Source: an optimization exercise on an open RTL-to-GDS flow (aim: small area). Production flows keep margins and buffers that such runs may drop.
The RTL was checked by simulation tests, not by an equivalence proof against the original design.
Some runs may be left out. An edit can pass the tests and still lose a function that they never use.

File: flow/constraint.sdc
create_clock -name core_clock -period 7.0 [get_ports {clk}]
set_input_delay 1.4000 -clock core_clock [delete_from_list [all_inputs] [get_ports {clk}]]
set_output_delay 1.4000 -clock core_clock [all_outputs]
set_load 0.01 [all_outputs]
File: flow/flow/run.sh
#!/bin/bash
# The standard layout, with two changes:
#  - the final ABC mapping of the standard synthesis uses flow/abc_area2.script
#    (two rounds of dc2 / dch -f / area-oriented map) instead of abc_area.script;
#    registers, their names and cell types are those of the standard synthesis;
#  - the ports are buffered with sky130_fd_sc_hd__buf_1.
set -euo pipefail
HERE=$(pwd)
cat > my_synth.tcl <<TCL
proc abc {args} {
  set i [lsearch -exact \$args -script]
  if {\$i >= 0} { lset args [expr {\$i + 1}] $HERE/flow/abc_area2.script }
  yosys abc {*}\$args
}
source $HERE/synth_recipe.tcl
TCL
bash standard.sh SYNTH_SCRIPT=$HERE/my_synth.tcl \
  "BUFFER_PORTS_ARGS=-buffer_cell sky130_fd_sc_hd__buf_1" finish > standard.log 2>&1
File: flow/config.mk
export PLATFORM = sky130hd
export DESIGN_NAME = fft_r4_stage5
export DESIGN_NICKNAME = fft_r4_stage5
export VERILOG_FILES = /design/flow/design.v
export SDC_FILE = /design/flow/constraint.sdc
export NUM_CORES = 4
export LEC_CHECK = 0
export ABC_AREA = 1
export CAP_MARGIN = 20
export CORE_MARGIN = 2
export CORE_UTILIZATION = 60
export PLACE_DENSITY = 0.68
export SLEW_MARGIN = 20
export SYNTH_MEMORY_MAX_BITS = 32768
File: flow/flow/abc_area2.script
strash
dc2
dch -f
map -a
strash
dc2
dch -f
map -a
topo
stime -c
buffer -c
upsize -c
dnsize -c
File: flow/standard.sh
#!/bin/bash
# synth_recipe.tcl (not shown) runs the flow's synth.tcl, then flattens the netlist and writes it again
# the make line also repeats each setting of config.mk as NAME=value (left out here)
make -C /OpenROAD-flow-scripts/flow DESIGN_CONFIG=/design/flow/config.mk WORK_HOME=/design/flow/orfs CLKGATE_MAP_FILE= SYNTH_SCRIPT=/design/flow/synth_recipe.tcl "${@:-finish}"
File: flow/design.v
`resetall
`timescale 1ns/1ps
module rom_addr_generate(clk, rst, enable, slot, valid, clr, mr, nr, mi, ni);
  input clk, rst;
  input enable;
  output [1:0] slot;             
  output valid;
  output clr;                    
  output reg [8:0] mr;
  output reg nr;
  output reg [7:0] mi;
  output reg ni;
  reg [11:0] c;
  reg fresh, vld;
  assign clr = fresh & ~c[1];
  assign slot = c[1:0];
  assign valid = vld | (c[2:0] == 3'b010);
  wire special = fresh && (c[2:0] == 3'b110);
  wire [1:0] k = {c[1], c[0] | special};
  wire [7:0] m = c[11:4];
  wire [9:0] r = {2'b00, m[1:0], m[3:2], m[5:4], m[7:6]};
  wire [9:0] e = (k[0] ? r : 10'd0) + (k[1] ? {r[8:0], 1'b0} : 10'd0);
  wire hi = e[7] & (e[6:0] != 7'd0);
  wire [7:0] jo = hi ? 8'd0 - e[7:0] : e[7:0];
  wire [7:0] tc, ts;
  ROM5_omega tab(.j(jo), .c(tc), .s(ts));
  wire [7:0] qc = hi ? ts : tc;            
  wire [7:0] qs = hi ? tc : ts;            
  wire q1 = (e[9:8] == 2'd1);
  wire kz = (k == 2'd0);
  always @(posedge clk or negedge rst) begin
    if (!rst) begin
      c <= 12'd4052;             
      fresh <= 1'b1;
      vld <= 1'b0;
    end else if (enable) begin
      c <= c + 12'd1;
      if (c[2:0] == 3'b110) fresh <= 1'b0;
      if (c[2:0] == 3'b010) vld <= 1'b1;
    end
  end
  always @(posedge clk) begin
    if (enable) begin
      mr <= kz ? 9'd256 : {1'b0, q1 ? qs : qc};
      nr <= ~kz & (e[9:8] != 2'd0);
      mi <= kz ? 8'd0 : (q1 ? qc : qs);
      ni <= e[9:8] != 2'd2;
    end
  end
endmodule
`resetall
`timescale 1ns/1ps
module ROM5_omega(j, c, s);
  input  [7:0] j;
  output reg [7:0] c;
  output reg [7:0] s;
  always @(*) begin
    case (j)
      8'd0: begin c = 8'd255; s = 8'd0; end
      8'd1: begin c = 8'd254; s = 8'd1; end
      8'd2: begin c = 8'd254; s = 8'd3; end
      8'd3: begin c = 8'd254; s = 8'd4; end
      8'd4: begin c = 8'd254; s = 8'd6; end
      8'd5: begin c = 8'd254; s = 8'd7; end
      8'd6: begin c = 8'd254; s = 8'd9; end
      8'd7: begin c = 8'd254; s = 8'd10; end
      8'd8: begin c = 8'd254; s = 8'd12; end
      8'd9: begin c = 8'd254; s = 8'd14; end
      8'd10: begin c = 8'd254; s = 8'd15; end
      8'd11: begin c = 8'd254; s = 8'd17; end
      8'd12: begin c = 8'd254; s = 8'd18; end
      8'd13: begin c = 8'd254; s = 8'd20; end
      8'd14: begin c = 8'd254; s = 8'd21; end
      8'd15: begin c = 8'd253; s = 8'd23; end
      8'd16: begin c = 8'd253; s = 8'd24; end
      8'd17: begin c = 8'd253; s = 8'd26; end
      8'd18: begin c = 8'd253; s = 8'd28; end
      8'd19: begin c = 8'd253; s = 8'd29; end
      8'd20: begin c = 8'd253; s = 8'd31; end
      8'd21: begin c = 8'd252; s = 8'd32; end
      8'd22: begin c = 8'd252; s = 8'd34; end
      8'd23: begin c = 8'd252; s = 8'd35; end
      8'd24: begin c = 8'd252; s = 8'd37; end
      8'd25: begin c = 8'd252; s = 8'd38; end
      8'd26: begin c = 8'd251; s = 8'd40; end
      8'd27: begin c = 8'd251; s = 8'd42; end
      8'd28: begin c = 8'd251; s = 8'd43; end
      8'd29: begin c = 8'd250; s = 8'd45; end
      8'd30: begin c = 8'd250; s = 8'd46; end
      8'd31: begin c = 8'd250; s = 8'd48; end
      8'd32: begin c = 8'd250; s = 8'd49; end
      8'd33: begin c = 8'd249; s = 8'd51; end
      8'd34: begin c = 8'd249; s = 8'd52; end
      8'd35: begin c = 8'd249; s = 8'd54; end
      8'd36: begin c = 8'd248; s = 8'd55; end
      8'd37: begin c = 8'd248; s = 8'd57; end
      8'd38: begin c = 8'd248; s = 8'd58; end
      8'd39: begin c = 8'd247; s = 8'd60; end
      8'd40: begin c = 8'd247; s = 8'd61; end
      8'd41: begin c = 8'd246; s = 8'd63; end
      8'd42: begin c = 8'd246; s = 8'd64; end
      8'd43: begin c = 8'd246; s = 8'd66; end
      8'd44: begin c = 8'd245; s = 8'd68; end
      8'd45: begin c = 8'd245; s = 8'd69; end
      8'd46: begin c = 8'd244; s = 8'd71; end
      8'd47: begin c = 8'd244; s = 8'd72; end
      8'd48: begin c = 8'd244; s = 8'd74; end
      8'd49: begin c = 8'd243; s = 8'd75; end
      8'd50: begin c = 8'd243; s = 8'd77; end
      8'd51: begin c = 8'd242; s = 8'd78; end
      8'd52: begin c = 8'd242; s = 8'd79; end
      8'd53: begin c = 8'd241; s = 8'd81; end
      8'd54: begin c = 8'd241; s = 8'd82; end
      8'd55: begin c = 8'd240; s = 8'd84; end
      8'd56: begin c = 8'd240; s = 8'd85; end
      8'd57: begin c = 8'd239; s = 8'd87; end
      8'd58: begin c = 8'd239; s = 8'd88; end
      8'd59: begin c = 8'd238; s = 8'd90; end
      8'd60: begin c = 8'd237; s = 8'd91; end
      8'd61: begin c = 8'd237; s = 8'd93; end
      8'd62: begin c = 8'd236; s = 8'd94; end
      8'd63: begin c = 8'd236; s = 8'd96; end
      8'd64: begin c = 8'd235; s = 8'd97; end
      8'd65: begin c = 8'd234; s = 8'd99; end
      8'd66: begin c = 8'd234; s = 8'd100; end
      8'd67: begin c = 8'd233; s = 8'd101; end
      8'd68: begin c = 8'd233; s = 8'd103; end
      8'd69: begin c = 8'd232; s = 8'd104; end
      8'd70: begin c = 8'd231; s = 8'd106; end
      8'd71: begin c = 8'd231; s = 8'd107; end
      8'd72: begin c = 8'd230; s = 8'd109; end
      8'd73: begin c = 8'd229; s = 8'd110; end
      8'd74: begin c = 8'd229; s = 8'd111; end
      8'd75: begin c = 8'd228; s = 8'd113; end
      8'd76: begin c = 8'd227; s = 8'd114; end
      8'd77: begin c = 8'd227; s = 8'd116; end
      8'd78: begin c = 8'd226; s = 8'd117; end
      8'd79: begin c = 8'd225; s = 8'd118; end
      8'd80: begin c = 8'd224; s = 8'd120; end
      8'd81: begin c = 8'd224; s = 8'd121; end
      8'd82: begin c = 8'd223; s = 8'd122; end
      8'd83: begin c = 8'd222; s = 8'd124; end
      8'd84: begin c = 8'd221; s = 8'd125; end
      8'd85: begin c = 8'd221; s = 8'd127; end
      8'd86: begin c = 8'd220; s = 8'd128; end
      8'd87: begin c = 8'd219; s = 8'd129; end
      8'd88: begin c = 8'd218; s = 8'd131; end
      8'd89: begin c = 8'd217; s = 8'd132; end
      8'd90: begin c = 8'd217; s = 8'd133; end
      8'd91: begin c = 8'd216; s = 8'd135; end
      8'd92: begin c = 8'd215; s = 8'd136; end
      8'd93: begin c = 8'd214; s = 8'd137; end
      8'd94: begin c = 8'd213; s = 8'd139; end
      8'd95: begin c = 8'd212; s = 8'd140; end
      8'd96: begin c = 8'd212; s = 8'd141; end
      8'd97: begin c = 8'd211; s = 8'd142; end
      8'd98: begin c = 8'd210; s = 8'd144; end
      8'd99: begin c = 8'd209; s = 8'd145; end
      8'd100: begin c = 8'd208; s = 8'd146; end
      8'd101: begin c = 8'd207; s = 8'd148; end
      8'd102: begin c = 8'd206; s = 8'd149; end
      8'd103: begin c = 8'd205; s = 8'd150; end
      8'd104: begin c = 8'd204; s = 8'd151; end
      8'd105: begin c = 8'd203; s = 8'd153; end
      8'd106: begin c = 8'd202; s = 8'd154; end
      8'd107: begin c = 8'd201; s = 8'd155; end
      8'd108: begin c = 8'd201; s = 8'd156; end
      8'd109: begin c = 8'd200; s = 8'd158; end
      8'd110: begin c = 8'd199; s = 8'd159; end
      8'd111: begin c = 8'd198; s = 8'd160; end
      8'd112: begin c = 8'd197; s = 8'd161; end
      8'd113: begin c = 8'd196; s = 8'd162; end
      8'd114: begin c = 8'd195; s = 8'd164; end
      8'd115: begin c = 8'd194; s = 8'd165; end
      8'd116: begin c = 8'd193; s = 8'd166; end
      8'd117: begin c = 8'd192; s = 8'd167; end
      8'd118: begin c = 8'd191; s = 8'd168; end
      8'd119: begin c = 8'd189; s = 8'd170; end
      8'd120: begin c = 8'd188; s = 8'd171; end
      8'd121: begin c = 8'd187; s = 8'd172; end
      8'd122: begin c = 8'd186; s = 8'd173; end
      8'd123: begin c = 8'd185; s = 8'd174; end
      8'd124: begin c = 8'd184; s = 8'd175; end
      8'd125: begin c = 8'd183; s = 8'd176; end
      8'd126: begin c = 8'd182; s = 8'd178; end
      8'd127: begin c = 8'd181; s = 8'd179; end
      8'd128: begin c = 8'd180; s = 8'd180; end
      default: begin c = 8'd0; s = 8'd0; end
    endcase
  end
endmodule
`resetall
`timescale 1ns/1ps
module s4p1_5(clk, enable, clr, data_in, data_out);
  parameter WORDLENGTH = 32;
  input clk, enable, clr;
  input  [WORDLENGTH-1:0] data_in;
  output [WORDLENGTH-1:0] data_out;
  reg [WORDLENGTH-1:0] d0, d1, d2;
  assign data_out = d2;
  always @(posedge clk) begin
    if (enable) begin
      d0 <= data_in; d1 <= d0; d2 <= clr ? {WORDLENGTH{1'b0}} : d1;
    end
  end
endmodule
`resetall
`timescale 1ns/1ps
module b4_unit_david(clk, enable, slot, pr, pi, zr, zi);
  input clk, enable;
  input [1:0] slot;
  input [24:0] pr, pi;
  output [24:0] zr, zi;
  reg [24:0] m1r, m1i, m2r, m2i, nr, ni;
  wire cd = slot[1];                        
  wire sd = (slot == 2'd3);
  wire sbd = slot[0];                       
  wire [24:0] ar, ai, sr, si;
  bkadd #(25) a1(.a(m2r), .b(pr), .cin(1'b0), .s(ar));
  bkadd #(25) a2(.a(m2i), .b(pi), .cin(1'b0), .s(ai));
  bksub #(25) s1(.a(m2r), .b(pr), .cin(1'b1), .s(sr));
  bksub #(25) s2(.a(m2i), .b(pi), .cin(1'b1), .s(si));
  wire [24:0] ur = cd ? ar : m2r;
  wire [24:0] ui = cd ? ai : m2i;
  wire [24:0] vr = sd ? ur : ui;
  wire [24:0] wi = sd ? ui : ~ur;
  wire [24:0] xr, xi, yr, yi;
  bkadd #(25) a3(.a(nr), .b(vr), .cin(1'b0), .s(xr));
  bksub #(25) s3(.a(nr), .b(vr), .cin(1'b1), .s(yr));
  bkadd #(25) a4(.a(ni), .b(wi), .cin(~sd), .s(xi));
  bksub #(25) s4(.a(ni), .b(wi), .cin(sd), .s(yi));
  assign zr = sbd ? xr : nr;
  assign zi = sbd ? xi : ni;
  wire [15:0] nhr = sbd ? yr[24:9] : ur[24:9];
  wire [15:0] nhi = sbd ? yi[24:9] : ui[24:9];
  always @(posedge clk) begin
    if (enable) begin
      m1r <= cd ? sr : pr;
      m1i <= cd ? si : pi;
      m2r <= m1r; m2i <= m1i;
      nr <= {nhr, ur[8:0]};
      ni <= {nhi, ui[8:0]};
    end
  end
endmodule
module bkadd(a, b, cin, s);
  parameter N = 25;
  parameter L = 5;
  input [24:0] a, b;
  input cin;
  output [24:0] s;
  wire [24:0] p0 = a ^ b;
  wire [24:0] g0 = a & b;
  wire gc0 = g0[0] | (p0[0] & cin);
  wire gg0 = g0[1] | (p0[1] & gc0); wire pp0 = p0[1] & p0[0];
  wire gg1 = g0[3] | (p0[3] & g0[2]); wire pp1 = p0[3] & p0[2];
  wire gg2 = g0[5] | (p0[5] & g0[4]); wire pp2 = p0[5] & p0[4];
  wire gg3 = g0[7] | (p0[7] & g0[6]); wire pp3 = p0[7] & p0[6];
  wire gg4 = g0[9] | (p0[9] & g0[8]); wire pp4 = p0[9] & p0[8];
  wire gg5 = g0[11] | (p0[11] & g0[10]); wire pp5 = p0[11] & p0[10];
  wire gg6 = g0[13] | (p0[13] & g0[12]); wire pp6 = p0[13] & p0[12];
  wire gg7 = g0[15] | (p0[15] & g0[14]); wire pp7 = p0[15] & p0[14];
  wire gg8 = g0[17] | (p0[17] & g0[16]); wire pp8 = p0[17] & p0[16];
  wire gg9 = g0[19] | (p0[19] & g0[18]); wire pp9 = p0[19] & p0[18];
  wire gg10 = g0[21] | (p0[21] & g0[20]); wire pp10 = p0[21] & p0[20];
  wire gg11 = g0[23] | (p0[23] & g0[22]); wire pp11 = p0[23] & p0[22];
  wire gg12 = gg1 | (pp1 & gg0); wire pp12 = pp1 & pp0;
  wire gg13 = gg3 | (pp3 & gg2); wire pp13 = pp3 & pp2;
  wire gg14 = gg5 | (pp5 & gg4); wire pp14 = pp5 & pp4;
  wire gg15 = gg7 | (pp7 & gg6); wire pp15 = pp7 & pp6;
  wire gg16 = gg9 | (pp9 & gg8); wire pp16 = pp9 & pp8;
  wire gg17 = gg11 | (pp11 & gg10); wire pp17 = pp11 & pp10;
  wire gg18 = gg13 | (pp13 & gg12); wire pp18 = pp13 & pp12;
  wire gg19 = gg15 | (pp15 & gg14); wire pp19 = pp15 & pp14;
  wire gg20 = gg17 | (pp17 & gg16); wire pp20 = pp17 & pp16;
  wire gg21 = gg19 | (pp19 & gg18); wire pp21 = pp19 & pp18;
  wire gg22 = gg20 | (pp20 & gg21); wire pp22 = pp20 & pp21;
  wire gg23 = gg14 | (pp14 & gg18); wire pp23 = pp14 & pp18;
  wire gg24 = gg16 | (pp16 & gg21); wire pp24 = pp16 & pp21;
  wire gg25 = gg2 | (pp2 & gg12); wire pp25 = pp2 & pp12;
  wire gg26 = gg4 | (pp4 & gg18); wire pp26 = pp4 & pp18;
  wire gg27 = gg6 | (pp6 & gg23); wire pp27 = pp6 & pp23;
  wire gg28 = gg8 | (pp8 & gg21); wire pp28 = pp8 & pp21;
  wire gg29 = gg10 | (pp10 & gg24); wire pp29 = pp10 & pp24;
  wire gg30 = g0[2] | (p0[2] & gg0); wire pp30 = p0[2] & pp0;
  wire gg31 = g0[4] | (p0[4] & gg12); wire pp31 = p0[4] & pp12;
  wire gg32 = g0[6] | (p0[6] & gg25); wire pp32 = p0[6] & pp25;
  wire gg33 = g0[8] | (p0[8] & gg18); wire pp33 = p0[8] & pp18;
  wire gg34 = g0[10] | (p0[10] & gg26); wire pp34 = p0[10] & pp26;
  wire gg35 = g0[12] | (p0[12] & gg23); wire pp35 = p0[12] & pp23;
  wire gg36 = g0[14] | (p0[14] & gg27); wire pp36 = p0[14] & pp27;
  wire gg37 = g0[16] | (p0[16] & gg21); wire pp37 = p0[16] & pp21;
  wire gg38 = g0[18] | (p0[18] & gg28); wire pp38 = p0[18] & pp28;
  wire gg39 = g0[20] | (p0[20] & gg24); wire pp39 = p0[20] & pp24;
  wire gg40 = g0[22] | (p0[22] & gg29); wire pp40 = p0[22] & pp29;
  wire gg41 = g0[24] | (p0[24] & gg22); wire pp41 = p0[24] & pp22;
  assign s[0] = p0[0] ^ cin;
  assign s[1] = p0[1] ^ gc0;
  assign s[2] = p0[2] ^ gg0;
  assign s[3] = p0[3] ^ gg30;
  assign s[4] = p0[4] ^ gg12;
  assign s[5] = p0[5] ^ gg31;
  assign s[6] = p0[6] ^ gg25;
  assign s[7] = p0[7] ^ gg32;
  assign s[8] = p0[8] ^ gg18;
  assign s[9] = p0[9] ^ gg33;
  assign s[10] = p0[10] ^ gg26;
  assign s[11] = p0[11] ^ gg34;
  assign s[12] = p0[12] ^ gg23;
  assign s[13] = p0[13] ^ gg35;
  assign s[14] = p0[14] ^ gg27;
  assign s[15] = p0[15] ^ gg36;
  assign s[16] = p0[16] ^ gg21;
  assign s[17] = p0[17] ^ gg37;
  assign s[18] = p0[18] ^ gg28;
  assign s[19] = p0[19] ^ gg38;
  assign s[20] = p0[20] ^ gg24;
  assign s[21] = p0[21] ^ gg39;
  assign s[22] = p0[22] ^ gg29;
  assign s[23] = p0[23] ^ gg40;
  assign s[24] = p0[24] ^ gg22;
endmodule
module bksub(a, b, cin, s);
  parameter N = 25;
  parameter L = 5;
  input [24:0] a, b;
  input cin;
  output [24:0] s;
  wire [24:0] p0 = ~(a ^ b);
  wire [24:0] g0 = a & ~b;
  wire gc0 = g0[0] | (p0[0] & cin);
  wire gg0 = g0[1] | (p0[1] & gc0); wire pp0 = p0[1] & p0[0];
  wire gg1 = g0[3] | (p0[3] & g0[2]); wire pp1 = p0[3] & p0[2];
  wire gg2 = g0[5] | (p0[5] & g0[4]); wire pp2 = p0[5] & p0[4];
  wire gg3 = g0[7] | (p0[7] & g0[6]); wire pp3 = p0[7] & p0[6];
  wire gg4 = g0[9] | (p0[9] & g0[8]); wire pp4 = p0[9] & p0[8];
  wire gg5 = g0[11] | (p0[11] & g0[10]); wire pp5 = p0[11] & p0[10];
  wire gg6 = g0[13] | (p0[13] & g0[12]); wire pp6 = p0[13] & p0[12];
  wire gg7 = g0[15] | (p0[15] & g0[14]); wire pp7 = p0[15] & p0[14];
  wire gg8 = g0[17] | (p0[17] & g0[16]); wire pp8 = p0[17] & p0[16];
  wire gg9 = g0[19] | (p0[19] & g0[18]); wire pp9 = p0[19] & p0[18];
  wire gg10 = g0[21] | (p0[21] & g0[20]); wire pp10 = p0[21] & p0[20];
  wire gg11 = g0[23] | (p0[23] & g0[22]); wire pp11 = p0[23] & p0[22];
  wire gg12 = gg1 | (pp1 & gg0); wire pp12 = pp1 & pp0;
  wire gg13 = gg3 | (pp3 & gg2); wire pp13 = pp3 & pp2;
  wire gg14 = gg5 | (pp5 & gg4); wire pp14 = pp5 & pp4;
  wire gg15 = gg7 | (pp7 & gg6); wire pp15 = pp7 & pp6;
  wire gg16 = gg9 | (pp9 & gg8); wire pp16 = pp9 & pp8;
  wire gg17 = gg11 | (pp11 & gg10); wire pp17 = pp11 & pp10;
  wire gg18 = gg13 | (pp13 & gg12); wire pp18 = pp13 & pp12;
  wire gg19 = gg15 | (pp15 & gg14); wire pp19 = pp15 & pp14;
  wire gg20 = gg17 | (pp17 & gg16); wire pp20 = pp17 & pp16;
  wire gg21 = gg19 | (pp19 & gg18); wire pp21 = pp19 & pp18;
  wire gg22 = gg20 | (pp20 & gg21); wire pp22 = pp20 & pp21;
  wire gg23 = gg14 | (pp14 & gg18); wire pp23 = pp14 & pp18;
  wire gg24 = gg16 | (pp16 & gg21); wire pp24 = pp16 & pp21;
  wire gg25 = gg2 | (pp2 & gg12); wire pp25 = pp2 & pp12;
  wire gg26 = gg4 | (pp4 & gg18); wire pp26 = pp4 & pp18;
  wire gg27 = gg6 | (pp6 & gg23); wire pp27 = pp6 & pp23;
  wire gg28 = gg8 | (pp8 & gg21); wire pp28 = pp8 & pp21;
  wire gg29 = gg10 | (pp10 & gg24); wire pp29 = pp10 & pp24;
  wire gg30 = g0[2] | (p0[2] & gg0); wire pp30 = p0[2] & pp0;
  wire gg31 = g0[4] | (p0[4] & gg12); wire pp31 = p0[4] & pp12;
  wire gg32 = g0[6] | (p0[6] & gg25); wire pp32 = p0[6] & pp25;
  wire gg33 = g0[8] | (p0[8] & gg18); wire pp33 = p0[8] & pp18;
  wire gg34 = g0[10] | (p0[10] & gg26); wire pp34 = p0[10] & pp26;
  wire gg35 = g0[12] | (p0[12] & gg23); wire pp35 = p0[12] & pp23;
  wire gg36 = g0[14] | (p0[14] & gg27); wire pp36 = p0[14] & pp27;
  wire gg37 = g0[16] | (p0[16] & gg21); wire pp37 = p0[16] & pp21;
  wire gg38 = g0[18] | (p0[18] & gg28); wire pp38 = p0[18] & pp28;
  wire gg39 = g0[20] | (p0[20] & gg24); wire pp39 = p0[20] & pp24;
  wire gg40 = g0[22] | (p0[22] & gg29); wire pp40 = p0[22] & pp29;
  wire gg41 = g0[24] | (p0[24] & gg22); wire pp41 = p0[24] & pp22;
  assign s[0] = p0[0] ^ cin;
  assign s[1] = p0[1] ^ gc0;
  assign s[2] = p0[2] ^ gg0;
  assign s[3] = p0[3] ^ gg30;
  assign s[4] = p0[4] ^ gg12;
  assign s[5] = p0[5] ^ gg31;
  assign s[6] = p0[6] ^ gg25;
  assign s[7] = p0[7] ^ gg32;
  assign s[8] = p0[8] ^ gg18;
  assign s[9] = p0[9] ^ gg33;
  assign s[10] = p0[10] ^ gg26;
  assign s[11] = p0[11] ^ gg34;
  assign s[12] = p0[12] ^ gg23;
  assign s[13] = p0[13] ^ gg35;
  assign s[14] = p0[14] ^ gg27;
  assign s[15] = p0[15] ^ gg36;
  assign s[16] = p0[16] ^ gg21;
  assign s[17] = p0[17] ^ gg37;
  assign s[18] = p0[18] ^ gg28;
  assign s[19] = p0[19] ^ gg38;
  assign s[20] = p0[20] ^ gg24;
  assign s[21] = p0[21] ^ gg39;
  assign s[22] = p0[22] ^ gg29;
  assign s[23] = p0[23] ^ gg40;
  assign s[24] = p0[24] ^ gg22;
endmodule
`resetall
`timescale 1ns/1ps
module pipe_line_b4_top_5(clk, rst, enable, slot, valid, x, mr, nr, mi, ni, data_out);
  input clk, rst, enable;
  input [1:0] slot;              
  input valid;
  input [31:0] x;
  input [8:0] mr;               
  input nr;
  input [7:0] mi;
  input ni;
  output [31:0] data_out;
  wire [24:0] pr, pi;
  cmul mul(.xr(x[31:16]), .xi(x[15:0]), .mr(mr), .nr(nr), .mi(mi), .ni(ni),
           .bias(slot == 2'd1), .pr(pr), .pi(pi));
  reg [24:0] ppr, ppi;
  always @(posedge clk) begin
    if (enable) begin
      ppr <= pr; ppi <= pi;
    end
  end
  wire [1:0] bslot = slot - 2'd2;     
  wire [24:0] zr, zi;
  b4_unit_david bf(.clk(clk), .enable(enable), .slot(bslot),
                   .pr(ppr), .pi(ppi), .zr(zr), .zi(zi));
  wire [31:0] z = {zr[24:9], zi[24:9]};
  reg [31:0] hr, dout;
  assign data_out = dout;
  wire sb = (bslot == 2'd1);
  always @(posedge clk or negedge rst) begin
    if (!rst) begin
      dout <= 0;
    end else if (enable) begin
      dout <= valid ? (sb ? z : hr) : 32'd0;
    end
  end
  always @(posedge clk) begin
    if (enable && !sb) hr <= z;
  end
endmodule
module cmul(xr, xi, mr, nr, mi, ni, bias, pr, pi);
  input [15:0] xr, xi;
  input [8:0] mr;
  input nr;
  input [7:0] mi;
  input ni;
  input bias;
  output [24:0] pr, pi;
  wire r_0 = mr[0] ^ 1'b0;
  wire r_1 = (mr[1] & ~mr[0] & ~1'b0) | (~mr[1] & mr[0] & 1'b0);
  wire r_2 = mr[1] ^ nr;
  wire r_3 = ((r_0 & xr[0]) | (r_1 & 1'b0)) ^ r_2;
  wire r_4 = ((r_0 & xr[1]) | (r_1 & xr[0])) ^ r_2;
  wire r_5 = ((r_0 & xr[2]) | (r_1 & xr[1])) ^ r_2;
  wire r_6 = ((r_0 & xr[3]) | (r_1 & xr[2])) ^ r_2;
  wire r_7 = ((r_0 & xr[4]) | (r_1 & xr[3])) ^ r_2;
  wire r_8 = ((r_0 & xr[5]) | (r_1 & xr[4])) ^ r_2;
  wire r_9 = ((r_0 & xr[6]) | (r_1 & xr[5])) ^ r_2;
  wire r_10 = ((r_0 & xr[7]) | (r_1 & xr[6])) ^ r_2;
  wire r_11 = ((r_0 & xr[8]) | (r_1 & xr[7])) ^ r_2;
  wire r_12 = ((r_0 & xr[9]) | (r_1 & xr[8])) ^ r_2;
  wire r_13 = ((r_0 & xr[10]) | (r_1 & xr[9])) ^ r_2;
  wire r_14 = ((r_0 & xr[11]) | (r_1 & xr[10])) ^ r_2;
  wire r_15 = ((r_0 & xr[12]) | (r_1 & xr[11])) ^ r_2;
  wire r_16 = ((r_0 & xr[13]) | (r_1 & xr[12])) ^ r_2;
  wire r_17 = ((r_0 & xr[14]) | (r_1 & xr[13])) ^ r_2;
  wire r_18 = ((r_0 & xr[15]) | (r_1 & xr[14])) ^ r_2;
  wire r_19 = ((r_0 & xr[15]) | (r_1 & xr[15])) ^ r_2;
  wire r_20 = ~r_19;
  wire r_21 = mr[2] ^ mr[1];
  wire r_22 = (mr[3] & ~mr[2] & ~mr[1]) | (~mr[3] & mr[2] & mr[1]);
  wire r_23 = mr[3] ^ nr;
  wire r_24 = ((r_21 & xr[0]) | (r_22 & 1'b0)) ^ r_23;
  wire r_25 = ((r_21 & xr[1]) | (r_22 & xr[0])) ^ r_23;
  wire r_26 = ((r_21 & xr[2]) | (r_22 & xr[1])) ^ r_23;
  wire r_27 = ((r_21 & xr[3]) | (r_22 & xr[2])) ^ r_23;
  wire r_28 = ((r_21 & xr[4]) | (r_22 & xr[3])) ^ r_23;
  wire r_29 = ((r_21 & xr[5]) | (r_22 & xr[4])) ^ r_23;
  wire r_30 = ((r_21 & xr[6]) | (r_22 & xr[5])) ^ r_23;
  wire r_31 = ((r_21 & xr[7]) | (r_22 & xr[6])) ^ r_23;
  wire r_32 = ((r_21 & xr[8]) | (r_22 & xr[7])) ^ r_23;
  wire r_33 = ((r_21 & xr[9]) | (r_22 & xr[8])) ^ r_23;
  wire r_34 = ((r_21 & xr[10]) | (r_22 & xr[9])) ^ r_23;
  wire r_35 = ((r_21 & xr[11]) | (r_22 & xr[10])) ^ r_23;
  wire r_36 = ((r_21 & xr[12]) | (r_22 & xr[11])) ^ r_23;
  wire r_37 = ((r_21 & xr[13]) | (r_22 & xr[12])) ^ r_23;
  wire r_38 = ((r_21 & xr[14]) | (r_22 & xr[13])) ^ r_23;
  wire r_39 = ((r_21 & xr[15]) | (r_22 & xr[14])) ^ r_23;
  wire r_40 = ((r_21 & xr[15]) | (r_22 & xr[15])) ^ r_23;
  wire r_41 = ~r_40;
  wire r_42 = mr[4] ^ mr[3];
  wire r_43 = (mr[5] & ~mr[4] & ~mr[3]) | (~mr[5] & mr[4] & mr[3]);
  wire r_44 = mr[5] ^ nr;
  wire r_45 = ((r_42 & xr[0]) | (r_43 & 1'b0)) ^ r_44;
  wire r_46 = ((r_42 & xr[1]) | (r_43 & xr[0])) ^ r_44;
  wire r_47 = ((r_42 & xr[2]) | (r_43 & xr[1])) ^ r_44;
  wire r_48 = ((r_42 & xr[3]) | (r_43 & xr[2])) ^ r_44;
  wire r_49 = ((r_42 & xr[4]) | (r_43 & xr[3])) ^ r_44;
  wire r_50 = ((r_42 & xr[5]) | (r_43 & xr[4])) ^ r_44;
  wire r_51 = ((r_42 & xr[6]) | (r_43 & xr[5])) ^ r_44;
  wire r_52 = ((r_42 & xr[7]) | (r_43 & xr[6])) ^ r_44;
  wire r_53 = ((r_42 & xr[8]) | (r_43 & xr[7])) ^ r_44;
  wire r_54 = ((r_42 & xr[9]) | (r_43 & xr[8])) ^ r_44;
  wire r_55 = ((r_42 & xr[10]) | (r_43 & xr[9])) ^ r_44;
  wire r_56 = ((r_42 & xr[11]) | (r_43 & xr[10])) ^ r_44;
  wire r_57 = ((r_42 & xr[12]) | (r_43 & xr[11])) ^ r_44;
  wire r_58 = ((r_42 & xr[13]) | (r_43 & xr[12])) ^ r_44;
  wire r_59 = ((r_42 & xr[14]) | (r_43 & xr[13])) ^ r_44;
  wire r_60 = ((r_42 & xr[15]) | (r_43 & xr[14])) ^ r_44;
  wire r_61 = ((r_42 & xr[15]) | (r_43 & xr[15])) ^ r_44;
  wire r_62 = ~r_61;
  wire r_63 = mr[6] ^ mr[5];
  wire r_64 = (mr[7] & ~mr[6] & ~mr[5]) | (~mr[7] & mr[6] & mr[5]);
  wire r_65 = mr[7] ^ nr;
  wire r_66 = ((r_63 & xr[0]) | (r_64 & 1'b0)) ^ r_65;
  wire r_67 = ((r_63 & xr[1]) | (r_64 & xr[0])) ^ r_65;
  wire r_68 = ((r_63 & xr[2]) | (r_64 & xr[1])) ^ r_65;
  wire r_69 = ((r_63 & xr[3]) | (r_64 & xr[2])) ^ r_65;
  wire r_70 = ((r_63 & xr[4]) | (r_64 & xr[3])) ^ r_65;
  wire r_71 = ((r_63 & xr[5]) | (r_64 & xr[4])) ^ r_65;
  wire r_72 = ((r_63 & xr[6]) | (r_64 & xr[5])) ^ r_65;
  wire r_73 = ((r_63 & xr[7]) | (r_64 & xr[6])) ^ r_65;
  wire r_74 = ((r_63 & xr[8]) | (r_64 & xr[7])) ^ r_65;
  wire r_75 = ((r_63 & xr[9]) | (r_64 & xr[8])) ^ r_65;
  wire r_76 = ((r_63 & xr[10]) | (r_64 & xr[9])) ^ r_65;
  wire r_77 = ((r_63 & xr[11]) | (r_64 & xr[10])) ^ r_65;
  wire r_78 = ((r_63 & xr[12]) | (r_64 & xr[11])) ^ r_65;
  wire r_79 = ((r_63 & xr[13]) | (r_64 & xr[12])) ^ r_65;
  wire r_80 = ((r_63 & xr[14]) | (r_64 & xr[13])) ^ r_65;
  wire r_81 = ((r_63 & xr[15]) | (r_64 & xr[14])) ^ r_65;
  wire r_82 = ((r_63 & xr[15]) | (r_64 & xr[15])) ^ r_65;
  wire r_83 = ~r_82;
  wire r_84 = mr[8] | mr[7];
  wire r_85 = 1'b0 ^ nr;
  wire r_86 = ((r_84 & xr[0]) | (1'b0 & 1'b0)) ^ r_85;
  wire r_87 = ((r_84 & xr[1]) | (1'b0 & xr[0])) ^ r_85;
  wire r_88 = ((r_84 & xr[2]) | (1'b0 & xr[1])) ^ r_85;
  wire r_89 = ((r_84 & xr[3]) | (1'b0 & xr[2])) ^ r_85;
  wire r_90 = ((r_84 & xr[4]) | (1'b0 & xr[3])) ^ r_85;
  wire r_91 = ((r_84 & xr[5]) | (1'b0 & xr[4])) ^ r_85;
  wire r_92 = ((r_84 & xr[6]) | (1'b0 & xr[5])) ^ r_85;
  wire r_93 = ((r_84 & xr[7]) | (1'b0 & xr[6])) ^ r_85;
  wire r_94 = ((r_84 & xr[8]) | (1'b0 & xr[7])) ^ r_85;
  wire r_95 = ((r_84 & xr[9]) | (1'b0 & xr[8])) ^ r_85;
  wire r_96 = ((r_84 & xr[10]) | (1'b0 & xr[9])) ^ r_85;
  wire r_97 = ((r_84 & xr[11]) | (1'b0 & xr[10])) ^ r_85;
  wire r_98 = ((r_84 & xr[12]) | (1'b0 & xr[11])) ^ r_85;
  wire r_99 = ((r_84 & xr[13]) | (1'b0 & xr[12])) ^ r_85;
  wire r_100 = ((r_84 & xr[14]) | (1'b0 & xr[13])) ^ r_85;
  wire r_101 = ((r_84 & xr[15]) | (1'b0 & xr[14])) ^ r_85;
  wire r_102 = ((r_84 & xr[15]) | (1'b0 & xr[15])) ^ r_85;
  wire r_103 = ~r_102;
  wire r_104 = mi[0] ^ 1'b0;
  wire r_105 = (mi[1] & ~mi[0] & ~1'b0) | (~mi[1] & mi[0] & 1'b0);
  wire r_106 = ~(mi[1] ^ ni);
  wire r_107 = ((r_104 & xi[0]) | (r_105 & 1'b0)) ^ r_106;
  wire r_108 = ((r_104 & xi[1]) | (r_105 & xi[0])) ^ r_106;
  wire r_109 = ((r_104 & xi[2]) | (r_105 & xi[1])) ^ r_106;
  wire r_110 = ((r_104 & xi[3]) | (r_105 & xi[2])) ^ r_106;
  wire r_111 = ((r_104 & xi[4]) | (r_105 & xi[3])) ^ r_106;
  wire r_112 = ((r_104 & xi[5]) | (r_105 & xi[4])) ^ r_106;
  wire r_113 = ((r_104 & xi[6]) | (r_105 & xi[5])) ^ r_106;
  wire r_114 = ((r_104 & xi[7]) | (r_105 & xi[6])) ^ r_106;
  wire r_115 = ((r_104 & xi[8]) | (r_105 & xi[7])) ^ r_106;
  wire r_116 = ((r_104 & xi[9]) | (r_105 & xi[8])) ^ r_106;
  wire r_117 = ((r_104 & xi[10]) | (r_105 & xi[9])) ^ r_106;
  wire r_118 = ((r_104 & xi[11]) | (r_105 & xi[10])) ^ r_106;
  wire r_119 = ((r_104 & xi[12]) | (r_105 & xi[11])) ^ r_106;
  wire r_120 = ((r_104 & xi[13]) | (r_105 & xi[12])) ^ r_106;
  wire r_121 = ((r_104 & xi[14]) | (r_105 & xi[13])) ^ r_106;
  wire r_122 = ((r_104 & xi[15]) | (r_105 & xi[14])) ^ r_106;
  wire r_123 = ((r_104 & xi[15]) | (r_105 & xi[15])) ^ r_106;
  wire r_124 = ~r_123;
  wire r_125 = mi[2] ^ mi[1];
  wire r_126 = (mi[3] & ~mi[2] & ~mi[1]) | (~mi[3] & mi[2] & mi[1]);
  wire r_127 = ~(mi[3] ^ ni);
  wire r_128 = ((r_125 & xi[0]) | (r_126 & 1'b0)) ^ r_127;
  wire r_129 = ((r_125 & xi[1]) | (r_126 & xi[0])) ^ r_127;
  wire r_130 = ((r_125 & xi[2]) | (r_126 & xi[1])) ^ r_127;
  wire r_131 = ((r_125 & xi[3]) | (r_126 & xi[2])) ^ r_127;
  wire r_132 = ((r_125 & xi[4]) | (r_126 & xi[3])) ^ r_127;
  wire r_133 = ((r_125 & xi[5]) | (r_126 & xi[4])) ^ r_127;
  wire r_134 = ((r_125 & xi[6]) | (r_126 & xi[5])) ^ r_127;
  wire r_135 = ((r_125 & xi[7]) | (r_126 & xi[6])) ^ r_127;
  wire r_136 = ((r_125 & xi[8]) | (r_126 & xi[7])) ^ r_127;
  wire r_137 = ((r_125 & xi[9]) | (r_126 & xi[8])) ^ r_127;
  wire r_138 = ((r_125 & xi[10]) | (r_126 & xi[9])) ^ r_127;
  wire r_139 = ((r_125 & xi[11]) | (r_126 & xi[10])) ^ r_127;
  wire r_140 = ((r_125 & xi[12]) | (r_126 & xi[11])) ^ r_127;
  wire r_141 = ((r_125 & xi[13]) | (r_126 & xi[12])) ^ r_127;
  wire r_142 = ((r_125 & xi[14]) | (r_126 & xi[13])) ^ r_127;
  wire r_143 = ((r_125 & xi[15]) | (r_126 & xi[14])) ^ r_127;
  wire r_144 = ((r_125 & xi[15]) | (r_126 & xi[15])) ^ r_127;
  wire r_145 = ~r_144;
  wire r_146 = mi[4] ^ mi[3];
  wire r_147 = (mi[5] & ~mi[4] & ~mi[3]) | (~mi[5] & mi[4] & mi[3]);
  wire r_148 = ~(mi[5] ^ ni);
  wire r_149 = ((r_146 & xi[0]) | (r_147 & 1'b0)) ^ r_148;
  wire r_150 = ((r_146 & xi[1]) | (r_147 & xi[0])) ^ r_148;
  wire r_151 = ((r_146 & xi[2]) | (r_147 & xi[1])) ^ r_148;
  wire r_152 = ((r_146 & xi[3]) | (r_147 & xi[2])) ^ r_148;
  wire r_153 = ((r_146 & xi[4]) | (r_147 & xi[3])) ^ r_148;
  wire r_154 = ((r_146 & xi[5]) | (r_147 & xi[4])) ^ r_148;
  wire r_155 = ((r_146 & xi[6]) | (r_147 & xi[5])) ^ r_148;
  wire r_156 = ((r_146 & xi[7]) | (r_147 & xi[6])) ^ r_148;
  wire r_157 = ((r_146 & xi[8]) | (r_147 & xi[7])) ^ r_148;
  wire r_158 = ((r_146 & xi[9]) | (r_147 & xi[8])) ^ r_148;
  wire r_159 = ((r_146 & xi[10]) | (r_147 & xi[9])) ^ r_148;
  wire r_160 = ((r_146 & xi[11]) | (r_147 & xi[10])) ^ r_148;
  wire r_161 = ((r_146 & xi[12]) | (r_147 & xi[11])) ^ r_148;
  wire r_162 = ((r_146 & xi[13]) | (r_147 & xi[12])) ^ r_148;
  wire r_163 = ((r_146 & xi[14]) | (r_147 & xi[13])) ^ r_148;
  wire r_164 = ((r_146 & xi[15]) | (r_147 & xi[14])) ^ r_148;
  wire r_165 = ((r_146 & xi[15]) | (r_147 & xi[15])) ^ r_148;
  wire r_166 = ~r_165;
  wire r_167 = mi[6] ^ mi[5];
  wire r_168 = (mi[7] & ~mi[6] & ~mi[5]) | (~mi[7] & mi[6] & mi[5]);
  wire r_169 = ~(mi[7] ^ ni);
  wire r_170 = ((r_167 & xi[0]) | (r_168 & 1'b0)) ^ r_169;
  wire r_171 = ((r_167 & xi[1]) | (r_168 & xi[0])) ^ r_169;
  wire r_172 = ((r_167 & xi[2]) | (r_168 & xi[1])) ^ r_169;
  wire r_173 = ((r_167 & xi[3]) | (r_168 & xi[2])) ^ r_169;
  wire r_174 = ((r_167 & xi[4]) | (r_168 & xi[3])) ^ r_169;
  wire r_175 = ((r_167 & xi[5]) | (r_168 & xi[4])) ^ r_169;
  wire r_176 = ((r_167 & xi[6]) | (r_168 & xi[5])) ^ r_169;
  wire r_177 = ((r_167 & xi[7]) | (r_168 & xi[6])) ^ r_169;
  wire r_178 = ((r_167 & xi[8]) | (r_168 & xi[7])) ^ r_169;
  wire r_179 = ((r_167 & xi[9]) | (r_168 & xi[8])) ^ r_169;
  wire r_180 = ((r_167 & xi[10]) | (r_168 & xi[9])) ^ r_169;
  wire r_181 = ((r_167 & xi[11]) | (r_168 & xi[10])) ^ r_169;
  wire r_182 = ((r_167 & xi[12]) | (r_168 & xi[11])) ^ r_169;
  wire r_183 = ((r_167 & xi[13]) | (r_168 & xi[12])) ^ r_169;
  wire r_184 = ((r_167 & xi[14]) | (r_168 & xi[13])) ^ r_169;
  wire r_185 = ((r_167 & xi[15]) | (r_168 & xi[14])) ^ r_169;
  wire r_186 = ((r_167 & xi[15]) | (r_168 & xi[15])) ^ r_169;
  wire r_187 = ~r_186;
  wire r_188 = 1'b0 ^ mi[7];
  wire r_189 = (1'b0 & ~1'b0 & ~mi[7]) | (~1'b0 & 1'b0 & mi[7]);
  wire r_190 = ~(1'b0 ^ ni);
  wire r_191 = ((r_188 & xi[0]) | (r_189 & 1'b0)) ^ r_190;
  wire r_192 = ((r_188 & xi[1]) | (r_189 & xi[0])) ^ r_190;
  wire r_193 = ((r_188 & xi[2]) | (r_189 & xi[1])) ^ r_190;
  wire r_194 = ((r_188 & xi[3]) | (r_189 & xi[2])) ^ r_190;
  wire r_195 = ((r_188 & xi[4]) | (r_189 & xi[3])) ^ r_190;
  wire r_196 = ((r_188 & xi[5]) | (r_189 & xi[4])) ^ r_190;
  wire r_197 = ((r_188 & xi[6]) | (r_189 & xi[5])) ^ r_190;
  wire r_198 = ((r_188 & xi[7]) | (r_189 & xi[6])) ^ r_190;
  wire r_199 = ((r_188 & xi[8]) | (r_189 & xi[7])) ^ r_190;
  wire r_200 = ((r_188 & xi[9]) | (r_189 & xi[8])) ^ r_190;
  wire r_201 = ((r_188 & xi[10]) | (r_189 & xi[9])) ^ r_190;
  wire r_202 = ((r_188 & xi[11]) | (r_189 & xi[10])) ^ r_190;
  wire r_203 = ((r_188 & xi[12]) | (r_189 & xi[11])) ^ r_190;
  wire r_204 = ((r_188 & xi[13]) | (r_189 & xi[12])) ^ r_190;
  wire r_205 = ((r_188 & xi[14]) | (r_189 & xi[13])) ^ r_190;
  wire r_206 = ((r_188 & xi[15]) | (r_189 & xi[14])) ^ r_190;
  wire r_207 = ((r_188 & xi[15]) | (r_189 & xi[15])) ^ r_190;
  wire r_208 = ~r_207;
  wire r_209 = r_9 ^ r_28;
  wire r_210 = r_9 & r_28;
  wire r_211 = r_11 ^ r_30 ^ r_49;
  wire r_212 = (r_11 & r_30) | (r_11 & r_49) | (r_30 & r_49);
  wire r_213 = r_68 ^ r_86 ^ r_85;
  wire r_214 = (r_68 & r_86) | (r_68 & r_85) | (r_86 & r_85);
  wire r_215 = r_12 ^ r_31 ^ r_50;
  wire r_216 = (r_12 & r_31) | (r_12 & r_50) | (r_31 & r_50);
  wire r_217 = r_69 ^ r_87;
  wire r_218 = r_69 & r_87;
  wire r_219 = r_13 ^ r_32 ^ r_51;
  wire r_220 = (r_13 & r_32) | (r_13 & r_51) | (r_32 & r_51);
  wire r_221 = r_70 ^ r_88;
  wire r_222 = r_70 & r_88;
  wire r_223 = r_14 ^ r_33 ^ r_52;
  wire r_224 = (r_14 & r_33) | (r_14 & r_52) | (r_33 & r_52);
  wire r_225 = r_71 ^ r_89;
  wire r_226 = r_71 & r_89;
  wire r_227 = r_15 ^ r_34 ^ r_53;
  wire r_228 = (r_15 & r_34) | (r_15 & r_53) | (r_34 & r_53);
  wire r_229 = r_72 ^ r_90;
  wire r_230 = r_72 & r_90;
  wire r_231 = r_16 ^ r_35 ^ r_54;
  wire r_232 = (r_16 & r_35) | (r_16 & r_54) | (r_35 & r_54);
  wire r_233 = r_73 ^ r_91;
  wire r_234 = r_73 & r_91;
  wire r_235 = r_17 ^ r_36 ^ r_55;
  wire r_236 = (r_17 & r_36) | (r_17 & r_55) | (r_36 & r_55);
  wire r_237 = r_74 ^ r_92;
  wire r_238 = r_74 & r_92;
  wire r_239 = r_18 ^ r_37 ^ r_56;
  wire r_240 = (r_18 & r_37) | (r_18 & r_56) | (r_37 & r_56);
  wire r_241 = r_75 ^ r_93;
  wire r_242 = r_75 & r_93;
  wire r_243 = r_20 ^ r_38 ^ r_57;
  wire r_244 = (r_20 & r_38) | (r_20 & r_57) | (r_38 & r_57);
  wire r_245 = r_76 ^ r_94;
  wire r_246 = r_76 & r_94;
  wire r_247 = r_39 ^ r_58 ^ r_77;
  wire r_248 = (r_39 & r_58) | (r_39 & r_77) | (r_58 & r_77);
  wire r_249 = r_41 ^ r_59;
  wire r_250 = r_41 & r_59;
  wire r_251 = r_7 ^ r_26 ^ r_45;
  wire r_252 = (r_7 & r_26) | (r_7 & r_45) | (r_26 & r_45);
  wire r_253 = r_8 ^ r_27;
  wire r_254 = r_8 & r_27;
  wire r_255 = r_209 ^ r_47 ^ r_66;
  wire r_256 = (r_209 & r_47) | (r_209 & r_66) | (r_47 & r_66);
  wire r_257 = r_65 ^ r_113 ^ r_132;
  wire r_258 = (r_65 & r_113) | (r_65 & r_132) | (r_113 & r_132);
  wire r_259 = r_210 ^ r_10 ^ r_29;
  wire r_260 = (r_210 & r_10) | (r_210 & r_29) | (r_10 & r_29);
  wire r_261 = r_48 ^ r_67 ^ r_114;
  wire r_262 = (r_48 & r_67) | (r_48 & r_114) | (r_67 & r_114);
  wire r_263 = r_133 ^ r_152;
  wire r_264 = r_133 & r_152;
  wire r_265 = r_211 ^ r_213 ^ r_115;
  wire r_266 = (r_211 & r_213) | (r_211 & r_115) | (r_213 & r_115);
  wire r_267 = r_134 ^ r_153 ^ r_172;
  wire r_268 = (r_134 & r_153) | (r_134 & r_172) | (r_153 & r_172);
  wire r_269 = r_191 ^ r_190 ^ bias;
  wire r_270 = (r_191 & r_190) | (r_191 & bias) | (r_190 & bias);
  wire r_271 = r_212 ^ r_214 ^ r_215;
  wire r_272 = (r_212 & r_214) | (r_212 & r_215) | (r_214 & r_215);
  wire r_273 = r_217 ^ r_116 ^ r_135;
  wire r_274 = (r_217 & r_116) | (r_217 & r_135) | (r_116 & r_135);
  wire r_275 = r_154 ^ r_173 ^ r_192;
  wire r_276 = (r_154 & r_173) | (r_154 & r_192) | (r_173 & r_192);
  wire r_277 = r_216 ^ r_218 ^ r_219;
  wire r_278 = (r_216 & r_218) | (r_216 & r_219) | (r_218 & r_219);
  wire r_279 = r_221 ^ r_117 ^ r_136;
  wire r_280 = (r_221 & r_117) | (r_221 & r_136) | (r_117 & r_136);
  wire r_281 = r_155 ^ r_174 ^ r_193;
  wire r_282 = (r_155 & r_174) | (r_155 & r_193) | (r_174 & r_193);
  wire r_283 = r_220 ^ r_222 ^ r_223;
  wire r_284 = (r_220 & r_222) | (r_220 & r_223) | (r_222 & r_223);
  wire r_285 = r_225 ^ r_118 ^ r_137;
  wire r_286 = (r_225 & r_118) | (r_225 & r_137) | (r_118 & r_137);
  wire r_287 = r_156 ^ r_175 ^ r_194;
  wire r_288 = (r_156 & r_175) | (r_156 & r_194) | (r_175 & r_194);
  wire r_289 = r_224 ^ r_226 ^ r_227;
  wire r_290 = (r_224 & r_226) | (r_224 & r_227) | (r_226 & r_227);
  wire r_291 = r_229 ^ r_119 ^ r_138;
  wire r_292 = (r_229 & r_119) | (r_229 & r_138) | (r_119 & r_138);
  wire r_293 = r_157 ^ r_176 ^ r_195;
  wire r_294 = (r_157 & r_176) | (r_157 & r_195) | (r_176 & r_195);
  wire r_295 = r_228 ^ r_230 ^ r_231;
  wire r_296 = (r_228 & r_230) | (r_228 & r_231) | (r_230 & r_231);
  wire r_297 = r_233 ^ r_120 ^ r_139;
  wire r_298 = (r_233 & r_120) | (r_233 & r_139) | (r_120 & r_139);
  wire r_299 = r_158 ^ r_177 ^ r_196;
  wire r_300 = (r_158 & r_177) | (r_158 & r_196) | (r_177 & r_196);
  wire r_301 = r_232 ^ r_234 ^ r_235;
  wire r_302 = (r_232 & r_234) | (r_232 & r_235) | (r_234 & r_235);
  wire r_303 = r_237 ^ r_121 ^ r_140;
  wire r_304 = (r_237 & r_121) | (r_237 & r_140) | (r_121 & r_140);
  wire r_305 = r_159 ^ r_178 ^ r_197;
  wire r_306 = (r_159 & r_178) | (r_159 & r_197) | (r_178 & r_197);
  wire r_307 = r_236 ^ r_238 ^ r_239;
  wire r_308 = (r_236 & r_238) | (r_236 & r_239) | (r_238 & r_239);
  wire r_309 = r_241 ^ r_122 ^ r_141;
  wire r_310 = (r_241 & r_122) | (r_241 & r_141) | (r_122 & r_141);
  wire r_311 = r_160 ^ r_179 ^ r_198;
  wire r_312 = (r_160 & r_179) | (r_160 & r_198) | (r_179 & r_198);
  wire r_313 = r_240 ^ r_242 ^ r_243;
  wire r_314 = (r_240 & r_242) | (r_240 & r_243) | (r_242 & r_243);
  wire r_315 = r_245 ^ r_124 ^ r_142;
  wire r_316 = (r_245 & r_124) | (r_245 & r_142) | (r_124 & r_142);
  wire r_317 = r_161 ^ r_180 ^ r_199;
  wire r_318 = (r_161 & r_180) | (r_161 & r_199) | (r_180 & r_199);
  wire r_319 = r_244 ^ r_246 ^ r_247;
  wire r_320 = (r_244 & r_246) | (r_244 & r_247) | (r_246 & r_247);
  wire r_321 = r_95 ^ r_143 ^ r_162;
  wire r_322 = (r_95 & r_143) | (r_95 & r_162) | (r_143 & r_162);
  wire r_323 = r_181 ^ r_200 ^ 1'b1;
  wire r_324 = (r_181 & r_200) | (r_181 & 1'b1) | (r_200 & 1'b1);
  wire r_325 = r_248 ^ r_249 ^ r_78;
  wire r_326 = (r_248 & r_249) | (r_248 & r_78) | (r_249 & r_78);
  wire r_327 = r_96 ^ r_145 ^ r_163;
  wire r_328 = (r_96 & r_145) | (r_96 & r_163) | (r_145 & r_163);
  wire r_329 = r_182 ^ r_201 ^ 1'b1;
  wire r_330 = (r_182 & r_201) | (r_182 & 1'b1) | (r_201 & 1'b1);
  wire r_331 = r_250 ^ r_60 ^ r_79;
  wire r_332 = (r_250 & r_60) | (r_250 & r_79) | (r_60 & r_79);
  wire r_333 = r_97 ^ r_164 ^ r_183;
  wire r_334 = (r_97 & r_164) | (r_97 & r_183) | (r_164 & r_183);
  wire r_335 = r_62 ^ r_80 ^ r_98;
  wire r_336 = (r_62 & r_80) | (r_62 & r_98) | (r_80 & r_98);
  wire r_337 = r_166 ^ r_184;
  wire r_338 = r_166 & r_184;
  wire r_339 = r_5 ^ r_24 ^ r_23;
  wire r_340 = (r_5 & r_24) | (r_5 & r_23) | (r_24 & r_23);
  wire r_341 = r_6 ^ r_25;
  wire r_342 = r_6 & r_25;
  wire r_343 = r_251 ^ r_44 ^ r_111;
  wire r_344 = (r_251 & r_44) | (r_251 & r_111) | (r_44 & r_111);
  wire r_345 = r_130 ^ r_149;
  wire r_346 = r_130 & r_149;
  wire r_347 = r_252 ^ r_253 ^ r_46;
  wire r_348 = (r_252 & r_253) | (r_252 & r_46) | (r_253 & r_46);
  wire r_349 = r_112 ^ r_131 ^ r_150;
  wire r_350 = (r_112 & r_131) | (r_112 & r_150) | (r_131 & r_150);
  wire r_351 = r_254 ^ r_255 ^ r_257;
  wire r_352 = (r_254 & r_255) | (r_254 & r_257) | (r_255 & r_257);
  wire r_353 = r_151 ^ r_170 ^ r_169;
  wire r_354 = (r_151 & r_170) | (r_151 & r_169) | (r_170 & r_169);
  wire r_355 = r_256 ^ r_258 ^ r_259;
  wire r_356 = (r_256 & r_258) | (r_256 & r_259) | (r_258 & r_259);
  wire r_357 = r_261 ^ r_263 ^ r_171;
  wire r_358 = (r_261 & r_263) | (r_261 & r_171) | (r_263 & r_171);
  wire r_359 = r_260 ^ r_262 ^ r_264;
  wire r_360 = (r_260 & r_262) | (r_260 & r_264) | (r_262 & r_264);
  wire r_361 = r_265 ^ r_267 ^ r_269;
  wire r_362 = (r_265 & r_267) | (r_265 & r_269) | (r_267 & r_269);
  wire r_363 = r_266 ^ r_268 ^ r_270;
  wire r_364 = (r_266 & r_268) | (r_266 & r_270) | (r_268 & r_270);
  wire r_365 = r_271 ^ r_273 ^ r_275;
  wire r_366 = (r_271 & r_273) | (r_271 & r_275) | (r_273 & r_275);
  wire r_367 = r_272 ^ r_274 ^ r_276;
  wire r_368 = (r_272 & r_274) | (r_272 & r_276) | (r_274 & r_276);
  wire r_369 = r_277 ^ r_279 ^ r_281;
  wire r_370 = (r_277 & r_279) | (r_277 & r_281) | (r_279 & r_281);
  wire r_371 = r_278 ^ r_280 ^ r_282;
  wire r_372 = (r_278 & r_280) | (r_278 & r_282) | (r_280 & r_282);
  wire r_373 = r_283 ^ r_285 ^ r_287;
  wire r_374 = (r_283 & r_285) | (r_283 & r_287) | (r_285 & r_287);
  wire r_375 = r_284 ^ r_286 ^ r_288;
  wire r_376 = (r_284 & r_286) | (r_284 & r_288) | (r_286 & r_288);
  wire r_377 = r_289 ^ r_291 ^ r_293;
  wire r_378 = (r_289 & r_291) | (r_289 & r_293) | (r_291 & r_293);
  wire r_379 = r_290 ^ r_292 ^ r_294;
  wire r_380 = (r_290 & r_292) | (r_290 & r_294) | (r_292 & r_294);
  wire r_381 = r_295 ^ r_297 ^ r_299;
  wire r_382 = (r_295 & r_297) | (r_295 & r_299) | (r_297 & r_299);
  wire r_383 = r_296 ^ r_298 ^ r_300;
  wire r_384 = (r_296 & r_298) | (r_296 & r_300) | (r_298 & r_300);
  wire r_385 = r_301 ^ r_303 ^ r_305;
  wire r_386 = (r_301 & r_303) | (r_301 & r_305) | (r_303 & r_305);
  wire r_387 = r_302 ^ r_304 ^ r_306;
  wire r_388 = (r_302 & r_304) | (r_302 & r_306) | (r_304 & r_306);
  wire r_389 = r_307 ^ r_309 ^ r_311;
  wire r_390 = (r_307 & r_309) | (r_307 & r_311) | (r_309 & r_311);
  wire r_391 = r_308 ^ r_310 ^ r_312;
  wire r_392 = (r_308 & r_310) | (r_308 & r_312) | (r_310 & r_312);
  wire r_393 = r_313 ^ r_315 ^ r_317;
  wire r_394 = (r_313 & r_315) | (r_313 & r_317) | (r_315 & r_317);
  wire r_395 = r_314 ^ r_316 ^ r_318;
  wire r_396 = (r_314 & r_316) | (r_314 & r_318) | (r_316 & r_318);
  wire r_397 = r_319 ^ r_321 ^ r_323;
  wire r_398 = (r_319 & r_321) | (r_319 & r_323) | (r_321 & r_323);
  wire r_399 = r_320 ^ r_322 ^ r_324;
  wire r_400 = (r_320 & r_322) | (r_320 & r_324) | (r_322 & r_324);
  wire r_401 = r_325 ^ r_327 ^ r_329;
  wire r_402 = (r_325 & r_327) | (r_325 & r_329) | (r_327 & r_329);
  wire r_403 = r_326 ^ r_328 ^ r_330;
  wire r_404 = (r_326 & r_328) | (r_326 & r_330) | (r_328 & r_330);
  wire r_405 = r_331 ^ r_333 ^ r_202;
  wire r_406 = (r_331 & r_333) | (r_331 & r_202) | (r_333 & r_202);
  wire r_407 = r_332 ^ r_334 ^ r_335;
  wire r_408 = (r_332 & r_334) | (r_332 & r_335) | (r_334 & r_335);
  wire r_409 = r_337 ^ r_203 ^ 1'b1;
  wire r_410 = (r_337 & r_203) | (r_337 & 1'b1) | (r_203 & 1'b1);
  wire r_411 = r_336 ^ r_338 ^ r_81;
  wire r_412 = (r_336 & r_338) | (r_336 & r_81) | (r_338 & r_81);
  wire r_413 = r_99 ^ r_185 ^ r_204;
  wire r_414 = (r_99 & r_185) | (r_99 & r_204) | (r_185 & r_204);
  wire r_415 = r_83 ^ r_100 ^ r_187;
  wire r_416 = (r_83 & r_100) | (r_83 & r_187) | (r_100 & r_187);
  wire r_417 = r_205 ^ 1'b1;
  wire r_418 = r_205 & 1'b1;
  wire r_419 = r_3 ^ r_2;
  wire r_420 = r_3 & r_2;
  wire r_421 = r_339 ^ r_109;
  wire r_422 = r_339 & r_109;
  wire r_423 = r_340 ^ r_341 ^ r_110;
  wire r_424 = (r_340 & r_341) | (r_340 & r_110) | (r_341 & r_110);
  wire r_425 = r_342 ^ r_343 ^ r_345;
  wire r_426 = (r_342 & r_343) | (r_342 & r_345) | (r_343 & r_345);
  wire r_427 = r_344 ^ r_346 ^ r_347;
  wire r_428 = (r_344 & r_346) | (r_344 & r_347) | (r_346 & r_347);
  wire r_429 = r_348 ^ r_350 ^ r_351;
  wire r_430 = (r_348 & r_350) | (r_348 & r_351) | (r_350 & r_351);
  wire r_431 = r_352 ^ r_354 ^ r_355;
  wire r_432 = (r_352 & r_354) | (r_352 & r_355) | (r_354 & r_355);
  wire r_433 = r_356 ^ r_358 ^ r_359;
  wire r_434 = (r_356 & r_358) | (r_356 & r_359) | (r_358 & r_359);
  wire r_435 = r_360 ^ r_362 ^ r_363;
  wire r_436 = (r_360 & r_362) | (r_360 & r_363) | (r_362 & r_363);
  wire r_437 = r_364 ^ r_366 ^ r_367;
  wire r_438 = (r_364 & r_366) | (r_364 & r_367) | (r_366 & r_367);
  wire r_439 = r_368 ^ r_370 ^ r_371;
  wire r_440 = (r_368 & r_370) | (r_368 & r_371) | (r_370 & r_371);
  wire r_441 = r_372 ^ r_374 ^ r_375;
  wire r_442 = (r_372 & r_374) | (r_372 & r_375) | (r_374 & r_375);
  wire r_443 = r_376 ^ r_378 ^ r_379;
  wire r_444 = (r_376 & r_378) | (r_376 & r_379) | (r_378 & r_379);
  wire r_445 = r_380 ^ r_382 ^ r_383;
  wire r_446 = (r_380 & r_382) | (r_380 & r_383) | (r_382 & r_383);
  wire r_447 = r_384 ^ r_386 ^ r_387;
  wire r_448 = (r_384 & r_386) | (r_384 & r_387) | (r_386 & r_387);
  wire r_449 = r_388 ^ r_390 ^ r_391;
  wire r_450 = (r_388 & r_390) | (r_388 & r_391) | (r_390 & r_391);
  wire r_451 = r_392 ^ r_394 ^ r_395;
  wire r_452 = (r_392 & r_394) | (r_392 & r_395) | (r_394 & r_395);
  wire r_453 = r_396 ^ r_398 ^ r_399;
  wire r_454 = (r_396 & r_398) | (r_396 & r_399) | (r_398 & r_399);
  wire r_455 = r_400 ^ r_402 ^ r_403;
  wire r_456 = (r_400 & r_402) | (r_400 & r_403) | (r_402 & r_403);
  wire r_457 = r_404 ^ r_406 ^ r_407;
  wire r_458 = (r_404 & r_406) | (r_404 & r_407) | (r_406 & r_407);
  wire r_459 = r_408 ^ r_410 ^ r_411;
  wire r_460 = (r_408 & r_410) | (r_408 & r_411) | (r_410 & r_411);
  wire r_461 = r_412 ^ r_414 ^ r_415;
  wire r_462 = (r_412 & r_414) | (r_412 & r_415) | (r_414 & r_415);
  wire r_463 = r_416 ^ r_418 ^ r_101;
  wire r_464 = (r_416 & r_418) | (r_416 & r_101) | (r_418 & r_101);
  wire r_465 = r_103 ^ r_208;
  wire r_466 = r_103 & r_208;
  wire r_467 = r_419 ^ r_107;
  wire r_468 = r_419 & r_107;
  wire r_469 = r_420 ^ r_4 ^ r_108;
  wire r_470 = (r_420 & r_4) | (r_420 & r_108) | (r_4 & r_108);
  wire r_471 = r_421 ^ r_128 ^ r_127;
  wire r_472 = (r_421 & r_128) | (r_421 & r_127) | (r_128 & r_127);
  wire r_473 = r_422 ^ r_423 ^ r_129;
  wire r_474 = (r_422 & r_423) | (r_422 & r_129) | (r_423 & r_129);
  wire r_475 = r_424 ^ r_425 ^ r_148;
  wire r_476 = (r_424 & r_425) | (r_424 & r_148) | (r_425 & r_148);
  wire r_477 = r_426 ^ r_427 ^ r_349;
  wire r_478 = (r_426 & r_427) | (r_426 & r_349) | (r_427 & r_349);
  wire r_479 = r_428 ^ r_429 ^ r_353;
  wire r_480 = (r_428 & r_429) | (r_428 & r_353) | (r_429 & r_353);
  wire r_481 = r_430 ^ r_431 ^ r_357;
  wire r_482 = (r_430 & r_431) | (r_430 & r_357) | (r_431 & r_357);
  wire r_483 = r_432 ^ r_433 ^ r_361;
  wire r_484 = (r_432 & r_433) | (r_432 & r_361) | (r_433 & r_361);
  wire r_485 = r_434 ^ r_435 ^ r_365;
  wire r_486 = (r_434 & r_435) | (r_434 & r_365) | (r_435 & r_365);
  wire r_487 = r_436 ^ r_437 ^ r_369;
  wire r_488 = (r_436 & r_437) | (r_436 & r_369) | (r_437 & r_369);
  wire r_489 = r_438 ^ r_439 ^ r_373;
  wire r_490 = (r_438 & r_439) | (r_438 & r_373) | (r_439 & r_373);
  wire r_491 = r_440 ^ r_441 ^ r_377;
  wire r_492 = (r_440 & r_441) | (r_440 & r_377) | (r_441 & r_377);
  wire r_493 = r_442 ^ r_443 ^ r_381;
  wire r_494 = (r_442 & r_443) | (r_442 & r_381) | (r_443 & r_381);
  wire r_495 = r_444 ^ r_445 ^ r_385;
  wire r_496 = (r_444 & r_445) | (r_444 & r_385) | (r_445 & r_385);
  wire r_497 = r_446 ^ r_447 ^ r_389;
  wire r_498 = (r_446 & r_447) | (r_446 & r_389) | (r_447 & r_389);
  wire r_499 = r_448 ^ r_449 ^ r_393;
  wire r_500 = (r_448 & r_449) | (r_448 & r_393) | (r_449 & r_393);
  wire r_501 = r_450 ^ r_451 ^ r_397;
  wire r_502 = (r_450 & r_451) | (r_450 & r_397) | (r_451 & r_397);
  wire r_503 = r_452 ^ r_453 ^ r_401;
  wire r_504 = (r_452 & r_453) | (r_452 & r_401) | (r_453 & r_401);
  wire r_505 = r_454 ^ r_455 ^ r_405;
  wire r_506 = (r_454 & r_455) | (r_454 & r_405) | (r_455 & r_405);
  wire r_507 = r_456 ^ r_457 ^ r_409;
  wire r_508 = (r_456 & r_457) | (r_456 & r_409) | (r_457 & r_409);
  wire r_509 = r_458 ^ r_459 ^ r_413;
  wire r_510 = (r_458 & r_459) | (r_458 & r_413) | (r_459 & r_413);
  wire r_511 = r_460 ^ r_461 ^ r_417;
  wire r_512 = (r_460 & r_461) | (r_460 & r_417) | (r_461 & r_417);
  wire r_513 = r_462 ^ r_463 ^ r_206;
  wire r_514 = (r_462 & r_463) | (r_462 & r_206) | (r_463 & r_206);
  wire r_515 = r_464 ^ r_465 ^ 1'b1;
  wire r_516 = (r_464 & r_465) | (r_464 & 1'b1) | (r_465 & 1'b1);
  bkadd #(25) fpr(.a({r_514,r_512,r_510,r_508,r_506,r_504,r_502,r_500,r_498,r_496,r_494,r_492,r_490,r_488,r_486,r_484,r_482,r_480,r_478,r_476,r_474,r_472,r_470,r_468,r_467}), .b({r_515,r_513,r_511,r_509,r_507,r_505,r_503,r_501,r_499,r_497,r_495,r_493,r_491,r_489,r_487,r_485,r_483,r_481,r_479,r_477,r_475,r_473,r_471,r_469,r_106}), .cin(1'b0), .s(pr));
  wire i_0 = mi[0] ^ 1'b0;
  wire i_1 = (mi[1] & ~mi[0] & ~1'b0) | (~mi[1] & mi[0] & 1'b0);
  wire i_2 = mi[1] ^ ni;
  wire i_3 = ((i_0 & xr[0]) | (i_1 & 1'b0)) ^ i_2;
  wire i_4 = ((i_0 & xr[1]) | (i_1 & xr[0])) ^ i_2;
  wire i_5 = ((i_0 & xr[2]) | (i_1 & xr[1])) ^ i_2;
  wire i_6 = ((i_0 & xr[3]) | (i_1 & xr[2])) ^ i_2;
  wire i_7 = ((i_0 & xr[4]) | (i_1 & xr[3])) ^ i_2;
  wire i_8 = ((i_0 & xr[5]) | (i_1 & xr[4])) ^ i_2;
  wire i_9 = ((i_0 & xr[6]) | (i_1 & xr[5])) ^ i_2;
  wire i_10 = ((i_0 & xr[7]) | (i_1 & xr[6])) ^ i_2;
  wire i_11 = ((i_0 & xr[8]) | (i_1 & xr[7])) ^ i_2;
  wire i_12 = ((i_0 & xr[9]) | (i_1 & xr[8])) ^ i_2;
  wire i_13 = ((i_0 & xr[10]) | (i_1 & xr[9])) ^ i_2;
  wire i_14 = ((i_0 & xr[11]) | (i_1 & xr[10])) ^ i_2;
  wire i_15 = ((i_0 & xr[12]) | (i_1 & xr[11])) ^ i_2;
  wire i_16 = ((i_0 & xr[13]) | (i_1 & xr[12])) ^ i_2;
  wire i_17 = ((i_0 & xr[14]) | (i_1 & xr[13])) ^ i_2;
  wire i_18 = ((i_0 & xr[15]) | (i_1 & xr[14])) ^ i_2;
  wire i_19 = ((i_0 & xr[15]) | (i_1 & xr[15])) ^ i_2;
  wire i_20 = ~i_19;
  wire i_21 = mi[2] ^ mi[1];
  wire i_22 = (mi[3] & ~mi[2] & ~mi[1]) | (~mi[3] & mi[2] & mi[1]);
  wire i_23 = mi[3] ^ ni;
  wire i_24 = ((i_21 & xr[0]) | (i_22 & 1'b0)) ^ i_23;
  wire i_25 = ((i_21 & xr[1]) | (i_22 & xr[0])) ^ i_23;
  wire i_26 = ((i_21 & xr[2]) | (i_22 & xr[1])) ^ i_23;
  wire i_27 = ((i_21 & xr[3]) | (i_22 & xr[2])) ^ i_23;
  wire i_28 = ((i_21 & xr[4]) | (i_22 & xr[3])) ^ i_23;
  wire i_29 = ((i_21 & xr[5]) | (i_22 & xr[4])) ^ i_23;
  wire i_30 = ((i_21 & xr[6]) | (i_22 & xr[5])) ^ i_23;
  wire i_31 = ((i_21 & xr[7]) | (i_22 & xr[6])) ^ i_23;
  wire i_32 = ((i_21 & xr[8]) | (i_22 & xr[7])) ^ i_23;
  wire i_33 = ((i_21 & xr[9]) | (i_22 & xr[8])) ^ i_23;
  wire i_34 = ((i_21 & xr[10]) | (i_22 & xr[9])) ^ i_23;
  wire i_35 = ((i_21 & xr[11]) | (i_22 & xr[10])) ^ i_23;
  wire i_36 = ((i_21 & xr[12]) | (i_22 & xr[11])) ^ i_23;
  wire i_37 = ((i_21 & xr[13]) | (i_22 & xr[12])) ^ i_23;
  wire i_38 = ((i_21 & xr[14]) | (i_22 & xr[13])) ^ i_23;
  wire i_39 = ((i_21 & xr[15]) | (i_22 & xr[14])) ^ i_23;
  wire i_40 = ((i_21 & xr[15]) | (i_22 & xr[15])) ^ i_23;
  wire i_41 = ~i_40;
  wire i_42 = mi[4] ^ mi[3];
  wire i_43 = (mi[5] & ~mi[4] & ~mi[3]) | (~mi[5] & mi[4] & mi[3]);
  wire i_44 = mi[5] ^ ni;
  wire i_45 = ((i_42 & xr[0]) | (i_43 & 1'b0)) ^ i_44;
  wire i_46 = ((i_42 & xr[1]) | (i_43 & xr[0])) ^ i_44;
  wire i_47 = ((i_42 & xr[2]) | (i_43 & xr[1])) ^ i_44;
  wire i_48 = ((i_42 & xr[3]) | (i_43 & xr[2])) ^ i_44;
  wire i_49 = ((i_42 & xr[4]) | (i_43 & xr[3])) ^ i_44;
  wire i_50 = ((i_42 & xr[5]) | (i_43 & xr[4])) ^ i_44;
  wire i_51 = ((i_42 & xr[6]) | (i_43 & xr[5])) ^ i_44;
  wire i_52 = ((i_42 & xr[7]) | (i_43 & xr[6])) ^ i_44;
  wire i_53 = ((i_42 & xr[8]) | (i_43 & xr[7])) ^ i_44;
  wire i_54 = ((i_42 & xr[9]) | (i_43 & xr[8])) ^ i_44;
  wire i_55 = ((i_42 & xr[10]) | (i_43 & xr[9])) ^ i_44;
  wire i_56 = ((i_42 & xr[11]) | (i_43 & xr[10])) ^ i_44;
  wire i_57 = ((i_42 & xr[12]) | (i_43 & xr[11])) ^ i_44;
  wire i_58 = ((i_42 & xr[13]) | (i_43 & xr[12])) ^ i_44;
  wire i_59 = ((i_42 & xr[14]) | (i_43 & xr[13])) ^ i_44;
  wire i_60 = ((i_42 & xr[15]) | (i_43 & xr[14])) ^ i_44;
  wire i_61 = ((i_42 & xr[15]) | (i_43 & xr[15])) ^ i_44;
  wire i_62 = ~i_61;
  wire i_63 = mi[6] ^ mi[5];
  wire i_64 = (mi[7] & ~mi[6] & ~mi[5]) | (~mi[7] & mi[6] & mi[5]);
  wire i_65 = mi[7] ^ ni;
  wire i_66 = ((i_63 & xr[0]) | (i_64 & 1'b0)) ^ i_65;
  wire i_67 = ((i_63 & xr[1]) | (i_64 & xr[0])) ^ i_65;
  wire i_68 = ((i_63 & xr[2]) | (i_64 & xr[1])) ^ i_65;
  wire i_69 = ((i_63 & xr[3]) | (i_64 & xr[2])) ^ i_65;
  wire i_70 = ((i_63 & xr[4]) | (i_64 & xr[3])) ^ i_65;
  wire i_71 = ((i_63 & xr[5]) | (i_64 & xr[4])) ^ i_65;
  wire i_72 = ((i_63 & xr[6]) | (i_64 & xr[5])) ^ i_65;
  wire i_73 = ((i_63 & xr[7]) | (i_64 & xr[6])) ^ i_65;
  wire i_74 = ((i_63 & xr[8]) | (i_64 & xr[7])) ^ i_65;
  wire i_75 = ((i_63 & xr[9]) | (i_64 & xr[8])) ^ i_65;
  wire i_76 = ((i_63 & xr[10]) | (i_64 & xr[9])) ^ i_65;
  wire i_77 = ((i_63 & xr[11]) | (i_64 & xr[10])) ^ i_65;
  wire i_78 = ((i_63 & xr[12]) | (i_64 & xr[11])) ^ i_65;
  wire i_79 = ((i_63 & xr[13]) | (i_64 & xr[12])) ^ i_65;
  wire i_80 = ((i_63 & xr[14]) | (i_64 & xr[13])) ^ i_65;
  wire i_81 = ((i_63 & xr[15]) | (i_64 & xr[14])) ^ i_65;
  wire i_82 = ((i_63 & xr[15]) | (i_64 & xr[15])) ^ i_65;
  wire i_83 = ~i_82;
  wire i_84 = 1'b0 ^ mi[7];
  wire i_85 = (1'b0 & ~1'b0 & ~mi[7]) | (~1'b0 & 1'b0 & mi[7]);
  wire i_86 = 1'b0 ^ ni;
  wire i_87 = ((i_84 & xr[0]) | (i_85 & 1'b0)) ^ i_86;
  wire i_88 = ((i_84 & xr[1]) | (i_85 & xr[0])) ^ i_86;
  wire i_89 = ((i_84 & xr[2]) | (i_85 & xr[1])) ^ i_86;
  wire i_90 = ((i_84 & xr[3]) | (i_85 & xr[2])) ^ i_86;
  wire i_91 = ((i_84 & xr[4]) | (i_85 & xr[3])) ^ i_86;
  wire i_92 = ((i_84 & xr[5]) | (i_85 & xr[4])) ^ i_86;
  wire i_93 = ((i_84 & xr[6]) | (i_85 & xr[5])) ^ i_86;
  wire i_94 = ((i_84 & xr[7]) | (i_85 & xr[6])) ^ i_86;
  wire i_95 = ((i_84 & xr[8]) | (i_85 & xr[7])) ^ i_86;
  wire i_96 = ((i_84 & xr[9]) | (i_85 & xr[8])) ^ i_86;
  wire i_97 = ((i_84 & xr[10]) | (i_85 & xr[9])) ^ i_86;
  wire i_98 = ((i_84 & xr[11]) | (i_85 & xr[10])) ^ i_86;
  wire i_99 = ((i_84 & xr[12]) | (i_85 & xr[11])) ^ i_86;
  wire i_100 = ((i_84 & xr[13]) | (i_85 & xr[12])) ^ i_86;
  wire i_101 = ((i_84 & xr[14]) | (i_85 & xr[13])) ^ i_86;
  wire i_102 = ((i_84 & xr[15]) | (i_85 & xr[14])) ^ i_86;
  wire i_103 = ((i_84 & xr[15]) | (i_85 & xr[15])) ^ i_86;
  wire i_104 = ~i_103;
  wire i_105 = mr[0] ^ 1'b0;
  wire i_106 = (mr[1] & ~mr[0] & ~1'b0) | (~mr[1] & mr[0] & 1'b0);
  wire i_107 = mr[1] ^ nr;
  wire i_108 = ((i_105 & xi[0]) | (i_106 & 1'b0)) ^ i_107;
  wire i_109 = ((i_105 & xi[1]) | (i_106 & xi[0])) ^ i_107;
  wire i_110 = ((i_105 & xi[2]) | (i_106 & xi[1])) ^ i_107;
  wire i_111 = ((i_105 & xi[3]) | (i_106 & xi[2])) ^ i_107;
  wire i_112 = ((i_105 & xi[4]) | (i_106 & xi[3])) ^ i_107;
  wire i_113 = ((i_105 & xi[5]) | (i_106 & xi[4])) ^ i_107;
  wire i_114 = ((i_105 & xi[6]) | (i_106 & xi[5])) ^ i_107;
  wire i_115 = ((i_105 & xi[7]) | (i_106 & xi[6])) ^ i_107;
  wire i_116 = ((i_105 & xi[8]) | (i_106 & xi[7])) ^ i_107;
  wire i_117 = ((i_105 & xi[9]) | (i_106 & xi[8])) ^ i_107;
  wire i_118 = ((i_105 & xi[10]) | (i_106 & xi[9])) ^ i_107;
  wire i_119 = ((i_105 & xi[11]) | (i_106 & xi[10])) ^ i_107;
  wire i_120 = ((i_105 & xi[12]) | (i_106 & xi[11])) ^ i_107;
  wire i_121 = ((i_105 & xi[13]) | (i_106 & xi[12])) ^ i_107;
  wire i_122 = ((i_105 & xi[14]) | (i_106 & xi[13])) ^ i_107;
  wire i_123 = ((i_105 & xi[15]) | (i_106 & xi[14])) ^ i_107;
  wire i_124 = ((i_105 & xi[15]) | (i_106 & xi[15])) ^ i_107;
  wire i_125 = ~i_124;
  wire i_126 = mr[2] ^ mr[1];
  wire i_127 = (mr[3] & ~mr[2] & ~mr[1]) | (~mr[3] & mr[2] & mr[1]);
  wire i_128 = mr[3] ^ nr;
  wire i_129 = ((i_126 & xi[0]) | (i_127 & 1'b0)) ^ i_128;
  wire i_130 = ((i_126 & xi[1]) | (i_127 & xi[0])) ^ i_128;
  wire i_131 = ((i_126 & xi[2]) | (i_127 & xi[1])) ^ i_128;
  wire i_132 = ((i_126 & xi[3]) | (i_127 & xi[2])) ^ i_128;
  wire i_133 = ((i_126 & xi[4]) | (i_127 & xi[3])) ^ i_128;
  wire i_134 = ((i_126 & xi[5]) | (i_127 & xi[4])) ^ i_128;
  wire i_135 = ((i_126 & xi[6]) | (i_127 & xi[5])) ^ i_128;
  wire i_136 = ((i_126 & xi[7]) | (i_127 & xi[6])) ^ i_128;
  wire i_137 = ((i_126 & xi[8]) | (i_127 & xi[7])) ^ i_128;
  wire i_138 = ((i_126 & xi[9]) | (i_127 & xi[8])) ^ i_128;
  wire i_139 = ((i_126 & xi[10]) | (i_127 & xi[9])) ^ i_128;
  wire i_140 = ((i_126 & xi[11]) | (i_127 & xi[10])) ^ i_128;
  wire i_141 = ((i_126 & xi[12]) | (i_127 & xi[11])) ^ i_128;
  wire i_142 = ((i_126 & xi[13]) | (i_127 & xi[12])) ^ i_128;
  wire i_143 = ((i_126 & xi[14]) | (i_127 & xi[13])) ^ i_128;
  wire i_144 = ((i_126 & xi[15]) | (i_127 & xi[14])) ^ i_128;
  wire i_145 = ((i_126 & xi[15]) | (i_127 & xi[15])) ^ i_128;
  wire i_146 = ~i_145;
  wire i_147 = mr[4] ^ mr[3];
  wire i_148 = (mr[5] & ~mr[4] & ~mr[3]) | (~mr[5] & mr[4] & mr[3]);
  wire i_149 = mr[5] ^ nr;
  wire i_150 = ((i_147 & xi[0]) | (i_148 & 1'b0)) ^ i_149;
  wire i_151 = ((i_147 & xi[1]) | (i_148 & xi[0])) ^ i_149;
  wire i_152 = ((i_147 & xi[2]) | (i_148 & xi[1])) ^ i_149;
  wire i_153 = ((i_147 & xi[3]) | (i_148 & xi[2])) ^ i_149;
  wire i_154 = ((i_147 & xi[4]) | (i_148 & xi[3])) ^ i_149;
  wire i_155 = ((i_147 & xi[5]) | (i_148 & xi[4])) ^ i_149;
  wire i_156 = ((i_147 & xi[6]) | (i_148 & xi[5])) ^ i_149;
  wire i_157 = ((i_147 & xi[7]) | (i_148 & xi[6])) ^ i_149;
  wire i_158 = ((i_147 & xi[8]) | (i_148 & xi[7])) ^ i_149;
  wire i_159 = ((i_147 & xi[9]) | (i_148 & xi[8])) ^ i_149;
  wire i_160 = ((i_147 & xi[10]) | (i_148 & xi[9])) ^ i_149;
  wire i_161 = ((i_147 & xi[11]) | (i_148 & xi[10])) ^ i_149;
  wire i_162 = ((i_147 & xi[12]) | (i_148 & xi[11])) ^ i_149;
  wire i_163 = ((i_147 & xi[13]) | (i_148 & xi[12])) ^ i_149;
  wire i_164 = ((i_147 & xi[14]) | (i_148 & xi[13])) ^ i_149;
  wire i_165 = ((i_147 & xi[15]) | (i_148 & xi[14])) ^ i_149;
  wire i_166 = ((i_147 & xi[15]) | (i_148 & xi[15])) ^ i_149;
  wire i_167 = ~i_166;
  wire i_168 = mr[6] ^ mr[5];
  wire i_169 = (mr[7] & ~mr[6] & ~mr[5]) | (~mr[7] & mr[6] & mr[5]);
  wire i_170 = mr[7] ^ nr;
  wire i_171 = ((i_168 & xi[0]) | (i_169 & 1'b0)) ^ i_170;
  wire i_172 = ((i_168 & xi[1]) | (i_169 & xi[0])) ^ i_170;
  wire i_173 = ((i_168 & xi[2]) | (i_169 & xi[1])) ^ i_170;
  wire i_174 = ((i_168 & xi[3]) | (i_169 & xi[2])) ^ i_170;
  wire i_175 = ((i_168 & xi[4]) | (i_169 & xi[3])) ^ i_170;
  wire i_176 = ((i_168 & xi[5]) | (i_169 & xi[4])) ^ i_170;
  wire i_177 = ((i_168 & xi[6]) | (i_169 & xi[5])) ^ i_170;
  wire i_178 = ((i_168 & xi[7]) | (i_169 & xi[6])) ^ i_170;
  wire i_179 = ((i_168 & xi[8]) | (i_169 & xi[7])) ^ i_170;
  wire i_180 = ((i_168 & xi[9]) | (i_169 & xi[8])) ^ i_170;
  wire i_181 = ((i_168 & xi[10]) | (i_169 & xi[9])) ^ i_170;
  wire i_182 = ((i_168 & xi[11]) | (i_169 & xi[10])) ^ i_170;
  wire i_183 = ((i_168 & xi[12]) | (i_169 & xi[11])) ^ i_170;
  wire i_184 = ((i_168 & xi[13]) | (i_169 & xi[12])) ^ i_170;
  wire i_185 = ((i_168 & xi[14]) | (i_169 & xi[13])) ^ i_170;
  wire i_186 = ((i_168 & xi[15]) | (i_169 & xi[14])) ^ i_170;
  wire i_187 = ((i_168 & xi[15]) | (i_169 & xi[15])) ^ i_170;
  wire i_188 = ~i_187;
  wire i_189 = mr[8] | mr[7];
  wire i_190 = 1'b0 ^ nr;
  wire i_191 = ((i_189 & xi[0]) | (1'b0 & 1'b0)) ^ i_190;
  wire i_192 = ((i_189 & xi[1]) | (1'b0 & xi[0])) ^ i_190;
  wire i_193 = ((i_189 & xi[2]) | (1'b0 & xi[1])) ^ i_190;
  wire i_194 = ((i_189 & xi[3]) | (1'b0 & xi[2])) ^ i_190;
  wire i_195 = ((i_189 & xi[4]) | (1'b0 & xi[3])) ^ i_190;
  wire i_196 = ((i_189 & xi[5]) | (1'b0 & xi[4])) ^ i_190;
  wire i_197 = ((i_189 & xi[6]) | (1'b0 & xi[5])) ^ i_190;
  wire i_198 = ((i_189 & xi[7]) | (1'b0 & xi[6])) ^ i_190;
  wire i_199 = ((i_189 & xi[8]) | (1'b0 & xi[7])) ^ i_190;
  wire i_200 = ((i_189 & xi[9]) | (1'b0 & xi[8])) ^ i_190;
  wire i_201 = ((i_189 & xi[10]) | (1'b0 & xi[9])) ^ i_190;
  wire i_202 = ((i_189 & xi[11]) | (1'b0 & xi[10])) ^ i_190;
  wire i_203 = ((i_189 & xi[12]) | (1'b0 & xi[11])) ^ i_190;
  wire i_204 = ((i_189 & xi[13]) | (1'b0 & xi[12])) ^ i_190;
  wire i_205 = ((i_189 & xi[14]) | (1'b0 & xi[13])) ^ i_190;
  wire i_206 = ((i_189 & xi[15]) | (1'b0 & xi[14])) ^ i_190;
  wire i_207 = ((i_189 & xi[15]) | (1'b0 & xi[15])) ^ i_190;
  wire i_208 = ~i_207;
  wire i_209 = i_9 ^ i_28;
  wire i_210 = i_9 & i_28;
  wire i_211 = i_11 ^ i_30 ^ i_49;
  wire i_212 = (i_11 & i_30) | (i_11 & i_49) | (i_30 & i_49);
  wire i_213 = i_68 ^ i_87 ^ i_86;
  wire i_214 = (i_68 & i_87) | (i_68 & i_86) | (i_87 & i_86);
  wire i_215 = i_12 ^ i_31 ^ i_50;
  wire i_216 = (i_12 & i_31) | (i_12 & i_50) | (i_31 & i_50);
  wire i_217 = i_69 ^ i_88;
  wire i_218 = i_69 & i_88;
  wire i_219 = i_13 ^ i_32 ^ i_51;
  wire i_220 = (i_13 & i_32) | (i_13 & i_51) | (i_32 & i_51);
  wire i_221 = i_70 ^ i_89;
  wire i_222 = i_70 & i_89;
  wire i_223 = i_14 ^ i_33 ^ i_52;
  wire i_224 = (i_14 & i_33) | (i_14 & i_52) | (i_33 & i_52);
  wire i_225 = i_71 ^ i_90;
  wire i_226 = i_71 & i_90;
  wire i_227 = i_15 ^ i_34 ^ i_53;
  wire i_228 = (i_15 & i_34) | (i_15 & i_53) | (i_34 & i_53);
  wire i_229 = i_72 ^ i_91;
  wire i_230 = i_72 & i_91;
  wire i_231 = i_16 ^ i_35 ^ i_54;
  wire i_232 = (i_16 & i_35) | (i_16 & i_54) | (i_35 & i_54);
  wire i_233 = i_73 ^ i_92;
  wire i_234 = i_73 & i_92;
  wire i_235 = i_17 ^ i_36 ^ i_55;
  wire i_236 = (i_17 & i_36) | (i_17 & i_55) | (i_36 & i_55);
  wire i_237 = i_74 ^ i_93;
  wire i_238 = i_74 & i_93;
  wire i_239 = i_18 ^ i_37 ^ i_56;
  wire i_240 = (i_18 & i_37) | (i_18 & i_56) | (i_37 & i_56);
  wire i_241 = i_75 ^ i_94;
  wire i_242 = i_75 & i_94;
  wire i_243 = i_20 ^ i_38 ^ i_57;
  wire i_244 = (i_20 & i_38) | (i_20 & i_57) | (i_38 & i_57);
  wire i_245 = i_76 ^ i_95;
  wire i_246 = i_76 & i_95;
  wire i_247 = i_39 ^ i_58 ^ i_77;
  wire i_248 = (i_39 & i_58) | (i_39 & i_77) | (i_58 & i_77);
  wire i_249 = i_41 ^ i_59;
  wire i_250 = i_41 & i_59;
  wire i_251 = i_7 ^ i_26 ^ i_45;
  wire i_252 = (i_7 & i_26) | (i_7 & i_45) | (i_26 & i_45);
  wire i_253 = i_8 ^ i_27;
  wire i_254 = i_8 & i_27;
  wire i_255 = i_209 ^ i_47 ^ i_66;
  wire i_256 = (i_209 & i_47) | (i_209 & i_66) | (i_47 & i_66);
  wire i_257 = i_65 ^ i_114 ^ i_133;
  wire i_258 = (i_65 & i_114) | (i_65 & i_133) | (i_114 & i_133);
  wire i_259 = i_210 ^ i_10 ^ i_29;
  wire i_260 = (i_210 & i_10) | (i_210 & i_29) | (i_10 & i_29);
  wire i_261 = i_48 ^ i_67 ^ i_115;
  wire i_262 = (i_48 & i_67) | (i_48 & i_115) | (i_67 & i_115);
  wire i_263 = i_134 ^ i_153;
  wire i_264 = i_134 & i_153;
  wire i_265 = i_211 ^ i_213 ^ i_116;
  wire i_266 = (i_211 & i_213) | (i_211 & i_116) | (i_213 & i_116);
  wire i_267 = i_135 ^ i_154 ^ i_173;
  wire i_268 = (i_135 & i_154) | (i_135 & i_173) | (i_154 & i_173);
  wire i_269 = i_191 ^ i_190 ^ bias;
  wire i_270 = (i_191 & i_190) | (i_191 & bias) | (i_190 & bias);
  wire i_271 = i_212 ^ i_214 ^ i_215;
  wire i_272 = (i_212 & i_214) | (i_212 & i_215) | (i_214 & i_215);
  wire i_273 = i_217 ^ i_117 ^ i_136;
  wire i_274 = (i_217 & i_117) | (i_217 & i_136) | (i_117 & i_136);
  wire i_275 = i_155 ^ i_174 ^ i_192;
  wire i_276 = (i_155 & i_174) | (i_155 & i_192) | (i_174 & i_192);
  wire i_277 = i_216 ^ i_218 ^ i_219;
  wire i_278 = (i_216 & i_218) | (i_216 & i_219) | (i_218 & i_219);
  wire i_279 = i_221 ^ i_118 ^ i_137;
  wire i_280 = (i_221 & i_118) | (i_221 & i_137) | (i_118 & i_137);
  wire i_281 = i_156 ^ i_175 ^ i_193;
  wire i_282 = (i_156 & i_175) | (i_156 & i_193) | (i_175 & i_193);
  wire i_283 = i_220 ^ i_222 ^ i_223;
  wire i_284 = (i_220 & i_222) | (i_220 & i_223) | (i_222 & i_223);
  wire i_285 = i_225 ^ i_119 ^ i_138;
  wire i_286 = (i_225 & i_119) | (i_225 & i_138) | (i_119 & i_138);
  wire i_287 = i_157 ^ i_176 ^ i_194;
  wire i_288 = (i_157 & i_176) | (i_157 & i_194) | (i_176 & i_194);
  wire i_289 = i_224 ^ i_226 ^ i_227;
  wire i_290 = (i_224 & i_226) | (i_224 & i_227) | (i_226 & i_227);
  wire i_291 = i_229 ^ i_120 ^ i_139;
  wire i_292 = (i_229 & i_120) | (i_229 & i_139) | (i_120 & i_139);
  wire i_293 = i_158 ^ i_177 ^ i_195;
  wire i_294 = (i_158 & i_177) | (i_158 & i_195) | (i_177 & i_195);
  wire i_295 = i_228 ^ i_230 ^ i_231;
  wire i_296 = (i_228 & i_230) | (i_228 & i_231) | (i_230 & i_231);
  wire i_297 = i_233 ^ i_121 ^ i_140;
  wire i_298 = (i_233 & i_121) | (i_233 & i_140) | (i_121 & i_140);
  wire i_299 = i_159 ^ i_178 ^ i_196;
  wire i_300 = (i_159 & i_178) | (i_159 & i_196) | (i_178 & i_196);
  wire i_301 = i_232 ^ i_234 ^ i_235;
  wire i_302 = (i_232 & i_234) | (i_232 & i_235) | (i_234 & i_235);
  wire i_303 = i_237 ^ i_122 ^ i_141;
  wire i_304 = (i_237 & i_122) | (i_237 & i_141) | (i_122 & i_141);
  wire i_305 = i_160 ^ i_179 ^ i_197;
  wire i_306 = (i_160 & i_179) | (i_160 & i_197) | (i_179 & i_197);
  wire i_307 = i_236 ^ i_238 ^ i_239;
  wire i_308 = (i_236 & i_238) | (i_236 & i_239) | (i_238 & i_239);
  wire i_309 = i_241 ^ i_123 ^ i_142;
  wire i_310 = (i_241 & i_123) | (i_241 & i_142) | (i_123 & i_142);
  wire i_311 = i_161 ^ i_180 ^ i_198;
  wire i_312 = (i_161 & i_180) | (i_161 & i_198) | (i_180 & i_198);
  wire i_313 = i_240 ^ i_242 ^ i_243;
  wire i_314 = (i_240 & i_242) | (i_240 & i_243) | (i_242 & i_243);
  wire i_315 = i_245 ^ i_125 ^ i_143;
  wire i_316 = (i_245 & i_125) | (i_245 & i_143) | (i_125 & i_143);
  wire i_317 = i_162 ^ i_181 ^ i_199;
  wire i_318 = (i_162 & i_181) | (i_162 & i_199) | (i_181 & i_199);
  wire i_319 = i_244 ^ i_246 ^ i_247;
  wire i_320 = (i_244 & i_246) | (i_244 & i_247) | (i_246 & i_247);
  wire i_321 = i_96 ^ i_144 ^ i_163;
  wire i_322 = (i_96 & i_144) | (i_96 & i_163) | (i_144 & i_163);
  wire i_323 = i_182 ^ i_200 ^ 1'b1;
  wire i_324 = (i_182 & i_200) | (i_182 & 1'b1) | (i_200 & 1'b1);
  wire i_325 = i_248 ^ i_249 ^ i_78;
  wire i_326 = (i_248 & i_249) | (i_248 & i_78) | (i_249 & i_78);
  wire i_327 = i_97 ^ i_146 ^ i_164;
  wire i_328 = (i_97 & i_146) | (i_97 & i_164) | (i_146 & i_164);
  wire i_329 = i_183 ^ i_201 ^ 1'b1;
  wire i_330 = (i_183 & i_201) | (i_183 & 1'b1) | (i_201 & 1'b1);
  wire i_331 = i_250 ^ i_60 ^ i_79;
  wire i_332 = (i_250 & i_60) | (i_250 & i_79) | (i_60 & i_79);
  wire i_333 = i_98 ^ i_165 ^ i_184;
  wire i_334 = (i_98 & i_165) | (i_98 & i_184) | (i_165 & i_184);
  wire i_335 = i_62 ^ i_80 ^ i_99;
  wire i_336 = (i_62 & i_80) | (i_62 & i_99) | (i_80 & i_99);
  wire i_337 = i_167 ^ i_185;
  wire i_338 = i_167 & i_185;
  wire i_339 = i_5 ^ i_24 ^ i_23;
  wire i_340 = (i_5 & i_24) | (i_5 & i_23) | (i_24 & i_23);
  wire i_341 = i_6 ^ i_25;
  wire i_342 = i_6 & i_25;
  wire i_343 = i_251 ^ i_44 ^ i_112;
  wire i_344 = (i_251 & i_44) | (i_251 & i_112) | (i_44 & i_112);
  wire i_345 = i_131 ^ i_150;
  wire i_346 = i_131 & i_150;
  wire i_347 = i_252 ^ i_253 ^ i_46;
  wire i_348 = (i_252 & i_253) | (i_252 & i_46) | (i_253 & i_46);
  wire i_349 = i_113 ^ i_132 ^ i_151;
  wire i_350 = (i_113 & i_132) | (i_113 & i_151) | (i_132 & i_151);
  wire i_351 = i_254 ^ i_255 ^ i_257;
  wire i_352 = (i_254 & i_255) | (i_254 & i_257) | (i_255 & i_257);
  wire i_353 = i_152 ^ i_171 ^ i_170;
  wire i_354 = (i_152 & i_171) | (i_152 & i_170) | (i_171 & i_170);
  wire i_355 = i_256 ^ i_258 ^ i_259;
  wire i_356 = (i_256 & i_258) | (i_256 & i_259) | (i_258 & i_259);
  wire i_357 = i_261 ^ i_263 ^ i_172;
  wire i_358 = (i_261 & i_263) | (i_261 & i_172) | (i_263 & i_172);
  wire i_359 = i_260 ^ i_262 ^ i_264;
  wire i_360 = (i_260 & i_262) | (i_260 & i_264) | (i_262 & i_264);
  wire i_361 = i_265 ^ i_267 ^ i_269;
  wire i_362 = (i_265 & i_267) | (i_265 & i_269) | (i_267 & i_269);
  wire i_363 = i_266 ^ i_268 ^ i_270;
  wire i_364 = (i_266 & i_268) | (i_266 & i_270) | (i_268 & i_270);
  wire i_365 = i_271 ^ i_273 ^ i_275;
  wire i_366 = (i_271 & i_273) | (i_271 & i_275) | (i_273 & i_275);
  wire i_367 = i_272 ^ i_274 ^ i_276;
  wire i_368 = (i_272 & i_274) | (i_272 & i_276) | (i_274 & i_276);
  wire i_369 = i_277 ^ i_279 ^ i_281;
  wire i_370 = (i_277 & i_279) | (i_277 & i_281) | (i_279 & i_281);
  wire i_371 = i_278 ^ i_280 ^ i_282;
  wire i_372 = (i_278 & i_280) | (i_278 & i_282) | (i_280 & i_282);
  wire i_373 = i_283 ^ i_285 ^ i_287;
  wire i_374 = (i_283 & i_285) | (i_283 & i_287) | (i_285 & i_287);
  wire i_375 = i_284 ^ i_286 ^ i_288;
  wire i_376 = (i_284 & i_286) | (i_284 & i_288) | (i_286 & i_288);
  wire i_377 = i_289 ^ i_291 ^ i_293;
  wire i_378 = (i_289 & i_291) | (i_289 & i_293) | (i_291 & i_293);
  wire i_379 = i_290 ^ i_292 ^ i_294;
  wire i_380 = (i_290 & i_292) | (i_290 & i_294) | (i_292 & i_294);
  wire i_381 = i_295 ^ i_297 ^ i_299;
  wire i_382 = (i_295 & i_297) | (i_295 & i_299) | (i_297 & i_299);
  wire i_383 = i_296 ^ i_298 ^ i_300;
  wire i_384 = (i_296 & i_298) | (i_296 & i_300) | (i_298 & i_300);
  wire i_385 = i_301 ^ i_303 ^ i_305;
  wire i_386 = (i_301 & i_303) | (i_301 & i_305) | (i_303 & i_305);
  wire i_387 = i_302 ^ i_304 ^ i_306;
  wire i_388 = (i_302 & i_304) | (i_302 & i_306) | (i_304 & i_306);
  wire i_389 = i_307 ^ i_309 ^ i_311;
  wire i_390 = (i_307 & i_309) | (i_307 & i_311) | (i_309 & i_311);
  wire i_391 = i_308 ^ i_310 ^ i_312;
  wire i_392 = (i_308 & i_310) | (i_308 & i_312) | (i_310 & i_312);
  wire i_393 = i_313 ^ i_315 ^ i_317;
  wire i_394 = (i_313 & i_315) | (i_313 & i_317) | (i_315 & i_317);
  wire i_395 = i_314 ^ i_316 ^ i_318;
  wire i_396 = (i_314 & i_316) | (i_314 & i_318) | (i_316 & i_318);
  wire i_397 = i_319 ^ i_321 ^ i_323;
  wire i_398 = (i_319 & i_321) | (i_319 & i_323) | (i_321 & i_323);
  wire i_399 = i_320 ^ i_322 ^ i_324;
  wire i_400 = (i_320 & i_322) | (i_320 & i_324) | (i_322 & i_324);
  wire i_401 = i_325 ^ i_327 ^ i_329;
  wire i_402 = (i_325 & i_327) | (i_325 & i_329) | (i_327 & i_329);
  wire i_403 = i_326 ^ i_328 ^ i_330;
  wire i_404 = (i_326 & i_328) | (i_326 & i_330) | (i_328 & i_330);
  wire i_405 = i_331 ^ i_333 ^ i_202;
  wire i_406 = (i_331 & i_333) | (i_331 & i_202) | (i_333 & i_202);
  wire i_407 = i_332 ^ i_334 ^ i_335;
  wire i_408 = (i_332 & i_334) | (i_332 & i_335) | (i_334 & i_335);
  wire i_409 = i_337 ^ i_203 ^ 1'b1;
  wire i_410 = (i_337 & i_203) | (i_337 & 1'b1) | (i_203 & 1'b1);
  wire i_411 = i_336 ^ i_338 ^ i_81;
  wire i_412 = (i_336 & i_338) | (i_336 & i_81) | (i_338 & i_81);
  wire i_413 = i_100 ^ i_186 ^ i_204;
  wire i_414 = (i_100 & i_186) | (i_100 & i_204) | (i_186 & i_204);
  wire i_415 = i_83 ^ i_101 ^ i_188;
  wire i_416 = (i_83 & i_101) | (i_83 & i_188) | (i_101 & i_188);
  wire i_417 = i_205 ^ 1'b1;
  wire i_418 = i_205 & 1'b1;
  wire i_419 = i_3 ^ i_2;
  wire i_420 = i_3 & i_2;
  wire i_421 = i_339 ^ i_110;
  wire i_422 = i_339 & i_110;
  wire i_423 = i_340 ^ i_341 ^ i_111;
  wire i_424 = (i_340 & i_341) | (i_340 & i_111) | (i_341 & i_111);
  wire i_425 = i_342 ^ i_343 ^ i_345;
  wire i_426 = (i_342 & i_343) | (i_342 & i_345) | (i_343 & i_345);
  wire i_427 = i_344 ^ i_346 ^ i_347;
  wire i_428 = (i_344 & i_346) | (i_344 & i_347) | (i_346 & i_347);
  wire i_429 = i_348 ^ i_350 ^ i_351;
  wire i_430 = (i_348 & i_350) | (i_348 & i_351) | (i_350 & i_351);
  wire i_431 = i_352 ^ i_354 ^ i_355;
  wire i_432 = (i_352 & i_354) | (i_352 & i_355) | (i_354 & i_355);
  wire i_433 = i_356 ^ i_358 ^ i_359;
  wire i_434 = (i_356 & i_358) | (i_356 & i_359) | (i_358 & i_359);
  wire i_435 = i_360 ^ i_362 ^ i_363;
  wire i_436 = (i_360 & i_362) | (i_360 & i_363) | (i_362 & i_363);
  wire i_437 = i_364 ^ i_366 ^ i_367;
  wire i_438 = (i_364 & i_366) | (i_364 & i_367) | (i_366 & i_367);
  wire i_439 = i_368 ^ i_370 ^ i_371;
  wire i_440 = (i_368 & i_370) | (i_368 & i_371) | (i_370 & i_371);
  wire i_441 = i_372 ^ i_374 ^ i_375;
  wire i_442 = (i_372 & i_374) | (i_372 & i_375) | (i_374 & i_375);
  wire i_443 = i_376 ^ i_378 ^ i_379;
  wire i_444 = (i_376 & i_378) | (i_376 & i_379) | (i_378 & i_379);
  wire i_445 = i_380 ^ i_382 ^ i_383;
  wire i_446 = (i_380 & i_382) | (i_380 & i_383) | (i_382 & i_383);
  wire i_447 = i_384 ^ i_386 ^ i_387;
  wire i_448 = (i_384 & i_386) | (i_384 & i_387) | (i_386 & i_387);
  wire i_449 = i_388 ^ i_390 ^ i_391;
  wire i_450 = (i_388 & i_390) | (i_388 & i_391) | (i_390 & i_391);
  wire i_451 = i_392 ^ i_394 ^ i_395;
  wire i_452 = (i_392 & i_394) | (i_392 & i_395) | (i_394 & i_395);
  wire i_453 = i_396 ^ i_398 ^ i_399;
  wire i_454 = (i_396 & i_398) | (i_396 & i_399) | (i_398 & i_399);
  wire i_455 = i_400 ^ i_402 ^ i_403;
  wire i_456 = (i_400 & i_402) | (i_400 & i_403) | (i_402 & i_403);
  wire i_457 = i_404 ^ i_406 ^ i_407;
  wire i_458 = (i_404 & i_406) | (i_404 & i_407) | (i_406 & i_407);
  wire i_459 = i_408 ^ i_410 ^ i_411;
  wire i_460 = (i_408 & i_410) | (i_408 & i_411) | (i_410 & i_411);
  wire i_461 = i_412 ^ i_414 ^ i_415;
  wire i_462 = (i_412 & i_414) | (i_412 & i_415) | (i_414 & i_415);
  wire i_463 = i_416 ^ i_418 ^ i_102;
  wire i_464 = (i_416 & i_418) | (i_416 & i_102) | (i_418 & i_102);
  wire i_465 = i_104 ^ i_208;
  wire i_466 = i_104 & i_208;
  wire i_467 = i_419 ^ i_108;
  wire i_468 = i_419 & i_108;
  wire i_469 = i_420 ^ i_4 ^ i_109;
  wire i_470 = (i_420 & i_4) | (i_420 & i_109) | (i_4 & i_109);
  wire i_471 = i_421 ^ i_129 ^ i_128;
  wire i_472 = (i_421 & i_129) | (i_421 & i_128) | (i_129 & i_128);
  wire i_473 = i_422 ^ i_423 ^ i_130;
  wire i_474 = (i_422 & i_423) | (i_422 & i_130) | (i_423 & i_130);
  wire i_475 = i_424 ^ i_425 ^ i_149;
  wire i_476 = (i_424 & i_425) | (i_424 & i_149) | (i_425 & i_149);
  wire i_477 = i_426 ^ i_427 ^ i_349;
  wire i_478 = (i_426 & i_427) | (i_426 & i_349) | (i_427 & i_349);
  wire i_479 = i_428 ^ i_429 ^ i_353;
  wire i_480 = (i_428 & i_429) | (i_428 & i_353) | (i_429 & i_353);
  wire i_481 = i_430 ^ i_431 ^ i_357;
  wire i_482 = (i_430 & i_431) | (i_430 & i_357) | (i_431 & i_357);
  wire i_483 = i_432 ^ i_433 ^ i_361;
  wire i_484 = (i_432 & i_433) | (i_432 & i_361) | (i_433 & i_361);
  wire i_485 = i_434 ^ i_435 ^ i_365;
  wire i_486 = (i_434 & i_435) | (i_434 & i_365) | (i_435 & i_365);
  wire i_487 = i_436 ^ i_437 ^ i_369;
  wire i_488 = (i_436 & i_437) | (i_436 & i_369) | (i_437 & i_369);
  wire i_489 = i_438 ^ i_439 ^ i_373;
  wire i_490 = (i_438 & i_439) | (i_438 & i_373) | (i_439 & i_373);
  wire i_491 = i_440 ^ i_441 ^ i_377;
  wire i_492 = (i_440 & i_441) | (i_440 & i_377) | (i_441 & i_377);
  wire i_493 = i_442 ^ i_443 ^ i_381;
  wire i_494 = (i_442 & i_443) | (i_442 & i_381) | (i_443 & i_381);
  wire i_495 = i_444 ^ i_445 ^ i_385;
  wire i_496 = (i_444 & i_445) | (i_444 & i_385) | (i_445 & i_385);
  wire i_497 = i_446 ^ i_447 ^ i_389;
  wire i_498 = (i_446 & i_447) | (i_446 & i_389) | (i_447 & i_389);
  wire i_499 = i_448 ^ i_449 ^ i_393;
  wire i_500 = (i_448 & i_449) | (i_448 & i_393) | (i_449 & i_393);
  wire i_501 = i_450 ^ i_451 ^ i_397;
  wire i_502 = (i_450 & i_451) | (i_450 & i_397) | (i_451 & i_397);
  wire i_503 = i_452 ^ i_453 ^ i_401;
  wire i_504 = (i_452 & i_453) | (i_452 & i_401) | (i_453 & i_401);
  wire i_505 = i_454 ^ i_455 ^ i_405;
  wire i_506 = (i_454 & i_455) | (i_454 & i_405) | (i_455 & i_405);
  wire i_507 = i_456 ^ i_457 ^ i_409;
  wire i_508 = (i_456 & i_457) | (i_456 & i_409) | (i_457 & i_409);
  wire i_509 = i_458 ^ i_459 ^ i_413;
  wire i_510 = (i_458 & i_459) | (i_458 & i_413) | (i_459 & i_413);
  wire i_511 = i_460 ^ i_461 ^ i_417;
  wire i_512 = (i_460 & i_461) | (i_460 & i_417) | (i_461 & i_417);
  wire i_513 = i_462 ^ i_463 ^ i_206;
  wire i_514 = (i_462 & i_463) | (i_462 & i_206) | (i_463 & i_206);
  wire i_515 = i_464 ^ i_465 ^ 1'b1;
  wire i_516 = (i_464 & i_465) | (i_464 & 1'b1) | (i_465 & 1'b1);
  bkadd #(25) fpi(.a({i_514,i_512,i_510,i_508,i_506,i_504,i_502,i_500,i_498,i_496,i_494,i_492,i_490,i_488,i_486,i_484,i_482,i_480,i_478,i_476,i_474,i_472,i_470,i_468,i_467}), .b({i_515,i_513,i_511,i_509,i_507,i_505,i_503,i_501,i_499,i_497,i_495,i_493,i_491,i_489,i_487,i_485,i_483,i_481,i_479,i_477,i_475,i_473,i_471,i_469,i_107}), .cin(1'b0), .s(pi));
endmodule
`resetall
`timescale 1ns/1ps
module fft_r4_stage5(clk, rst, enable, data_in, data_out);
  input clk;
  input rst;
  input enable;
  input  [31:0] data_in;
  output [31:0] data_out;
  wire [1:0] slot;
  wire valid, clr;
  wire [8:0] mr;
  wire nr;
  wire [7:0] mi;
  wire ni;
  wire [31:0] x;
  rom_addr_generate tw(.clk(clk), .rst(rst), .enable(enable),
                       .slot(slot), .valid(valid), .clr(clr),
                       .mr(mr), .nr(nr), .mi(mi), .ni(ni));
  s4p1_5 #(32) dly(.clk(clk), .enable(enable), .clr(clr),
                   .data_in(data_in), .data_out(x));
  pipe_line_b4_top_5 dp(.clk(clk), .rst(rst), .enable(enable), .slot(slot),
                        .valid(valid), .x(x),
                        .mr(mr), .nr(nr), .mi(mi), .ni(ni),
                        .data_out(data_out));
endmodule
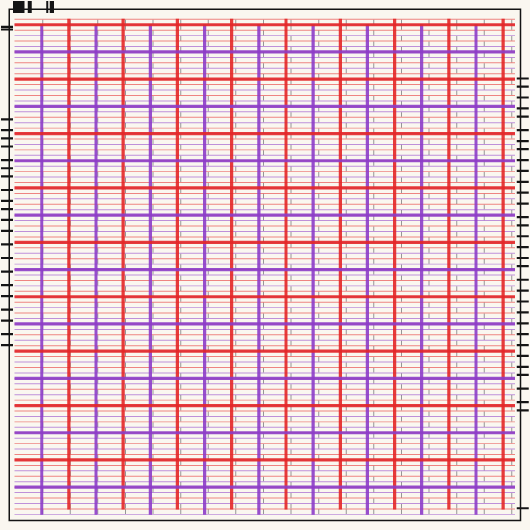
(run_1/power_grid.png)
Drawn at 2 px/um. Pins as bars on the die edge. Tap cells in gray.
| color | net |
|---|---|
| purple | VSS |
| red | VDD |
signal pins: 67
tap cells: 837
Core ar.: 61,900 um^2
Chip Height: 255 um

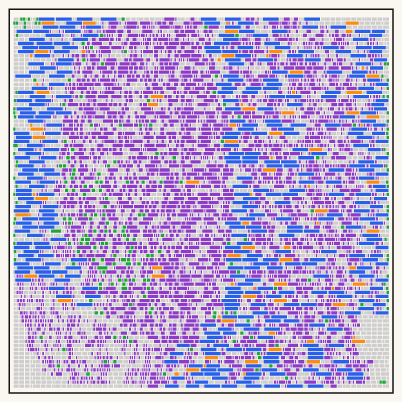
(run_1/placement_by_type.png)
Drawn at 1.5 px/um. Fill, decap, tap and diode cells in gray.
| color | class | cells | share of their area |
|---|---|---|---|
| purple | combinational and other logic | 3,492 | 64% |
| blue | sequential cells | 393 | 29% |
| orange | clock drivers and dummy loads | 81 | 3.5% |
| green | remaining buffers and delay cells | 218 | 3.6% |
sequential share of cell area: 28.2%
num rows: 91
final core occ: 66.4%
design area: 41,200 um^2

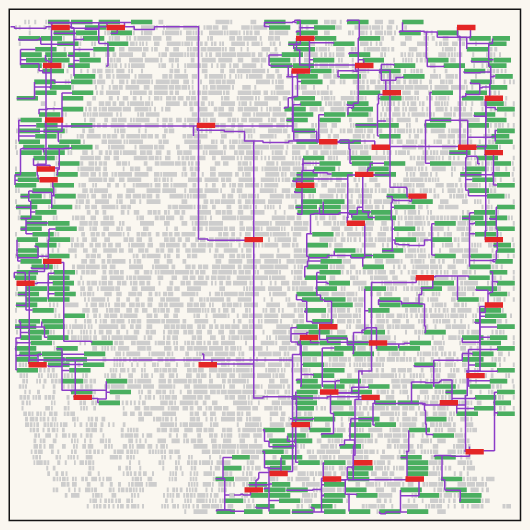
(run_1/clk_routes.png)
Drawn at 2 px/um.
[red] clock drivers | count: 44
[green] flip-flops | count: 393
[purple] clock wires | length: 5,460 um
flops lie: widely spread
clock skew: 0.0195 ns

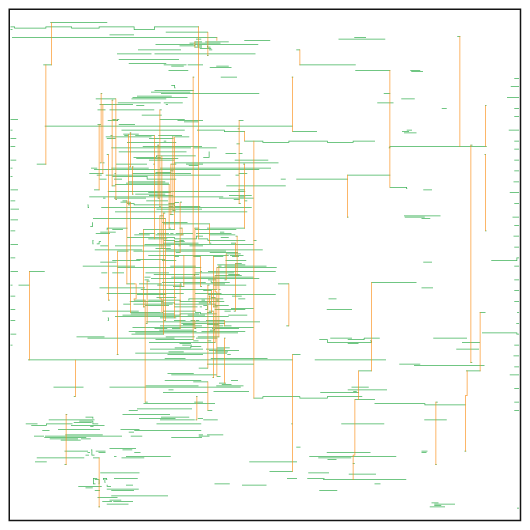
(run_1/wires.png)
Drawn at 2 px/um. Only two layers are drawn.
| color | layer | wire length |
|---|---|---|
| green | metal 3 | 7,190 um |
| orange | metal 4 | 2,850 um |
DR vias: 27,988
wire length per cell: 18.0 um
total track usage: 28.5%
Routed WL: 90,500 um

==> results_dict.tcl, run 1 <==
set metrics [dict create \
    status "finished clean" \
    drc_errors 0 \
    start_util_pct 61.0 \
    hold_viol_final 0 \
    rr_worst_depth 29 \
    crit_path_end_kind "register" \
    die_w_um 255 \
    hold_class "register to register" \
    hold_ws_ns 0.407 \
    worst_pin_slew_ns 0.985 \
    ys_warn_count 5 \
    yosys.cell_types.count 49 \
    critPathLaunchType "register" \
    gp_congestion 0.968 \
    synth_cells 4084 \
    fin_crit_ns 6.71 \
    clk_pin_slew_ns 0.06 \
    area_growth_pct 8.97 \
    clk_latency_ns 0.59 \
    relSlewSlack_pct 34.2 \
    multi_input_area_um2 23000 \
    worstPathRequired_ns 7.34 \
    final_nets 4825 \
    drive_gt1_share_pct 7.48 \
    crit_type "register to register" \
    yosys_most_used_dff "edfxtp_1" \
    die_area_um2 65000 \
    synth_edf_count 347 \
    ctsLongestPathBuffers 3 \
    grt_pass1_vias 28035 \
    crit_start "tw.mr[1]" \
    crit_family "adder cells" \
    cts_max_level 2 \
    grt_max_degree 81 \
    seqCellArea_um2 11600 \
    synth-seq-cells 393 \
    r2r-end "dp.ppr[23]" \
    grt_first_pass_wirelength_um 147000 \
    crit_arrival_ns 7.04 \
    drt-pass1-iter-count 8 \
    syn_area_per_cell_um2 9.25 \
    grt_overflow 0 \
    mostFrequentLayoutCells "inv_1, nand2_1, fa_1" \
    drv_slew 0 \
    path_buf_inv 9 \
    num_antenna_cells 0 \
    max_freq_mhz 149 \
    cts_tree "built" \
    hold_depth 0 \
    portBuffers 66 \
    post-route-period-util_pct 95.8 \
    async_flop_share_pct 11.7 \
    drt-initial-drc-count 2424 \
    cpMaxStageDelayCell "fa_1" \
    root_buffer "clkbuf_16" \
    ant_nets 0 \
    path_max_fanout 11 \
    synth_seq_area_share_pct 30.7 \
    io_pins 67 \
    max_stage_delay_ns 0.50 \
    avgViaCountPerCell 5.57 \
    maxCapViolCount 0 \
    rrSetupSlack_ns 0.29 \
    n_fill_cell 5165 \
    final_common_cell "inv_1" \
    worstReg2RegStart "tw.mr[1]" \
    grt_antenna_before_repair 1 \
    cts_sinks 393 \
    dp_hpwl_um 68200 \
    cts_made_buffers 44 \
    finalSetupViolations 0 \
    rsz0062_at_grt "true" \
    netlist_area_um2 37800 \
    hp-start "dp.bf.m1r[23]" \
]
-- run 1: per-layer routing --
metal	GRT usage (%)	vias to the layer above	part of all wire, %
li1	-	13390	-
met1	39.4	13367	44
met2	46.0	1018	45
met3	5.15	211	7.9
met4	8.96	2	3.1
met5	0	-	0.014
-- run 1: synthesized netlist by cell type (all sizes together), types with 3 or more instances --
master  count  share of area [%]
nand3      32               0.42
nand2     464                4.6
o31ai      18               0.36
clkinv     36               0.36
dfrtp      37                2.5
o22ai     248                4.1
inv       674                6.7
nand4       4              0.066
o21ai     325                4.3
nor4        3              0.050
fa        351                 19
clkbuf    174                1.7
a21o        5              0.099
o211ai      5              0.099
nor3       16               0.21
a31oi      17               0.28
ha        290                9.6
edfxtp    347                 28
or2         5              0.083
a21oi     166                2.4
nor2      307                3.1
xnor2     118                2.7
xor2      313                7.3
dfstp       9               0.63
a211oi      4              0.080
a221oi      3              0.070
buf        25               0.26
o21bai     68                1.4
-- run 1: what timing repair did --
action,CTS,global route
hold buffers,0,0
setup buffers,0,14
gates resized for setup,0,78
setup endpoints to repair,0,35
-- run 1: cell families (layout without fill, tap and decap cells) --
kind of cell / after synthesis / after routing / synth area share (%)
buffers and inverters: 909 / 1009 / 9.04
AO/OA/AOI/OAI: 873 / 873 / 13.4
AND/OR/NAND/NOR: 835 / 835 / 8.57
adder cells (fa/ha/maj): 641 / 641 / 28.2
XOR/XNOR: 431 / 431 / 10.0
flip-flops: 393 / 393 / 30.7
multiplexers: 2 / 2 / 0.0530
-- run 1: worst max-delay path by stage --
stage                     slack, ns  cells after the start      endpoint
after floorplan                0.32                     31    dp.ppr[23]
after global placement         0.07                     26    dp.ppr[23]
after detailed placement       0.03                     36  dp.bf.nr[23]
after CTS                      0.01                     36  dp.bf.nr[23]
after global routing          -0.04                     41  dp.bf.ni[23]
final                          0.29                     29    dp.ppr[23]
-- run 1: per-stage QoR --
step	setup slack, ns	area, um^2	TNS, ns	cells
6_report	0.293	41200	0	5021
5_1_grt	-0.0443	41200	-0.0529	5021
4_1_cts	0.0101	40900	0	5007
3_5_place_dp	0.0267	39500	0	4926
3_3_place_gp	0.0701	39500	0	4926
2_1_floorplan	0.316	37800	0	4084
-- run 1: sequential cells by signal, indices dropped and copies added, names as in the netlist, 8 cells and up --
| signal | flops |
|---|---|
| dp.bf.m2i | 25 |
| dp.bf.m1r | 25 |
| dly.d1 | 32 |
| tw.mr | 9 |
| tw.c | 12 |
| dp.bf.m2r | 25 |
| dp.hr | 32 |
| dly.d0 | 32 |
| dp.bf.m1i | 25 |
| dp.ppr | 25 |
| dp.bf.nr | 25 |
| dp.bf.ni | 25 |
| dly.d2 | 32 |
| dp.ppi | 25 |
| tw.mi | 8 |
| dp.dout | 32 |
-- run 1: layout make-up --
class	count	share of cell area (%)
well taps	837	2.54
repair buffers	218	3.48
clock inverters	19	0.398
inverters	710	6.48
flip-flops and latches	393	28.2
multi-input cells	2782	55.9
clock buffers	62	3.06
## Run 2: what changed since run 1
--- a/flow/config.mk
+++ b/flow/config.mk
@@ -9,6 +9,7 @@
 export CAP_MARGIN = 20
 export CORE_MARGIN = 2
 export CORE_UTILIZATION = 60
+export GPL_TIMING_DRIVEN = 0
 export PLACE_DENSITY = 0.68
 export SLEW_MARGIN = 20
 export SYNTH_MEMORY_MAX_BITS = 32768
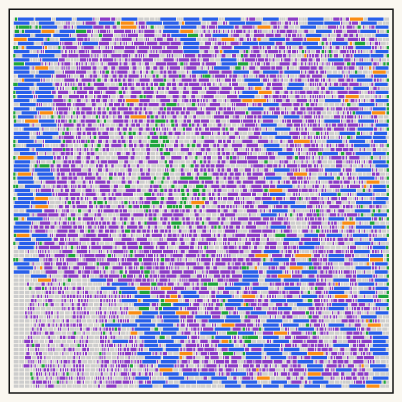
(run_2/placement_by_type.png)
Drawn at 1.5 px/um. Fill, decap, tap and diode cells in gray.
| color | class | cells | share of their area |
|---|---|---|---|
| blue | sequential cells | 393 | 28% |
| purple | combinational and other logic | 3,492 | 63% |
| green | remaining buffers and delay cells | 342 | 5.3% |
| orange | clock drivers and dummy loads | 81 | 3.6% |

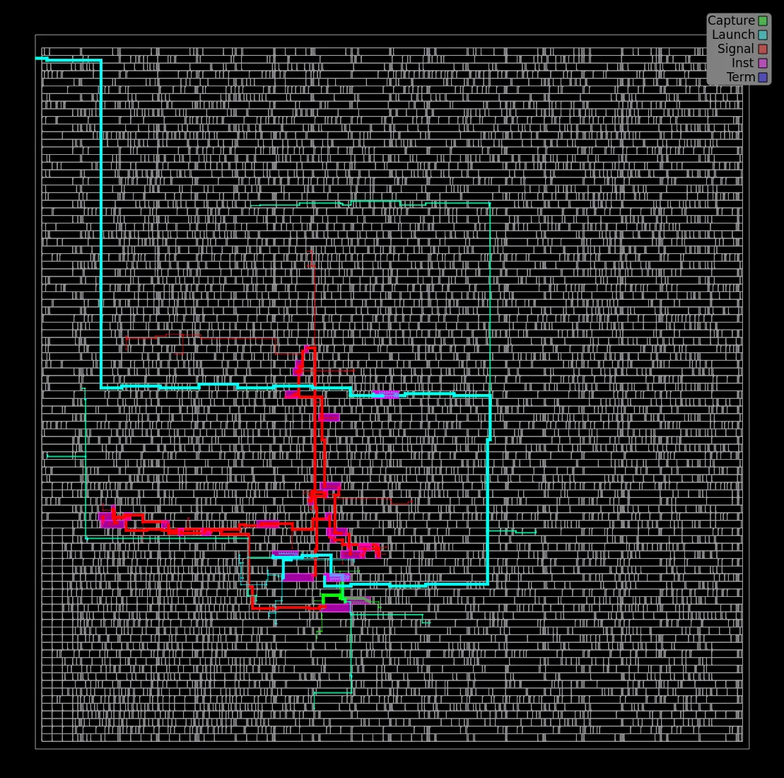
(run_2/worst_path.png)
Finished Layout Cells: 5,145
min Tclk post-route: 6.80 ns

==> run 2 against run 1 <==
Net effect: still clean; count of clock-buffer cells in the layout decreased by 4; cell count grew 2.5%; global-route usage increased by 7.3 points; register-to-register slack lost 0.09 ns; hold slack got worse by 0.0089 ns; final area is 3.8% higher; area after synthesis unchanged; critical path type unchanged; critical endpoint is now dp.ppi[23].
==> results_dict.tcl, run 2 <==
set metrics [dict create \
    status "finished clean" \
    io_pins 67 \
    grt.total_usage_pct 35.8 \
    avgViaCountPerCell 5.86 \
    path_max_fanout 10 \
    grt_pass1_vias 30032 \
    num_antenna_cells 0 \
    yosys-top-cells-area "edfxtp_1, fa_1, ha_1" \
    dieHeight_um 255 \
    async_flop_share_pct 11.7 \
    final_nets 4949 \
    vias 30146 \
    synth_common_cells "inv_1, nand2_1, fa_1" \
    drt-initial-drc-count 2719 \
    yosys.cell_types.count 49 \
    synth-seq-cells 393 \
    max_stage_delay_ns 0.51 \
    die_w_um 255 \
    hold_ws_ns 0.399 \
    finalSetupViolations 0 \
    area_growth_pct 13.1 \
    die_area_um2 65000 \
    grt_overflow 0 \
    cts_tree "built" \
    start_util_pct 61.0 \
    drt-pass1-iter-count 7 \
    hold_depth 0 \
    post-synth-top-count-cell "inv_1" \
    ctsHoldBuffers 0 \
    synth_cells 4084 \
    grt_first_pass_wirelength_um 173000 \
    rsz0062_at_grt "true" \
    rr_worst_depth 25 \
    relSlewSlack_pct 8.17 \
    dp_hpwl_um 88500 \
    netlist_area_um2 37800 \
    cts_sinks 393 \
    worstReg2RegStart "tw.mi[7]" \
    routed_wl_um 116000 \
    crit_path_end_kind "register" \
    post-route-period-util_pct 97.2 \
    worst_pin_slew_ns 1.38 \
    final_area_um2 42700 \
    holdPathEnd "dp.bf.m2i[14]" \
    dpl_cell_area_um2 39300 \
    crit_family "adder cells" \
    clk_pin_slew_ns 0.06 \
    path_buf_inv 5 \
    maxCapViolCount 0 \
    grt_max_degree 36 \
    ctsLongestPathBuffers 3 \
    synth_top_area_share_pct 27.6 \
    synth_seq_area_share_pct 30.7 \
    worstPathRequired_ns 7.32 \
    final_util_pct 69.0 \
    cpMaxStageDelayCell "clkbuf_1" \
    clk_latency_ns 0.62 \
    portBuffers 66 \
    critPathLaunchType "register" \
    crit_type "register to register" \
    r2r-end "dp.ppi[23]" \
    crit_arrival_ns 7.12 \
    pre_cts_ws_ns -2.19 \
    wl_per_cell_um 22.5 \
    drive_gt1_share_pct 10.8 \
    ant_nets 0 \
    hold_class "register to register" \
    core_um2 61900 \
    rows 91 \
    synth_nets 4760 \
    hp-start "dp.bf.m1i[14]" \
    root_buffer "clkbuf_16" \
    final_common_cell "inv_1" \
    yosys_most_used_dff "edfxtp_1" \
    synth_edf_count 347 \
    drc_errors 0 \
    worst_slack_ns 0.199 \
    gp_congestion 1.09 \
    max_freq_mhz 147 \
    ys_warn_count 5 \
    drv_slew 0 \
    mostFrequentLayoutCells "inv_1, nand2_1, edfxtp_1" \
    grt_antenna_before_repair 1 \
    cts_made_buffers 44 \
    netlist.top_cell.by_area "edfxtp_1" \
    hold_viol_final 0 \
    rrSetupSlack_ns 0.20 \
    syn_area_per_cell_um2 9.25 \
    clock_skew_ns 0.0413 \
    cts_max_level 2 \
]
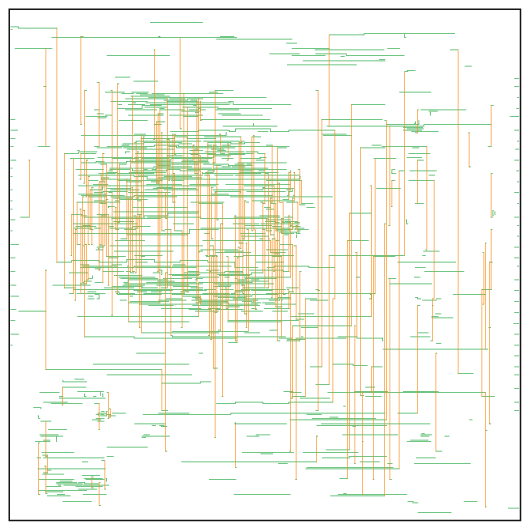
(run_2/wires.png)
Drawn at 2 px/um. Only two layers are drawn.
| color | layer | wire length |
|---|---|---|
| orange | metal 4 | 8,470 um |
| green | metal 3 | 9,880 um |

run 2: cell counts after synthesis:
No cell type changed its count.
run 2: kinds of logic after synthesis:
group	count (synthesis)	synth area share (%)
adders and majority gates	641	28.2
DFF	393	30.7
muxes	2	0.0530
xor gates and xnor gates	431	10.0
buffers and inverters	909	9.04
and+or+nand+nor	835	8.57
AOI/OAI and AO/OA	873	13.4
run 2: what timing repair did:
item                       CTS  global route
buffers inserted            16            56
gates cloned                 0             0
setup endpoints to repair  126            59
pin swaps                    8            72
resized for setup          223           314
run 2: metrics by stage:
stage                     instances  TNS [ns]
after floorplan                4084         0
after global placement         4987  -3068.16
after detailed placement       4999   -130.75
after CTS                      5092   -0.0314
after global routing           5145    -0.290
final                          5145         0
run 2: metal layers:
| metal | global-route usage, % | wire [um] | up-vias |
|---|---|---|---|
| met5 | 0 | 12 | - |
| met4 | 21.4 | 8470 | 2 |
| met3 | 7.36 | 9880 | 427 |
| met2 | 59.3 | 54100 | 1531 |
| met1 | 43.4 | 43200 | 14519 |
| li1 | - | - | 13667 |
run 2: worst max-delay path by stage:
stage,start,slack (ns),end,cells after the start
2_1_floorplan,tw.nr,0.32,dp.ppr[23],31
3_3_place_gp,enable,-10.13,dp.hr[0],5
3_5_place_dp,tw.c[1],-2.19,dp.bf.ni[23],47
4_1_cts,dp.ppi[0],-0.03,dp.bf.ni[23],37
5_1_grt,tw.mi[1],-0.08,dp.ppi[22],29
6_report,tw.mi[7],0.20,dp.ppi[23],25
run 2: layout make-up:
cell class	instances	area, um^2
clock inverters	23	295
inverters	710	2720
multi-input cells	2782	23600
clock buffers	58	1210
fillers	5012	19200
plain buffers	192	1120
repair buffers	150	1090
well taps	837	1050
flip-flops and latches	393	11600
## Run 3: what changed since run 2
--- a/flow/config.mk
+++ b/flow/config.mk
@@ -6,10 +6,9 @@
 export NUM_CORES = 4
 export LEC_CHECK = 0
 export ABC_AREA = 1
-export CAP_MARGIN = 20
+export CAP_MARGIN = 10
 export CORE_MARGIN = 2
 export CORE_UTILIZATION = 60
-export GPL_TIMING_DRIVEN = 0
 export PLACE_DENSITY = 0.68
-export SLEW_MARGIN = 20
+export SLEW_MARGIN = 10
 export SYNTH_MEMORY_MAX_BITS = 32768
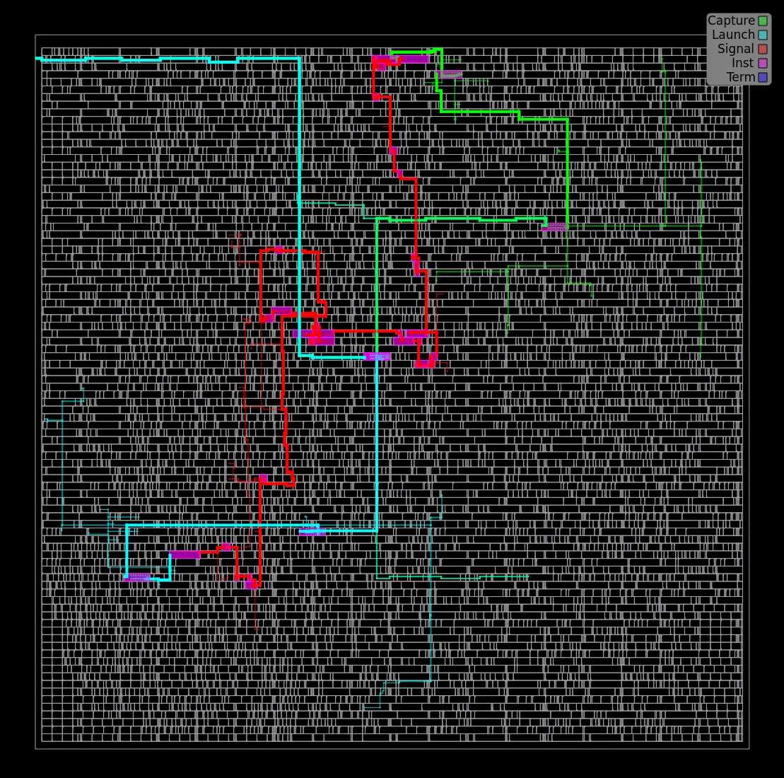
(run_3/worst_path.png)
Finished Layout Cells: 5,021
setup ws final: 0.293 ns
min Tclk post-route: 6.71 ns
setup TNS: 0 ns

==> run 3 against run 2 <==
Net effect: still clean; count of clock-buffer cells in the layout grew 4; via count shrank 7.2%; synthesized cell count stayed put; worst setup slack better by 0.095 ns; non-clock buffer count decreased by 124; cell count is 2.4% lower; critical path type unchanged; largest cell class unchanged.
==> results_dict.tcl, run 3 <==
set metrics [dict create \
    status "finished clean" \
    cts_max_level 2 \
    synth_top_area_share_pct 27.6 \
    rr_worst_depth 29 \
    mostFrequentLayoutCells "inv_1, nand2_1, fa_1" \
    seqCellArea_um2 11600 \
    final_common_cell "inv_1" \
    die_area_um2 65000 \
    clk_latency_ns 0.59 \
    vias 27988 \
    wl_per_cell_um 18.0 \
    worstPathRequired_ns 7.34 \
    root_buffer "clkbuf_16" \
    synth_cells 4084 \
    crit_type "register to register" \
    r2r-end "dp.ppr[23]" \
    start_util_pct 61.0 \
    cpMaxStageDelayCell "fa_1" \
    hold_viol_final 0 \
    hold_class "register to register" \
    drt-initial-drc-count 2424 \
    rows 91 \
    avgViaCountPerCell 5.57 \
    hold_depth 0 \
    multi_input_area_um2 23000 \
    drc_errors 0 \
    grt_first_pass_wirelength_um 147000 \
    routed_wl_um 90500 \
    yosys-top-cells-area "edfxtp_1, fa_1, ha_1" \
    post-synth-top-count-cell "inv_1" \
    crit_path_end_kind "register" \
    num_antenna_cells 0 \
    io_pins 67 \
    clock_skew_ns 0.0195 \
    portBuffers 66 \
    cts_sinks 393 \
    relSlewSlack_pct 34.2 \
    synth_edf_count 347 \
    async_flop_share_pct 11.7 \
    dp_hpwl_um 68200 \
    rrSetupSlack_ns 0.29 \
    worstReg2RegStart "tw.mr[1]" \
    drt-pass1-iter-count 8 \
    grt_antenna_before_repair 1 \
    drv_slew 0 \
    syn_area_per_cell_um2 9.25 \
    max_stage_delay_ns 0.50 \
    ctsHoldBuffers 0 \
    netlist_area_um2 37800 \
    max_freq_mhz 149 \
    n_fill_cell 5165 \
    netlist.top_cell.by_area "edfxtp_1" \
    post-route-period-util_pct 95.8 \
    grt_pass1_vias 28035 \
    dieHeight_um 255 \
    cts_tree "built" \
    ys_warn_count 5 \
    drive_gt1_share_pct 7.48 \
    synth_common_cells "inv_1, nand2_1, fa_1" \
    rsz0062_at_grt "true" \
    holdPathEnd "dp.bf.m2r[23]" \
    grt_overflow 0 \
    clk_pin_slew_ns 0.06 \
    ant_nets 0 \
    pre_cts_ws_ns 0.0267 \
    critPathLaunchType "register" \
    cts_made_buffers 44 \
    gp_congestion 0.968 \
    synth-seq-cells 393 \
    dpl_cell_area_um2 39500 \
    hp-start "dp.bf.m1r[23]" \
    yosys_most_used_dff "edfxtp_1" \
    yosys.cell_types.count 49 \
    core_um2 61900 \
    grt.total_usage_pct 28.5 \
    finalSetupViolations 0 \
    die_w_um 255 \
    ctsLongestPathBuffers 3 \
    path_max_fanout 11 \
    synth_nets 4760 \
    area_growth_pct 8.97 \
    maxCapViolCount 0 \
    synth_seq_area_share_pct 30.7 \
    grt_max_degree 81 \
    crit_arrival_ns 7.04 \
    final_nets 4825 \
    worst_pin_slew_ns 0.985 \
    final_area_um2 41200 \
]
-- run 3: changes by cell type in the layout (fill, tap and decap cells not counted), sizes merged --
cell,delta
clkinvlp,-8
bufinv,-4
buf,+26
inv,+6
clkbuf,-146
clkinv,+2
-- run 3: worst max-delay path by stage --
stage	slack (ns)	endpoint	startpoint
2_1_floorplan	0.32	dp.ppr[23]	tw.nr
3_3_place_gp	0.07	dp.ppr[23]	tw.mr[1]
3_5_place_dp	0.03	dp.bf.nr[23]	dp.bf.m2r[0]
4_1_cts	0.01	dp.bf.nr[23]	dp.bf.m2r[0]
5_1_grt	-0.04	dp.bf.ni[23]	dp.ppi[0]
6_report	0.29	dp.ppr[23]	tw.mr[1]
-- run 3: through the flow --
stage	utilization [%]	std cells	hold slack [ns]
after global routing	66.4	5021	0.418
final	66.4	5021	0.407
after CTS	66.0	5007	0.400
after detailed placement	63.7	4926	0.405
after global placement	63.7	4926	0.400
after floorplan	-	4084	0.400
-- run 3: cell type report --
cell class,count,area share [%]
multi-input cells,2782,55.9
flip-flops and latches,393,28.2
inverters,710,6.48
repair buffers,218,3.48
clock buffers,62,3.06
well taps,837,2.54
clock inverters,19,0.398
-- run 3: layer usage --
layer  vias to the layer above  GRT usage [%]  share of wire (%)  wire length, um
li1                      13390              -                  -                -
met1                     13367           39.4                 44            39500
met2                      1018           46.0                 45            40900
met3                       211           5.15                7.9             7190
met4                         2           8.96                3.1             2850
met5                         -              0              0.014               13
-- run 3: kinds of logic (layout without fill, tap and decap cells) --
family	count (synthesis)	after routing	share of synthesized area, %
buffers and inverters	909	1009	9.04
flip-flops	393	393	30.7
AND/OR/NAND/NOR	835	835	8.57
AO/OA/AOI/OAI	873	873	13.4
adder cells (fa/ha/maj)	641	641	28.2
multiplexers	2	2	0.0530
XOR/XNOR	431	431	10.0
-- run 3: repair_timing --
item | CTS | global route
endpoints found under the setup margin | 0 | 35
buffers inserted | 0 | 14
resized for setup | 0 | 78
-- run 3: worst max-delay path: cells and delay by family (launching register included) --
kind	cells	cell delay, ns
flops	1	0.43
simple gates	5	0.53
compound gates	6	1.02
fa+ha+maj	7	2.85
xor+xnor	2	0.39
buf+inv	9	1.22
## Run 4: what changed since run 3
==> flow/flow/abc_area2.script (replaced) <==
strash
dc2
dch -f
map -a
strash
dc2
dch -f
map -a
topo
stime -c
upsize -c
dnsize -c
--- a/flow/config.mk
+++ b/flow/config.mk
@@ -6,9 +6,11 @@
 export NUM_CORES = 4
 export LEC_CHECK = 0
 export ABC_AREA = 1
-export CAP_MARGIN = 10
+export CAP_MARGIN = 20
 export CORE_MARGIN = 2
 export CORE_UTILIZATION = 60
+export CTS_BUF_LIST = sky130_fd_sc_hd__clkbuf_4
+export CTS_CLUSTER_SIZE = 8
 export PLACE_DENSITY = 0.68
-export SLEW_MARGIN = 10
+export SLEW_MARGIN = 20
 export SYNTH_MEMORY_MAX_BITS = 32768
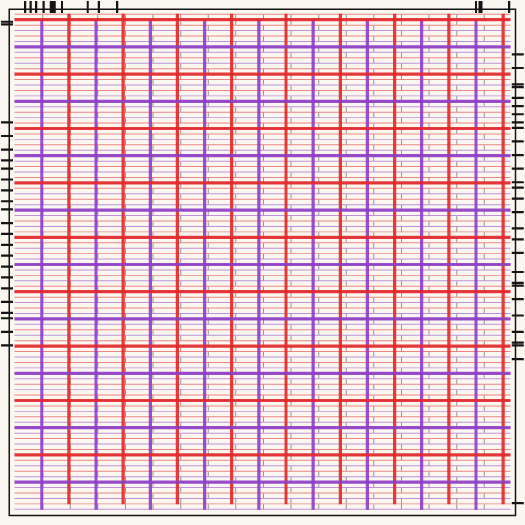
(run_4/power_grid.png)
Drawn at 2 px/um. Pins as bars on the die edge. Tap cells in gray.
| color | net |
|---|---|
| purple | VSS |
| red | VDD |
rows: 91
met5 straps: 18
met1 rails: 92
met4 straps: 18

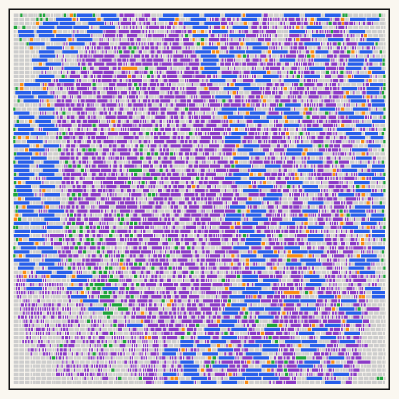
(run_4/placement_by_type.png)
Drawn at 1.5 px/um. Fill, decap, tap and diode cells in gray.
| color | class | cells | share of their area |
|---|---|---|---|
| green | remaining buffers and delay cells | 251 | 4.3% |
| blue | sequential cells | 393 | 28% |
| purple | combinational and other logic | 3,492 | 64% |
| orange | clock drivers and dummy loads | 189 | 3.5% |

==> run 4 against run 3 <==
Net effect: clock skew grew 0.083 ns; die area shrank 2.0%; first-iteration DRC count shrank 13%; area after synthesis shrank 2.0%; cell count grew 1.9%; worst setup slack gained 0.041 ns; flip-flop and latch count is the same; count of clock-buffer cells in the layout grew 98; still clean on timing, DRC and antenna.
==> results_dict.tcl, run 4 <==
set metrics [dict create \
    status "finished clean" \
    core_um2 61400 \
    async_flop_share_pct 11.7 \
    final_common_cell "clkinv_1" \
    grt.total_usage_pct 28.9 \
    max_freq_mhz 150 \
    start_util_pct 60.3 \
    synth_nets 4561 \
    met1_usage_pct 39.3 \
    clk_pin_slew_ns 0.07 \
    rows 91 \
    hold_ws_ns 0.320 \
    rr_worst_depth 26 \
    post-route-period-util_pct 95.2 \
    hold_class "register to register" \
    netlist_area_um2 37000 \
    synth-seq-cells 393 \
    grt_max_degree 125 \
    dp.cells 4909 \
    yosys.cell_types.count 50 \
    gr-usage-met2_pct 46.6 \
    final_util_pct 68.1 \
    worstPathRequired_ns 7.65 \
    avgViaCountPerCell 5.57 \
    grt_first_pass_wirelength_um 147000 \
    synth_cells 3885 \
    yosys_most_used_dff "edfxtp_1" \
    crit_end "dp.ppi[23]" \
    crit_path_end_kind "register" \
    post-synth-top-count-cell "clkinv_1" \
    crit_start "tw.ni" \
    synth_top_area_share_pct 28.2 \
    clock_skew_ns 0.103 \
    grt-busiest-layer "met2" \
    critPathLaunchType "register" \
    fin_crit_ns 6.67 \
    crit_type "register to register" \
    yosys-top-cells-area "edfxtp_1, fa_1, ha_1" \
    dp_hpwl_um 66800 \
    mostFrequentLayoutCells "clkinv_1, nand2_1, fa_1, edfxtp_1, xor2_1" \
    wl_per_cell_um 17.7 \
    relSlewSlack_pct 36.2 \
    drt-pass1-iter-count 5 \
    grt_overflow 0 \
    cts_max_level 3 \
    clk_latency_ns 0.91 \
    area_growth_pct 12.9 \
    ctsLongestPathBuffers 3 \
    finalSetupViolations 0 \
    drv_slew 0 \
    syn_area_per_cell_um2 9.53 \
    grt_antenna_before_repair 2 \
]
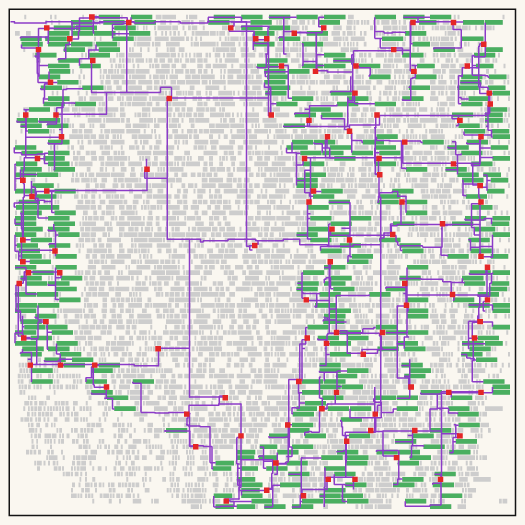
(run_4/clk_routes.png)
Drawn at 2 px/um.
[green] flip-flops | count: 393
[red] clock drivers | count: 107
[purple] clock wires | length: 6,110 um
flops lie: widely spread
routed clock nets: 108

run 4: cell types whose count changed after synthesis, sizes merged:
cell / before / now
inv: 674 / 1
clkinv: 36 / 708
clkbuf: 174 / 0
buf: 25 / 0
bufinv: 0 / 1
run 4: cell type report:
type / count / area (um^2) / share of cell area (%)
Sequential cell: 393 / 11600 / 27.7
Timing Repair Buffer: 251 / 1760 / 4.21
Inverter: 710 / 2720 / 6.52
Tap cell: 790 / 988 / 2.36
Antenna cell: 1 / 2.50 / 0.00599
Clock buffer: 160 / 1200 / 2.87
Multi-Input combinational cell: 2782 / 23300 / 55.8
Clock inverter: 29 / 210 / 0.503
run 4: worst max-delay path, cell delays in order (launching register included):
cell      delay (ns)
edfxtp_1        0.51
clkinv_2        0.12
nor2_1          0.07
nor2_4          0.45
buf_4           0.41
xor2_1          0.20
ha_1            0.28
fa_1            0.47
fa_1            0.49
fa_1            0.50
clkinv_1        0.08
fa_1            0.51
clkinv_1        0.07
ha_1            0.32
a21oi_1         0.14
nand2_1         0.09
nand3_1         0.08
nand2_1         0.11
a31oi_4         0.18
o21ai_0         0.12
buf_4           0.15
a21oi_1         0.16
o21bai_2        0.12
a31oi_4         0.17
clkinv_1        0.10
fa_1            0.38
xor2_1          0.17
run 4: what timing repair did:
item                                   4_1_cts  5_1_grt
gates resized for setup                      1      167
buffers inserted                             0       16
gates cloned                                 0        1
hold buffers                                 0        0
setup endpoints to repair                    2       47
endpoints found under the hold margin        0        0
pin swaps                                    0       29
run 4: stage by stage:
| step | setup WS [ns] | area (um^2) | setup TNS [ns] |
|---|---|---|---|
| 5_1_grt | -0.0559 | 41800 | -0.108 |
| 4_1_cts | 0.0404 | 41200 | 0 |
| 2_1_floorplan | -0.0485 | 37200 | -0.0485 |
| 3_5_place_dp | -0.0917 | 39800 | -0.251 |
| 3_3_place_gp | 0.0579 | 39800 | 0 |
| 6_report | 0.334 | 41800 | 0 |
run 4: worst min-delay path by stage:
stage,from,end,slack [ns],depth (start not counted)
CTS,dly.d0[26],dly.d1[26],0.33,0
global placement,dp.bf.m1i[15],dp.bf.m2i[15],0.40,0
global route,dly.d0[26],dly.d1[26],0.34,0
finish,dly.d0[26],dly.d1[26],0.32,0
floorplan,dly.d0[0],dly.d1[0],0.40,0
detailed placement,dly.d0[21],dly.d1[21],0.40,0
run 4: logic make-up (layout without fill, tap and decap cells):
logic type / after synthesis / count (layout) / synth area share, %
flops: 393 / 393 / 31.3
mux: 2 / 2 / 0.0541
buf+inv: 710 / 1150 / 7.24
xor+xnor: 431 / 431 / 10.2
other cells: 0 / 1 / 0
compound gates: 873 / 873 / 13.7
simple gates: 835 / 835 / 8.78
fa+ha+maj: 641 / 641 / 28.8
run 4: metal layers:
layer | part of all wire [%] | wire [um]
met1 | 44 | 39500
met2 | 45 | 41100
met3 | 7.6 | 6910
met4 | 3.2 | 2920
met5 | 0 | 0
## Run 5: what changed since run 4
==> flow/flow/abc_area2.script (replaced) <==
strash
dc2
dch -f
map -a
strash
dc2
dch -f
map -a
topo
stime -c
buffer -c
upsize -c
dnsize -c
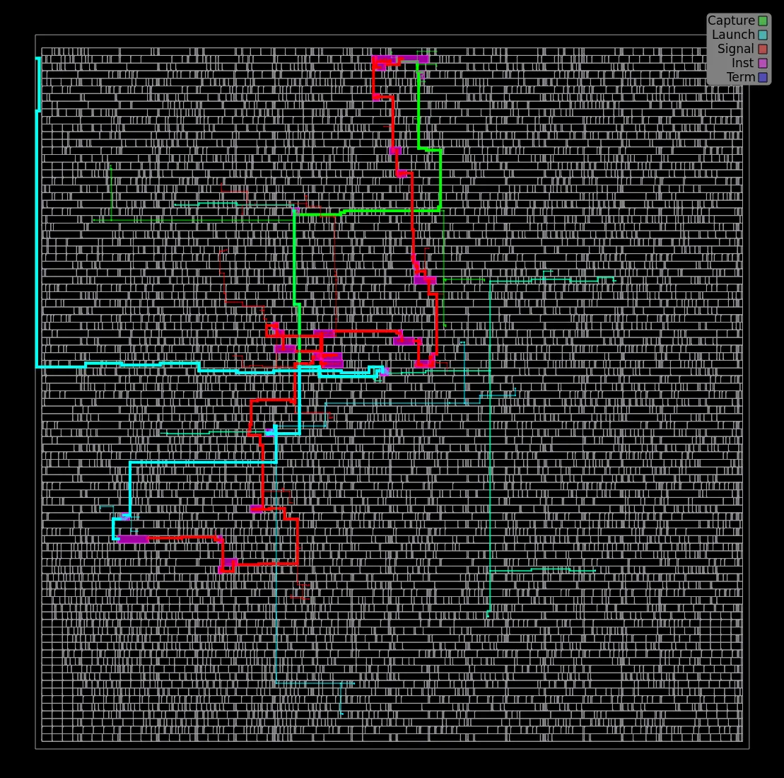
(run_5/worst_path.png)
setup ws final: 0.324 ns
final core occ: 66.4%
Finished Layout Cells: 5,129
min Tclk post-route: 6.68 ns

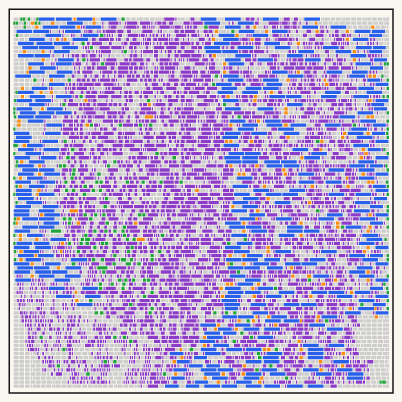
(run_5/placement_by_type.png)
Drawn at 1.5 px/um. Fill, decap, tap and diode cells in gray.
| color | class | cells | share of their area |
|---|---|---|---|
| green | remaining buffers and delay cells | 216 | 3.5% |
| blue | sequential cells | 393 | 29% |
| orange | clock drivers and dummy loads | 190 | 3.5% |
| purple | combinational and other logic | 3,492 | 64% |
sequential share of cell area: 28.2%
design area: 41,100 um^2

==> run 5 against run 4 <==
Net effect: maximum frequency decreased by 0.15%; cell count increased by 0.25%; still clean on timing, DRC and antenna.
==> results_dict.tcl, run 5 <==
set metrics [dict create \
    status "finished clean" \
    synth_cells 4084 \
    vias 28412 \
    multi_input_area_um2 23000 \
    dp_hpwl_um 68200 \
    critPathLaunchType "register" \
    seqCellArea_um2 11600 \
    cts_max_level 3 \
    finalSetupTns_ns 0 \
    dieHeight_um 255 \
    die_w_um 255 \
    crit_type "register to register" \
    clock_skew_ns 0.106 \
    final_nets 4885 \
    synth-seq-cells 393 \
    core_um2 61900 \
    cts_made_buffers 106 \
    pre_cts_ws_ns 0.0267 \
    finalSetupViolations 0 \
    ctsLongestPathBuffers 3 \
    worst_pin_slew_ns 0.984 \
    crit_arrival_ns 7.32 \
    synth_edf_count 347 \
    die_area_um2 65000 \
    ctsHoldBuffers 0 \
    netlist.top_cell.by_area "edfxtp_1" \
    drt-pass1-iter-count 7 \
    avgViaCountPerCell 5.54 \
    crit_path_end_kind "register" \
    async_flop_share_pct 11.7 \
    clk_pin_slew_ns 0.06 \
    post-synth-top-count-cell "inv_1" \
    area_growth_pct 8.88 \
    gp_congestion 0.968 \
    drc_errors 0 \
    portBuffers 66 \
    clk_latency_ns 0.93 \
]
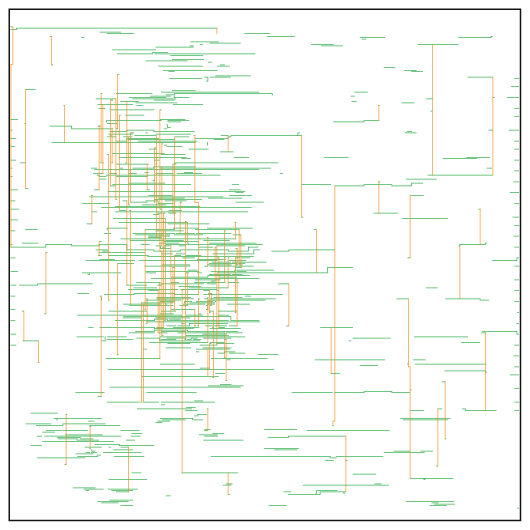
(run_5/wires.png)
Drawn at 2 px/um. Only two layers are drawn.
| color | layer | wire length |
|---|---|---|
| orange | metal 4 | 3,050 um |
| green | metal 3 | 7,570 um |
wire length per cell: 17.8 um
total track usage: 28.7%

run 5: final timing paths:
check,start,to,slack (ns),cells past startpoint
hold reg to reg,dp.bf.m1i[24],dp.bf.m2i[24],0.36,0
min in group asynchronous,rst,tw.c[3],0.59,2
hold / removal,dp.bf.m1i[24],dp.bf.m2i[24],0.36,0
setup / recovery,tw.mr[3],dp.ppr[23],0.32,27
setup reg to reg,tw.mr[3],dp.ppr[23],0.32,27
max in group asynchronous,rst,tw.c[1],5.90,2
run 5: cells by family (layout without fill, tap and decap cells):
logic type / count (synthesis) / count (layout) / synth area share, %
AO/OA/AOI/OAI: 873 / 873 / 13.4
XOR/XNOR: 431 / 431 / 10.0
adder cells (fa/ha/maj): 641 / 641 / 28.2
buffers and inverters: 909 / 1116 / 9.04
flip-flops: 393 / 393 / 30.7
multiplexers: 2 / 2 / 0.0530
other: 0 / 1 / 0
AND/OR/NAND/NOR: 835 / 835 / 8.57
run 5: through the flow:
stage	utilization, %	hold WS [ns]	instance area, um^2
global placement	63.7	0.400	39500
finish	66.4	0.364	41100
floorplan	-	0.400	37800
detailed placement	63.7	0.405	39500
CTS	66.0	0.349	40900
global route	66.4	0.362	41100
run 5: worst max-delay path, stage by stage, from the launching register on:
cell and delay, ns:
edfxtp_1 0.44, inv_1 0.16, nand2_1 0.11, o21ai_4 0.14, buf_6 0.21, buf_4 0.26, o22ai_1 0.12, xor2_1 0.20
fa_1 0.48, fa_1 0.41, fa_1 0.47, fa_1 0.57, inv_1 0.06, fa_1 0.49, inv_1 0.04, ha_1 0.31
a21oi_1 0.14, nand2_1 0.14, a31oi_4 0.18, nor2_1 0.05, o21ai_0 0.15, nand2_1 0.12, a21oi_2 0.15, o21bai_2 0.09
a31oi_1 0.22, inv_1 0.08, fa_1 0.38, xor2_1 0.17
run 5: final cells by class:
| cell class | instances | area share (%) |
|---|---|---|
| antenna | 1 | 0.00608 |
| clock buffer | 165 | 3.01 |
| clock inverter | 25 | 0.359 |
| inverter | 710 | 6.48 |
| multi-input combinational | 2782 | 56.0 |
| sequential | 393 | 28.2 |
| tap | 837 | 2.55 |
| timing repair buffer | 216 | 3.44 |
run 5: what timing repair did:
| action | CTS | global route |
|---|---|---|
| pin swaps | 0 | 13 |
| buffers inserted | 0 | 12 |
| cloned | 0 | 0 |
| resized for setup | 5 | 75 |
| setup endpoints to repair | 1 | 33 |
run 5: metal layers:
| layer | vias up | global-route usage (%) | share of wire [%] |
|---|---|---|---|
| li1 | 13594 | - | - |
| met1 | 13467 | 39.2 | 43 |
| met2 | 1110 | 45.9 | 45 |
| met3 | 237 | 5.64 | 8.3 |
| met4 | 4 | 10.2 | 3.3 |
| met5 | - | 0 | 0.047 |
## Run 6: what changed since run 5
--- a/flow/flow/run.sh
+++ b/flow/flow/run.sh
@@ -1,7 +1,7 @@
 #!/bin/bash
 # The standard layout, with two changes:
 #  - the final ABC mapping of the standard synthesis uses flow/abc_area2.script
-#    (two rounds of dc2 / dch -f / area-oriented map) instead of abc_area.script;
+#    (dc2 / dch -f / map -a, then dc2 / dch -f / amap) instead of abc_area.script;
 #    registers, their names and cell types are those of the standard synthesis;
 #  - the ports are buffered with sky130_fd_sc_hd__buf_1.
 set -euo pipefail
==> flow/flow/abc_area2.script (replaced) <==
strash
dc2
dch -f
map -a
strash
dc2
dch -f
amap
topo
stime -c
buffer -c
upsize -c
dnsize -c
--- a/flow/config.mk
+++ b/flow/config.mk
@@ -9,8 +9,6 @@
 export CAP_MARGIN = 20
 export CORE_MARGIN = 2
 export CORE_UTILIZATION = 60
-export CTS_BUF_LIST = sky130_fd_sc_hd__clkbuf_4
-export CTS_CLUSTER_SIZE = 8
 export PLACE_DENSITY = 0.68
 export SLEW_MARGIN = 20
 export SYNTH_MEMORY_MAX_BITS = 32768
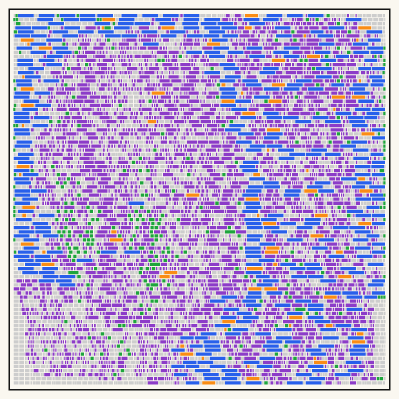
(run_6/placement_by_type.png)
Drawn at 1.5 px/um. Fill, decap, tap and diode cells in gray.
| color | class | cells | share of their area |
|---|---|---|---|
| blue | sequential cells | 393 | 28% |
| orange | clock drivers and dummy loads | 81 | 3.6% |
| green | remaining buffers and delay cells | 297 | 5.0% |
| purple | combinational and other logic | 3,526 | 63% |

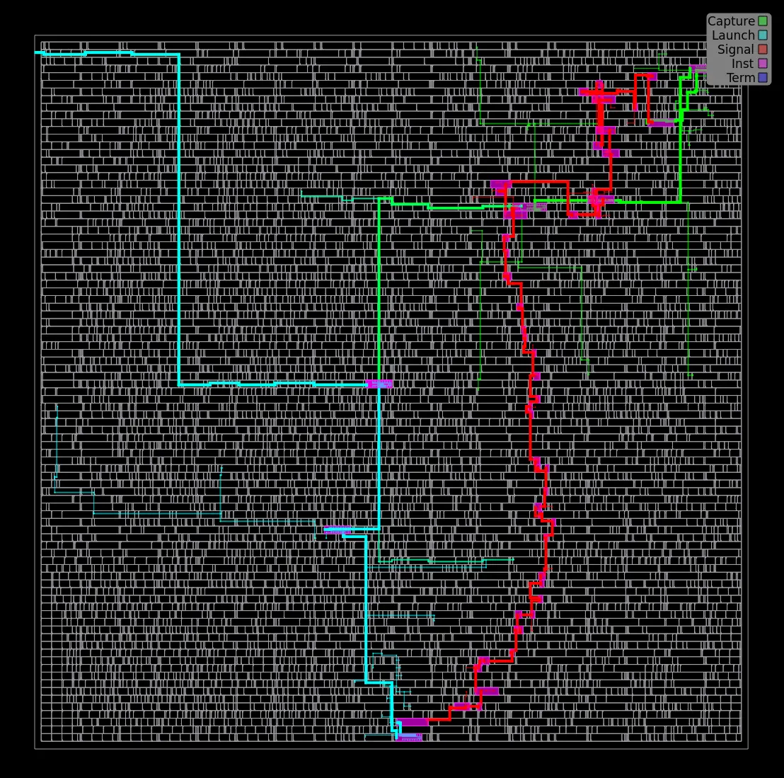
(run_6/worst_path.png)
min Tclk post-route: 6.68 ns
final core occ: 68.0%

==> run 6 against run 5 <==
Net effect: maximum frequency hardly changed; register-to-register slack hardly changed; largest cell class unchanged; via count is 5.3% higher; non-clock buffer count is 81 higher; flip-flop and latch count stayed put; utilization is 1.6 points higher; hold slack better by 0.034 ns.
==> results_dict.tcl, run 6 <==
set metrics [dict create \
    start_util_pct 60.4 \
    cpMaxStageDelayCell "edfxtp_1" \
    rows 91 \
    drc_errors 0 \
    path_max_fanout 7 \
    clk_latency_ns 0.60 \
    synth_edf_count 347 \
    die_w_um 253 \
    async_flop_share_pct 11.7 \
    grt_antenna_before_repair 2 \
    drt-pass1-iter-count 6 \
    die_area_um2 63800 \
    synth_cells 4149 \
    post-route-period-util_pct 95.4 \
    crit_family "simple AND/OR/NAND/NOR gates" \
    crit_type "register to register" \
    cts_sinks 393 \
    cts_tree "built" \
    area_growth_pct 12.6 \
    portBuffers 66 \
    routed_wl_um 97800 \
    rsz0062_at_grt "true" \
    hold_ws_ns 0.399 \
    yosys.cell_types.count 57 \
    netlist.top_cell.by_area "edfxtp_1" \
    clock_skew_ns 0.0291 \
    final_nets 4938 \
    crit_arrival_ns 7.17 \
    avgViaCountPerCell 5.88 \
    final_common_cell "inv_1" \
    grt_first_pass_wirelength_um 153000 \
    cts_max_level 2 \
    core_um2 61400 \
    vias 29914 \
    yosys_most_used_dff "edfxtp_1" \
    worstPathRequired_ns 7.49 \
    max_freq_mhz 150 \
    synth_nets 4825 \
    synth-seq-cells 393 \
    hold_depth 0 \
    hold_class "register to register" \
    synth_common_cells "inv_1, o22ai_1, nor2_1" \
    gp_congestion 0.976 \
    grt.total_usage_pct 30.5 \
    io_pins 67 \
    mostFrequentLayoutCells "inv_1, nor2_1, nand2_1" \
    ant_nets 0 \
    syn_area_per_cell_um2 8.94 \
    finalSetupViolations 0 \
    crit_path_end_kind "register" \
    yosys-top-cells-area "edfxtp_1, fa_1, ha_1" \
    synth_seq_area_share_pct 31.2 \
    max_stage_delay_ns 0.39 \
    dieHeight_um 253 \
    drive_gt1_share_pct 12.9 \
    grt_overflow 0 \
    status "finished clean" \
    grt_max_degree 157 \
    post-synth-top-count-cell "inv_1" \
    dp_hpwl_um 72600 \
    path_buf_inv 3 \
    num_antenna_cells 0 \
    cts_made_buffers 44 \
    maxCapViolCount 0 \
    worst-path-stages 52 \
    netlist_area_um2 37100 \
    ys_warn_count 5 \
    critPathLaunchType "register" \
    relSlewSlack_pct 33.8 \
    grt_pass1_vias 28978 \
    ctsLongestPathBuffers 3 \
    drv_slew 0 \
    hold_viol_final 0 \
    root_buffer "clkbuf_16" \
    crit_top_cell "nor2_1" \
    worst_pin_slew_ns 0.993 \
    wl_per_cell_um 19.2 \
    synth_top_area_share_pct 28.1 \
    rr_worst_depth 52 \
    clk_pin_slew_ns 0.06 \
    drt-initial-drc-count 2581 \
]
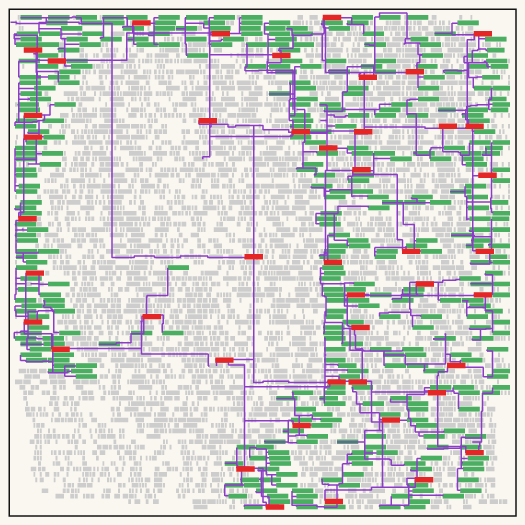
(run_6/clk_routes.png)
Drawn at 2 px/um.
[green] flip-flops | count: 393
[purple] clock wires | length: 5,460 um
[red] clock drivers | count: 44
routed clock nets: 45

## run 6: cell types whose count changed in the layout (fill, tap and decap cells not counted), moves of 113 or more
cell	change
o21ai_0	+113
xnor2_1	-113
o22ai_1	+152
xor2_1	-311
nor2_1	+124
clkbuf_4	-165
## run 6: routing by layer
metal	global-route usage, %	vias up	wire, um	part of all wire [%]
li1	-	14491	-	-
met1	41.9	13987	42000	43
met2	48.0	1176	44100	45
met3	6.16	258	7770	7.9
met4	11.5	2	3910	4.0
met5	0	-	13	0.013
## run 6: cell type report
cell class                 count  area [um^2]
multi-input combinational   2893        23300
fill                        4891        19600
sequential                   393        11600
inverter                     633         2390
timing repair buffer         297         2050
clock buffer                  62         1290
tap                          790          988
clock inverter                19          168
## run 6: final timing paths
check,slack [ns],from,end
worst min-delay path,0.40,dp.bf.m1r[24],dp.bf.m2r[24]
worst max-delay path,0.32,dp.ppr[0],dp.dout[14]
worst max register to register,0.32,dp.ppr[0],dp.dout[14]
worst min register to register,0.40,dp.bf.m1r[24],dp.bf.m2r[24]
min in group asynchronous,0.94,rst,dp.dout[19]
max in group asynchronous,5.55,rst,tw.c[1]
## run 6: repair_timing
| action | in CTS | in global routing |
|---|---|---|
| gates resized for setup | 0 | 231 |
| hold buffers | 0 | 0 |
| hold endpoints to repair | 0 | 0 |
| buffers inserted | 0 | 50 |
| setup endpoints to repair | 0 | 57 |
## run 6: metrics by stage
| step | setup slack, ns | cells | area (um^2) | setup TNS (ns) |
|---|---|---|---|---|
| final | 0.324 | 5087 | 41800 | 0 |
| after global routing | -0.360 | 5087 | 41800 | -3.23 |
| after CTS | 0.0313 | 5036 | 40400 | 0 |
| after detailed placement | 0.0491 | 4955 | 38900 | 0 |
| after global placement | 0.113 | 4955 | 38900 | 0 |
| after floorplan | 0.226 | 4149 | 37100 | 0 |
## run 6: logic make-up (layout without fill, tap and decap cells)
| family | Yosys count | after routing | share of synthesized area (%) |
|---|---|---|---|
| compound gates | 1281 | 1281 | 20.7 |
| simple gates | 968 | 968 | 10.5 |
| buf+inv | 863 | 1011 | 8.74 |
| fa+ha+maj | 641 | 641 | 28.7 |
| flops | 393 | 393 | 31.2 |
| xor+xnor | 3 | 3 | 0.0709 |
## run 6: worst register-to-register path: cells and delay by family, from the launching register on
family          cells  cell delay [ns]
buf+inv             3             0.27
flops               1             0.39
fa+ha+maj           5             1.59
simple gates       35             2.92
compound gates      9             1.39
## Run 7: what changed since run 6
==> flow/run.sh (new file) <==
#!/bin/bash
# synth_recipe.tcl (not shown) runs the flow's synth.tcl, then flattens the netlist and writes it again
# the make line also repeats each setting of config.mk as NAME=value (left out here)
make -C /OpenROAD-flow-scripts/flow DESIGN_CONFIG=/design/flow/config.mk WORK_HOME=/design/flow/orfs CLKGATE_MAP_FILE= SYNTH_SCRIPT=/design/flow/synth_recipe.tcl finish
removed: flow/flow/run.sh
removed: flow/flow/abc_area2.script
removed: flow/standard.sh
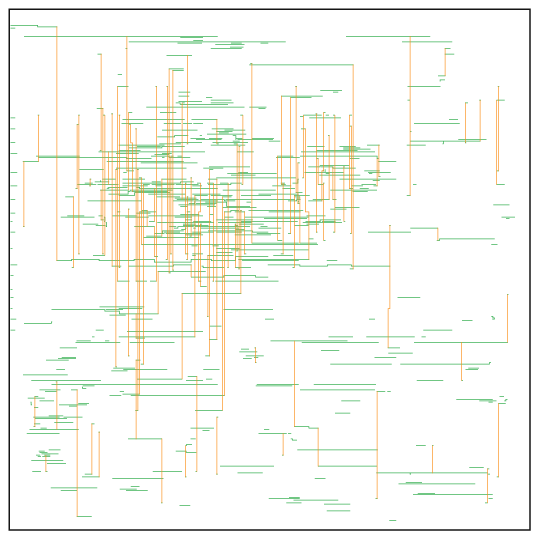
(run_7/wires.png)
Drawn at 2 px/um. Only two layers are drawn.
| color | layer | wire length |
|---|---|---|
| orange | metal 4 | 5,030 um |
| green | metal 3 | 6,150 um |

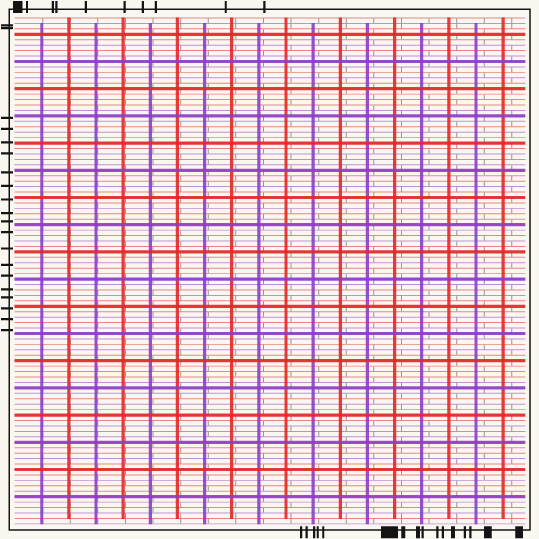
(run_7/power_grid.png)
Drawn at 2 px/um. Pins as bars on the die edge. Tap cells in gray.
| color | net |
|---|---|
| red | VDD |
| purple | VSS |
rows: 93
tap cells: 855
Chip Height: 260 um
Core ar.: 64,600 um^2
DIE WIDTH: 260 um

==> run 7 against run 6 <==
Net effect: worst setup slack gained 0.13 ns; die area rose by 5.7%; count of clock-buffer cells in the layout rose by 1; critical path depth fell by 25; non-clock buffer count decreased by 118.
==> results_dict.tcl, run 7 <==
set metrics [dict create \
    ant_nets 0 \
    syn_area_per_cell_um2 8.94 \
    crit_top_cell "fa_1" \
    max_stage_delay_ns 0.55 \
    cts_tree "built" \
    vias 30123 \
    synth_edf_count 347 \
    ys_warn_count 5 \
    grt_first_pass_wirelength_um 161000 \
    finalSetupViolations 0 \
    crit_path_end_kind "register" \
    final_nets 5069 \
    status "finished clean" \
    yosys-top-cells-area "edfxtp_1, fa_1, ha_1" \
    area_growth_pct 8.85 \
    cts_made_buffers 48 \
    post-synth-top-count-cell "inv_1" \
    grt_pass1_vias 29333 \
    num_antenna_cells 0 \
    relSlewSlack_pct 34.0 \
    gp_congestion 0.946 \
    grt_antenna_before_repair 0 \
    post-route-period-util_pct 93.5 \
    crit_arrival_ns 6.90 \
    max_freq_mhz 153 \
    path_buf_inv 7 \
    fin_crit_ns 6.55 \
    crit_type "register to register" \
    rsz0062_at_grt "false" \
    worstPathRequired_ns 7.35 \
    worst-path-stages 27 \
    synth_nets 5061 \
    crit_start "dly.d2[20]" \
    drv_slew 0 \
    die_area_um2 67400 \
    critPathLaunchType "register" \
    hold_class "register to register" \
    finalSetupTns_ns 0 \
    synth-seq-cells 393 \
    rr_worst_depth 27 \
    portBuffers 66 \
    dp_hpwl_um 76300 \
    routed_wl_um 101000 \
    netlist.top_cell.by_area "edfxtp_1" \
]
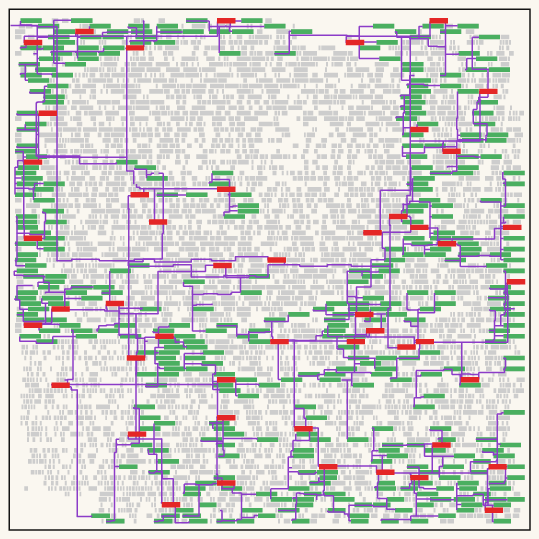
(run_7/clk_routes.png)
Drawn at 2 px/um.
[purple] clock wires | length: 6,020 um
[red] clock drivers | count: 48
[green] flip-flops | count: 393
routed clock nets: 49
clock skew: 0.0331 ns
Skew-Pair Late Insertion Delay: 0.62 ns

run 7: cell types whose count changed in the layout (fill, tap and decap cells not counted), sizes merged, moves of 93 or more:
cell and change:
xor2 +362, inv +104, o22ai -221, o21ai -93, nand2 +240, nand3 +137
buf -180, nor2 -198
run 7: final cells by class:
| type | count | area, um^2 |
|---|---|---|
| Inverter | 731 | 2750 |
| Timing Repair Buffer | 179 | 1560 |
| Multi-Input combinational cell | 3040 | 24100 |
| Fill cell | 5368 | 21900 |
| Clock inverter | 27 | 329 |
| Sequential cell | 393 | 11600 |
| Tap cell | 855 | 1070 |
| Clock buffer | 63 | 1320 |
run 7: kinds of logic (layout without fill, tap and decap cells):
group | after synthesis | in the layout | synth area share, %
buffers and inverters | 952 | 1000 | 9.33
and+or+nand+nor | 1135 | 1135 | 12.2
DFF | 393 | 393 | 29.5
xor gates and xnor gates | 431 | 431 | 9.69
AOI/OAI and AO/OA | 830 | 830 | 12.0
adders and majority gates | 641 | 641 | 27.2
muxes | 3 | 3 | 0.0766
run 7: metrics by stage:
| stage | worst slack, ns | instance area [um^2] | std cells | util [%] |
|---|---|---|---|---|
| after global placement | 0.554 | 41000 | 5198 | 63.5 |
| final | 0.452 | 42700 | 5288 | 66.1 |
| after CTS | 0.494 | 42700 | 5288 | 66.1 |
| after global routing | 0.152 | 42700 | 5288 | 66.1 |
| after detailed placement | 0.516 | 41000 | 5198 | 63.5 |
| after floorplan | 0.317 | 39200 | 4385 | - |
run 7: worst reg2reg max path: stages (launching register included):
cell	delay, ns
edfxtp_1	0.38
clkinv_1	0.48
o22ai_1	0.37
xor2_1	0.24
fa_1	0.48
fa_1	0.55
inv_1	0.05
fa_1	0.40
inv_1	0.09
fa_1	0.41
inv_1	0.08
fa_1	0.41
inv_1	0.07
ha_1	0.25
a21o_1	0.17
o21bai_1	0.19
nand2_1	0.08
nand2_1	0.09
nand3_1	0.08
nand2_1	0.09
a21oi_1	0.20
buf_4	0.22
inv_1	0.06
a21o_1	0.17
nand3_1	0.07
nand2_1	0.06
fa_1	0.38
xor2_1	0.17
run 7: how the worst min path moves through the flow:
stage | start | to | cells after the start
after floorplan | dly.d0[0] | dly.d1[0] | 0
after global placement | dp.bf.m1r[24] | dp.bf.m2r[24] | 0
after detailed placement | dly.d0[20] | dly.d1[20] | 0
after CTS | dp.bf.m1r[10] | dp.bf.m2r[10] | 0
after global routing | dp.bf.m1r[21] | dp.bf.m2r[21] | 0
final | dp.bf.m1r[10] | dp.bf.m2r[10] | 0
run 7: routing by layer:
metal / vias to the layer above / GRT usage, % / wire (um)
li1: 14277 / - / -
met1: 14547 / 41.7 / 43100
met2: 1058 / 48.7 / 46900
met3: 241 / 3.60 / 6150
met4: 0 / 14.0 / 5030
met5: - / 0 / 0
## Run 8: what changed since run 7
==> flow/flow/run.sh (new file) <==
#!/bin/bash
# The standard layout, with three changes:
#  - the final ABC mapping of the standard synthesis uses flow/abc_area2.script
#    (two rounds of dc2 / dch -f / area-oriented map) instead of abc_area.script;
#  - after synthesis, flow/fa_polarity.py removes inverters between full-adder
#    cells by flipping the polarity of full adders (a full adder is self-dual);
#    registers, their names and cell types are those of the standard synthesis;
#  - the ports are buffered with sky130_fd_sc_hd__buf_1.
set -euo pipefail
HERE=$(pwd)
cat > my_synth.tcl <<TCL
proc abc {args} {
  set i [lsearch -exact \$args -script]
  if {\$i >= 0} { lset args [expr {\$i + 1}] $HERE/flow/abc_area2.script }
  yosys abc {*}\$args
}
source $HERE/synth_recipe.tcl
exec python3 $HERE/flow/fa_polarity.py \$::env(RESULTS_DIR)/1_2_yosys.v 2> $HERE/fa_polarity.log
TCL
bash standard.sh SYNTH_SCRIPT=$HERE/my_synth.tcl \
  "BUFFER_PORTS_ARGS=-buffer_cell sky130_fd_sc_hd__buf_1" finish > standard.log 2>&1
==> flow/flow/abc_area2.script (new file) <==
strash
dc2
dch -f
map -a
strash
dc2
dch -f
map -a
topo
stime -c
buffer -c
upsize -c
dnsize -c
==> flow/flow/fa_polarity.py (new file) <==
#!/usr/bin/env python3
# Removes inverters between full adders by flipping full-adder polarity.
# A full adder is self-dual: FA(~a,~b,~c) = (~sum, ~cout). Flipping one means
# feeding it the complements of its inputs (taken from the inputs of the
# inverters that drive them, or from new inverters) and giving its outputs'
# loads the complements (by dropping the inverters they drive, or adding one).
# A flip is made only when it removes more inverters than it adds.
# usage: fa_polarity.py netlist.v   (rewritten in place)
import re, sys, collections

path = sys.argv[1]
text = open(path).read()
inst_re = re.compile(r'^(\s*)(sky130_fd_sc_hd__\w+)\s+(\S+)\s*\((.*?)\);\s*$', re.S | re.M)
pin_re = re.compile(r'\.(\w+)\(\s*(.*?)\s*\)\s*(?:,|$)', re.S)

cells = {}      # name -> [type, {pin: net}]
order = []
for m in inst_re.finditer(text):
    typ, name, body = m.group(2), m.group(3), m.group(4)
    pins = {p: n.strip() for p, n in pin_re.findall(body)}
    cells[name] = [typ, pins]
    order.append(name)

INV = ('sky130_fd_sc_hd__inv_1', 'sky130_fd_sc_hd__clkinv_1')
FA = ('sky130_fd_sc_hd__fa_1', 'sky130_fd_sc_hd__fa_2')
OUTPINS = {'X', 'Y', 'Q', 'Q_N', 'SUM', 'COUT', 'HI', 'LO'}

driver = {}
loads = collections.defaultdict(set)
def is_out(typ, pin):
    return pin in OUTPINS
for name in order:
    typ, pins = cells[name]
    for p, n in pins.items():
        if is_out(typ, p): driver[n] = (name, p)
        else: loads[n].add((name, p))

# nets that are module ports cannot lose their meaning
hdr = text[:text.index(');')]
ports = set(re.findall(r'[\w\\.$\[\]]+', hdr))
portnets = set()
for n in list(driver) + list(loads):
    base = n.split('[')[0].strip()
    if base in ports or n in ports: portnets.add(n)

newid = [0]
newwires = []
def new_net():
    newid[0] += 1
    n = '_fap%d_' % newid[0]
    newwires.append(n)
    return n
def add_cell(typ, pins):
    newid[0] += 1
    name = '_fapc%d_' % newid[0]
    cells[name] = [typ, dict(pins)]
    order.append(name)
    for p, n in pins.items():
        if is_out(typ, p): driver[n] = (name, p)
        else: loads[n].add((name, p))
    return name
def del_cell(name):
    typ, pins = cells.pop(name)
    for p, n in pins.items():
        if is_out(typ, p):
            if driver.get(n) == (name, p): del driver[n]
        else: loads[n].discard((name, p))
def reconnect(cell, pin, net):
    typ, pins = cells[cell]
    old = pins[pin]
    loads[old].discard((cell, pin))
    pins[pin] = net
    loads[net].add((cell, pin))
def inv_of(net):
    # an existing inverter driven by net
    for c, p in loads[net]:
        if cells[c][0] in INV and p == 'A': return c
    return None
def is_const(n): return n in ("1'b0", "1'b1")

def input_cost(n):
    # (inverters removed, inverters added) to get the complement of net n
    if is_const(n): return 0, 0
    d = driver.get(n)
    if d and cells[d[0]][0] in INV:
        # complement available; inverter removable if this is its only load
        rem = 1 if (len(loads[n]) == 1 and n not in portnets) else 0
        return rem, 0
    if inv_of(n): return 0, 0
    return 0, 1

def output_cost(n):
    rem = 0; other = 0
    for c, p in loads[n]:
        if cells[c][0] in INV and p == 'A' and cells[c][1]['Y'] not in portnets: rem += 1
        else: other += 1
    if n in portnets: other += 1
    return rem, (1 if other else 0)

def gain(fa):
    typ, pins = cells[fa]
    r = a = 0
    seen = {}
    for p in ('A', 'B', 'CIN'):
        n = pins[p]
        if n in seen: continue
        seen[n] = 1
        x, y = input_cost(n)
        # a net feeding several pins of this cell: count once; removal only if all loads are here
        if x and sum(1 for c, q in loads[n] if c == fa) != len(loads[n]): x = 0
        r += x; a += y
    for p in ('SUM', 'COUT'):
        x, y = output_cost(pins[p]); r += x; a += y
    return r - a

def flip(fa):
    typ, pins = cells[fa]
    # inputs
    for p in ('A', 'B', 'CIN'):
        n = pins[p]
        if is_const(n):
            reconnect(fa, p, "1'b1" if n == "1'b0" else "1'b0"); continue
        d = driver.get(n)
        if d and cells[d[0]][0] in INV:
            x = cells[d[0]][1]['A']
            reconnect(fa, p, x)
            if not loads[n] and n not in portnets: del_cell(d[0])
            continue
        j = inv_of(n)
        if j: reconnect(fa, p, cells[j][1]['Y']); continue
        y = new_net(); add_cell('sky130_fd_sc_hd__inv_1', {'A': n, 'Y': y}); reconnect(fa, p, y)
    # outputs: the cell now drives the complement on a new net
    for p in ('SUM', 'COUT'):
        n = pins[p]
        phys = new_net()
        del driver[n]
        pins[p] = phys; driver[phys] = (fa, p)
        others = []
        for c, q in list(loads[n]):
            if cells[c][0] in INV and q == 'A' and cells[c][1]['Y'] not in portnets:
                y = cells[c][1]['Y']
                for c2, q2 in list(loads[y]): reconnect(c2, q2, phys)
                del_cell(c)
            else:
                others.append((c, q))
        if others or n in portnets:
            # keep net n with its logical value through a new inverter
            add_cell('sky130_fd_sc_hd__inv_1', {'A': phys, 'Y': n})

changed = True
flips = 0
while changed:
    changed = False
    for fa in [c for c in order if c in cells and cells[c][0] in FA]:
        if fa in cells and gain(fa) > 0:
            flip(fa); flips += 1; changed = True

# rewrite the module body
start = text.index(';', text.index('module')) + 1
end = text.rindex('endmodule')
body = text[start:end]
decls = [l for l in body.split('\n') if re.match(r'\s*(input|output|inout|wire|reg)\b', l)]
out = [text[:start]]
out += decls
for w in newwires: out.append('  wire %s;' % w)
for name in order:
    if name not in cells: continue
    typ, pins = cells[name]
    out.append('  %s %s (' % (typ, name))
    out.append(',\n'.join('    .%s(%s%s)' % (p, n, ' ' if n.startswith('\\') else '') for p, n in pins.items()))
    out.append('  );')
out.append(text[end:])
open(path, 'w').write('\n'.join(out))
ninv = sum(1 for c in cells.values() if c[0] in INV)
sys.stderr.write('fa_polarity: %d flips, %d inverters left\n' % (flips, ninv))
==> flow/standard.sh (new file) <==
#!/bin/bash
# synth_recipe.tcl (not shown) runs the flow's synth.tcl, then flattens the netlist and writes it again
# the make line also repeats each setting of config.mk as NAME=value (left out here)
make -C /OpenROAD-flow-scripts/flow DESIGN_CONFIG=/design/flow/config.mk WORK_HOME=/design/flow/orfs CLKGATE_MAP_FILE= SYNTH_SCRIPT=/design/flow/synth_recipe.tcl "${@:-finish}"
--- a/flow/config.mk
+++ b/flow/config.mk
@@ -9,6 +9,8 @@
 export CAP_MARGIN = 20
 export CORE_MARGIN = 2
 export CORE_UTILIZATION = 60
+export CTS_BUF_LIST = sky130_fd_sc_hd__clkbuf_4
+export CTS_CLUSTER_SIZE = 8
 export PLACE_DENSITY = 0.68
 export SLEW_MARGIN = 20
 export SYNTH_MEMORY_MAX_BITS = 32768
removed: flow/run.sh
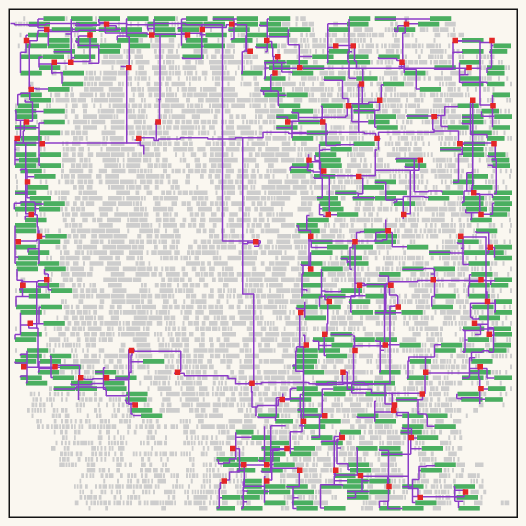
(run_8/clk_routes.png)
Drawn at 2 px/um.
[purple] clock wires | length: 6,040 um
[green] flip-flops | count: 393
[red] clock drivers | count: 108
flops lie: widely spread
routed clock nets: 109

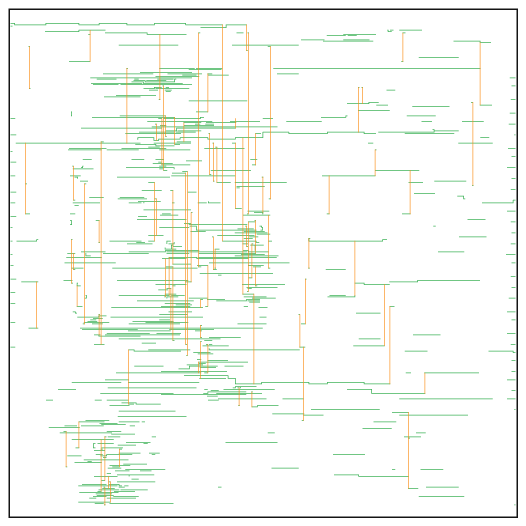
(run_8/wires.png)
Drawn at 2 px/um. Only two layers are drawn.
| color | layer | wire length |
|---|---|---|
| green | metal 3 | 6,500 um |
| orange | metal 4 | 2,360 um |
DR vias: 27,633
Routed WL: 87,800 um
total track usage: 28.0%
wire length per cell: 17.5 um

==> run 8 against run 7 <==
Net effect: still clean; global-route usage decreased by 2.5 points; utilization decreased by 0.082 points; sequential share of layout area increased by 1.3 points; routed wire length decreased by 13%; register-to-register slack got worse by 0.06 ns; via count decreased by 8.3%; worst setup slack got worse by 0.060 ns; synthesized cell count decreased by 9.9%; maximum frequency decreased by 0.91%; flip-flop and latch count unchanged; highest routed layer is now met5.
==> results_dict.tcl, run 8 <==
set metrics [dict create \
    status "finished clean" \
    avgViaCountPerCell 5.52 \
    hold_class "register to register" \
    portBuffers 66 \
    grt_antenna_before_repair 3 \
    rsz0062_at_grt "true" \
    worst_slack_ns 0.392 \
    cts_max_level 3 \
    post-route-period-util_pct 94.4 \
    hold_viol_final 0 \
    core_um2 61600 \
    drt-initial-drc-count 2324 \
    rr_worst_depth 27 \
    mostFrequentLayoutCells "inv_1, nand2_1, fa_1" \
    dpl_cell_area_um2 38900 \
    finalSetupTns_ns 0 \
    root_buffer "clkbuf_4" \
    hold_depth 0 \
    drive_gt1_share_pct 10.3 \
    drt-pass1-iter-count 6 \
    ant_nets 0 \
    maxCapViolCount 0 \
    worstPathRequired_ns 7.65 \
    netlist_area_um2 37300 \
    ys_warn_count 5 \
    fin_crit_ns 6.61 \
    start_util_pct 60.5 \
    grt_first_pass_wirelength_um 143000 \
    cts_sinks 393 \
    cts_tree "built" \
    path_max_fanout 13 \
    final_area_um2 40700 \
    pre_cts_ws_ns -0.0171 \
    rows 91 \
    worst_pin_slew_ns 1.04 \
    crit_type "register to register" \
    relSlewSlack_pct 30.7 \
    gp_congestion 0.963 \
    io_pins 67 \
    drc_errors 0 \
    area_growth_pct 9.12 \
    cts_made_buffers 108 \
    grt_pass1_vias 27722 \
    grt_max_degree 134 \
    max_freq_mhz 151 \
    clock_skew_ns 0.0723 \
    die_w_um 253 \
    critPathLaunchType "register" \
    finalSetupViolations 0 \
    dieHeight_um 253 \
    syn_area_per_cell_um2 9.43 \
    crit_path_end_kind "register" \
    clk_pin_slew_ns 0.06 \
    synth_nets 4626 \
    ctsLongestPathBuffers 3 \
    die_area_um2 64100 \
    drv_slew 0 \
    grt_overflow 0 \
    final_util_pct 66.0 \
    crit_arrival_ns 7.25 \
    dp_hpwl_um 66100 \
    final_common_cell "inv_1" \
    synth_cells 3950 \
    final_nets 4751 \
    clk_latency_ns 0.92 \
]
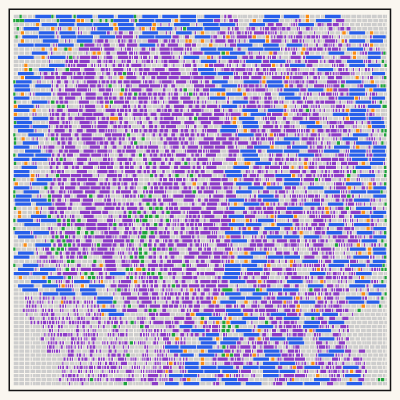
(run_8/placement_by_type.png)
Drawn at 1.5 px/um. Fill, decap, tap and diode cells in gray.
| color | class | cells | share of their area |
|---|---|---|---|
| purple | combinational and other logic | 3,358 | 64% |
| blue | sequential cells | 393 | 29% |
| orange | clock drivers and dummy loads | 197 | 3.6% |
| green | remaining buffers and delay cells | 214 | 3.5% |

==> run 8: cell types whose count changed in the layout (fill, tap and decap cells not counted), sizes merged, moves of 64 or more <==
| cell | previous run | this run |
|---|---|---|
| buf | 115 | 212 |
| clkbuf | 63 | 170 |
| clkdlybuf4s50 | 64 | 0 |
| inv | 705 | 542 |
| nand2 | 645 | 464 |
| nand3 | 151 | 32 |
==> run 8: worst paths after layout <==
check	slack, ns	end	startpoint
max	0.39	dp.ppr[23]	tw.nr
min	0.36	dp.bf.m2i[11]	dp.bf.m1i[11]
max reg2reg	0.39	dp.ppr[23]	tw.nr
min reg2reg	0.36	dp.bf.m2i[11]	dp.bf.m1i[11]
max in group asynchronous	5.90	tw.c[1]	rst
min in group asynchronous	0.59	dp.dout[17]	rst
==> run 8: what timing repair did <==
action	in CTS	in global routing
buffers inserted	0	12
resized for setup	0	86
hold buffers	0	0
endpoints found under the setup margin	0	32
==> run 8: layout make-up <==
class                           count  area [um^2]
Inverter                          576         2160
Antenna cell                        6         15.0
Multi-Input combinational cell   2782        23000
Tap cell                          837         1050
Sequential cell                   393        11600
Clock inverter                     29          153
Clock buffer                      168         1260
Timing Repair Buffer              214         1390
Fill cell                        5050        20900
==> run 8: per-stage QoR <==
| stage | hold WS [ns] | std cells |
|---|---|---|
| after floorplan | 0.400 | 3950 |
| after global placement | 0.401 | 4790 |
| after detailed placement | 0.405 | 4790 |
| after CTS | 0.346 | 4987 |
| after global routing | 0.347 | 5005 |
| final | 0.361 | 5005 |
==> run 8: metal layers <==
layer	vias to the layer above	share of wire, %	GRT usage, %
met5	-	0.015	0
met4	2	2.7	9.38
met3	199	7.4	4.87
met2	1025	46	45.0
met1	13074	44	38.5
li1	13333	-	-
==> run 8: critical path: stages, from the launching register on <==
cell and delay, ns:
edfxtp_1 0.46, buf_6 0.24, nor2_1 0.09, nor2_2 0.17, inv_2 0.13, xor2_1 0.25
fa_1 0.52, fa_1 0.47, fa_1 0.57, fa_1 0.44, fa_1 0.48, ha_1 0.34
a21oi_1 0.14, nand2_1 0.11, nand3_1 0.08, nand2_1 0.09, nand3_1 0.09, nand2_1 0.12
a31oi_4 0.18, nor2_1 0.06, o21ai_1 0.12, nand2_1 0.11, a21oi_1 0.15, o21bai_1 0.12
a31oi_1 0.24, inv_1 0.08, fa_1 0.38, xor2_1 0.17
## Run 9: what changed since run 8
--- a/flow/flow/run.sh
+++ b/flow/flow/run.sh
@@ -2,8 +2,9 @@
 # The standard layout, with three changes:
 #  - the final ABC mapping of the standard synthesis uses flow/abc_area2.script
 #    (two rounds of dc2 / dch -f / area-oriented map) instead of abc_area.script;
-#  - after synthesis, flow/fa_polarity.py removes inverters between full-adder
-#    cells by flipping the polarity of full adders (a full adder is self-dual);
+#  - after synthesis, flow/fa_polarity.py chooses the polarity of each
+#    full-adder cell (a full adder is self-dual) and rebuilds the inverters so
+#    that each signal has at most one, as few as the polarities allow;
 #    registers, their names and cell types are those of the standard synthesis;
 #  - the ports are buffered with sky130_fd_sc_hd__buf_1.
 set -euo pipefail
==> flow/flow/fa_polarity.py (replaced) <==
#!/usr/bin/env python3
# Removes inverters around full-adder cells by choosing each full adder's
# polarity (a full adder is self-dual: FA(~a,~b,~c) = (~sum, ~cout)).
# Every inverter is taken out, each signal is kept in the polarity its driver
# gives, and one inverter per signal is added back where some load needs the
# complement. The polarities are chosen by local search to need the fewest.
# usage: fa_pol2.py netlist.v   (rewritten in place)
import re, sys, collections, random

path = sys.argv[1]
text = open(path).read()
inst_re = re.compile(r'^(\s*)(sky130_fd_sc_hd__\w+)\s+(\S+)\s*\((.*?)\);\s*$', re.S | re.M)
pin_re = re.compile(r'\.(\w+)\(\s*(.*?)\s*\)\s*(?:,|$)', re.S)
cells = {}; order = []
for m in inst_re.finditer(text):
    typ, name, body = m.group(2), m.group(3), m.group(4)
    cells[name] = [typ, {p: n.strip() for p, n in pin_re.findall(body)}]
    order.append(name)
INV = ('sky130_fd_sc_hd__inv_1', 'sky130_fd_sc_hd__clkinv_1')
FA = ('sky130_fd_sc_hd__fa_1', 'sky130_fd_sc_hd__fa_2')
OUTPINS = {'X', 'Y', 'Q', 'Q_N', 'SUM', 'COUT', 'HI', 'LO'}
start = text.index(';', text.index('module')) + 1
hdr = text[:start]
portnames = set(re.findall(r'[A-Za-z_][\w$]*', hdr))
def isport(n): return n.split('[')[0].strip() in portnames
def is_const(n): return n in ("1'b0", "1'b1")

driver = {}
for name in order:
    typ, pins = cells[name]
    for p, n in pins.items():
        if p in OUTPINS: driver[n] = (name, p)
# inverters that stay: those driving a port
inv_cells = [c for c in order if cells[c][0] in INV and not isport(cells[c][1]['Y'])]
inv_set = set(inv_cells)
def base(n):
    pol = 0
    seen = 0
    while True:
        d = driver.get(n)
        if d and d[0] in inv_set:
            n = cells[d[0]][1]['A']; pol ^= 1; seen += 1
            if seen > 50: raise Exception('loop')
        else:
            return n, pol
fas = [c for c in order if cells[c][0] in FA]
fa_idx = {c: i for i, c in enumerate(fas)}
# demands: for each load pin of a non-inverter cell: (base, pol, fa or None)
demands = collections.defaultdict(list)  # base -> list of (pol, fa_index or -1)
pinrefs = []   # (cell, pin, base, pol)
for name in order:
    if name in inv_set: continue
    typ, pins = cells[name]
    for p, n in pins.items():
        if p in OUTPINS: continue
        b, pol = base(n)
        fi = fa_idx.get(name, -1) if p in ('A', 'B', 'CIN') else -1
        pinrefs.append((name, p, b, pol))
        if not is_const(b): demands[b].append((pol, fi))
# physical polarity of a base signal: flip of the FA driving it
owner = {}
for c in fas:
    for p in ('SUM', 'COUT'):
        owner[cells[c][1][p]] = fa_idx[c]
# a base that is an output port, or drives one through a kept inverter: its FA may not flip
frozen = set()
for b in list(owner):
    if isport(b): frozen.add(owner[b])
for c in order:
    if cells[c][0] in INV and c not in inv_set:
        b, _ = base(cells[c][1]['A'])
        if b in owner: frozen.add(owner[b])
F = [0] * len(fas)
touch = collections.defaultdict(set)
for b, ds in demands.items():
    if b in owner: touch[owner[b]].add(b)
    for pol, fi in ds:
        if fi >= 0: touch[fi].add(b)
def cost_b(b):
    ph = F[owner[b]] if b in owner else 0
    for pol, fi in demands[b]:
        d = pol ^ (F[fi] if fi >= 0 else 0)
        if d != ph: return 1
    return 0
def total(): return sum(cost_b(b) for b in demands)
def delta(i):
    bs = touch[i]
    before = sum(cost_b(b) for b in bs)
    F[i] ^= 1
    after = sum(cost_b(b) for b in bs)
    F[i] ^= 1
    return after - before
cur = total()
start_cost = cur
best = cur; bestF = F[:]
rng = random.Random(1)
idx = [i for i in range(len(fas)) if i not in frozen]
for rnd in range(60):
    improved = True
    while improved:
        improved = False
        for i in idx:
            d = delta(i)
            if d < 0:
                F[i] ^= 1; cur += d; improved = True
    if cur < best: best = cur; bestF = F[:]
    # perturb: zero-gain and random moves
    F = bestF[:]; cur = best
    for i in rng.sample(idx, max(1, len(idx) // 10)):
        d = delta(i)
        if d <= 1: F[i] ^= 1; cur += d
F = bestF
assert total() == best
# rebuild
newcells = []
invnet = {}
k = [0]
def comp_net(b):
    if b not in invnet:
        k[0] += 1
        y = '_fapn%d_' % k[0]
        invnet[b] = y
        newcells.append(('sky130_fd_sc_hd__inv_1', '_fapi%d_' % k[0], {'A': b, 'Y': y}))
    return invnet[b]
for name, p, b, pol in pinrefs:
    fi = fa_idx.get(name, -1) if p in ('A', 'B', 'CIN') else -1
    d = pol ^ (F[fi] if fi >= 0 else 0)
    if is_const(b):
        v = (b == "1'b1") ^ d
        cells[name][1][p] = "1'b1" if v else "1'b0"
        continue
    ph = F[owner[b]] if b in owner else 0
    cells[name][1][p] = b if d == ph else comp_net(b)
# kept inverters (driving ports): their input demand
for c in order:
    if cells[c][0] in INV and c not in inv_set:
        b, pol = base(cells[c][1]['A'])
        ph = F[owner[b]] if b in owner else 0
        cells[c][1]['A'] = b if pol == ph else comp_net(b)
end = text.rindex('endmodule')
body = text[start:end]
decls = [l for l in body.split('\n') if re.match(r'\s*(input|output|inout|wire|reg)\b', l)]
out = [hdr] + decls + ['  wire %s;' % y for y in invnet.values()]
def em(typ, name, pins):
    out.append('  %s %s (' % (typ, name))
    out.append(',\n'.join('    .%s(%s%s)' % (p, n, ' ' if n.startswith('\\') else '') for p, n in pins.items()))
    out.append('  );')
for name in order:
    if name in inv_set: continue
    em(cells[name][0], name, cells[name][1])
for typ, name, pins in newcells: em(typ, name, pins)
out.append(text[end:])
open(path, 'w').write('\n'.join(out))
sys.stderr.write('fa_pol2: inverters %d -> %d (flips %d)\n' % (len(inv_cells), best, sum(F)))
--- a/flow/config.mk
+++ b/flow/config.mk
@@ -8,9 +8,9 @@
 export ABC_AREA = 1
 export CAP_MARGIN = 20
 export CORE_MARGIN = 2
-export CORE_UTILIZATION = 60
+export CORE_UTILIZATION = 55
 export CTS_BUF_LIST = sky130_fd_sc_hd__clkbuf_4
 export CTS_CLUSTER_SIZE = 8
-export PLACE_DENSITY = 0.68
+export PLACE_DENSITY = 0.63
 export SLEW_MARGIN = 20
 export SYNTH_MEMORY_MAX_BITS = 32768
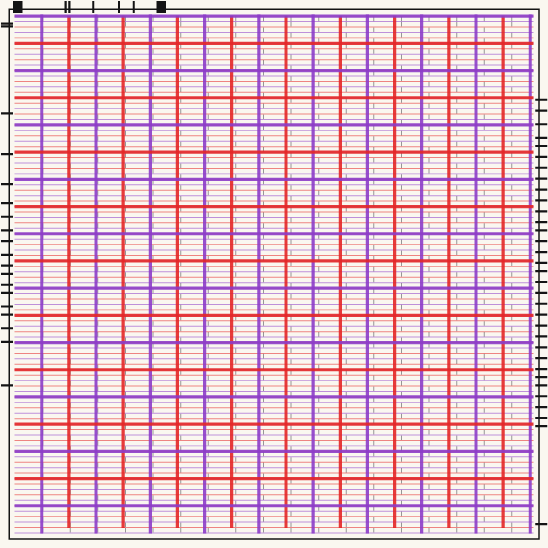
(run_9/power_grid.png)
Drawn at 2 px/um. Pins as bars on the die edge. Tap cells in gray.
| color | net |
|---|---|
| purple | VSS |
| red | VDD |
met4 straps: 19
signal pins: 67

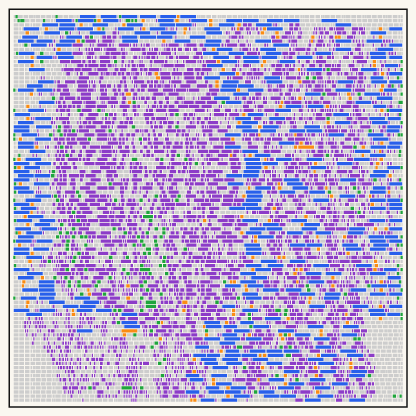
(run_9/placement_by_type.png)
Drawn at 1.5 px/um. Fill, decap, tap and diode cells in gray.
| color | class | cells | share of their area |
|---|---|---|---|
| orange | clock drivers and dummy loads | 198 | 3.5% |
| green | remaining buffers and delay cells | 235 | 4.0% |
| purple | combinational and other logic | 3,349 | 63% |
| blue | sequential cells | 393 | 29% |
num rows: 95
Core ar.: 67,000 um^2
design area: 41,000 um^2
final core occ: 61.1%

==> run 9 against run 8 <==
Net effect: die area rose by 8.8%; sequential share of layout area is 0.20 points lower; utilization is 4.9 points lower; non-clock buffer count increased by 21; synthesized cell count decreased by 0.23%; hold slack worse by 0.0062 ns; cell count is 0.96% higher; via count rose by 0.32%.
==> results_dict.tcl, run 9 <==
set metrics [dict create \
    status "finished clean" \
    drt-initial-drc-count 1924 \
    cts_made_buffers 108 \
    critPathLaunchType "register" \
    r2r-end "dp.ppr[23]" \
    worstReg2RegStart "tw.mr[1]" \
    cts_max_level 3 \
    drive_gt1_share_pct 11.2 \
    routed_wl_um 89600 \
    ys_warn_count 5 \
    portBuffers 66 \
    ant_nets 0 \
    io_pins 67 \
    hold_viol_final 0 \
    holdPathEnd "dp.bf.m2i[9]" \
    pre_cts_ws_ns 0.148 \
    crit_family "adder cells" \
    drc_errors 0 \
    seqCellArea_um2 11600 \
    start_util_pct 55.5 \
    drt-pass1-iter-count 6 \
    path_buf_inv 4 \
    synth_nets 4617 \
    crit_type "register to register" \
    crit_path_end_kind "register" \
    multi_input_area_um2 23100 \
    cts_sinks 393 \
    cpMaxStageDelayCell "fa_1" \
    post-route-period-util_pct 94.7 \
    dp_hpwl_um 67100 \
    met3_length_um 6140 \
    worstPathRequired_ns 7.65 \
    ctsLongestPathBuffers 3 \
    area_growth_pct 10.0 \
    die_w_um 264 \
    drv_slew 0 \
    grt_overflow 0 \
    drt-met1-wl_um 40100 \
    vias 27722 \
    clock_skew_ns 0.0888 \
    finalSetupViolations 0 \
    path_max_fanout 8 \
    worst_slack_ns 0.373 \
    rsz0062_at_grt "true" \
    grt_antenna_before_repair 4 \
    rrSetupSlack_ns 0.37 \
    crit_top_cell "fa_1" \
    grt_max_degree 86 \
    netlist_area_um2 37200 \
    crit_arrival_ns 7.28 \
    clk_latency_ns 0.95 \
    grt_first_pass_wirelength_um 146000 \
    n_fill_cell 5846 \
    max_freq_mhz 151 \
    avgViaCountPerCell 5.49 \
    cts_tree "built" \
    clk_pin_slew_ns 0.08 \
    wl_per_cell_um 17.7 \
    syn_area_per_cell_um2 9.45 \
    gp_congestion 0.924 \
    relSlewSlack_pct 37.7 \
    dieHeight_um 264 \
    hold_class "register to register" \
    worst_pin_slew_ns 0.933 \
    die_area_um2 69800 \
    mostFrequentLayoutCells "inv_1, nand2_1, fa_1" \
    final_nets 4763 \
    synth_cells 3941 \
    max_stage_delay_ns 0.52 \
    ctsHoldBuffers 0 \
    grt_pass1_vias 27863 \
    maxCapViolCount 0 \
    grt.total_usage_pct 26.2 \
    hold_depth 0 \
    topRoutingLayerUsed "met4" \
    rr_worst_depth 32 \
    final_common_cell "inv_1" \
    root_buffer "clkbuf_4" \
]
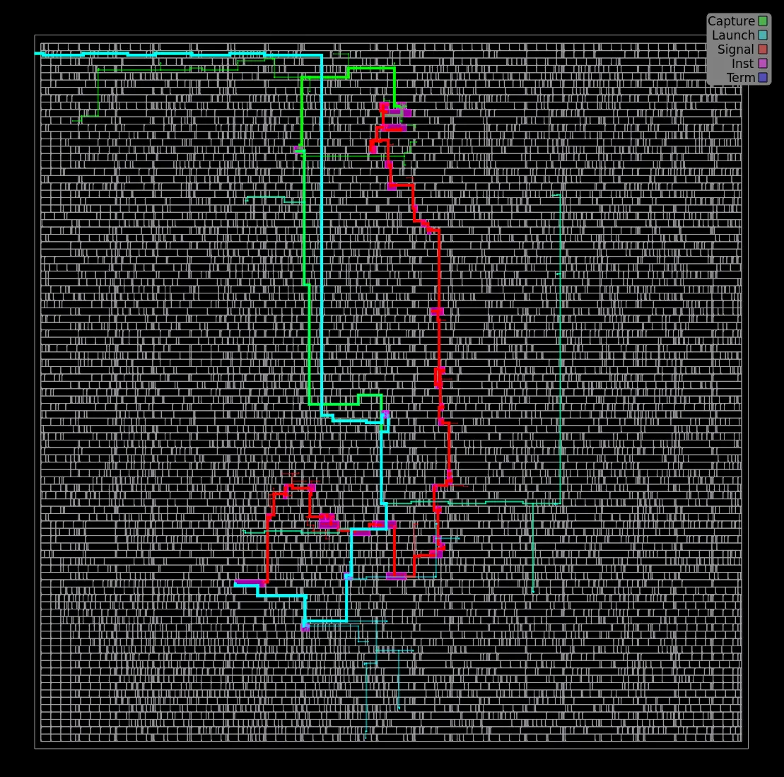
(run_9/worst_path.png)
Finished Layout Cells: 5,053
min Tclk post-route: 6.63 ns

==> run 9: cell types whose count changed in the layout (fill, tap and decap cells not counted), moves of 16 or more <==
cell      before  now
clkinv_1      54   28
inv_1        533  556
o21ai_0      282  260
o21ai_2       14   36
buf_4        143  159
clkbuf_4     169  153
==> run 9: worst register-to-register path, delay by kind of cell (launching register included) <==
| family | cells | cell delay (ns) |
|---|---|---|
| compound gates | 10 | 1.43 |
| simple gates | 10 | 1.01 |
| xor+xnor | 2 | 0.34 |
| flops | 1 | 0.45 |
| fa+ha+maj | 6 | 2.71 |
| buf+inv | 4 | 0.43 |
==> run 9: worst max-delay path by stage <==
stage	startpoint	to	slack [ns]	depth (start not counted)
global placement	tw.mi[3]	dp.ppi[23]	0.26	32
floorplan	tw.nr	dp.ppr[23]	0.36	31
global route	dp.bf.m2r[0]	dp.dout[13]	-0.05	34
finish	tw.mr[1]	dp.ppr[23]	0.37	32
detailed placement	dp.ppr[0]	dp.dout[14]	0.15	34
CTS	dp.ppr[0]	dp.dout[14]	0.13	34
==> run 9: final cells by class <==
cell class	count	area share [%]
diodes	5	0.0306
repair buffers	235	3.91
inverters	567	5.21
clock inverters	46	0.654
multi-input cells	2782	56.5
clock buffers	152	2.79
flip-flops and latches	393	28.3
well taps	873	2.67
==> run 9: stage by stage <==
| stage | hold slack, ns | setup TNS, ns | area [um^2] | cells |
|---|---|---|---|---|
| after floorplan | 0.400 | 0 | 37200 | 3941 |
| after global placement | 0.400 | 0 | 39000 | 4825 |
| after detailed placement | 0.405 | 0 | 39000 | 4825 |
| after CTS | 0.342 | 0 | 40500 | 5023 |
| after global routing | 0.342 | -0.179 | 41000 | 5052 |
| final | 0.355 | 0 | 41000 | 5053 |
==> run 9: repair_timing <==
action,CTS,global route
setup buffers,0,25
resized for setup,0,133
endpoints found under the setup margin,0,43
==> run 9: metal layers <==
layer,track usage (%),vias up
met3,4.35,209
met1,36.5,13221
met5,0,-
met2,41.7,936
met4,8.72,0
li1,-,13356
## Run 10: what changed since run 9
--- a/flow/config.mk
+++ b/flow/config.mk
@@ -8,9 +8,9 @@
 export ABC_AREA = 1
 export CAP_MARGIN = 20
 export CORE_MARGIN = 2
-export CORE_UTILIZATION = 55
+export CORE_UTILIZATION = 65
 export CTS_BUF_LIST = sky130_fd_sc_hd__clkbuf_4
 export CTS_CLUSTER_SIZE = 8
-export PLACE_DENSITY = 0.63
+export PLACE_DENSITY = 0.72
 export SLEW_MARGIN = 20
 export SYNTH_MEMORY_MAX_BITS = 32768
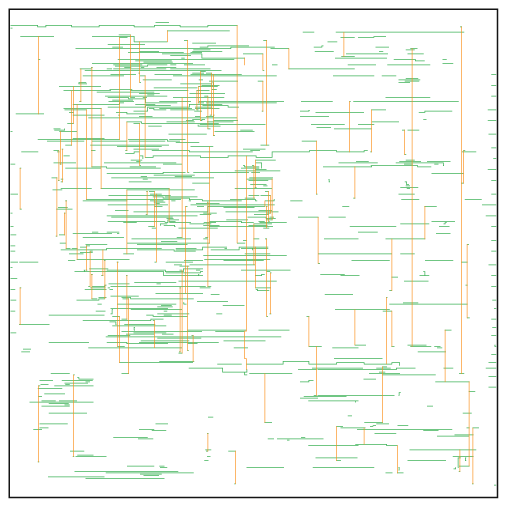
(run_10/wires.png)
Drawn at 2 px/um. Only two layers are drawn.
| color | layer | wire length |
|---|---|---|
| orange | metal 4 | 2,940 um |
| green | metal 3 | 8,330 um |

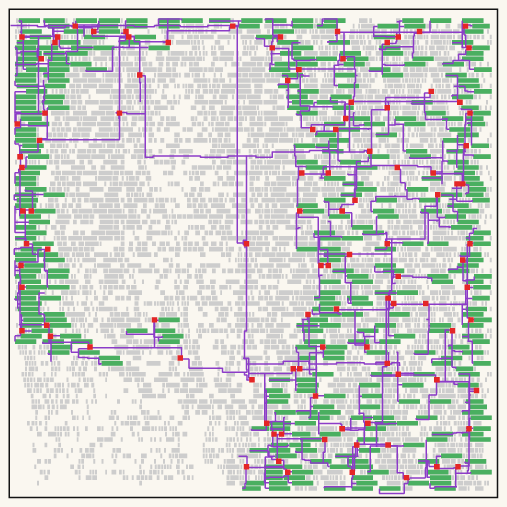
(run_10/clk_routes.png)
Drawn at 2 px/um.
[red] clock drivers | count: 102
[purple] clock wires | length: 5,760 um
[green] flip-flops | count: 393
routed clock nets: 103
flops lie: widely spread
clock skew: 0.0956 ns
Skew-Pair Late Insertion Delay: 0.91 ns

==> run 10 against run 9 <==
Net effect: still clean; critical path depth down 7; first-iteration DRC count is 31% higher; register-to-register slack got worse by 0.12 ns; routed wire length rose by 8.8%; worst setup slack lost 0.12 ns; sequential share of layout area rose by 0.18 points; non-clock buffer count rose by 2; critical endpoint is now dp.ppi[22].
==> results_dict.tcl, run 10 <==
set metrics [dict create \
    dieHeight_um 243 \
    drt-pass1-iter-count 7 \
    worstReg2RegStart "tw.mi[1]" \
    grt_overflow 0 \
    drt-initial-drc-count 2530 \
    hold_depth 0 \
    rsz0062_at_grt "true" \
    hold_class "register to register" \
    routed_wl_um 97500 \
    grt_antenna_before_repair 5 \
    synth_nets 4617 \
    gp_congestion 0.980 \
    cts_tree "built" \
    post-route-period-util_pct 96.3 \
    crit_type "register to register" \
    ant_nets 0 \
    path_buf_inv 3 \
    dp_hpwl_um 74100 \
    holdPathEnd "dp.bf.m2i[10]" \
    cpMaxStageDelayCell "fa_1" \
    cts_made_buffers 102 \
    root_buffer "clkbuf_4" \
    hp-start "dp.bf.m1i[10]" \
    grt_max_degree 85 \
    relSlewSlack_pct 35.0 \
    ys_warn_count 5 \
    die_w_um 243 \
    core_um2 56500 \
    grt_first_pass_wirelength_um 156000 \
    crit_family "adder cells" \
    path_max_fanout 13 \
    status "finished clean" \
    portBuffers 66 \
    grt.total_usage_pct 33.3 \
    pre_cts_ws_ns -0.0484 \
    ctsHoldBuffers 0 \
    drc_errors 0 \
    syn_area_per_cell_um2 9.45 \
    vias 28846 \
    rr_worst_depth 25 \
    rows 87 \
    synth_cells 3941 \
    max_freq_mhz 148 \
    drive_gt1_share_pct 10.8 \
    wl_per_cell_um 19.8 \
    avgViaCountPerCell 5.85 \
    io_pins 67 \
    netlist_area_um2 37200 \
    r2r-end "dp.ppi[22]" \
    area_growth_pct 9.31 \
    final_common_cell "inv_1" \
    dp.cells 4711 \
    final_nets 4759 \
    worst_pin_slew_ns 0.974 \
    grt_pass1_vias 29948 \
    ctsLongestPathBuffers 3 \
    finalSetupViolations 0 \
    max_stage_delay_ns 0.56 \
]
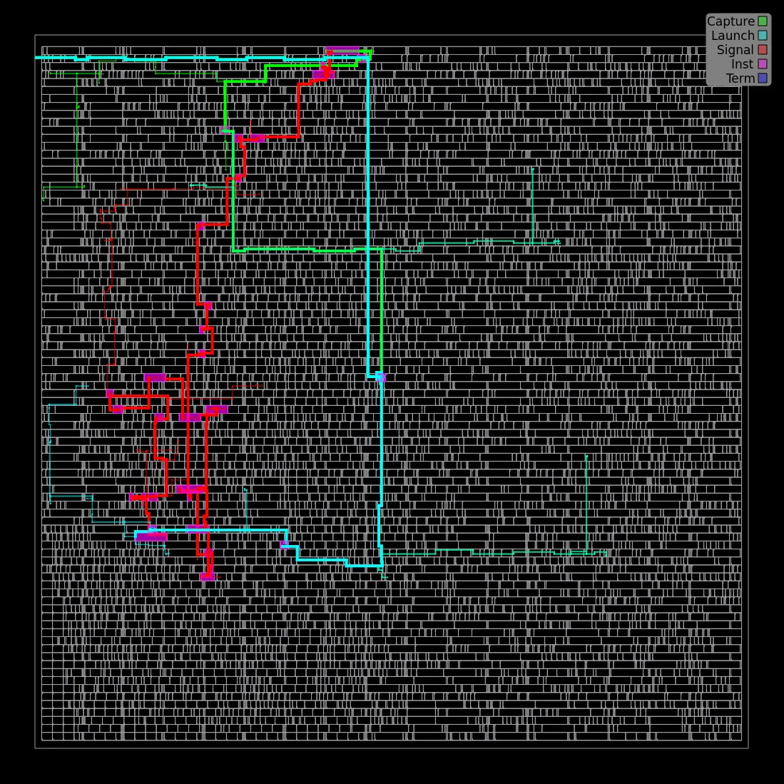
(run_10/worst_path.png)
final core occ: 72.0%
Finished Layout Cells: 4,927
min Tclk post-route: 6.74 ns
setup ws final: 0.256 ns

-- run 10: routing by layer --
| metal | GRT usage [%] | wire length [um] | vias up | share of wire (%) |
|---|---|---|---|---|
| li1 | - | - | 13327 | - |
| met1 | 45.2 | 40300 | 14003 | 41 |
| met2 | 54.1 | 46000 | 1275 | 47 |
| met4 | 11.8 | 2940 | 4 | 3.0 |
| met5 | 0 | 26 | - | 0.027 |
| met3 | 5.76 | 8330 | 237 | 8.5 |
-- run 10: layout make-up --
type / instances / area [um^2]
Clock buffer: 154 / 1160
Multi-Input combinational cell: 2782 / 23100
Tap cell: 756 / 946
Antenna cell: 4 / 10.0
Timing Repair Buffer: 237 / 1560
Sequential cell: 393 / 11600
Inverter: 567 / 2130
Clock inverter: 34 / 225
Fill cell: 4036 / 15800
-- run 10: metrics by stage --
step	hold slack, ns	area, um^2	TNS [ns]
2_1_floorplan	0.400	37200	0
3_5_place_dp	0.405	38900	-0.0484
5_1_grt	0.376	40700	-0.172
4_1_cts	0.353	40300	0
6_report	0.364	40700	0
3_3_place_gp	0.401	38900	0
-- run 10: how the worst max path moves through the flow --
stage | slack, ns | startpoint | endpoint | cells after the start
after floorplan | 0.36 | tw.nr | dp.ppr[23] | 31
after global placement | 0.15 | dp.ppi[0] | dp.bf.nr[23] | 38
after detailed placement | -0.05 | dp.ppr[0] | dp.bf.ni[23] | 35
after CTS | 0.01 | dp.ppr[0] | dp.bf.ni[23] | 35
after global routing | -0.05 | dp.bf.m2r[0] | dp.bf.ni[23] | 38
final | 0.26 | tw.mi[1] | dp.ppi[22] | 25
-- run 10: timing repair --
| item | in CTS | in global routing |
|---|---|---|
| pin swaps | 0 | 31 |
| setup endpoints to repair | 3 | 36 |
| gates cloned | 0 | 0 |
| setup buffers | 0 | 24 |
| endpoints found under the hold margin | 0 | 0 |
| gates resized for setup | 3 | 108 |
## Run 11: what changed since run 10
--- a/flow/config.mk
+++ b/flow/config.mk
@@ -6,11 +6,12 @@
 export NUM_CORES = 4
 export LEC_CHECK = 0
 export ABC_AREA = 1
+export ABC_CLOCK_PERIOD_IN_PS = 8000
 export CAP_MARGIN = 20
 export CORE_MARGIN = 2
-export CORE_UTILIZATION = 65
+export CORE_UTILIZATION = 60
 export CTS_BUF_LIST = sky130_fd_sc_hd__clkbuf_4
 export CTS_CLUSTER_SIZE = 8
-export PLACE_DENSITY = 0.72
+export PLACE_DENSITY = 0.68
 export SLEW_MARGIN = 20
 export SYNTH_MEMORY_MAX_BITS = 32768
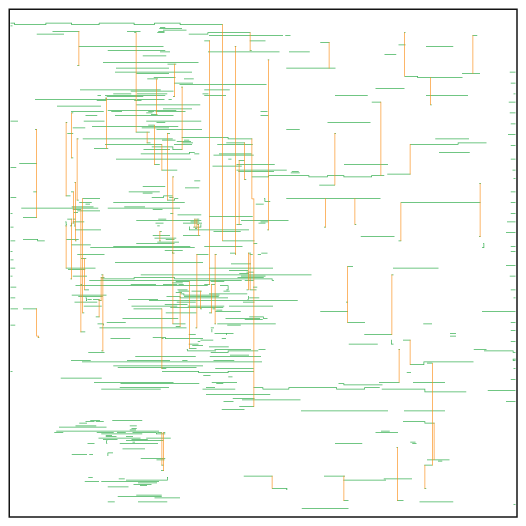
(run_11/wires.png)
Drawn at 2 px/um. Only two layers are drawn.
| color | layer | wire length |
|---|---|---|
| orange | metal 4 | 2,050 um |
| green | metal 3 | 5,810 um |
total track usage: 28.2%
DR vias: 27,524
wire length per cell: 17.8 um
Routed WL: 88,300 um

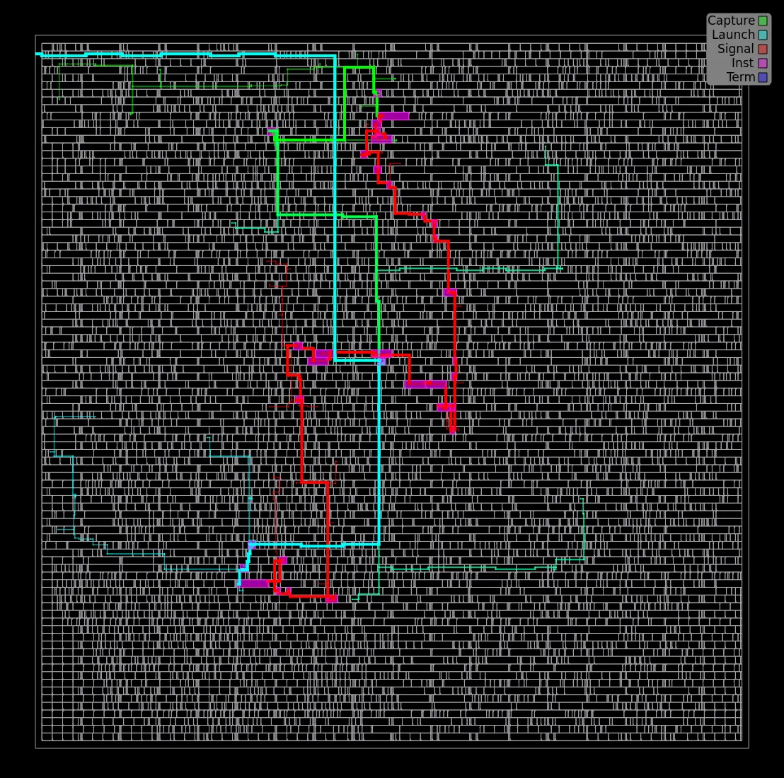
(run_11/worst_path.png)
Finished Layout Cells: 4,947
final core occ: 65.9%
setup ws final: 0.410 ns

==> run 11 against run 10 <==
Net effect: final area down 0.39%; hold slack worse by 0.014 ns; critical endpoint is now dp.ppr[23]; utilization down 6.1 points; cell count up 0.41%; register-to-register slack better by 0.15 ns; non-clock buffer count down 22; via count down 4.6%; worst setup slack better by 0.15 ns.
==> results_dict.tcl, run 11 <==
set metrics [dict create \
    status "finished clean" \
    netlist_area_um2 37200 \
    dp_hpwl_um 67100 \
    cts_made_buffers 107 \
    crit_type "register to register" \
    clk_pin_slew_ns 0.06 \
    drive_gt1_share_pct 10.3 \
    core_um2 61500 \
    critPathLaunchType "register" \
    final_area_um2 40500 \
    worstPathRequired_ns 7.63 \
    hold_class "register to register" \
    portBuffers 66 \
    ctsLongestPathBuffers 3 \
    cts_tree "built" \
    gp_congestion 0.961 \
    seqCellArea_um2 11600 \
    ys_warn_count 5 \
    fin_crit_ns 6.59 \
    dieHeight_um 253 \
    clk_latency_ns 0.92 \
    crit_top_cell "fa_1" \
    rows 91 \
    crit_arrival_ns 7.21 \
    worst_pin_slew_ns 0.988 \
    grt_antenna_before_repair 2 \
    grt_overflow 0 \
    synth_cells 3941 \
    drt-initial-drc-count 1881 \
    drt-pass1-iter-count 6 \
    root_buffer "clkbuf_4" \
    io_pins 67 \
    grt_max_degree 95 \
    start_util_pct 60.6 \
    finalSetupViolations 0 \
    synth_nets 4617 \
    multi_input_area_um2 23000 \
    post-route-period-util_pct 94.1 \
    drc_errors 0 \
    rsz0062_at_grt "true" \
    maxCapViolCount 0 \
    crit_path_end_kind "register" \
    die_w_um 253 \
    cts_max_level 3 \
    area_growth_pct 8.89 \
    die_area_um2 64100 \
    n_fill_cell 5087 \
    grt_first_pass_wirelength_um 143000 \
    drv_slew 0 \
    final_nets 4742 \
    ctsHoldBuffers 0 \
    final_common_cell "inv_1" \
    ant_nets 0 \
    max_stage_delay_ns 0.54 \
    relSlewSlack_pct 34.0 \
    finalSetupTns_ns 0 \
    dpl_cell_area_um2 38900 \
    syn_area_per_cell_um2 9.45 \
    cpMaxStageDelayCell "fa_1" \
    cts_sinks 393 \
    path_buf_inv 4 \
    dp.cells 4736 \
    avgViaCountPerCell 5.56 \
    hold_viol_final 0 \
    path_max_fanout 11 \
    max_freq_mhz 152 \
    grt_pass1_vias 27679 \
    mostFrequentLayoutCells "inv_1, nand2_1, fa_1" \
    crit_family "adder cells" \
    clock_skew_ns 0.101 \
]
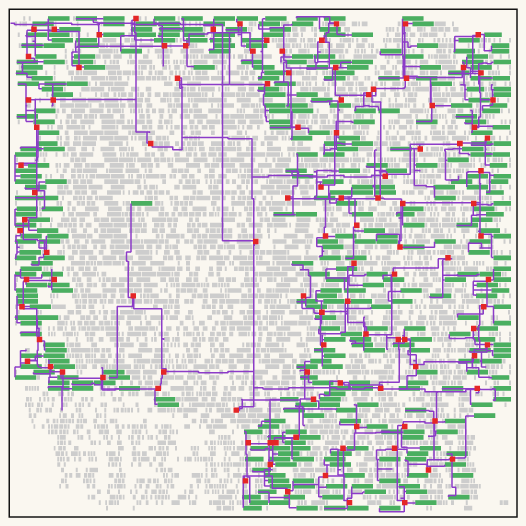
(run_11/clk_routes.png)
Drawn at 2 px/um.
[purple] clock wires | length: 6,120 um
[red] clock drivers | count: 107
[green] flip-flops | count: 393
routed clock nets: 108
flops lie: widely spread

[run 11: per-stage QoR]
stage                     util, %  worst slack, ns  hold WS, ns
final                        65.9            0.410        0.350
after global placement       63.2            0.154        0.400
after floorplan                 -            0.360        0.400
after CTS                    65.5            0.123        0.356
after detailed placement     63.2           0.0531        0.405
after global routing         65.9          -0.0248        0.377
[run 11: area by class of cell]
cell class / instances / area share [%]
multi-input cells: 2782 / 56.8
inverters: 567 / 5.25
repair buffers: 215 / 3.44
diodes: 3 / 0.0185
clock inverters: 30 / 0.417
clock buffers: 167 / 3.09
well taps: 790 / 2.44
flip-flops and latches: 393 / 28.6
[run 11: per-layer routing]
layer	track usage, %	part of all wire (%)	wire [um]
met2	45.5	46	40900
met3	4.61	6.6	5810
met5	0	0	0
met1	39.1	45	39500
met4	8.84	2.3	2050
[run 11: path summary, 6_finish.rpt]
path / to / start / slack (ns) / cells after the start
max reg2reg: dp.ppr[23] / tw.mr[1] / 0.41 / 26
min reg2reg: dp.bf.m2r[1] / dp.bf.m1r[1] / 0.35 / 0
max: dp.ppr[23] / tw.mr[1] / 0.41 / 26
max in group asynchronous: tw.vld / rst / 5.88 / 2
min: dp.bf.m2r[1] / dp.bf.m1r[1] / 0.35 / 0
min in group asynchronous: dp.dout[20] / rst / 0.59 / 2
[run 11: repair_timing]
item                                   4_1_cts  5_1_grt
endpoints found under the hold margin        0        0
setup endpoints to repair                    0       28
buffers inserted                             0       11
gates resized for setup                      0       92
## Run 12: what changed since run 11
--- a/flow/config.mk
+++ b/flow/config.mk
@@ -6,7 +6,6 @@
 export NUM_CORES = 4
 export LEC_CHECK = 0
 export ABC_AREA = 1
-export ABC_CLOCK_PERIOD_IN_PS = 8000
 export CAP_MARGIN = 20
 export CORE_MARGIN = 2
 export CORE_UTILIZATION = 60
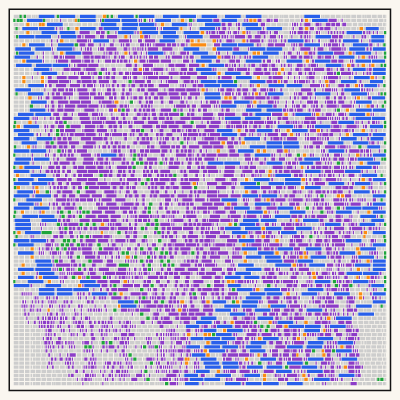
(run_12/placement_by_type.png)
Drawn at 1.5 px/um. Fill, decap, tap and diode cells in gray.
| color | class | cells | share of their area |
|---|---|---|---|
| blue | sequential cells | 393 | 29% |
| green | remaining buffers and delay cells | 215 | 3.5% |
| orange | clock drivers and dummy loads | 197 | 3.6% |
| purple | combinational and other logic | 3,349 | 64% |
design area: 40,500 um^2
num rows: 91
sequential share of cell area: 28.6%
Core ar.: 61,500 um^2

==> run 12 against run 11 <==
Net effect: still clean; first-iteration DRC count unchanged; clock skew unchanged; count of clock-buffer cells in the layout unchanged; critical path type unchanged; sequential share of layout area unchanged; highest routed layer unchanged; final area unchanged.
==> results_dict.tcl, run 12 <==
set metrics [dict create \
    netlist_area_um2 37200 \
    drt-pass1-iter-count 6 \
    ctsLongestPathBuffers 3 \
    grt_overflow 0 \
    grt_antenna_before_repair 2 \
    final_nets 4742 \
    crit_path_end_kind "register" \
    post-route-period-util_pct 94.1 \
    clk_pin_slew_ns 0.06 \
    gp_congestion 0.961 \
    portBuffers 66 \
    finalSetupViolations 0 \
    mostFrequentLayoutCells "inv_1, nand2_1, fa_1" \
    drv_slew 0 \
    synth_cells 3941 \
    avgViaCountPerCell 5.56 \
    path_max_fanout 11 \
    cts_max_level 3 \
    critPathLaunchType "register" \
    grt_max_degree 95 \
    worstPathRequired_ns 7.63 \
    rsz0062_at_grt "true" \
    status "finished clean" \
    drc_errors 0 \
    crit_type "register to register" \
    root_buffer "clkbuf_4" \
    finalSetupTns_ns 0 \
    crit_arrival_ns 7.21 \
    hold_class "register to register" \
    syn_area_per_cell_um2 9.45 \
    routed_wl_um 88300 \
    grt_first_pass_wirelength_um 143000 \
    path_buf_inv 4 \
    wl_per_cell_um 17.8 \
    drt-initial-drc-count 1881 \
    relSlewSlack_pct 34.0 \
    drive_gt1_share_pct 10.3 \
    crit_top_cell "fa_1" \
    grt.total_usage_pct 28.2 \
    fin_crit_ns 6.59 \
    worst_slack_ns 0.410 \
    dp_hpwl_um 67100 \
    n_fill_cell 5087 \
    area_growth_pct 8.89 \
    pre_cts_ws_ns 0.0531 \
    final_common_cell "inv_1" \
    max_stage_delay_ns 0.54 \
    ys_warn_count 5 \
    io_pins 67 \
    cts_tree "built" \
    cpMaxStageDelayCell "fa_1" \
    grt_pass1_vias 27679 \
    start_util_pct 60.6 \
    maxCapViolCount 0 \
    hold_ws_ns 0.350 \
    crit_family "adder cells" \
    clk_latency_ns 0.92 \
    vias 27524 \
    dp.cells 4736 \
    synth_nets 4617 \
    hold_viol_final 0 \
    ctsHoldBuffers 0 \
    cts_made_buffers 107 \
    worst_pin_slew_ns 0.988 \
    ant_nets 0 \
    instances_no_fill 4947 \
    die_area_um2 64100 \
    clock_skew_ns 0.101 \
    cts_sinks 393 \
    max_freq_mhz 152 \
]
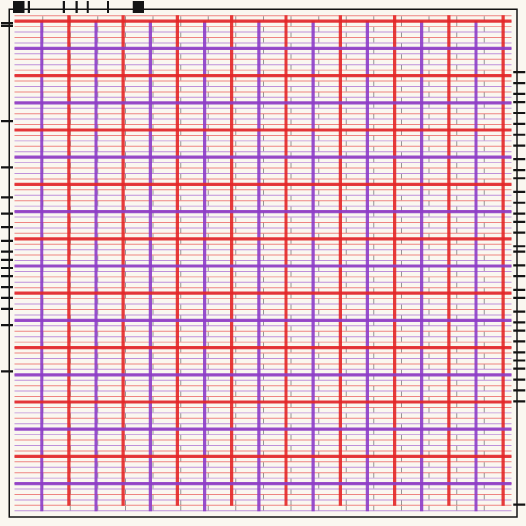
(run_12/power_grid.png)
Drawn at 2 px/um. Pins as bars on the die edge. Tap cells in gray.
| color | net |
|---|---|
| purple | VSS |
| red | VDD |
rows: 91
signal pins: 67
Chip Height: 253 um
DIE WIDTH: 253 um

## run 12: cell counts in the layout (fill, tap and decap cells not counted)
No cell type changed its count.
## run 12: path summary, 6_finish.rpt
path	start	to	slack [ns]	cells past startpoint
worst max-delay path	tw.mr[1]	dp.ppr[23]	0.41	26
worst min-delay path	dp.bf.m1r[1]	dp.bf.m2r[1]	0.35	0
worst max register to register	tw.mr[1]	dp.ppr[23]	0.41	26
worst min register to register	dp.bf.m1r[1]	dp.bf.m2r[1]	0.35	0
max in group asynchronous	rst	tw.vld	5.88	2
min in group asynchronous	rst	dp.dout[20]	0.59	2
## run 12: area by class of cell
| type | count | area (um^2) | share of cell area [%] |
|---|---|---|---|
| clock buffer | 167 | 1250 | 3.09 |
| antenna | 3 | 7.51 | 0.0185 |
| multi-input combinational | 2782 | 23000 | 56.8 |
| clock inverter | 30 | 169 | 0.417 |
| timing repair buffer | 215 | 1400 | 3.44 |
| inverter | 567 | 2130 | 5.25 |
| sequential | 393 | 11600 | 28.6 |
| tap | 790 | 988 | 2.44 |
## run 12: through the flow
step	instance area (um^2)	utilization [%]
2_1_floorplan	37200	-
3_3_place_gp	38900	63.2
3_5_place_dp	38900	63.2
4_1_cts	40300	65.5
5_1_grt	40500	65.9
6_report	40500	65.9
## run 12: per-layer routing
metal  GRT usage, %  up-vias  part of all wire (%)
li1               -    13316                     -
met1           39.1    13116                    45
met2           45.5      931                    46
met3           4.61      161                   6.6
met4           8.84        0                   2.3
met5              0        -                     0
## run 12: timing repair
action / CTS / global route
endpoints found under the hold margin: 0 / 0
gates resized for setup: 0 / 92
setup endpoints to repair: 0 / 28
buffers inserted: 0 / 11
## Run 13: what changed since run 12
--- a/flow/config.mk
+++ b/flow/config.mk
@@ -6,6 +6,7 @@
 export NUM_CORES = 4
 export LEC_CHECK = 0
 export ABC_AREA = 1
+export ABC_CLOCK_PERIOD_IN_PS = 6300
 export CAP_MARGIN = 20
 export CORE_MARGIN = 2
 export CORE_UTILIZATION = 60
==> run 13 against run 12 <==
Net effect: count of clock-buffer cells in the layout did not move; worst setup slack is the same; final area did not move; non-clock buffer count unchanged; synthesized cell count unchanged; die area is the same; critical path type unchanged; hold slack is the same; routed wire length unchanged; still clean; via count stayed put; register-to-register slack about the same; clock skew stayed put; largest cell class unchanged; area after synthesis did not move.
==> results_dict.tcl, run 13 <==
set metrics [dict create \
    relSlewSlack_pct 34.0 \
    crit_type "register to register" \
    synth_nets 4617 \
    worst_pin_slew_ns 0.988 \
    start_util_pct 60.6 \
    crit_top_cell "fa_1" \
    n_fill_cell 5087 \
    cts_made_buffers 107 \
    gp_congestion 0.961 \
    drc_errors 0 \
    cts_sinks 393 \
    grt_max_degree 95 \
    clk_pin_slew_ns 0.06 \
    grt_first_pass_wirelength_um 143000 \
    path_max_fanout 11 \
    ant_nets 0 \
    dp_hpwl_um 67100 \
    vias 27524 \
    clock_skew_ns 0.101 \
    grt_overflow 0 \
    portBuffers 66 \
    cpMaxStageDelayCell "fa_1" \
    max_stage_delay_ns 0.54 \
    rr_worst_depth 26 \
    die_area_um2 64100 \
    avgViaCountPerCell 5.56 \
    pre_cts_ws_ns 0.0531 \
    io_pins 67 \
    grt_antenna_before_repair 2 \
    grt.total_usage_pct 28.2 \
    worstReg2RegStart "tw.mr[1]" \
    rrSetupSlack_ns 0.41 \
    root_buffer "clkbuf_4" \
    worst-path-stages 26 \
    ys_warn_count 5 \
    drv_slew 0 \
    worst_slack_ns 0.410 \
    maxCapViolCount 0 \
    post-route-period-util_pct 94.1 \
    status "finished clean" \
    cts_max_level 3 \
    drt-initial-drc-count 1881 \
    dieHeight_um 253 \
    grt_pass1_vias 27679 \
    crit_arrival_ns 7.21 \
    syn_area_per_cell_um2 9.45 \
    crit_family "adder cells" \
    routed_wl_um 88300 \
    cts_tree "built" \
    critPathLaunchType "register" \
    hold_ws_ns 0.350 \
    die_w_um 253 \
    wl_per_cell_um 17.8 \
    dpl_cell_area_um2 38900 \
    max_freq_mhz 152 \
    fin_crit_ns 6.59 \
    final_common_cell "inv_1" \
    area_growth_pct 8.89 \
    netlist_area_um2 37200 \
    drive_gt1_share_pct 10.3 \
    final_area_um2 40500 \
    rows 91 \
    r2r-end "dp.ppr[23]" \
    ctsLongestPathBuffers 3 \
    path_buf_inv 4 \
    clk_latency_ns 0.92 \
    hold_class "register to register" \
    crit_path_end_kind "register" \
    worstPathRequired_ns 7.63 \
    drt-pass1-iter-count 6 \
    crit_start "tw.mr[1]" \
    synth_cells 3941 \
    finalSetupViolations 0 \
    final_nets 4742 \
]
-- run 13: area by class of cell --
class / instances / area (um^2) / area share (%)
Multi-Input combinational cell: 2782 / 23000 / 56.8
Sequential cell: 393 / 11600 / 28.6
Inverter: 567 / 2130 / 5.25
Timing Repair Buffer: 215 / 1400 / 3.44
Clock buffer: 167 / 1250 / 3.09
Tap cell: 790 / 988 / 2.44
Clock inverter: 30 / 169 / 0.417
Antenna cell: 3 / 7.51 / 0.0185
-- run 13: how the worst min path moves through the flow --
| stage | startpoint | end | depth (start not counted) |
|---|---|---|---|
| 2_1_floorplan | dly.d0[0] | dly.d1[0] | 0 |
| 3_3_place_gp | dp.bf.m1r[5] | dp.bf.m2r[5] | 0 |
| 3_5_place_dp | dp.bf.m1i[22] | dp.bf.m2i[22] | 0 |
| 4_1_cts | dp.bf.m1r[1] | dp.bf.m2r[1] | 0 |
| 5_1_grt | dp.bf.m1r[1] | dp.bf.m2r[1] | 0 |
| 6_report | dp.bf.m1r[1] | dp.bf.m2r[1] | 0 |
-- run 13: worst register-to-register path, stage by stage, from the launching register on --
cell and delay, ns:
edfxtp_1 0.47, buf_4 0.18, nand2_1 0.06, inv_1 0.07
nor2_4 0.28, buf_4 0.30, xor2_1 0.24, fa_1 0.44
fa_1 0.49, fa_1 0.48, fa_1 0.54, fa_1 0.42
ha_1 0.33, a21oi_1 0.14, nand2_1 0.11, nand3_1 0.08
nand2_1 0.10, a31oi_2 0.19, nor2_1 0.06, o21ai_0 0.15
nand2_1 0.13, a21oi_1 0.15, o21bai_1 0.11, a31oi_1 0.23
inv_1 0.08, fa_1 0.38, xor2_1 0.16
-- run 13: metrics by stage --
| step | util, % | setup TNS [ns] | cells |
|---|---|---|---|
| 2_1_floorplan | - | 0 | 3941 |
| 3_3_place_gp | 63.2 | 0 | 4736 |
| 3_5_place_dp | 63.2 | 0 | 4736 |
| 4_1_cts | 65.5 | 0 | 4933 |
| 5_1_grt | 65.9 | -0.0723 | 4947 |
| 6_report | 65.9 | 0 | 4947 |
-- run 13: layer usage --
layer / part of all wire [%] / up-vias / wire, um / track usage [%]
li1: - / 13316 / - / -
met1: 45 / 13116 / 39500 / 39.1
met2: 46 / 931 / 40900 / 45.5
met3: 6.6 / 161 / 5810 / 4.61
met4: 2.3 / 0 / 2050 / 8.84
met5: 0 / - / 0 / 0
-- run 13: timing repair --
item                       CTS  global route
hold buffers                 0             0
gates resized for setup      0            92
setup endpoints to repair    0            28
setup buffers                0            11

==> screenshots <==
Signal wires by layer.
Drawn at 2 px/um. Only two layers are drawn.
picture 1
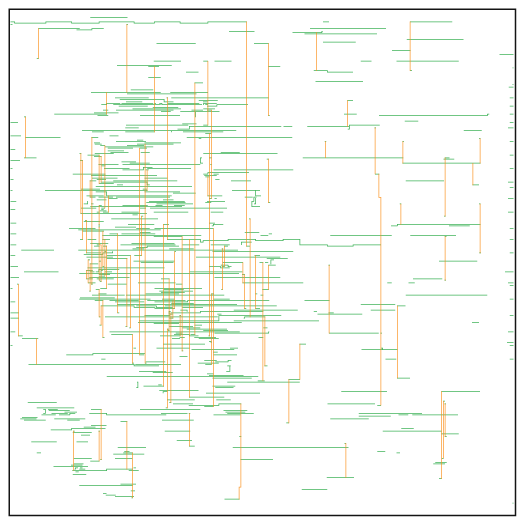
picture 2
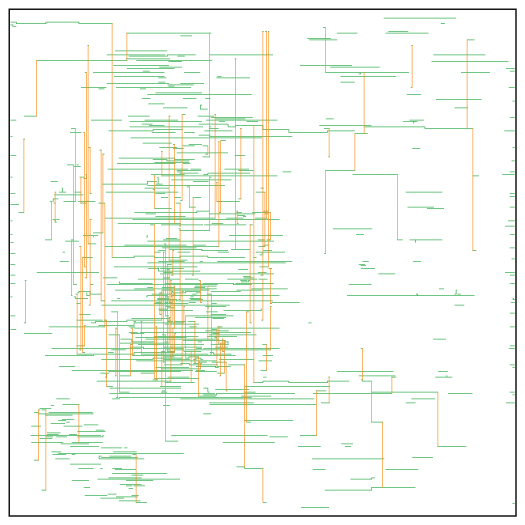
picture 3
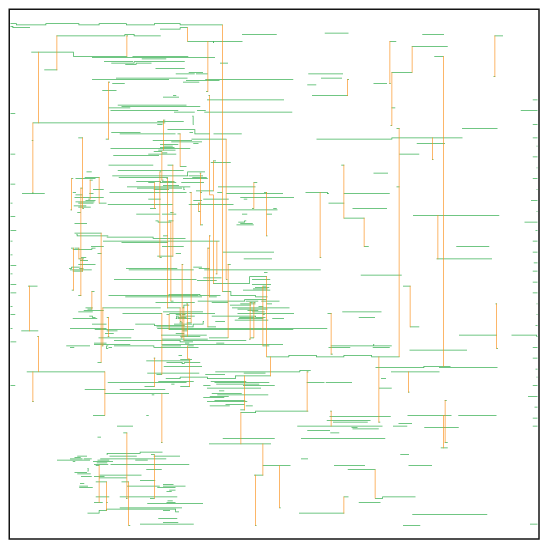
| from | picture |
|---|---|
| run 4 | picture 1 |
| run 9 | picture 3 |
| run 6 | picture 2 |

Key to picture 1:
| color | layer | wire length |
|---|---|---|
| green | metal 3 | 6,910 um |
| orange | metal 4 | 2,920 um |


==> gallery <==
Clock network drawn from the DEF.
Drawn at 2 px/um.
Plate I
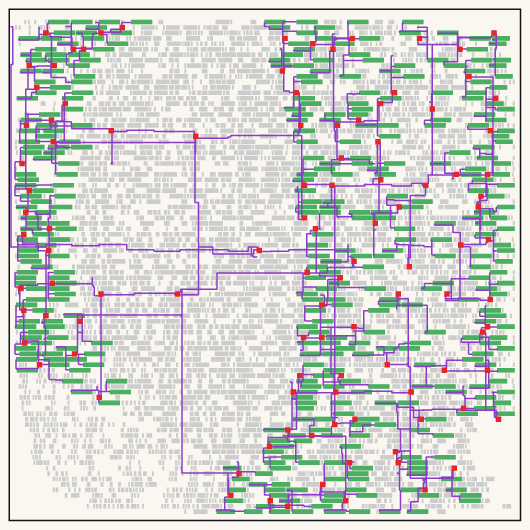
Plate II
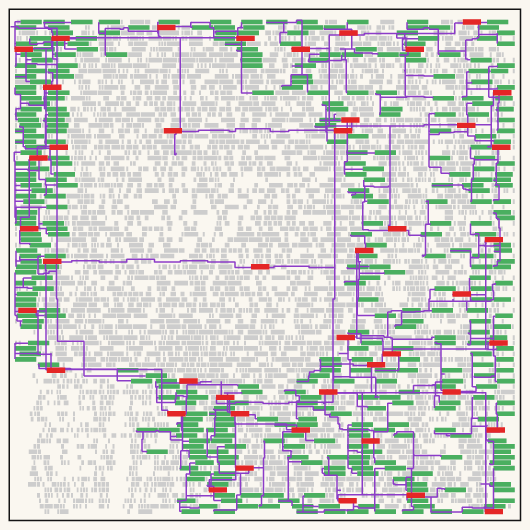
Plate I -> run 5
Plate II -> run 2

Key to Plate II:
[green] flip-flops | count: 393
[purple] clock wires | length: 5,690 um
[red] clock drivers | count: 44
flops lie: widely spread
routed clock nets: 45

-- separate check: timing with driven ports --
How much do the figures lean on ideal ports? The routed layouts below were timed once more, with nothing changed but the port constraints.
Step 1 (the two cells are an assumption about what drives the block):
set clk [get_ports {clk}]
set_driving_cell -lib_cell sky130_fd_sc_hd__clkbuf_16 $clk
set_driving_cell -lib_cell sky130_fd_sc_hd__buf_2 [delete_from_list [all_inputs] $clk]
Step 2 also shifts input and output timing later by t, the mid clock arrival at the registers, as if the neighbouring blocks saw the same clock.
Three values: ideal ports, drivers, drivers and shift; two values: the first two.
run	t (ns)	slack for setup (ns)	pins driven straight from the clock port
run 1	0.641	0.293 / 0.293 / 0.293	1
run 2	0.674	0.199 / 0.199 / 0.199	1
run 3	0.641	0.293 / 0.293 / 0.293	1
run 4	0.917	0.334 / 0.334 / 0.334	1
run 5	0.936	0.324 / 0.324 / 0.324	1
run 6	0.653	0.324 / 0.324 / 0.324	1
run 7	0.669	0.452 / 0.452 / 0.452	1
run 8	0.944	0.392 / 0.392 / 0.392	1
run 9	0.974	0.373 / 0.373 / 0.373	1
run 10	0.923	0.256 / 0.256 / 0.256	1
run 11	0.929	0.410 / 0.410 / 0.410	1
run 12	0.929	0.410 / 0.410 / 0.410	1
run 13	0.929	0.410 / 0.410 / 0.410	1
After both steps every run listed still meets setup and hold.
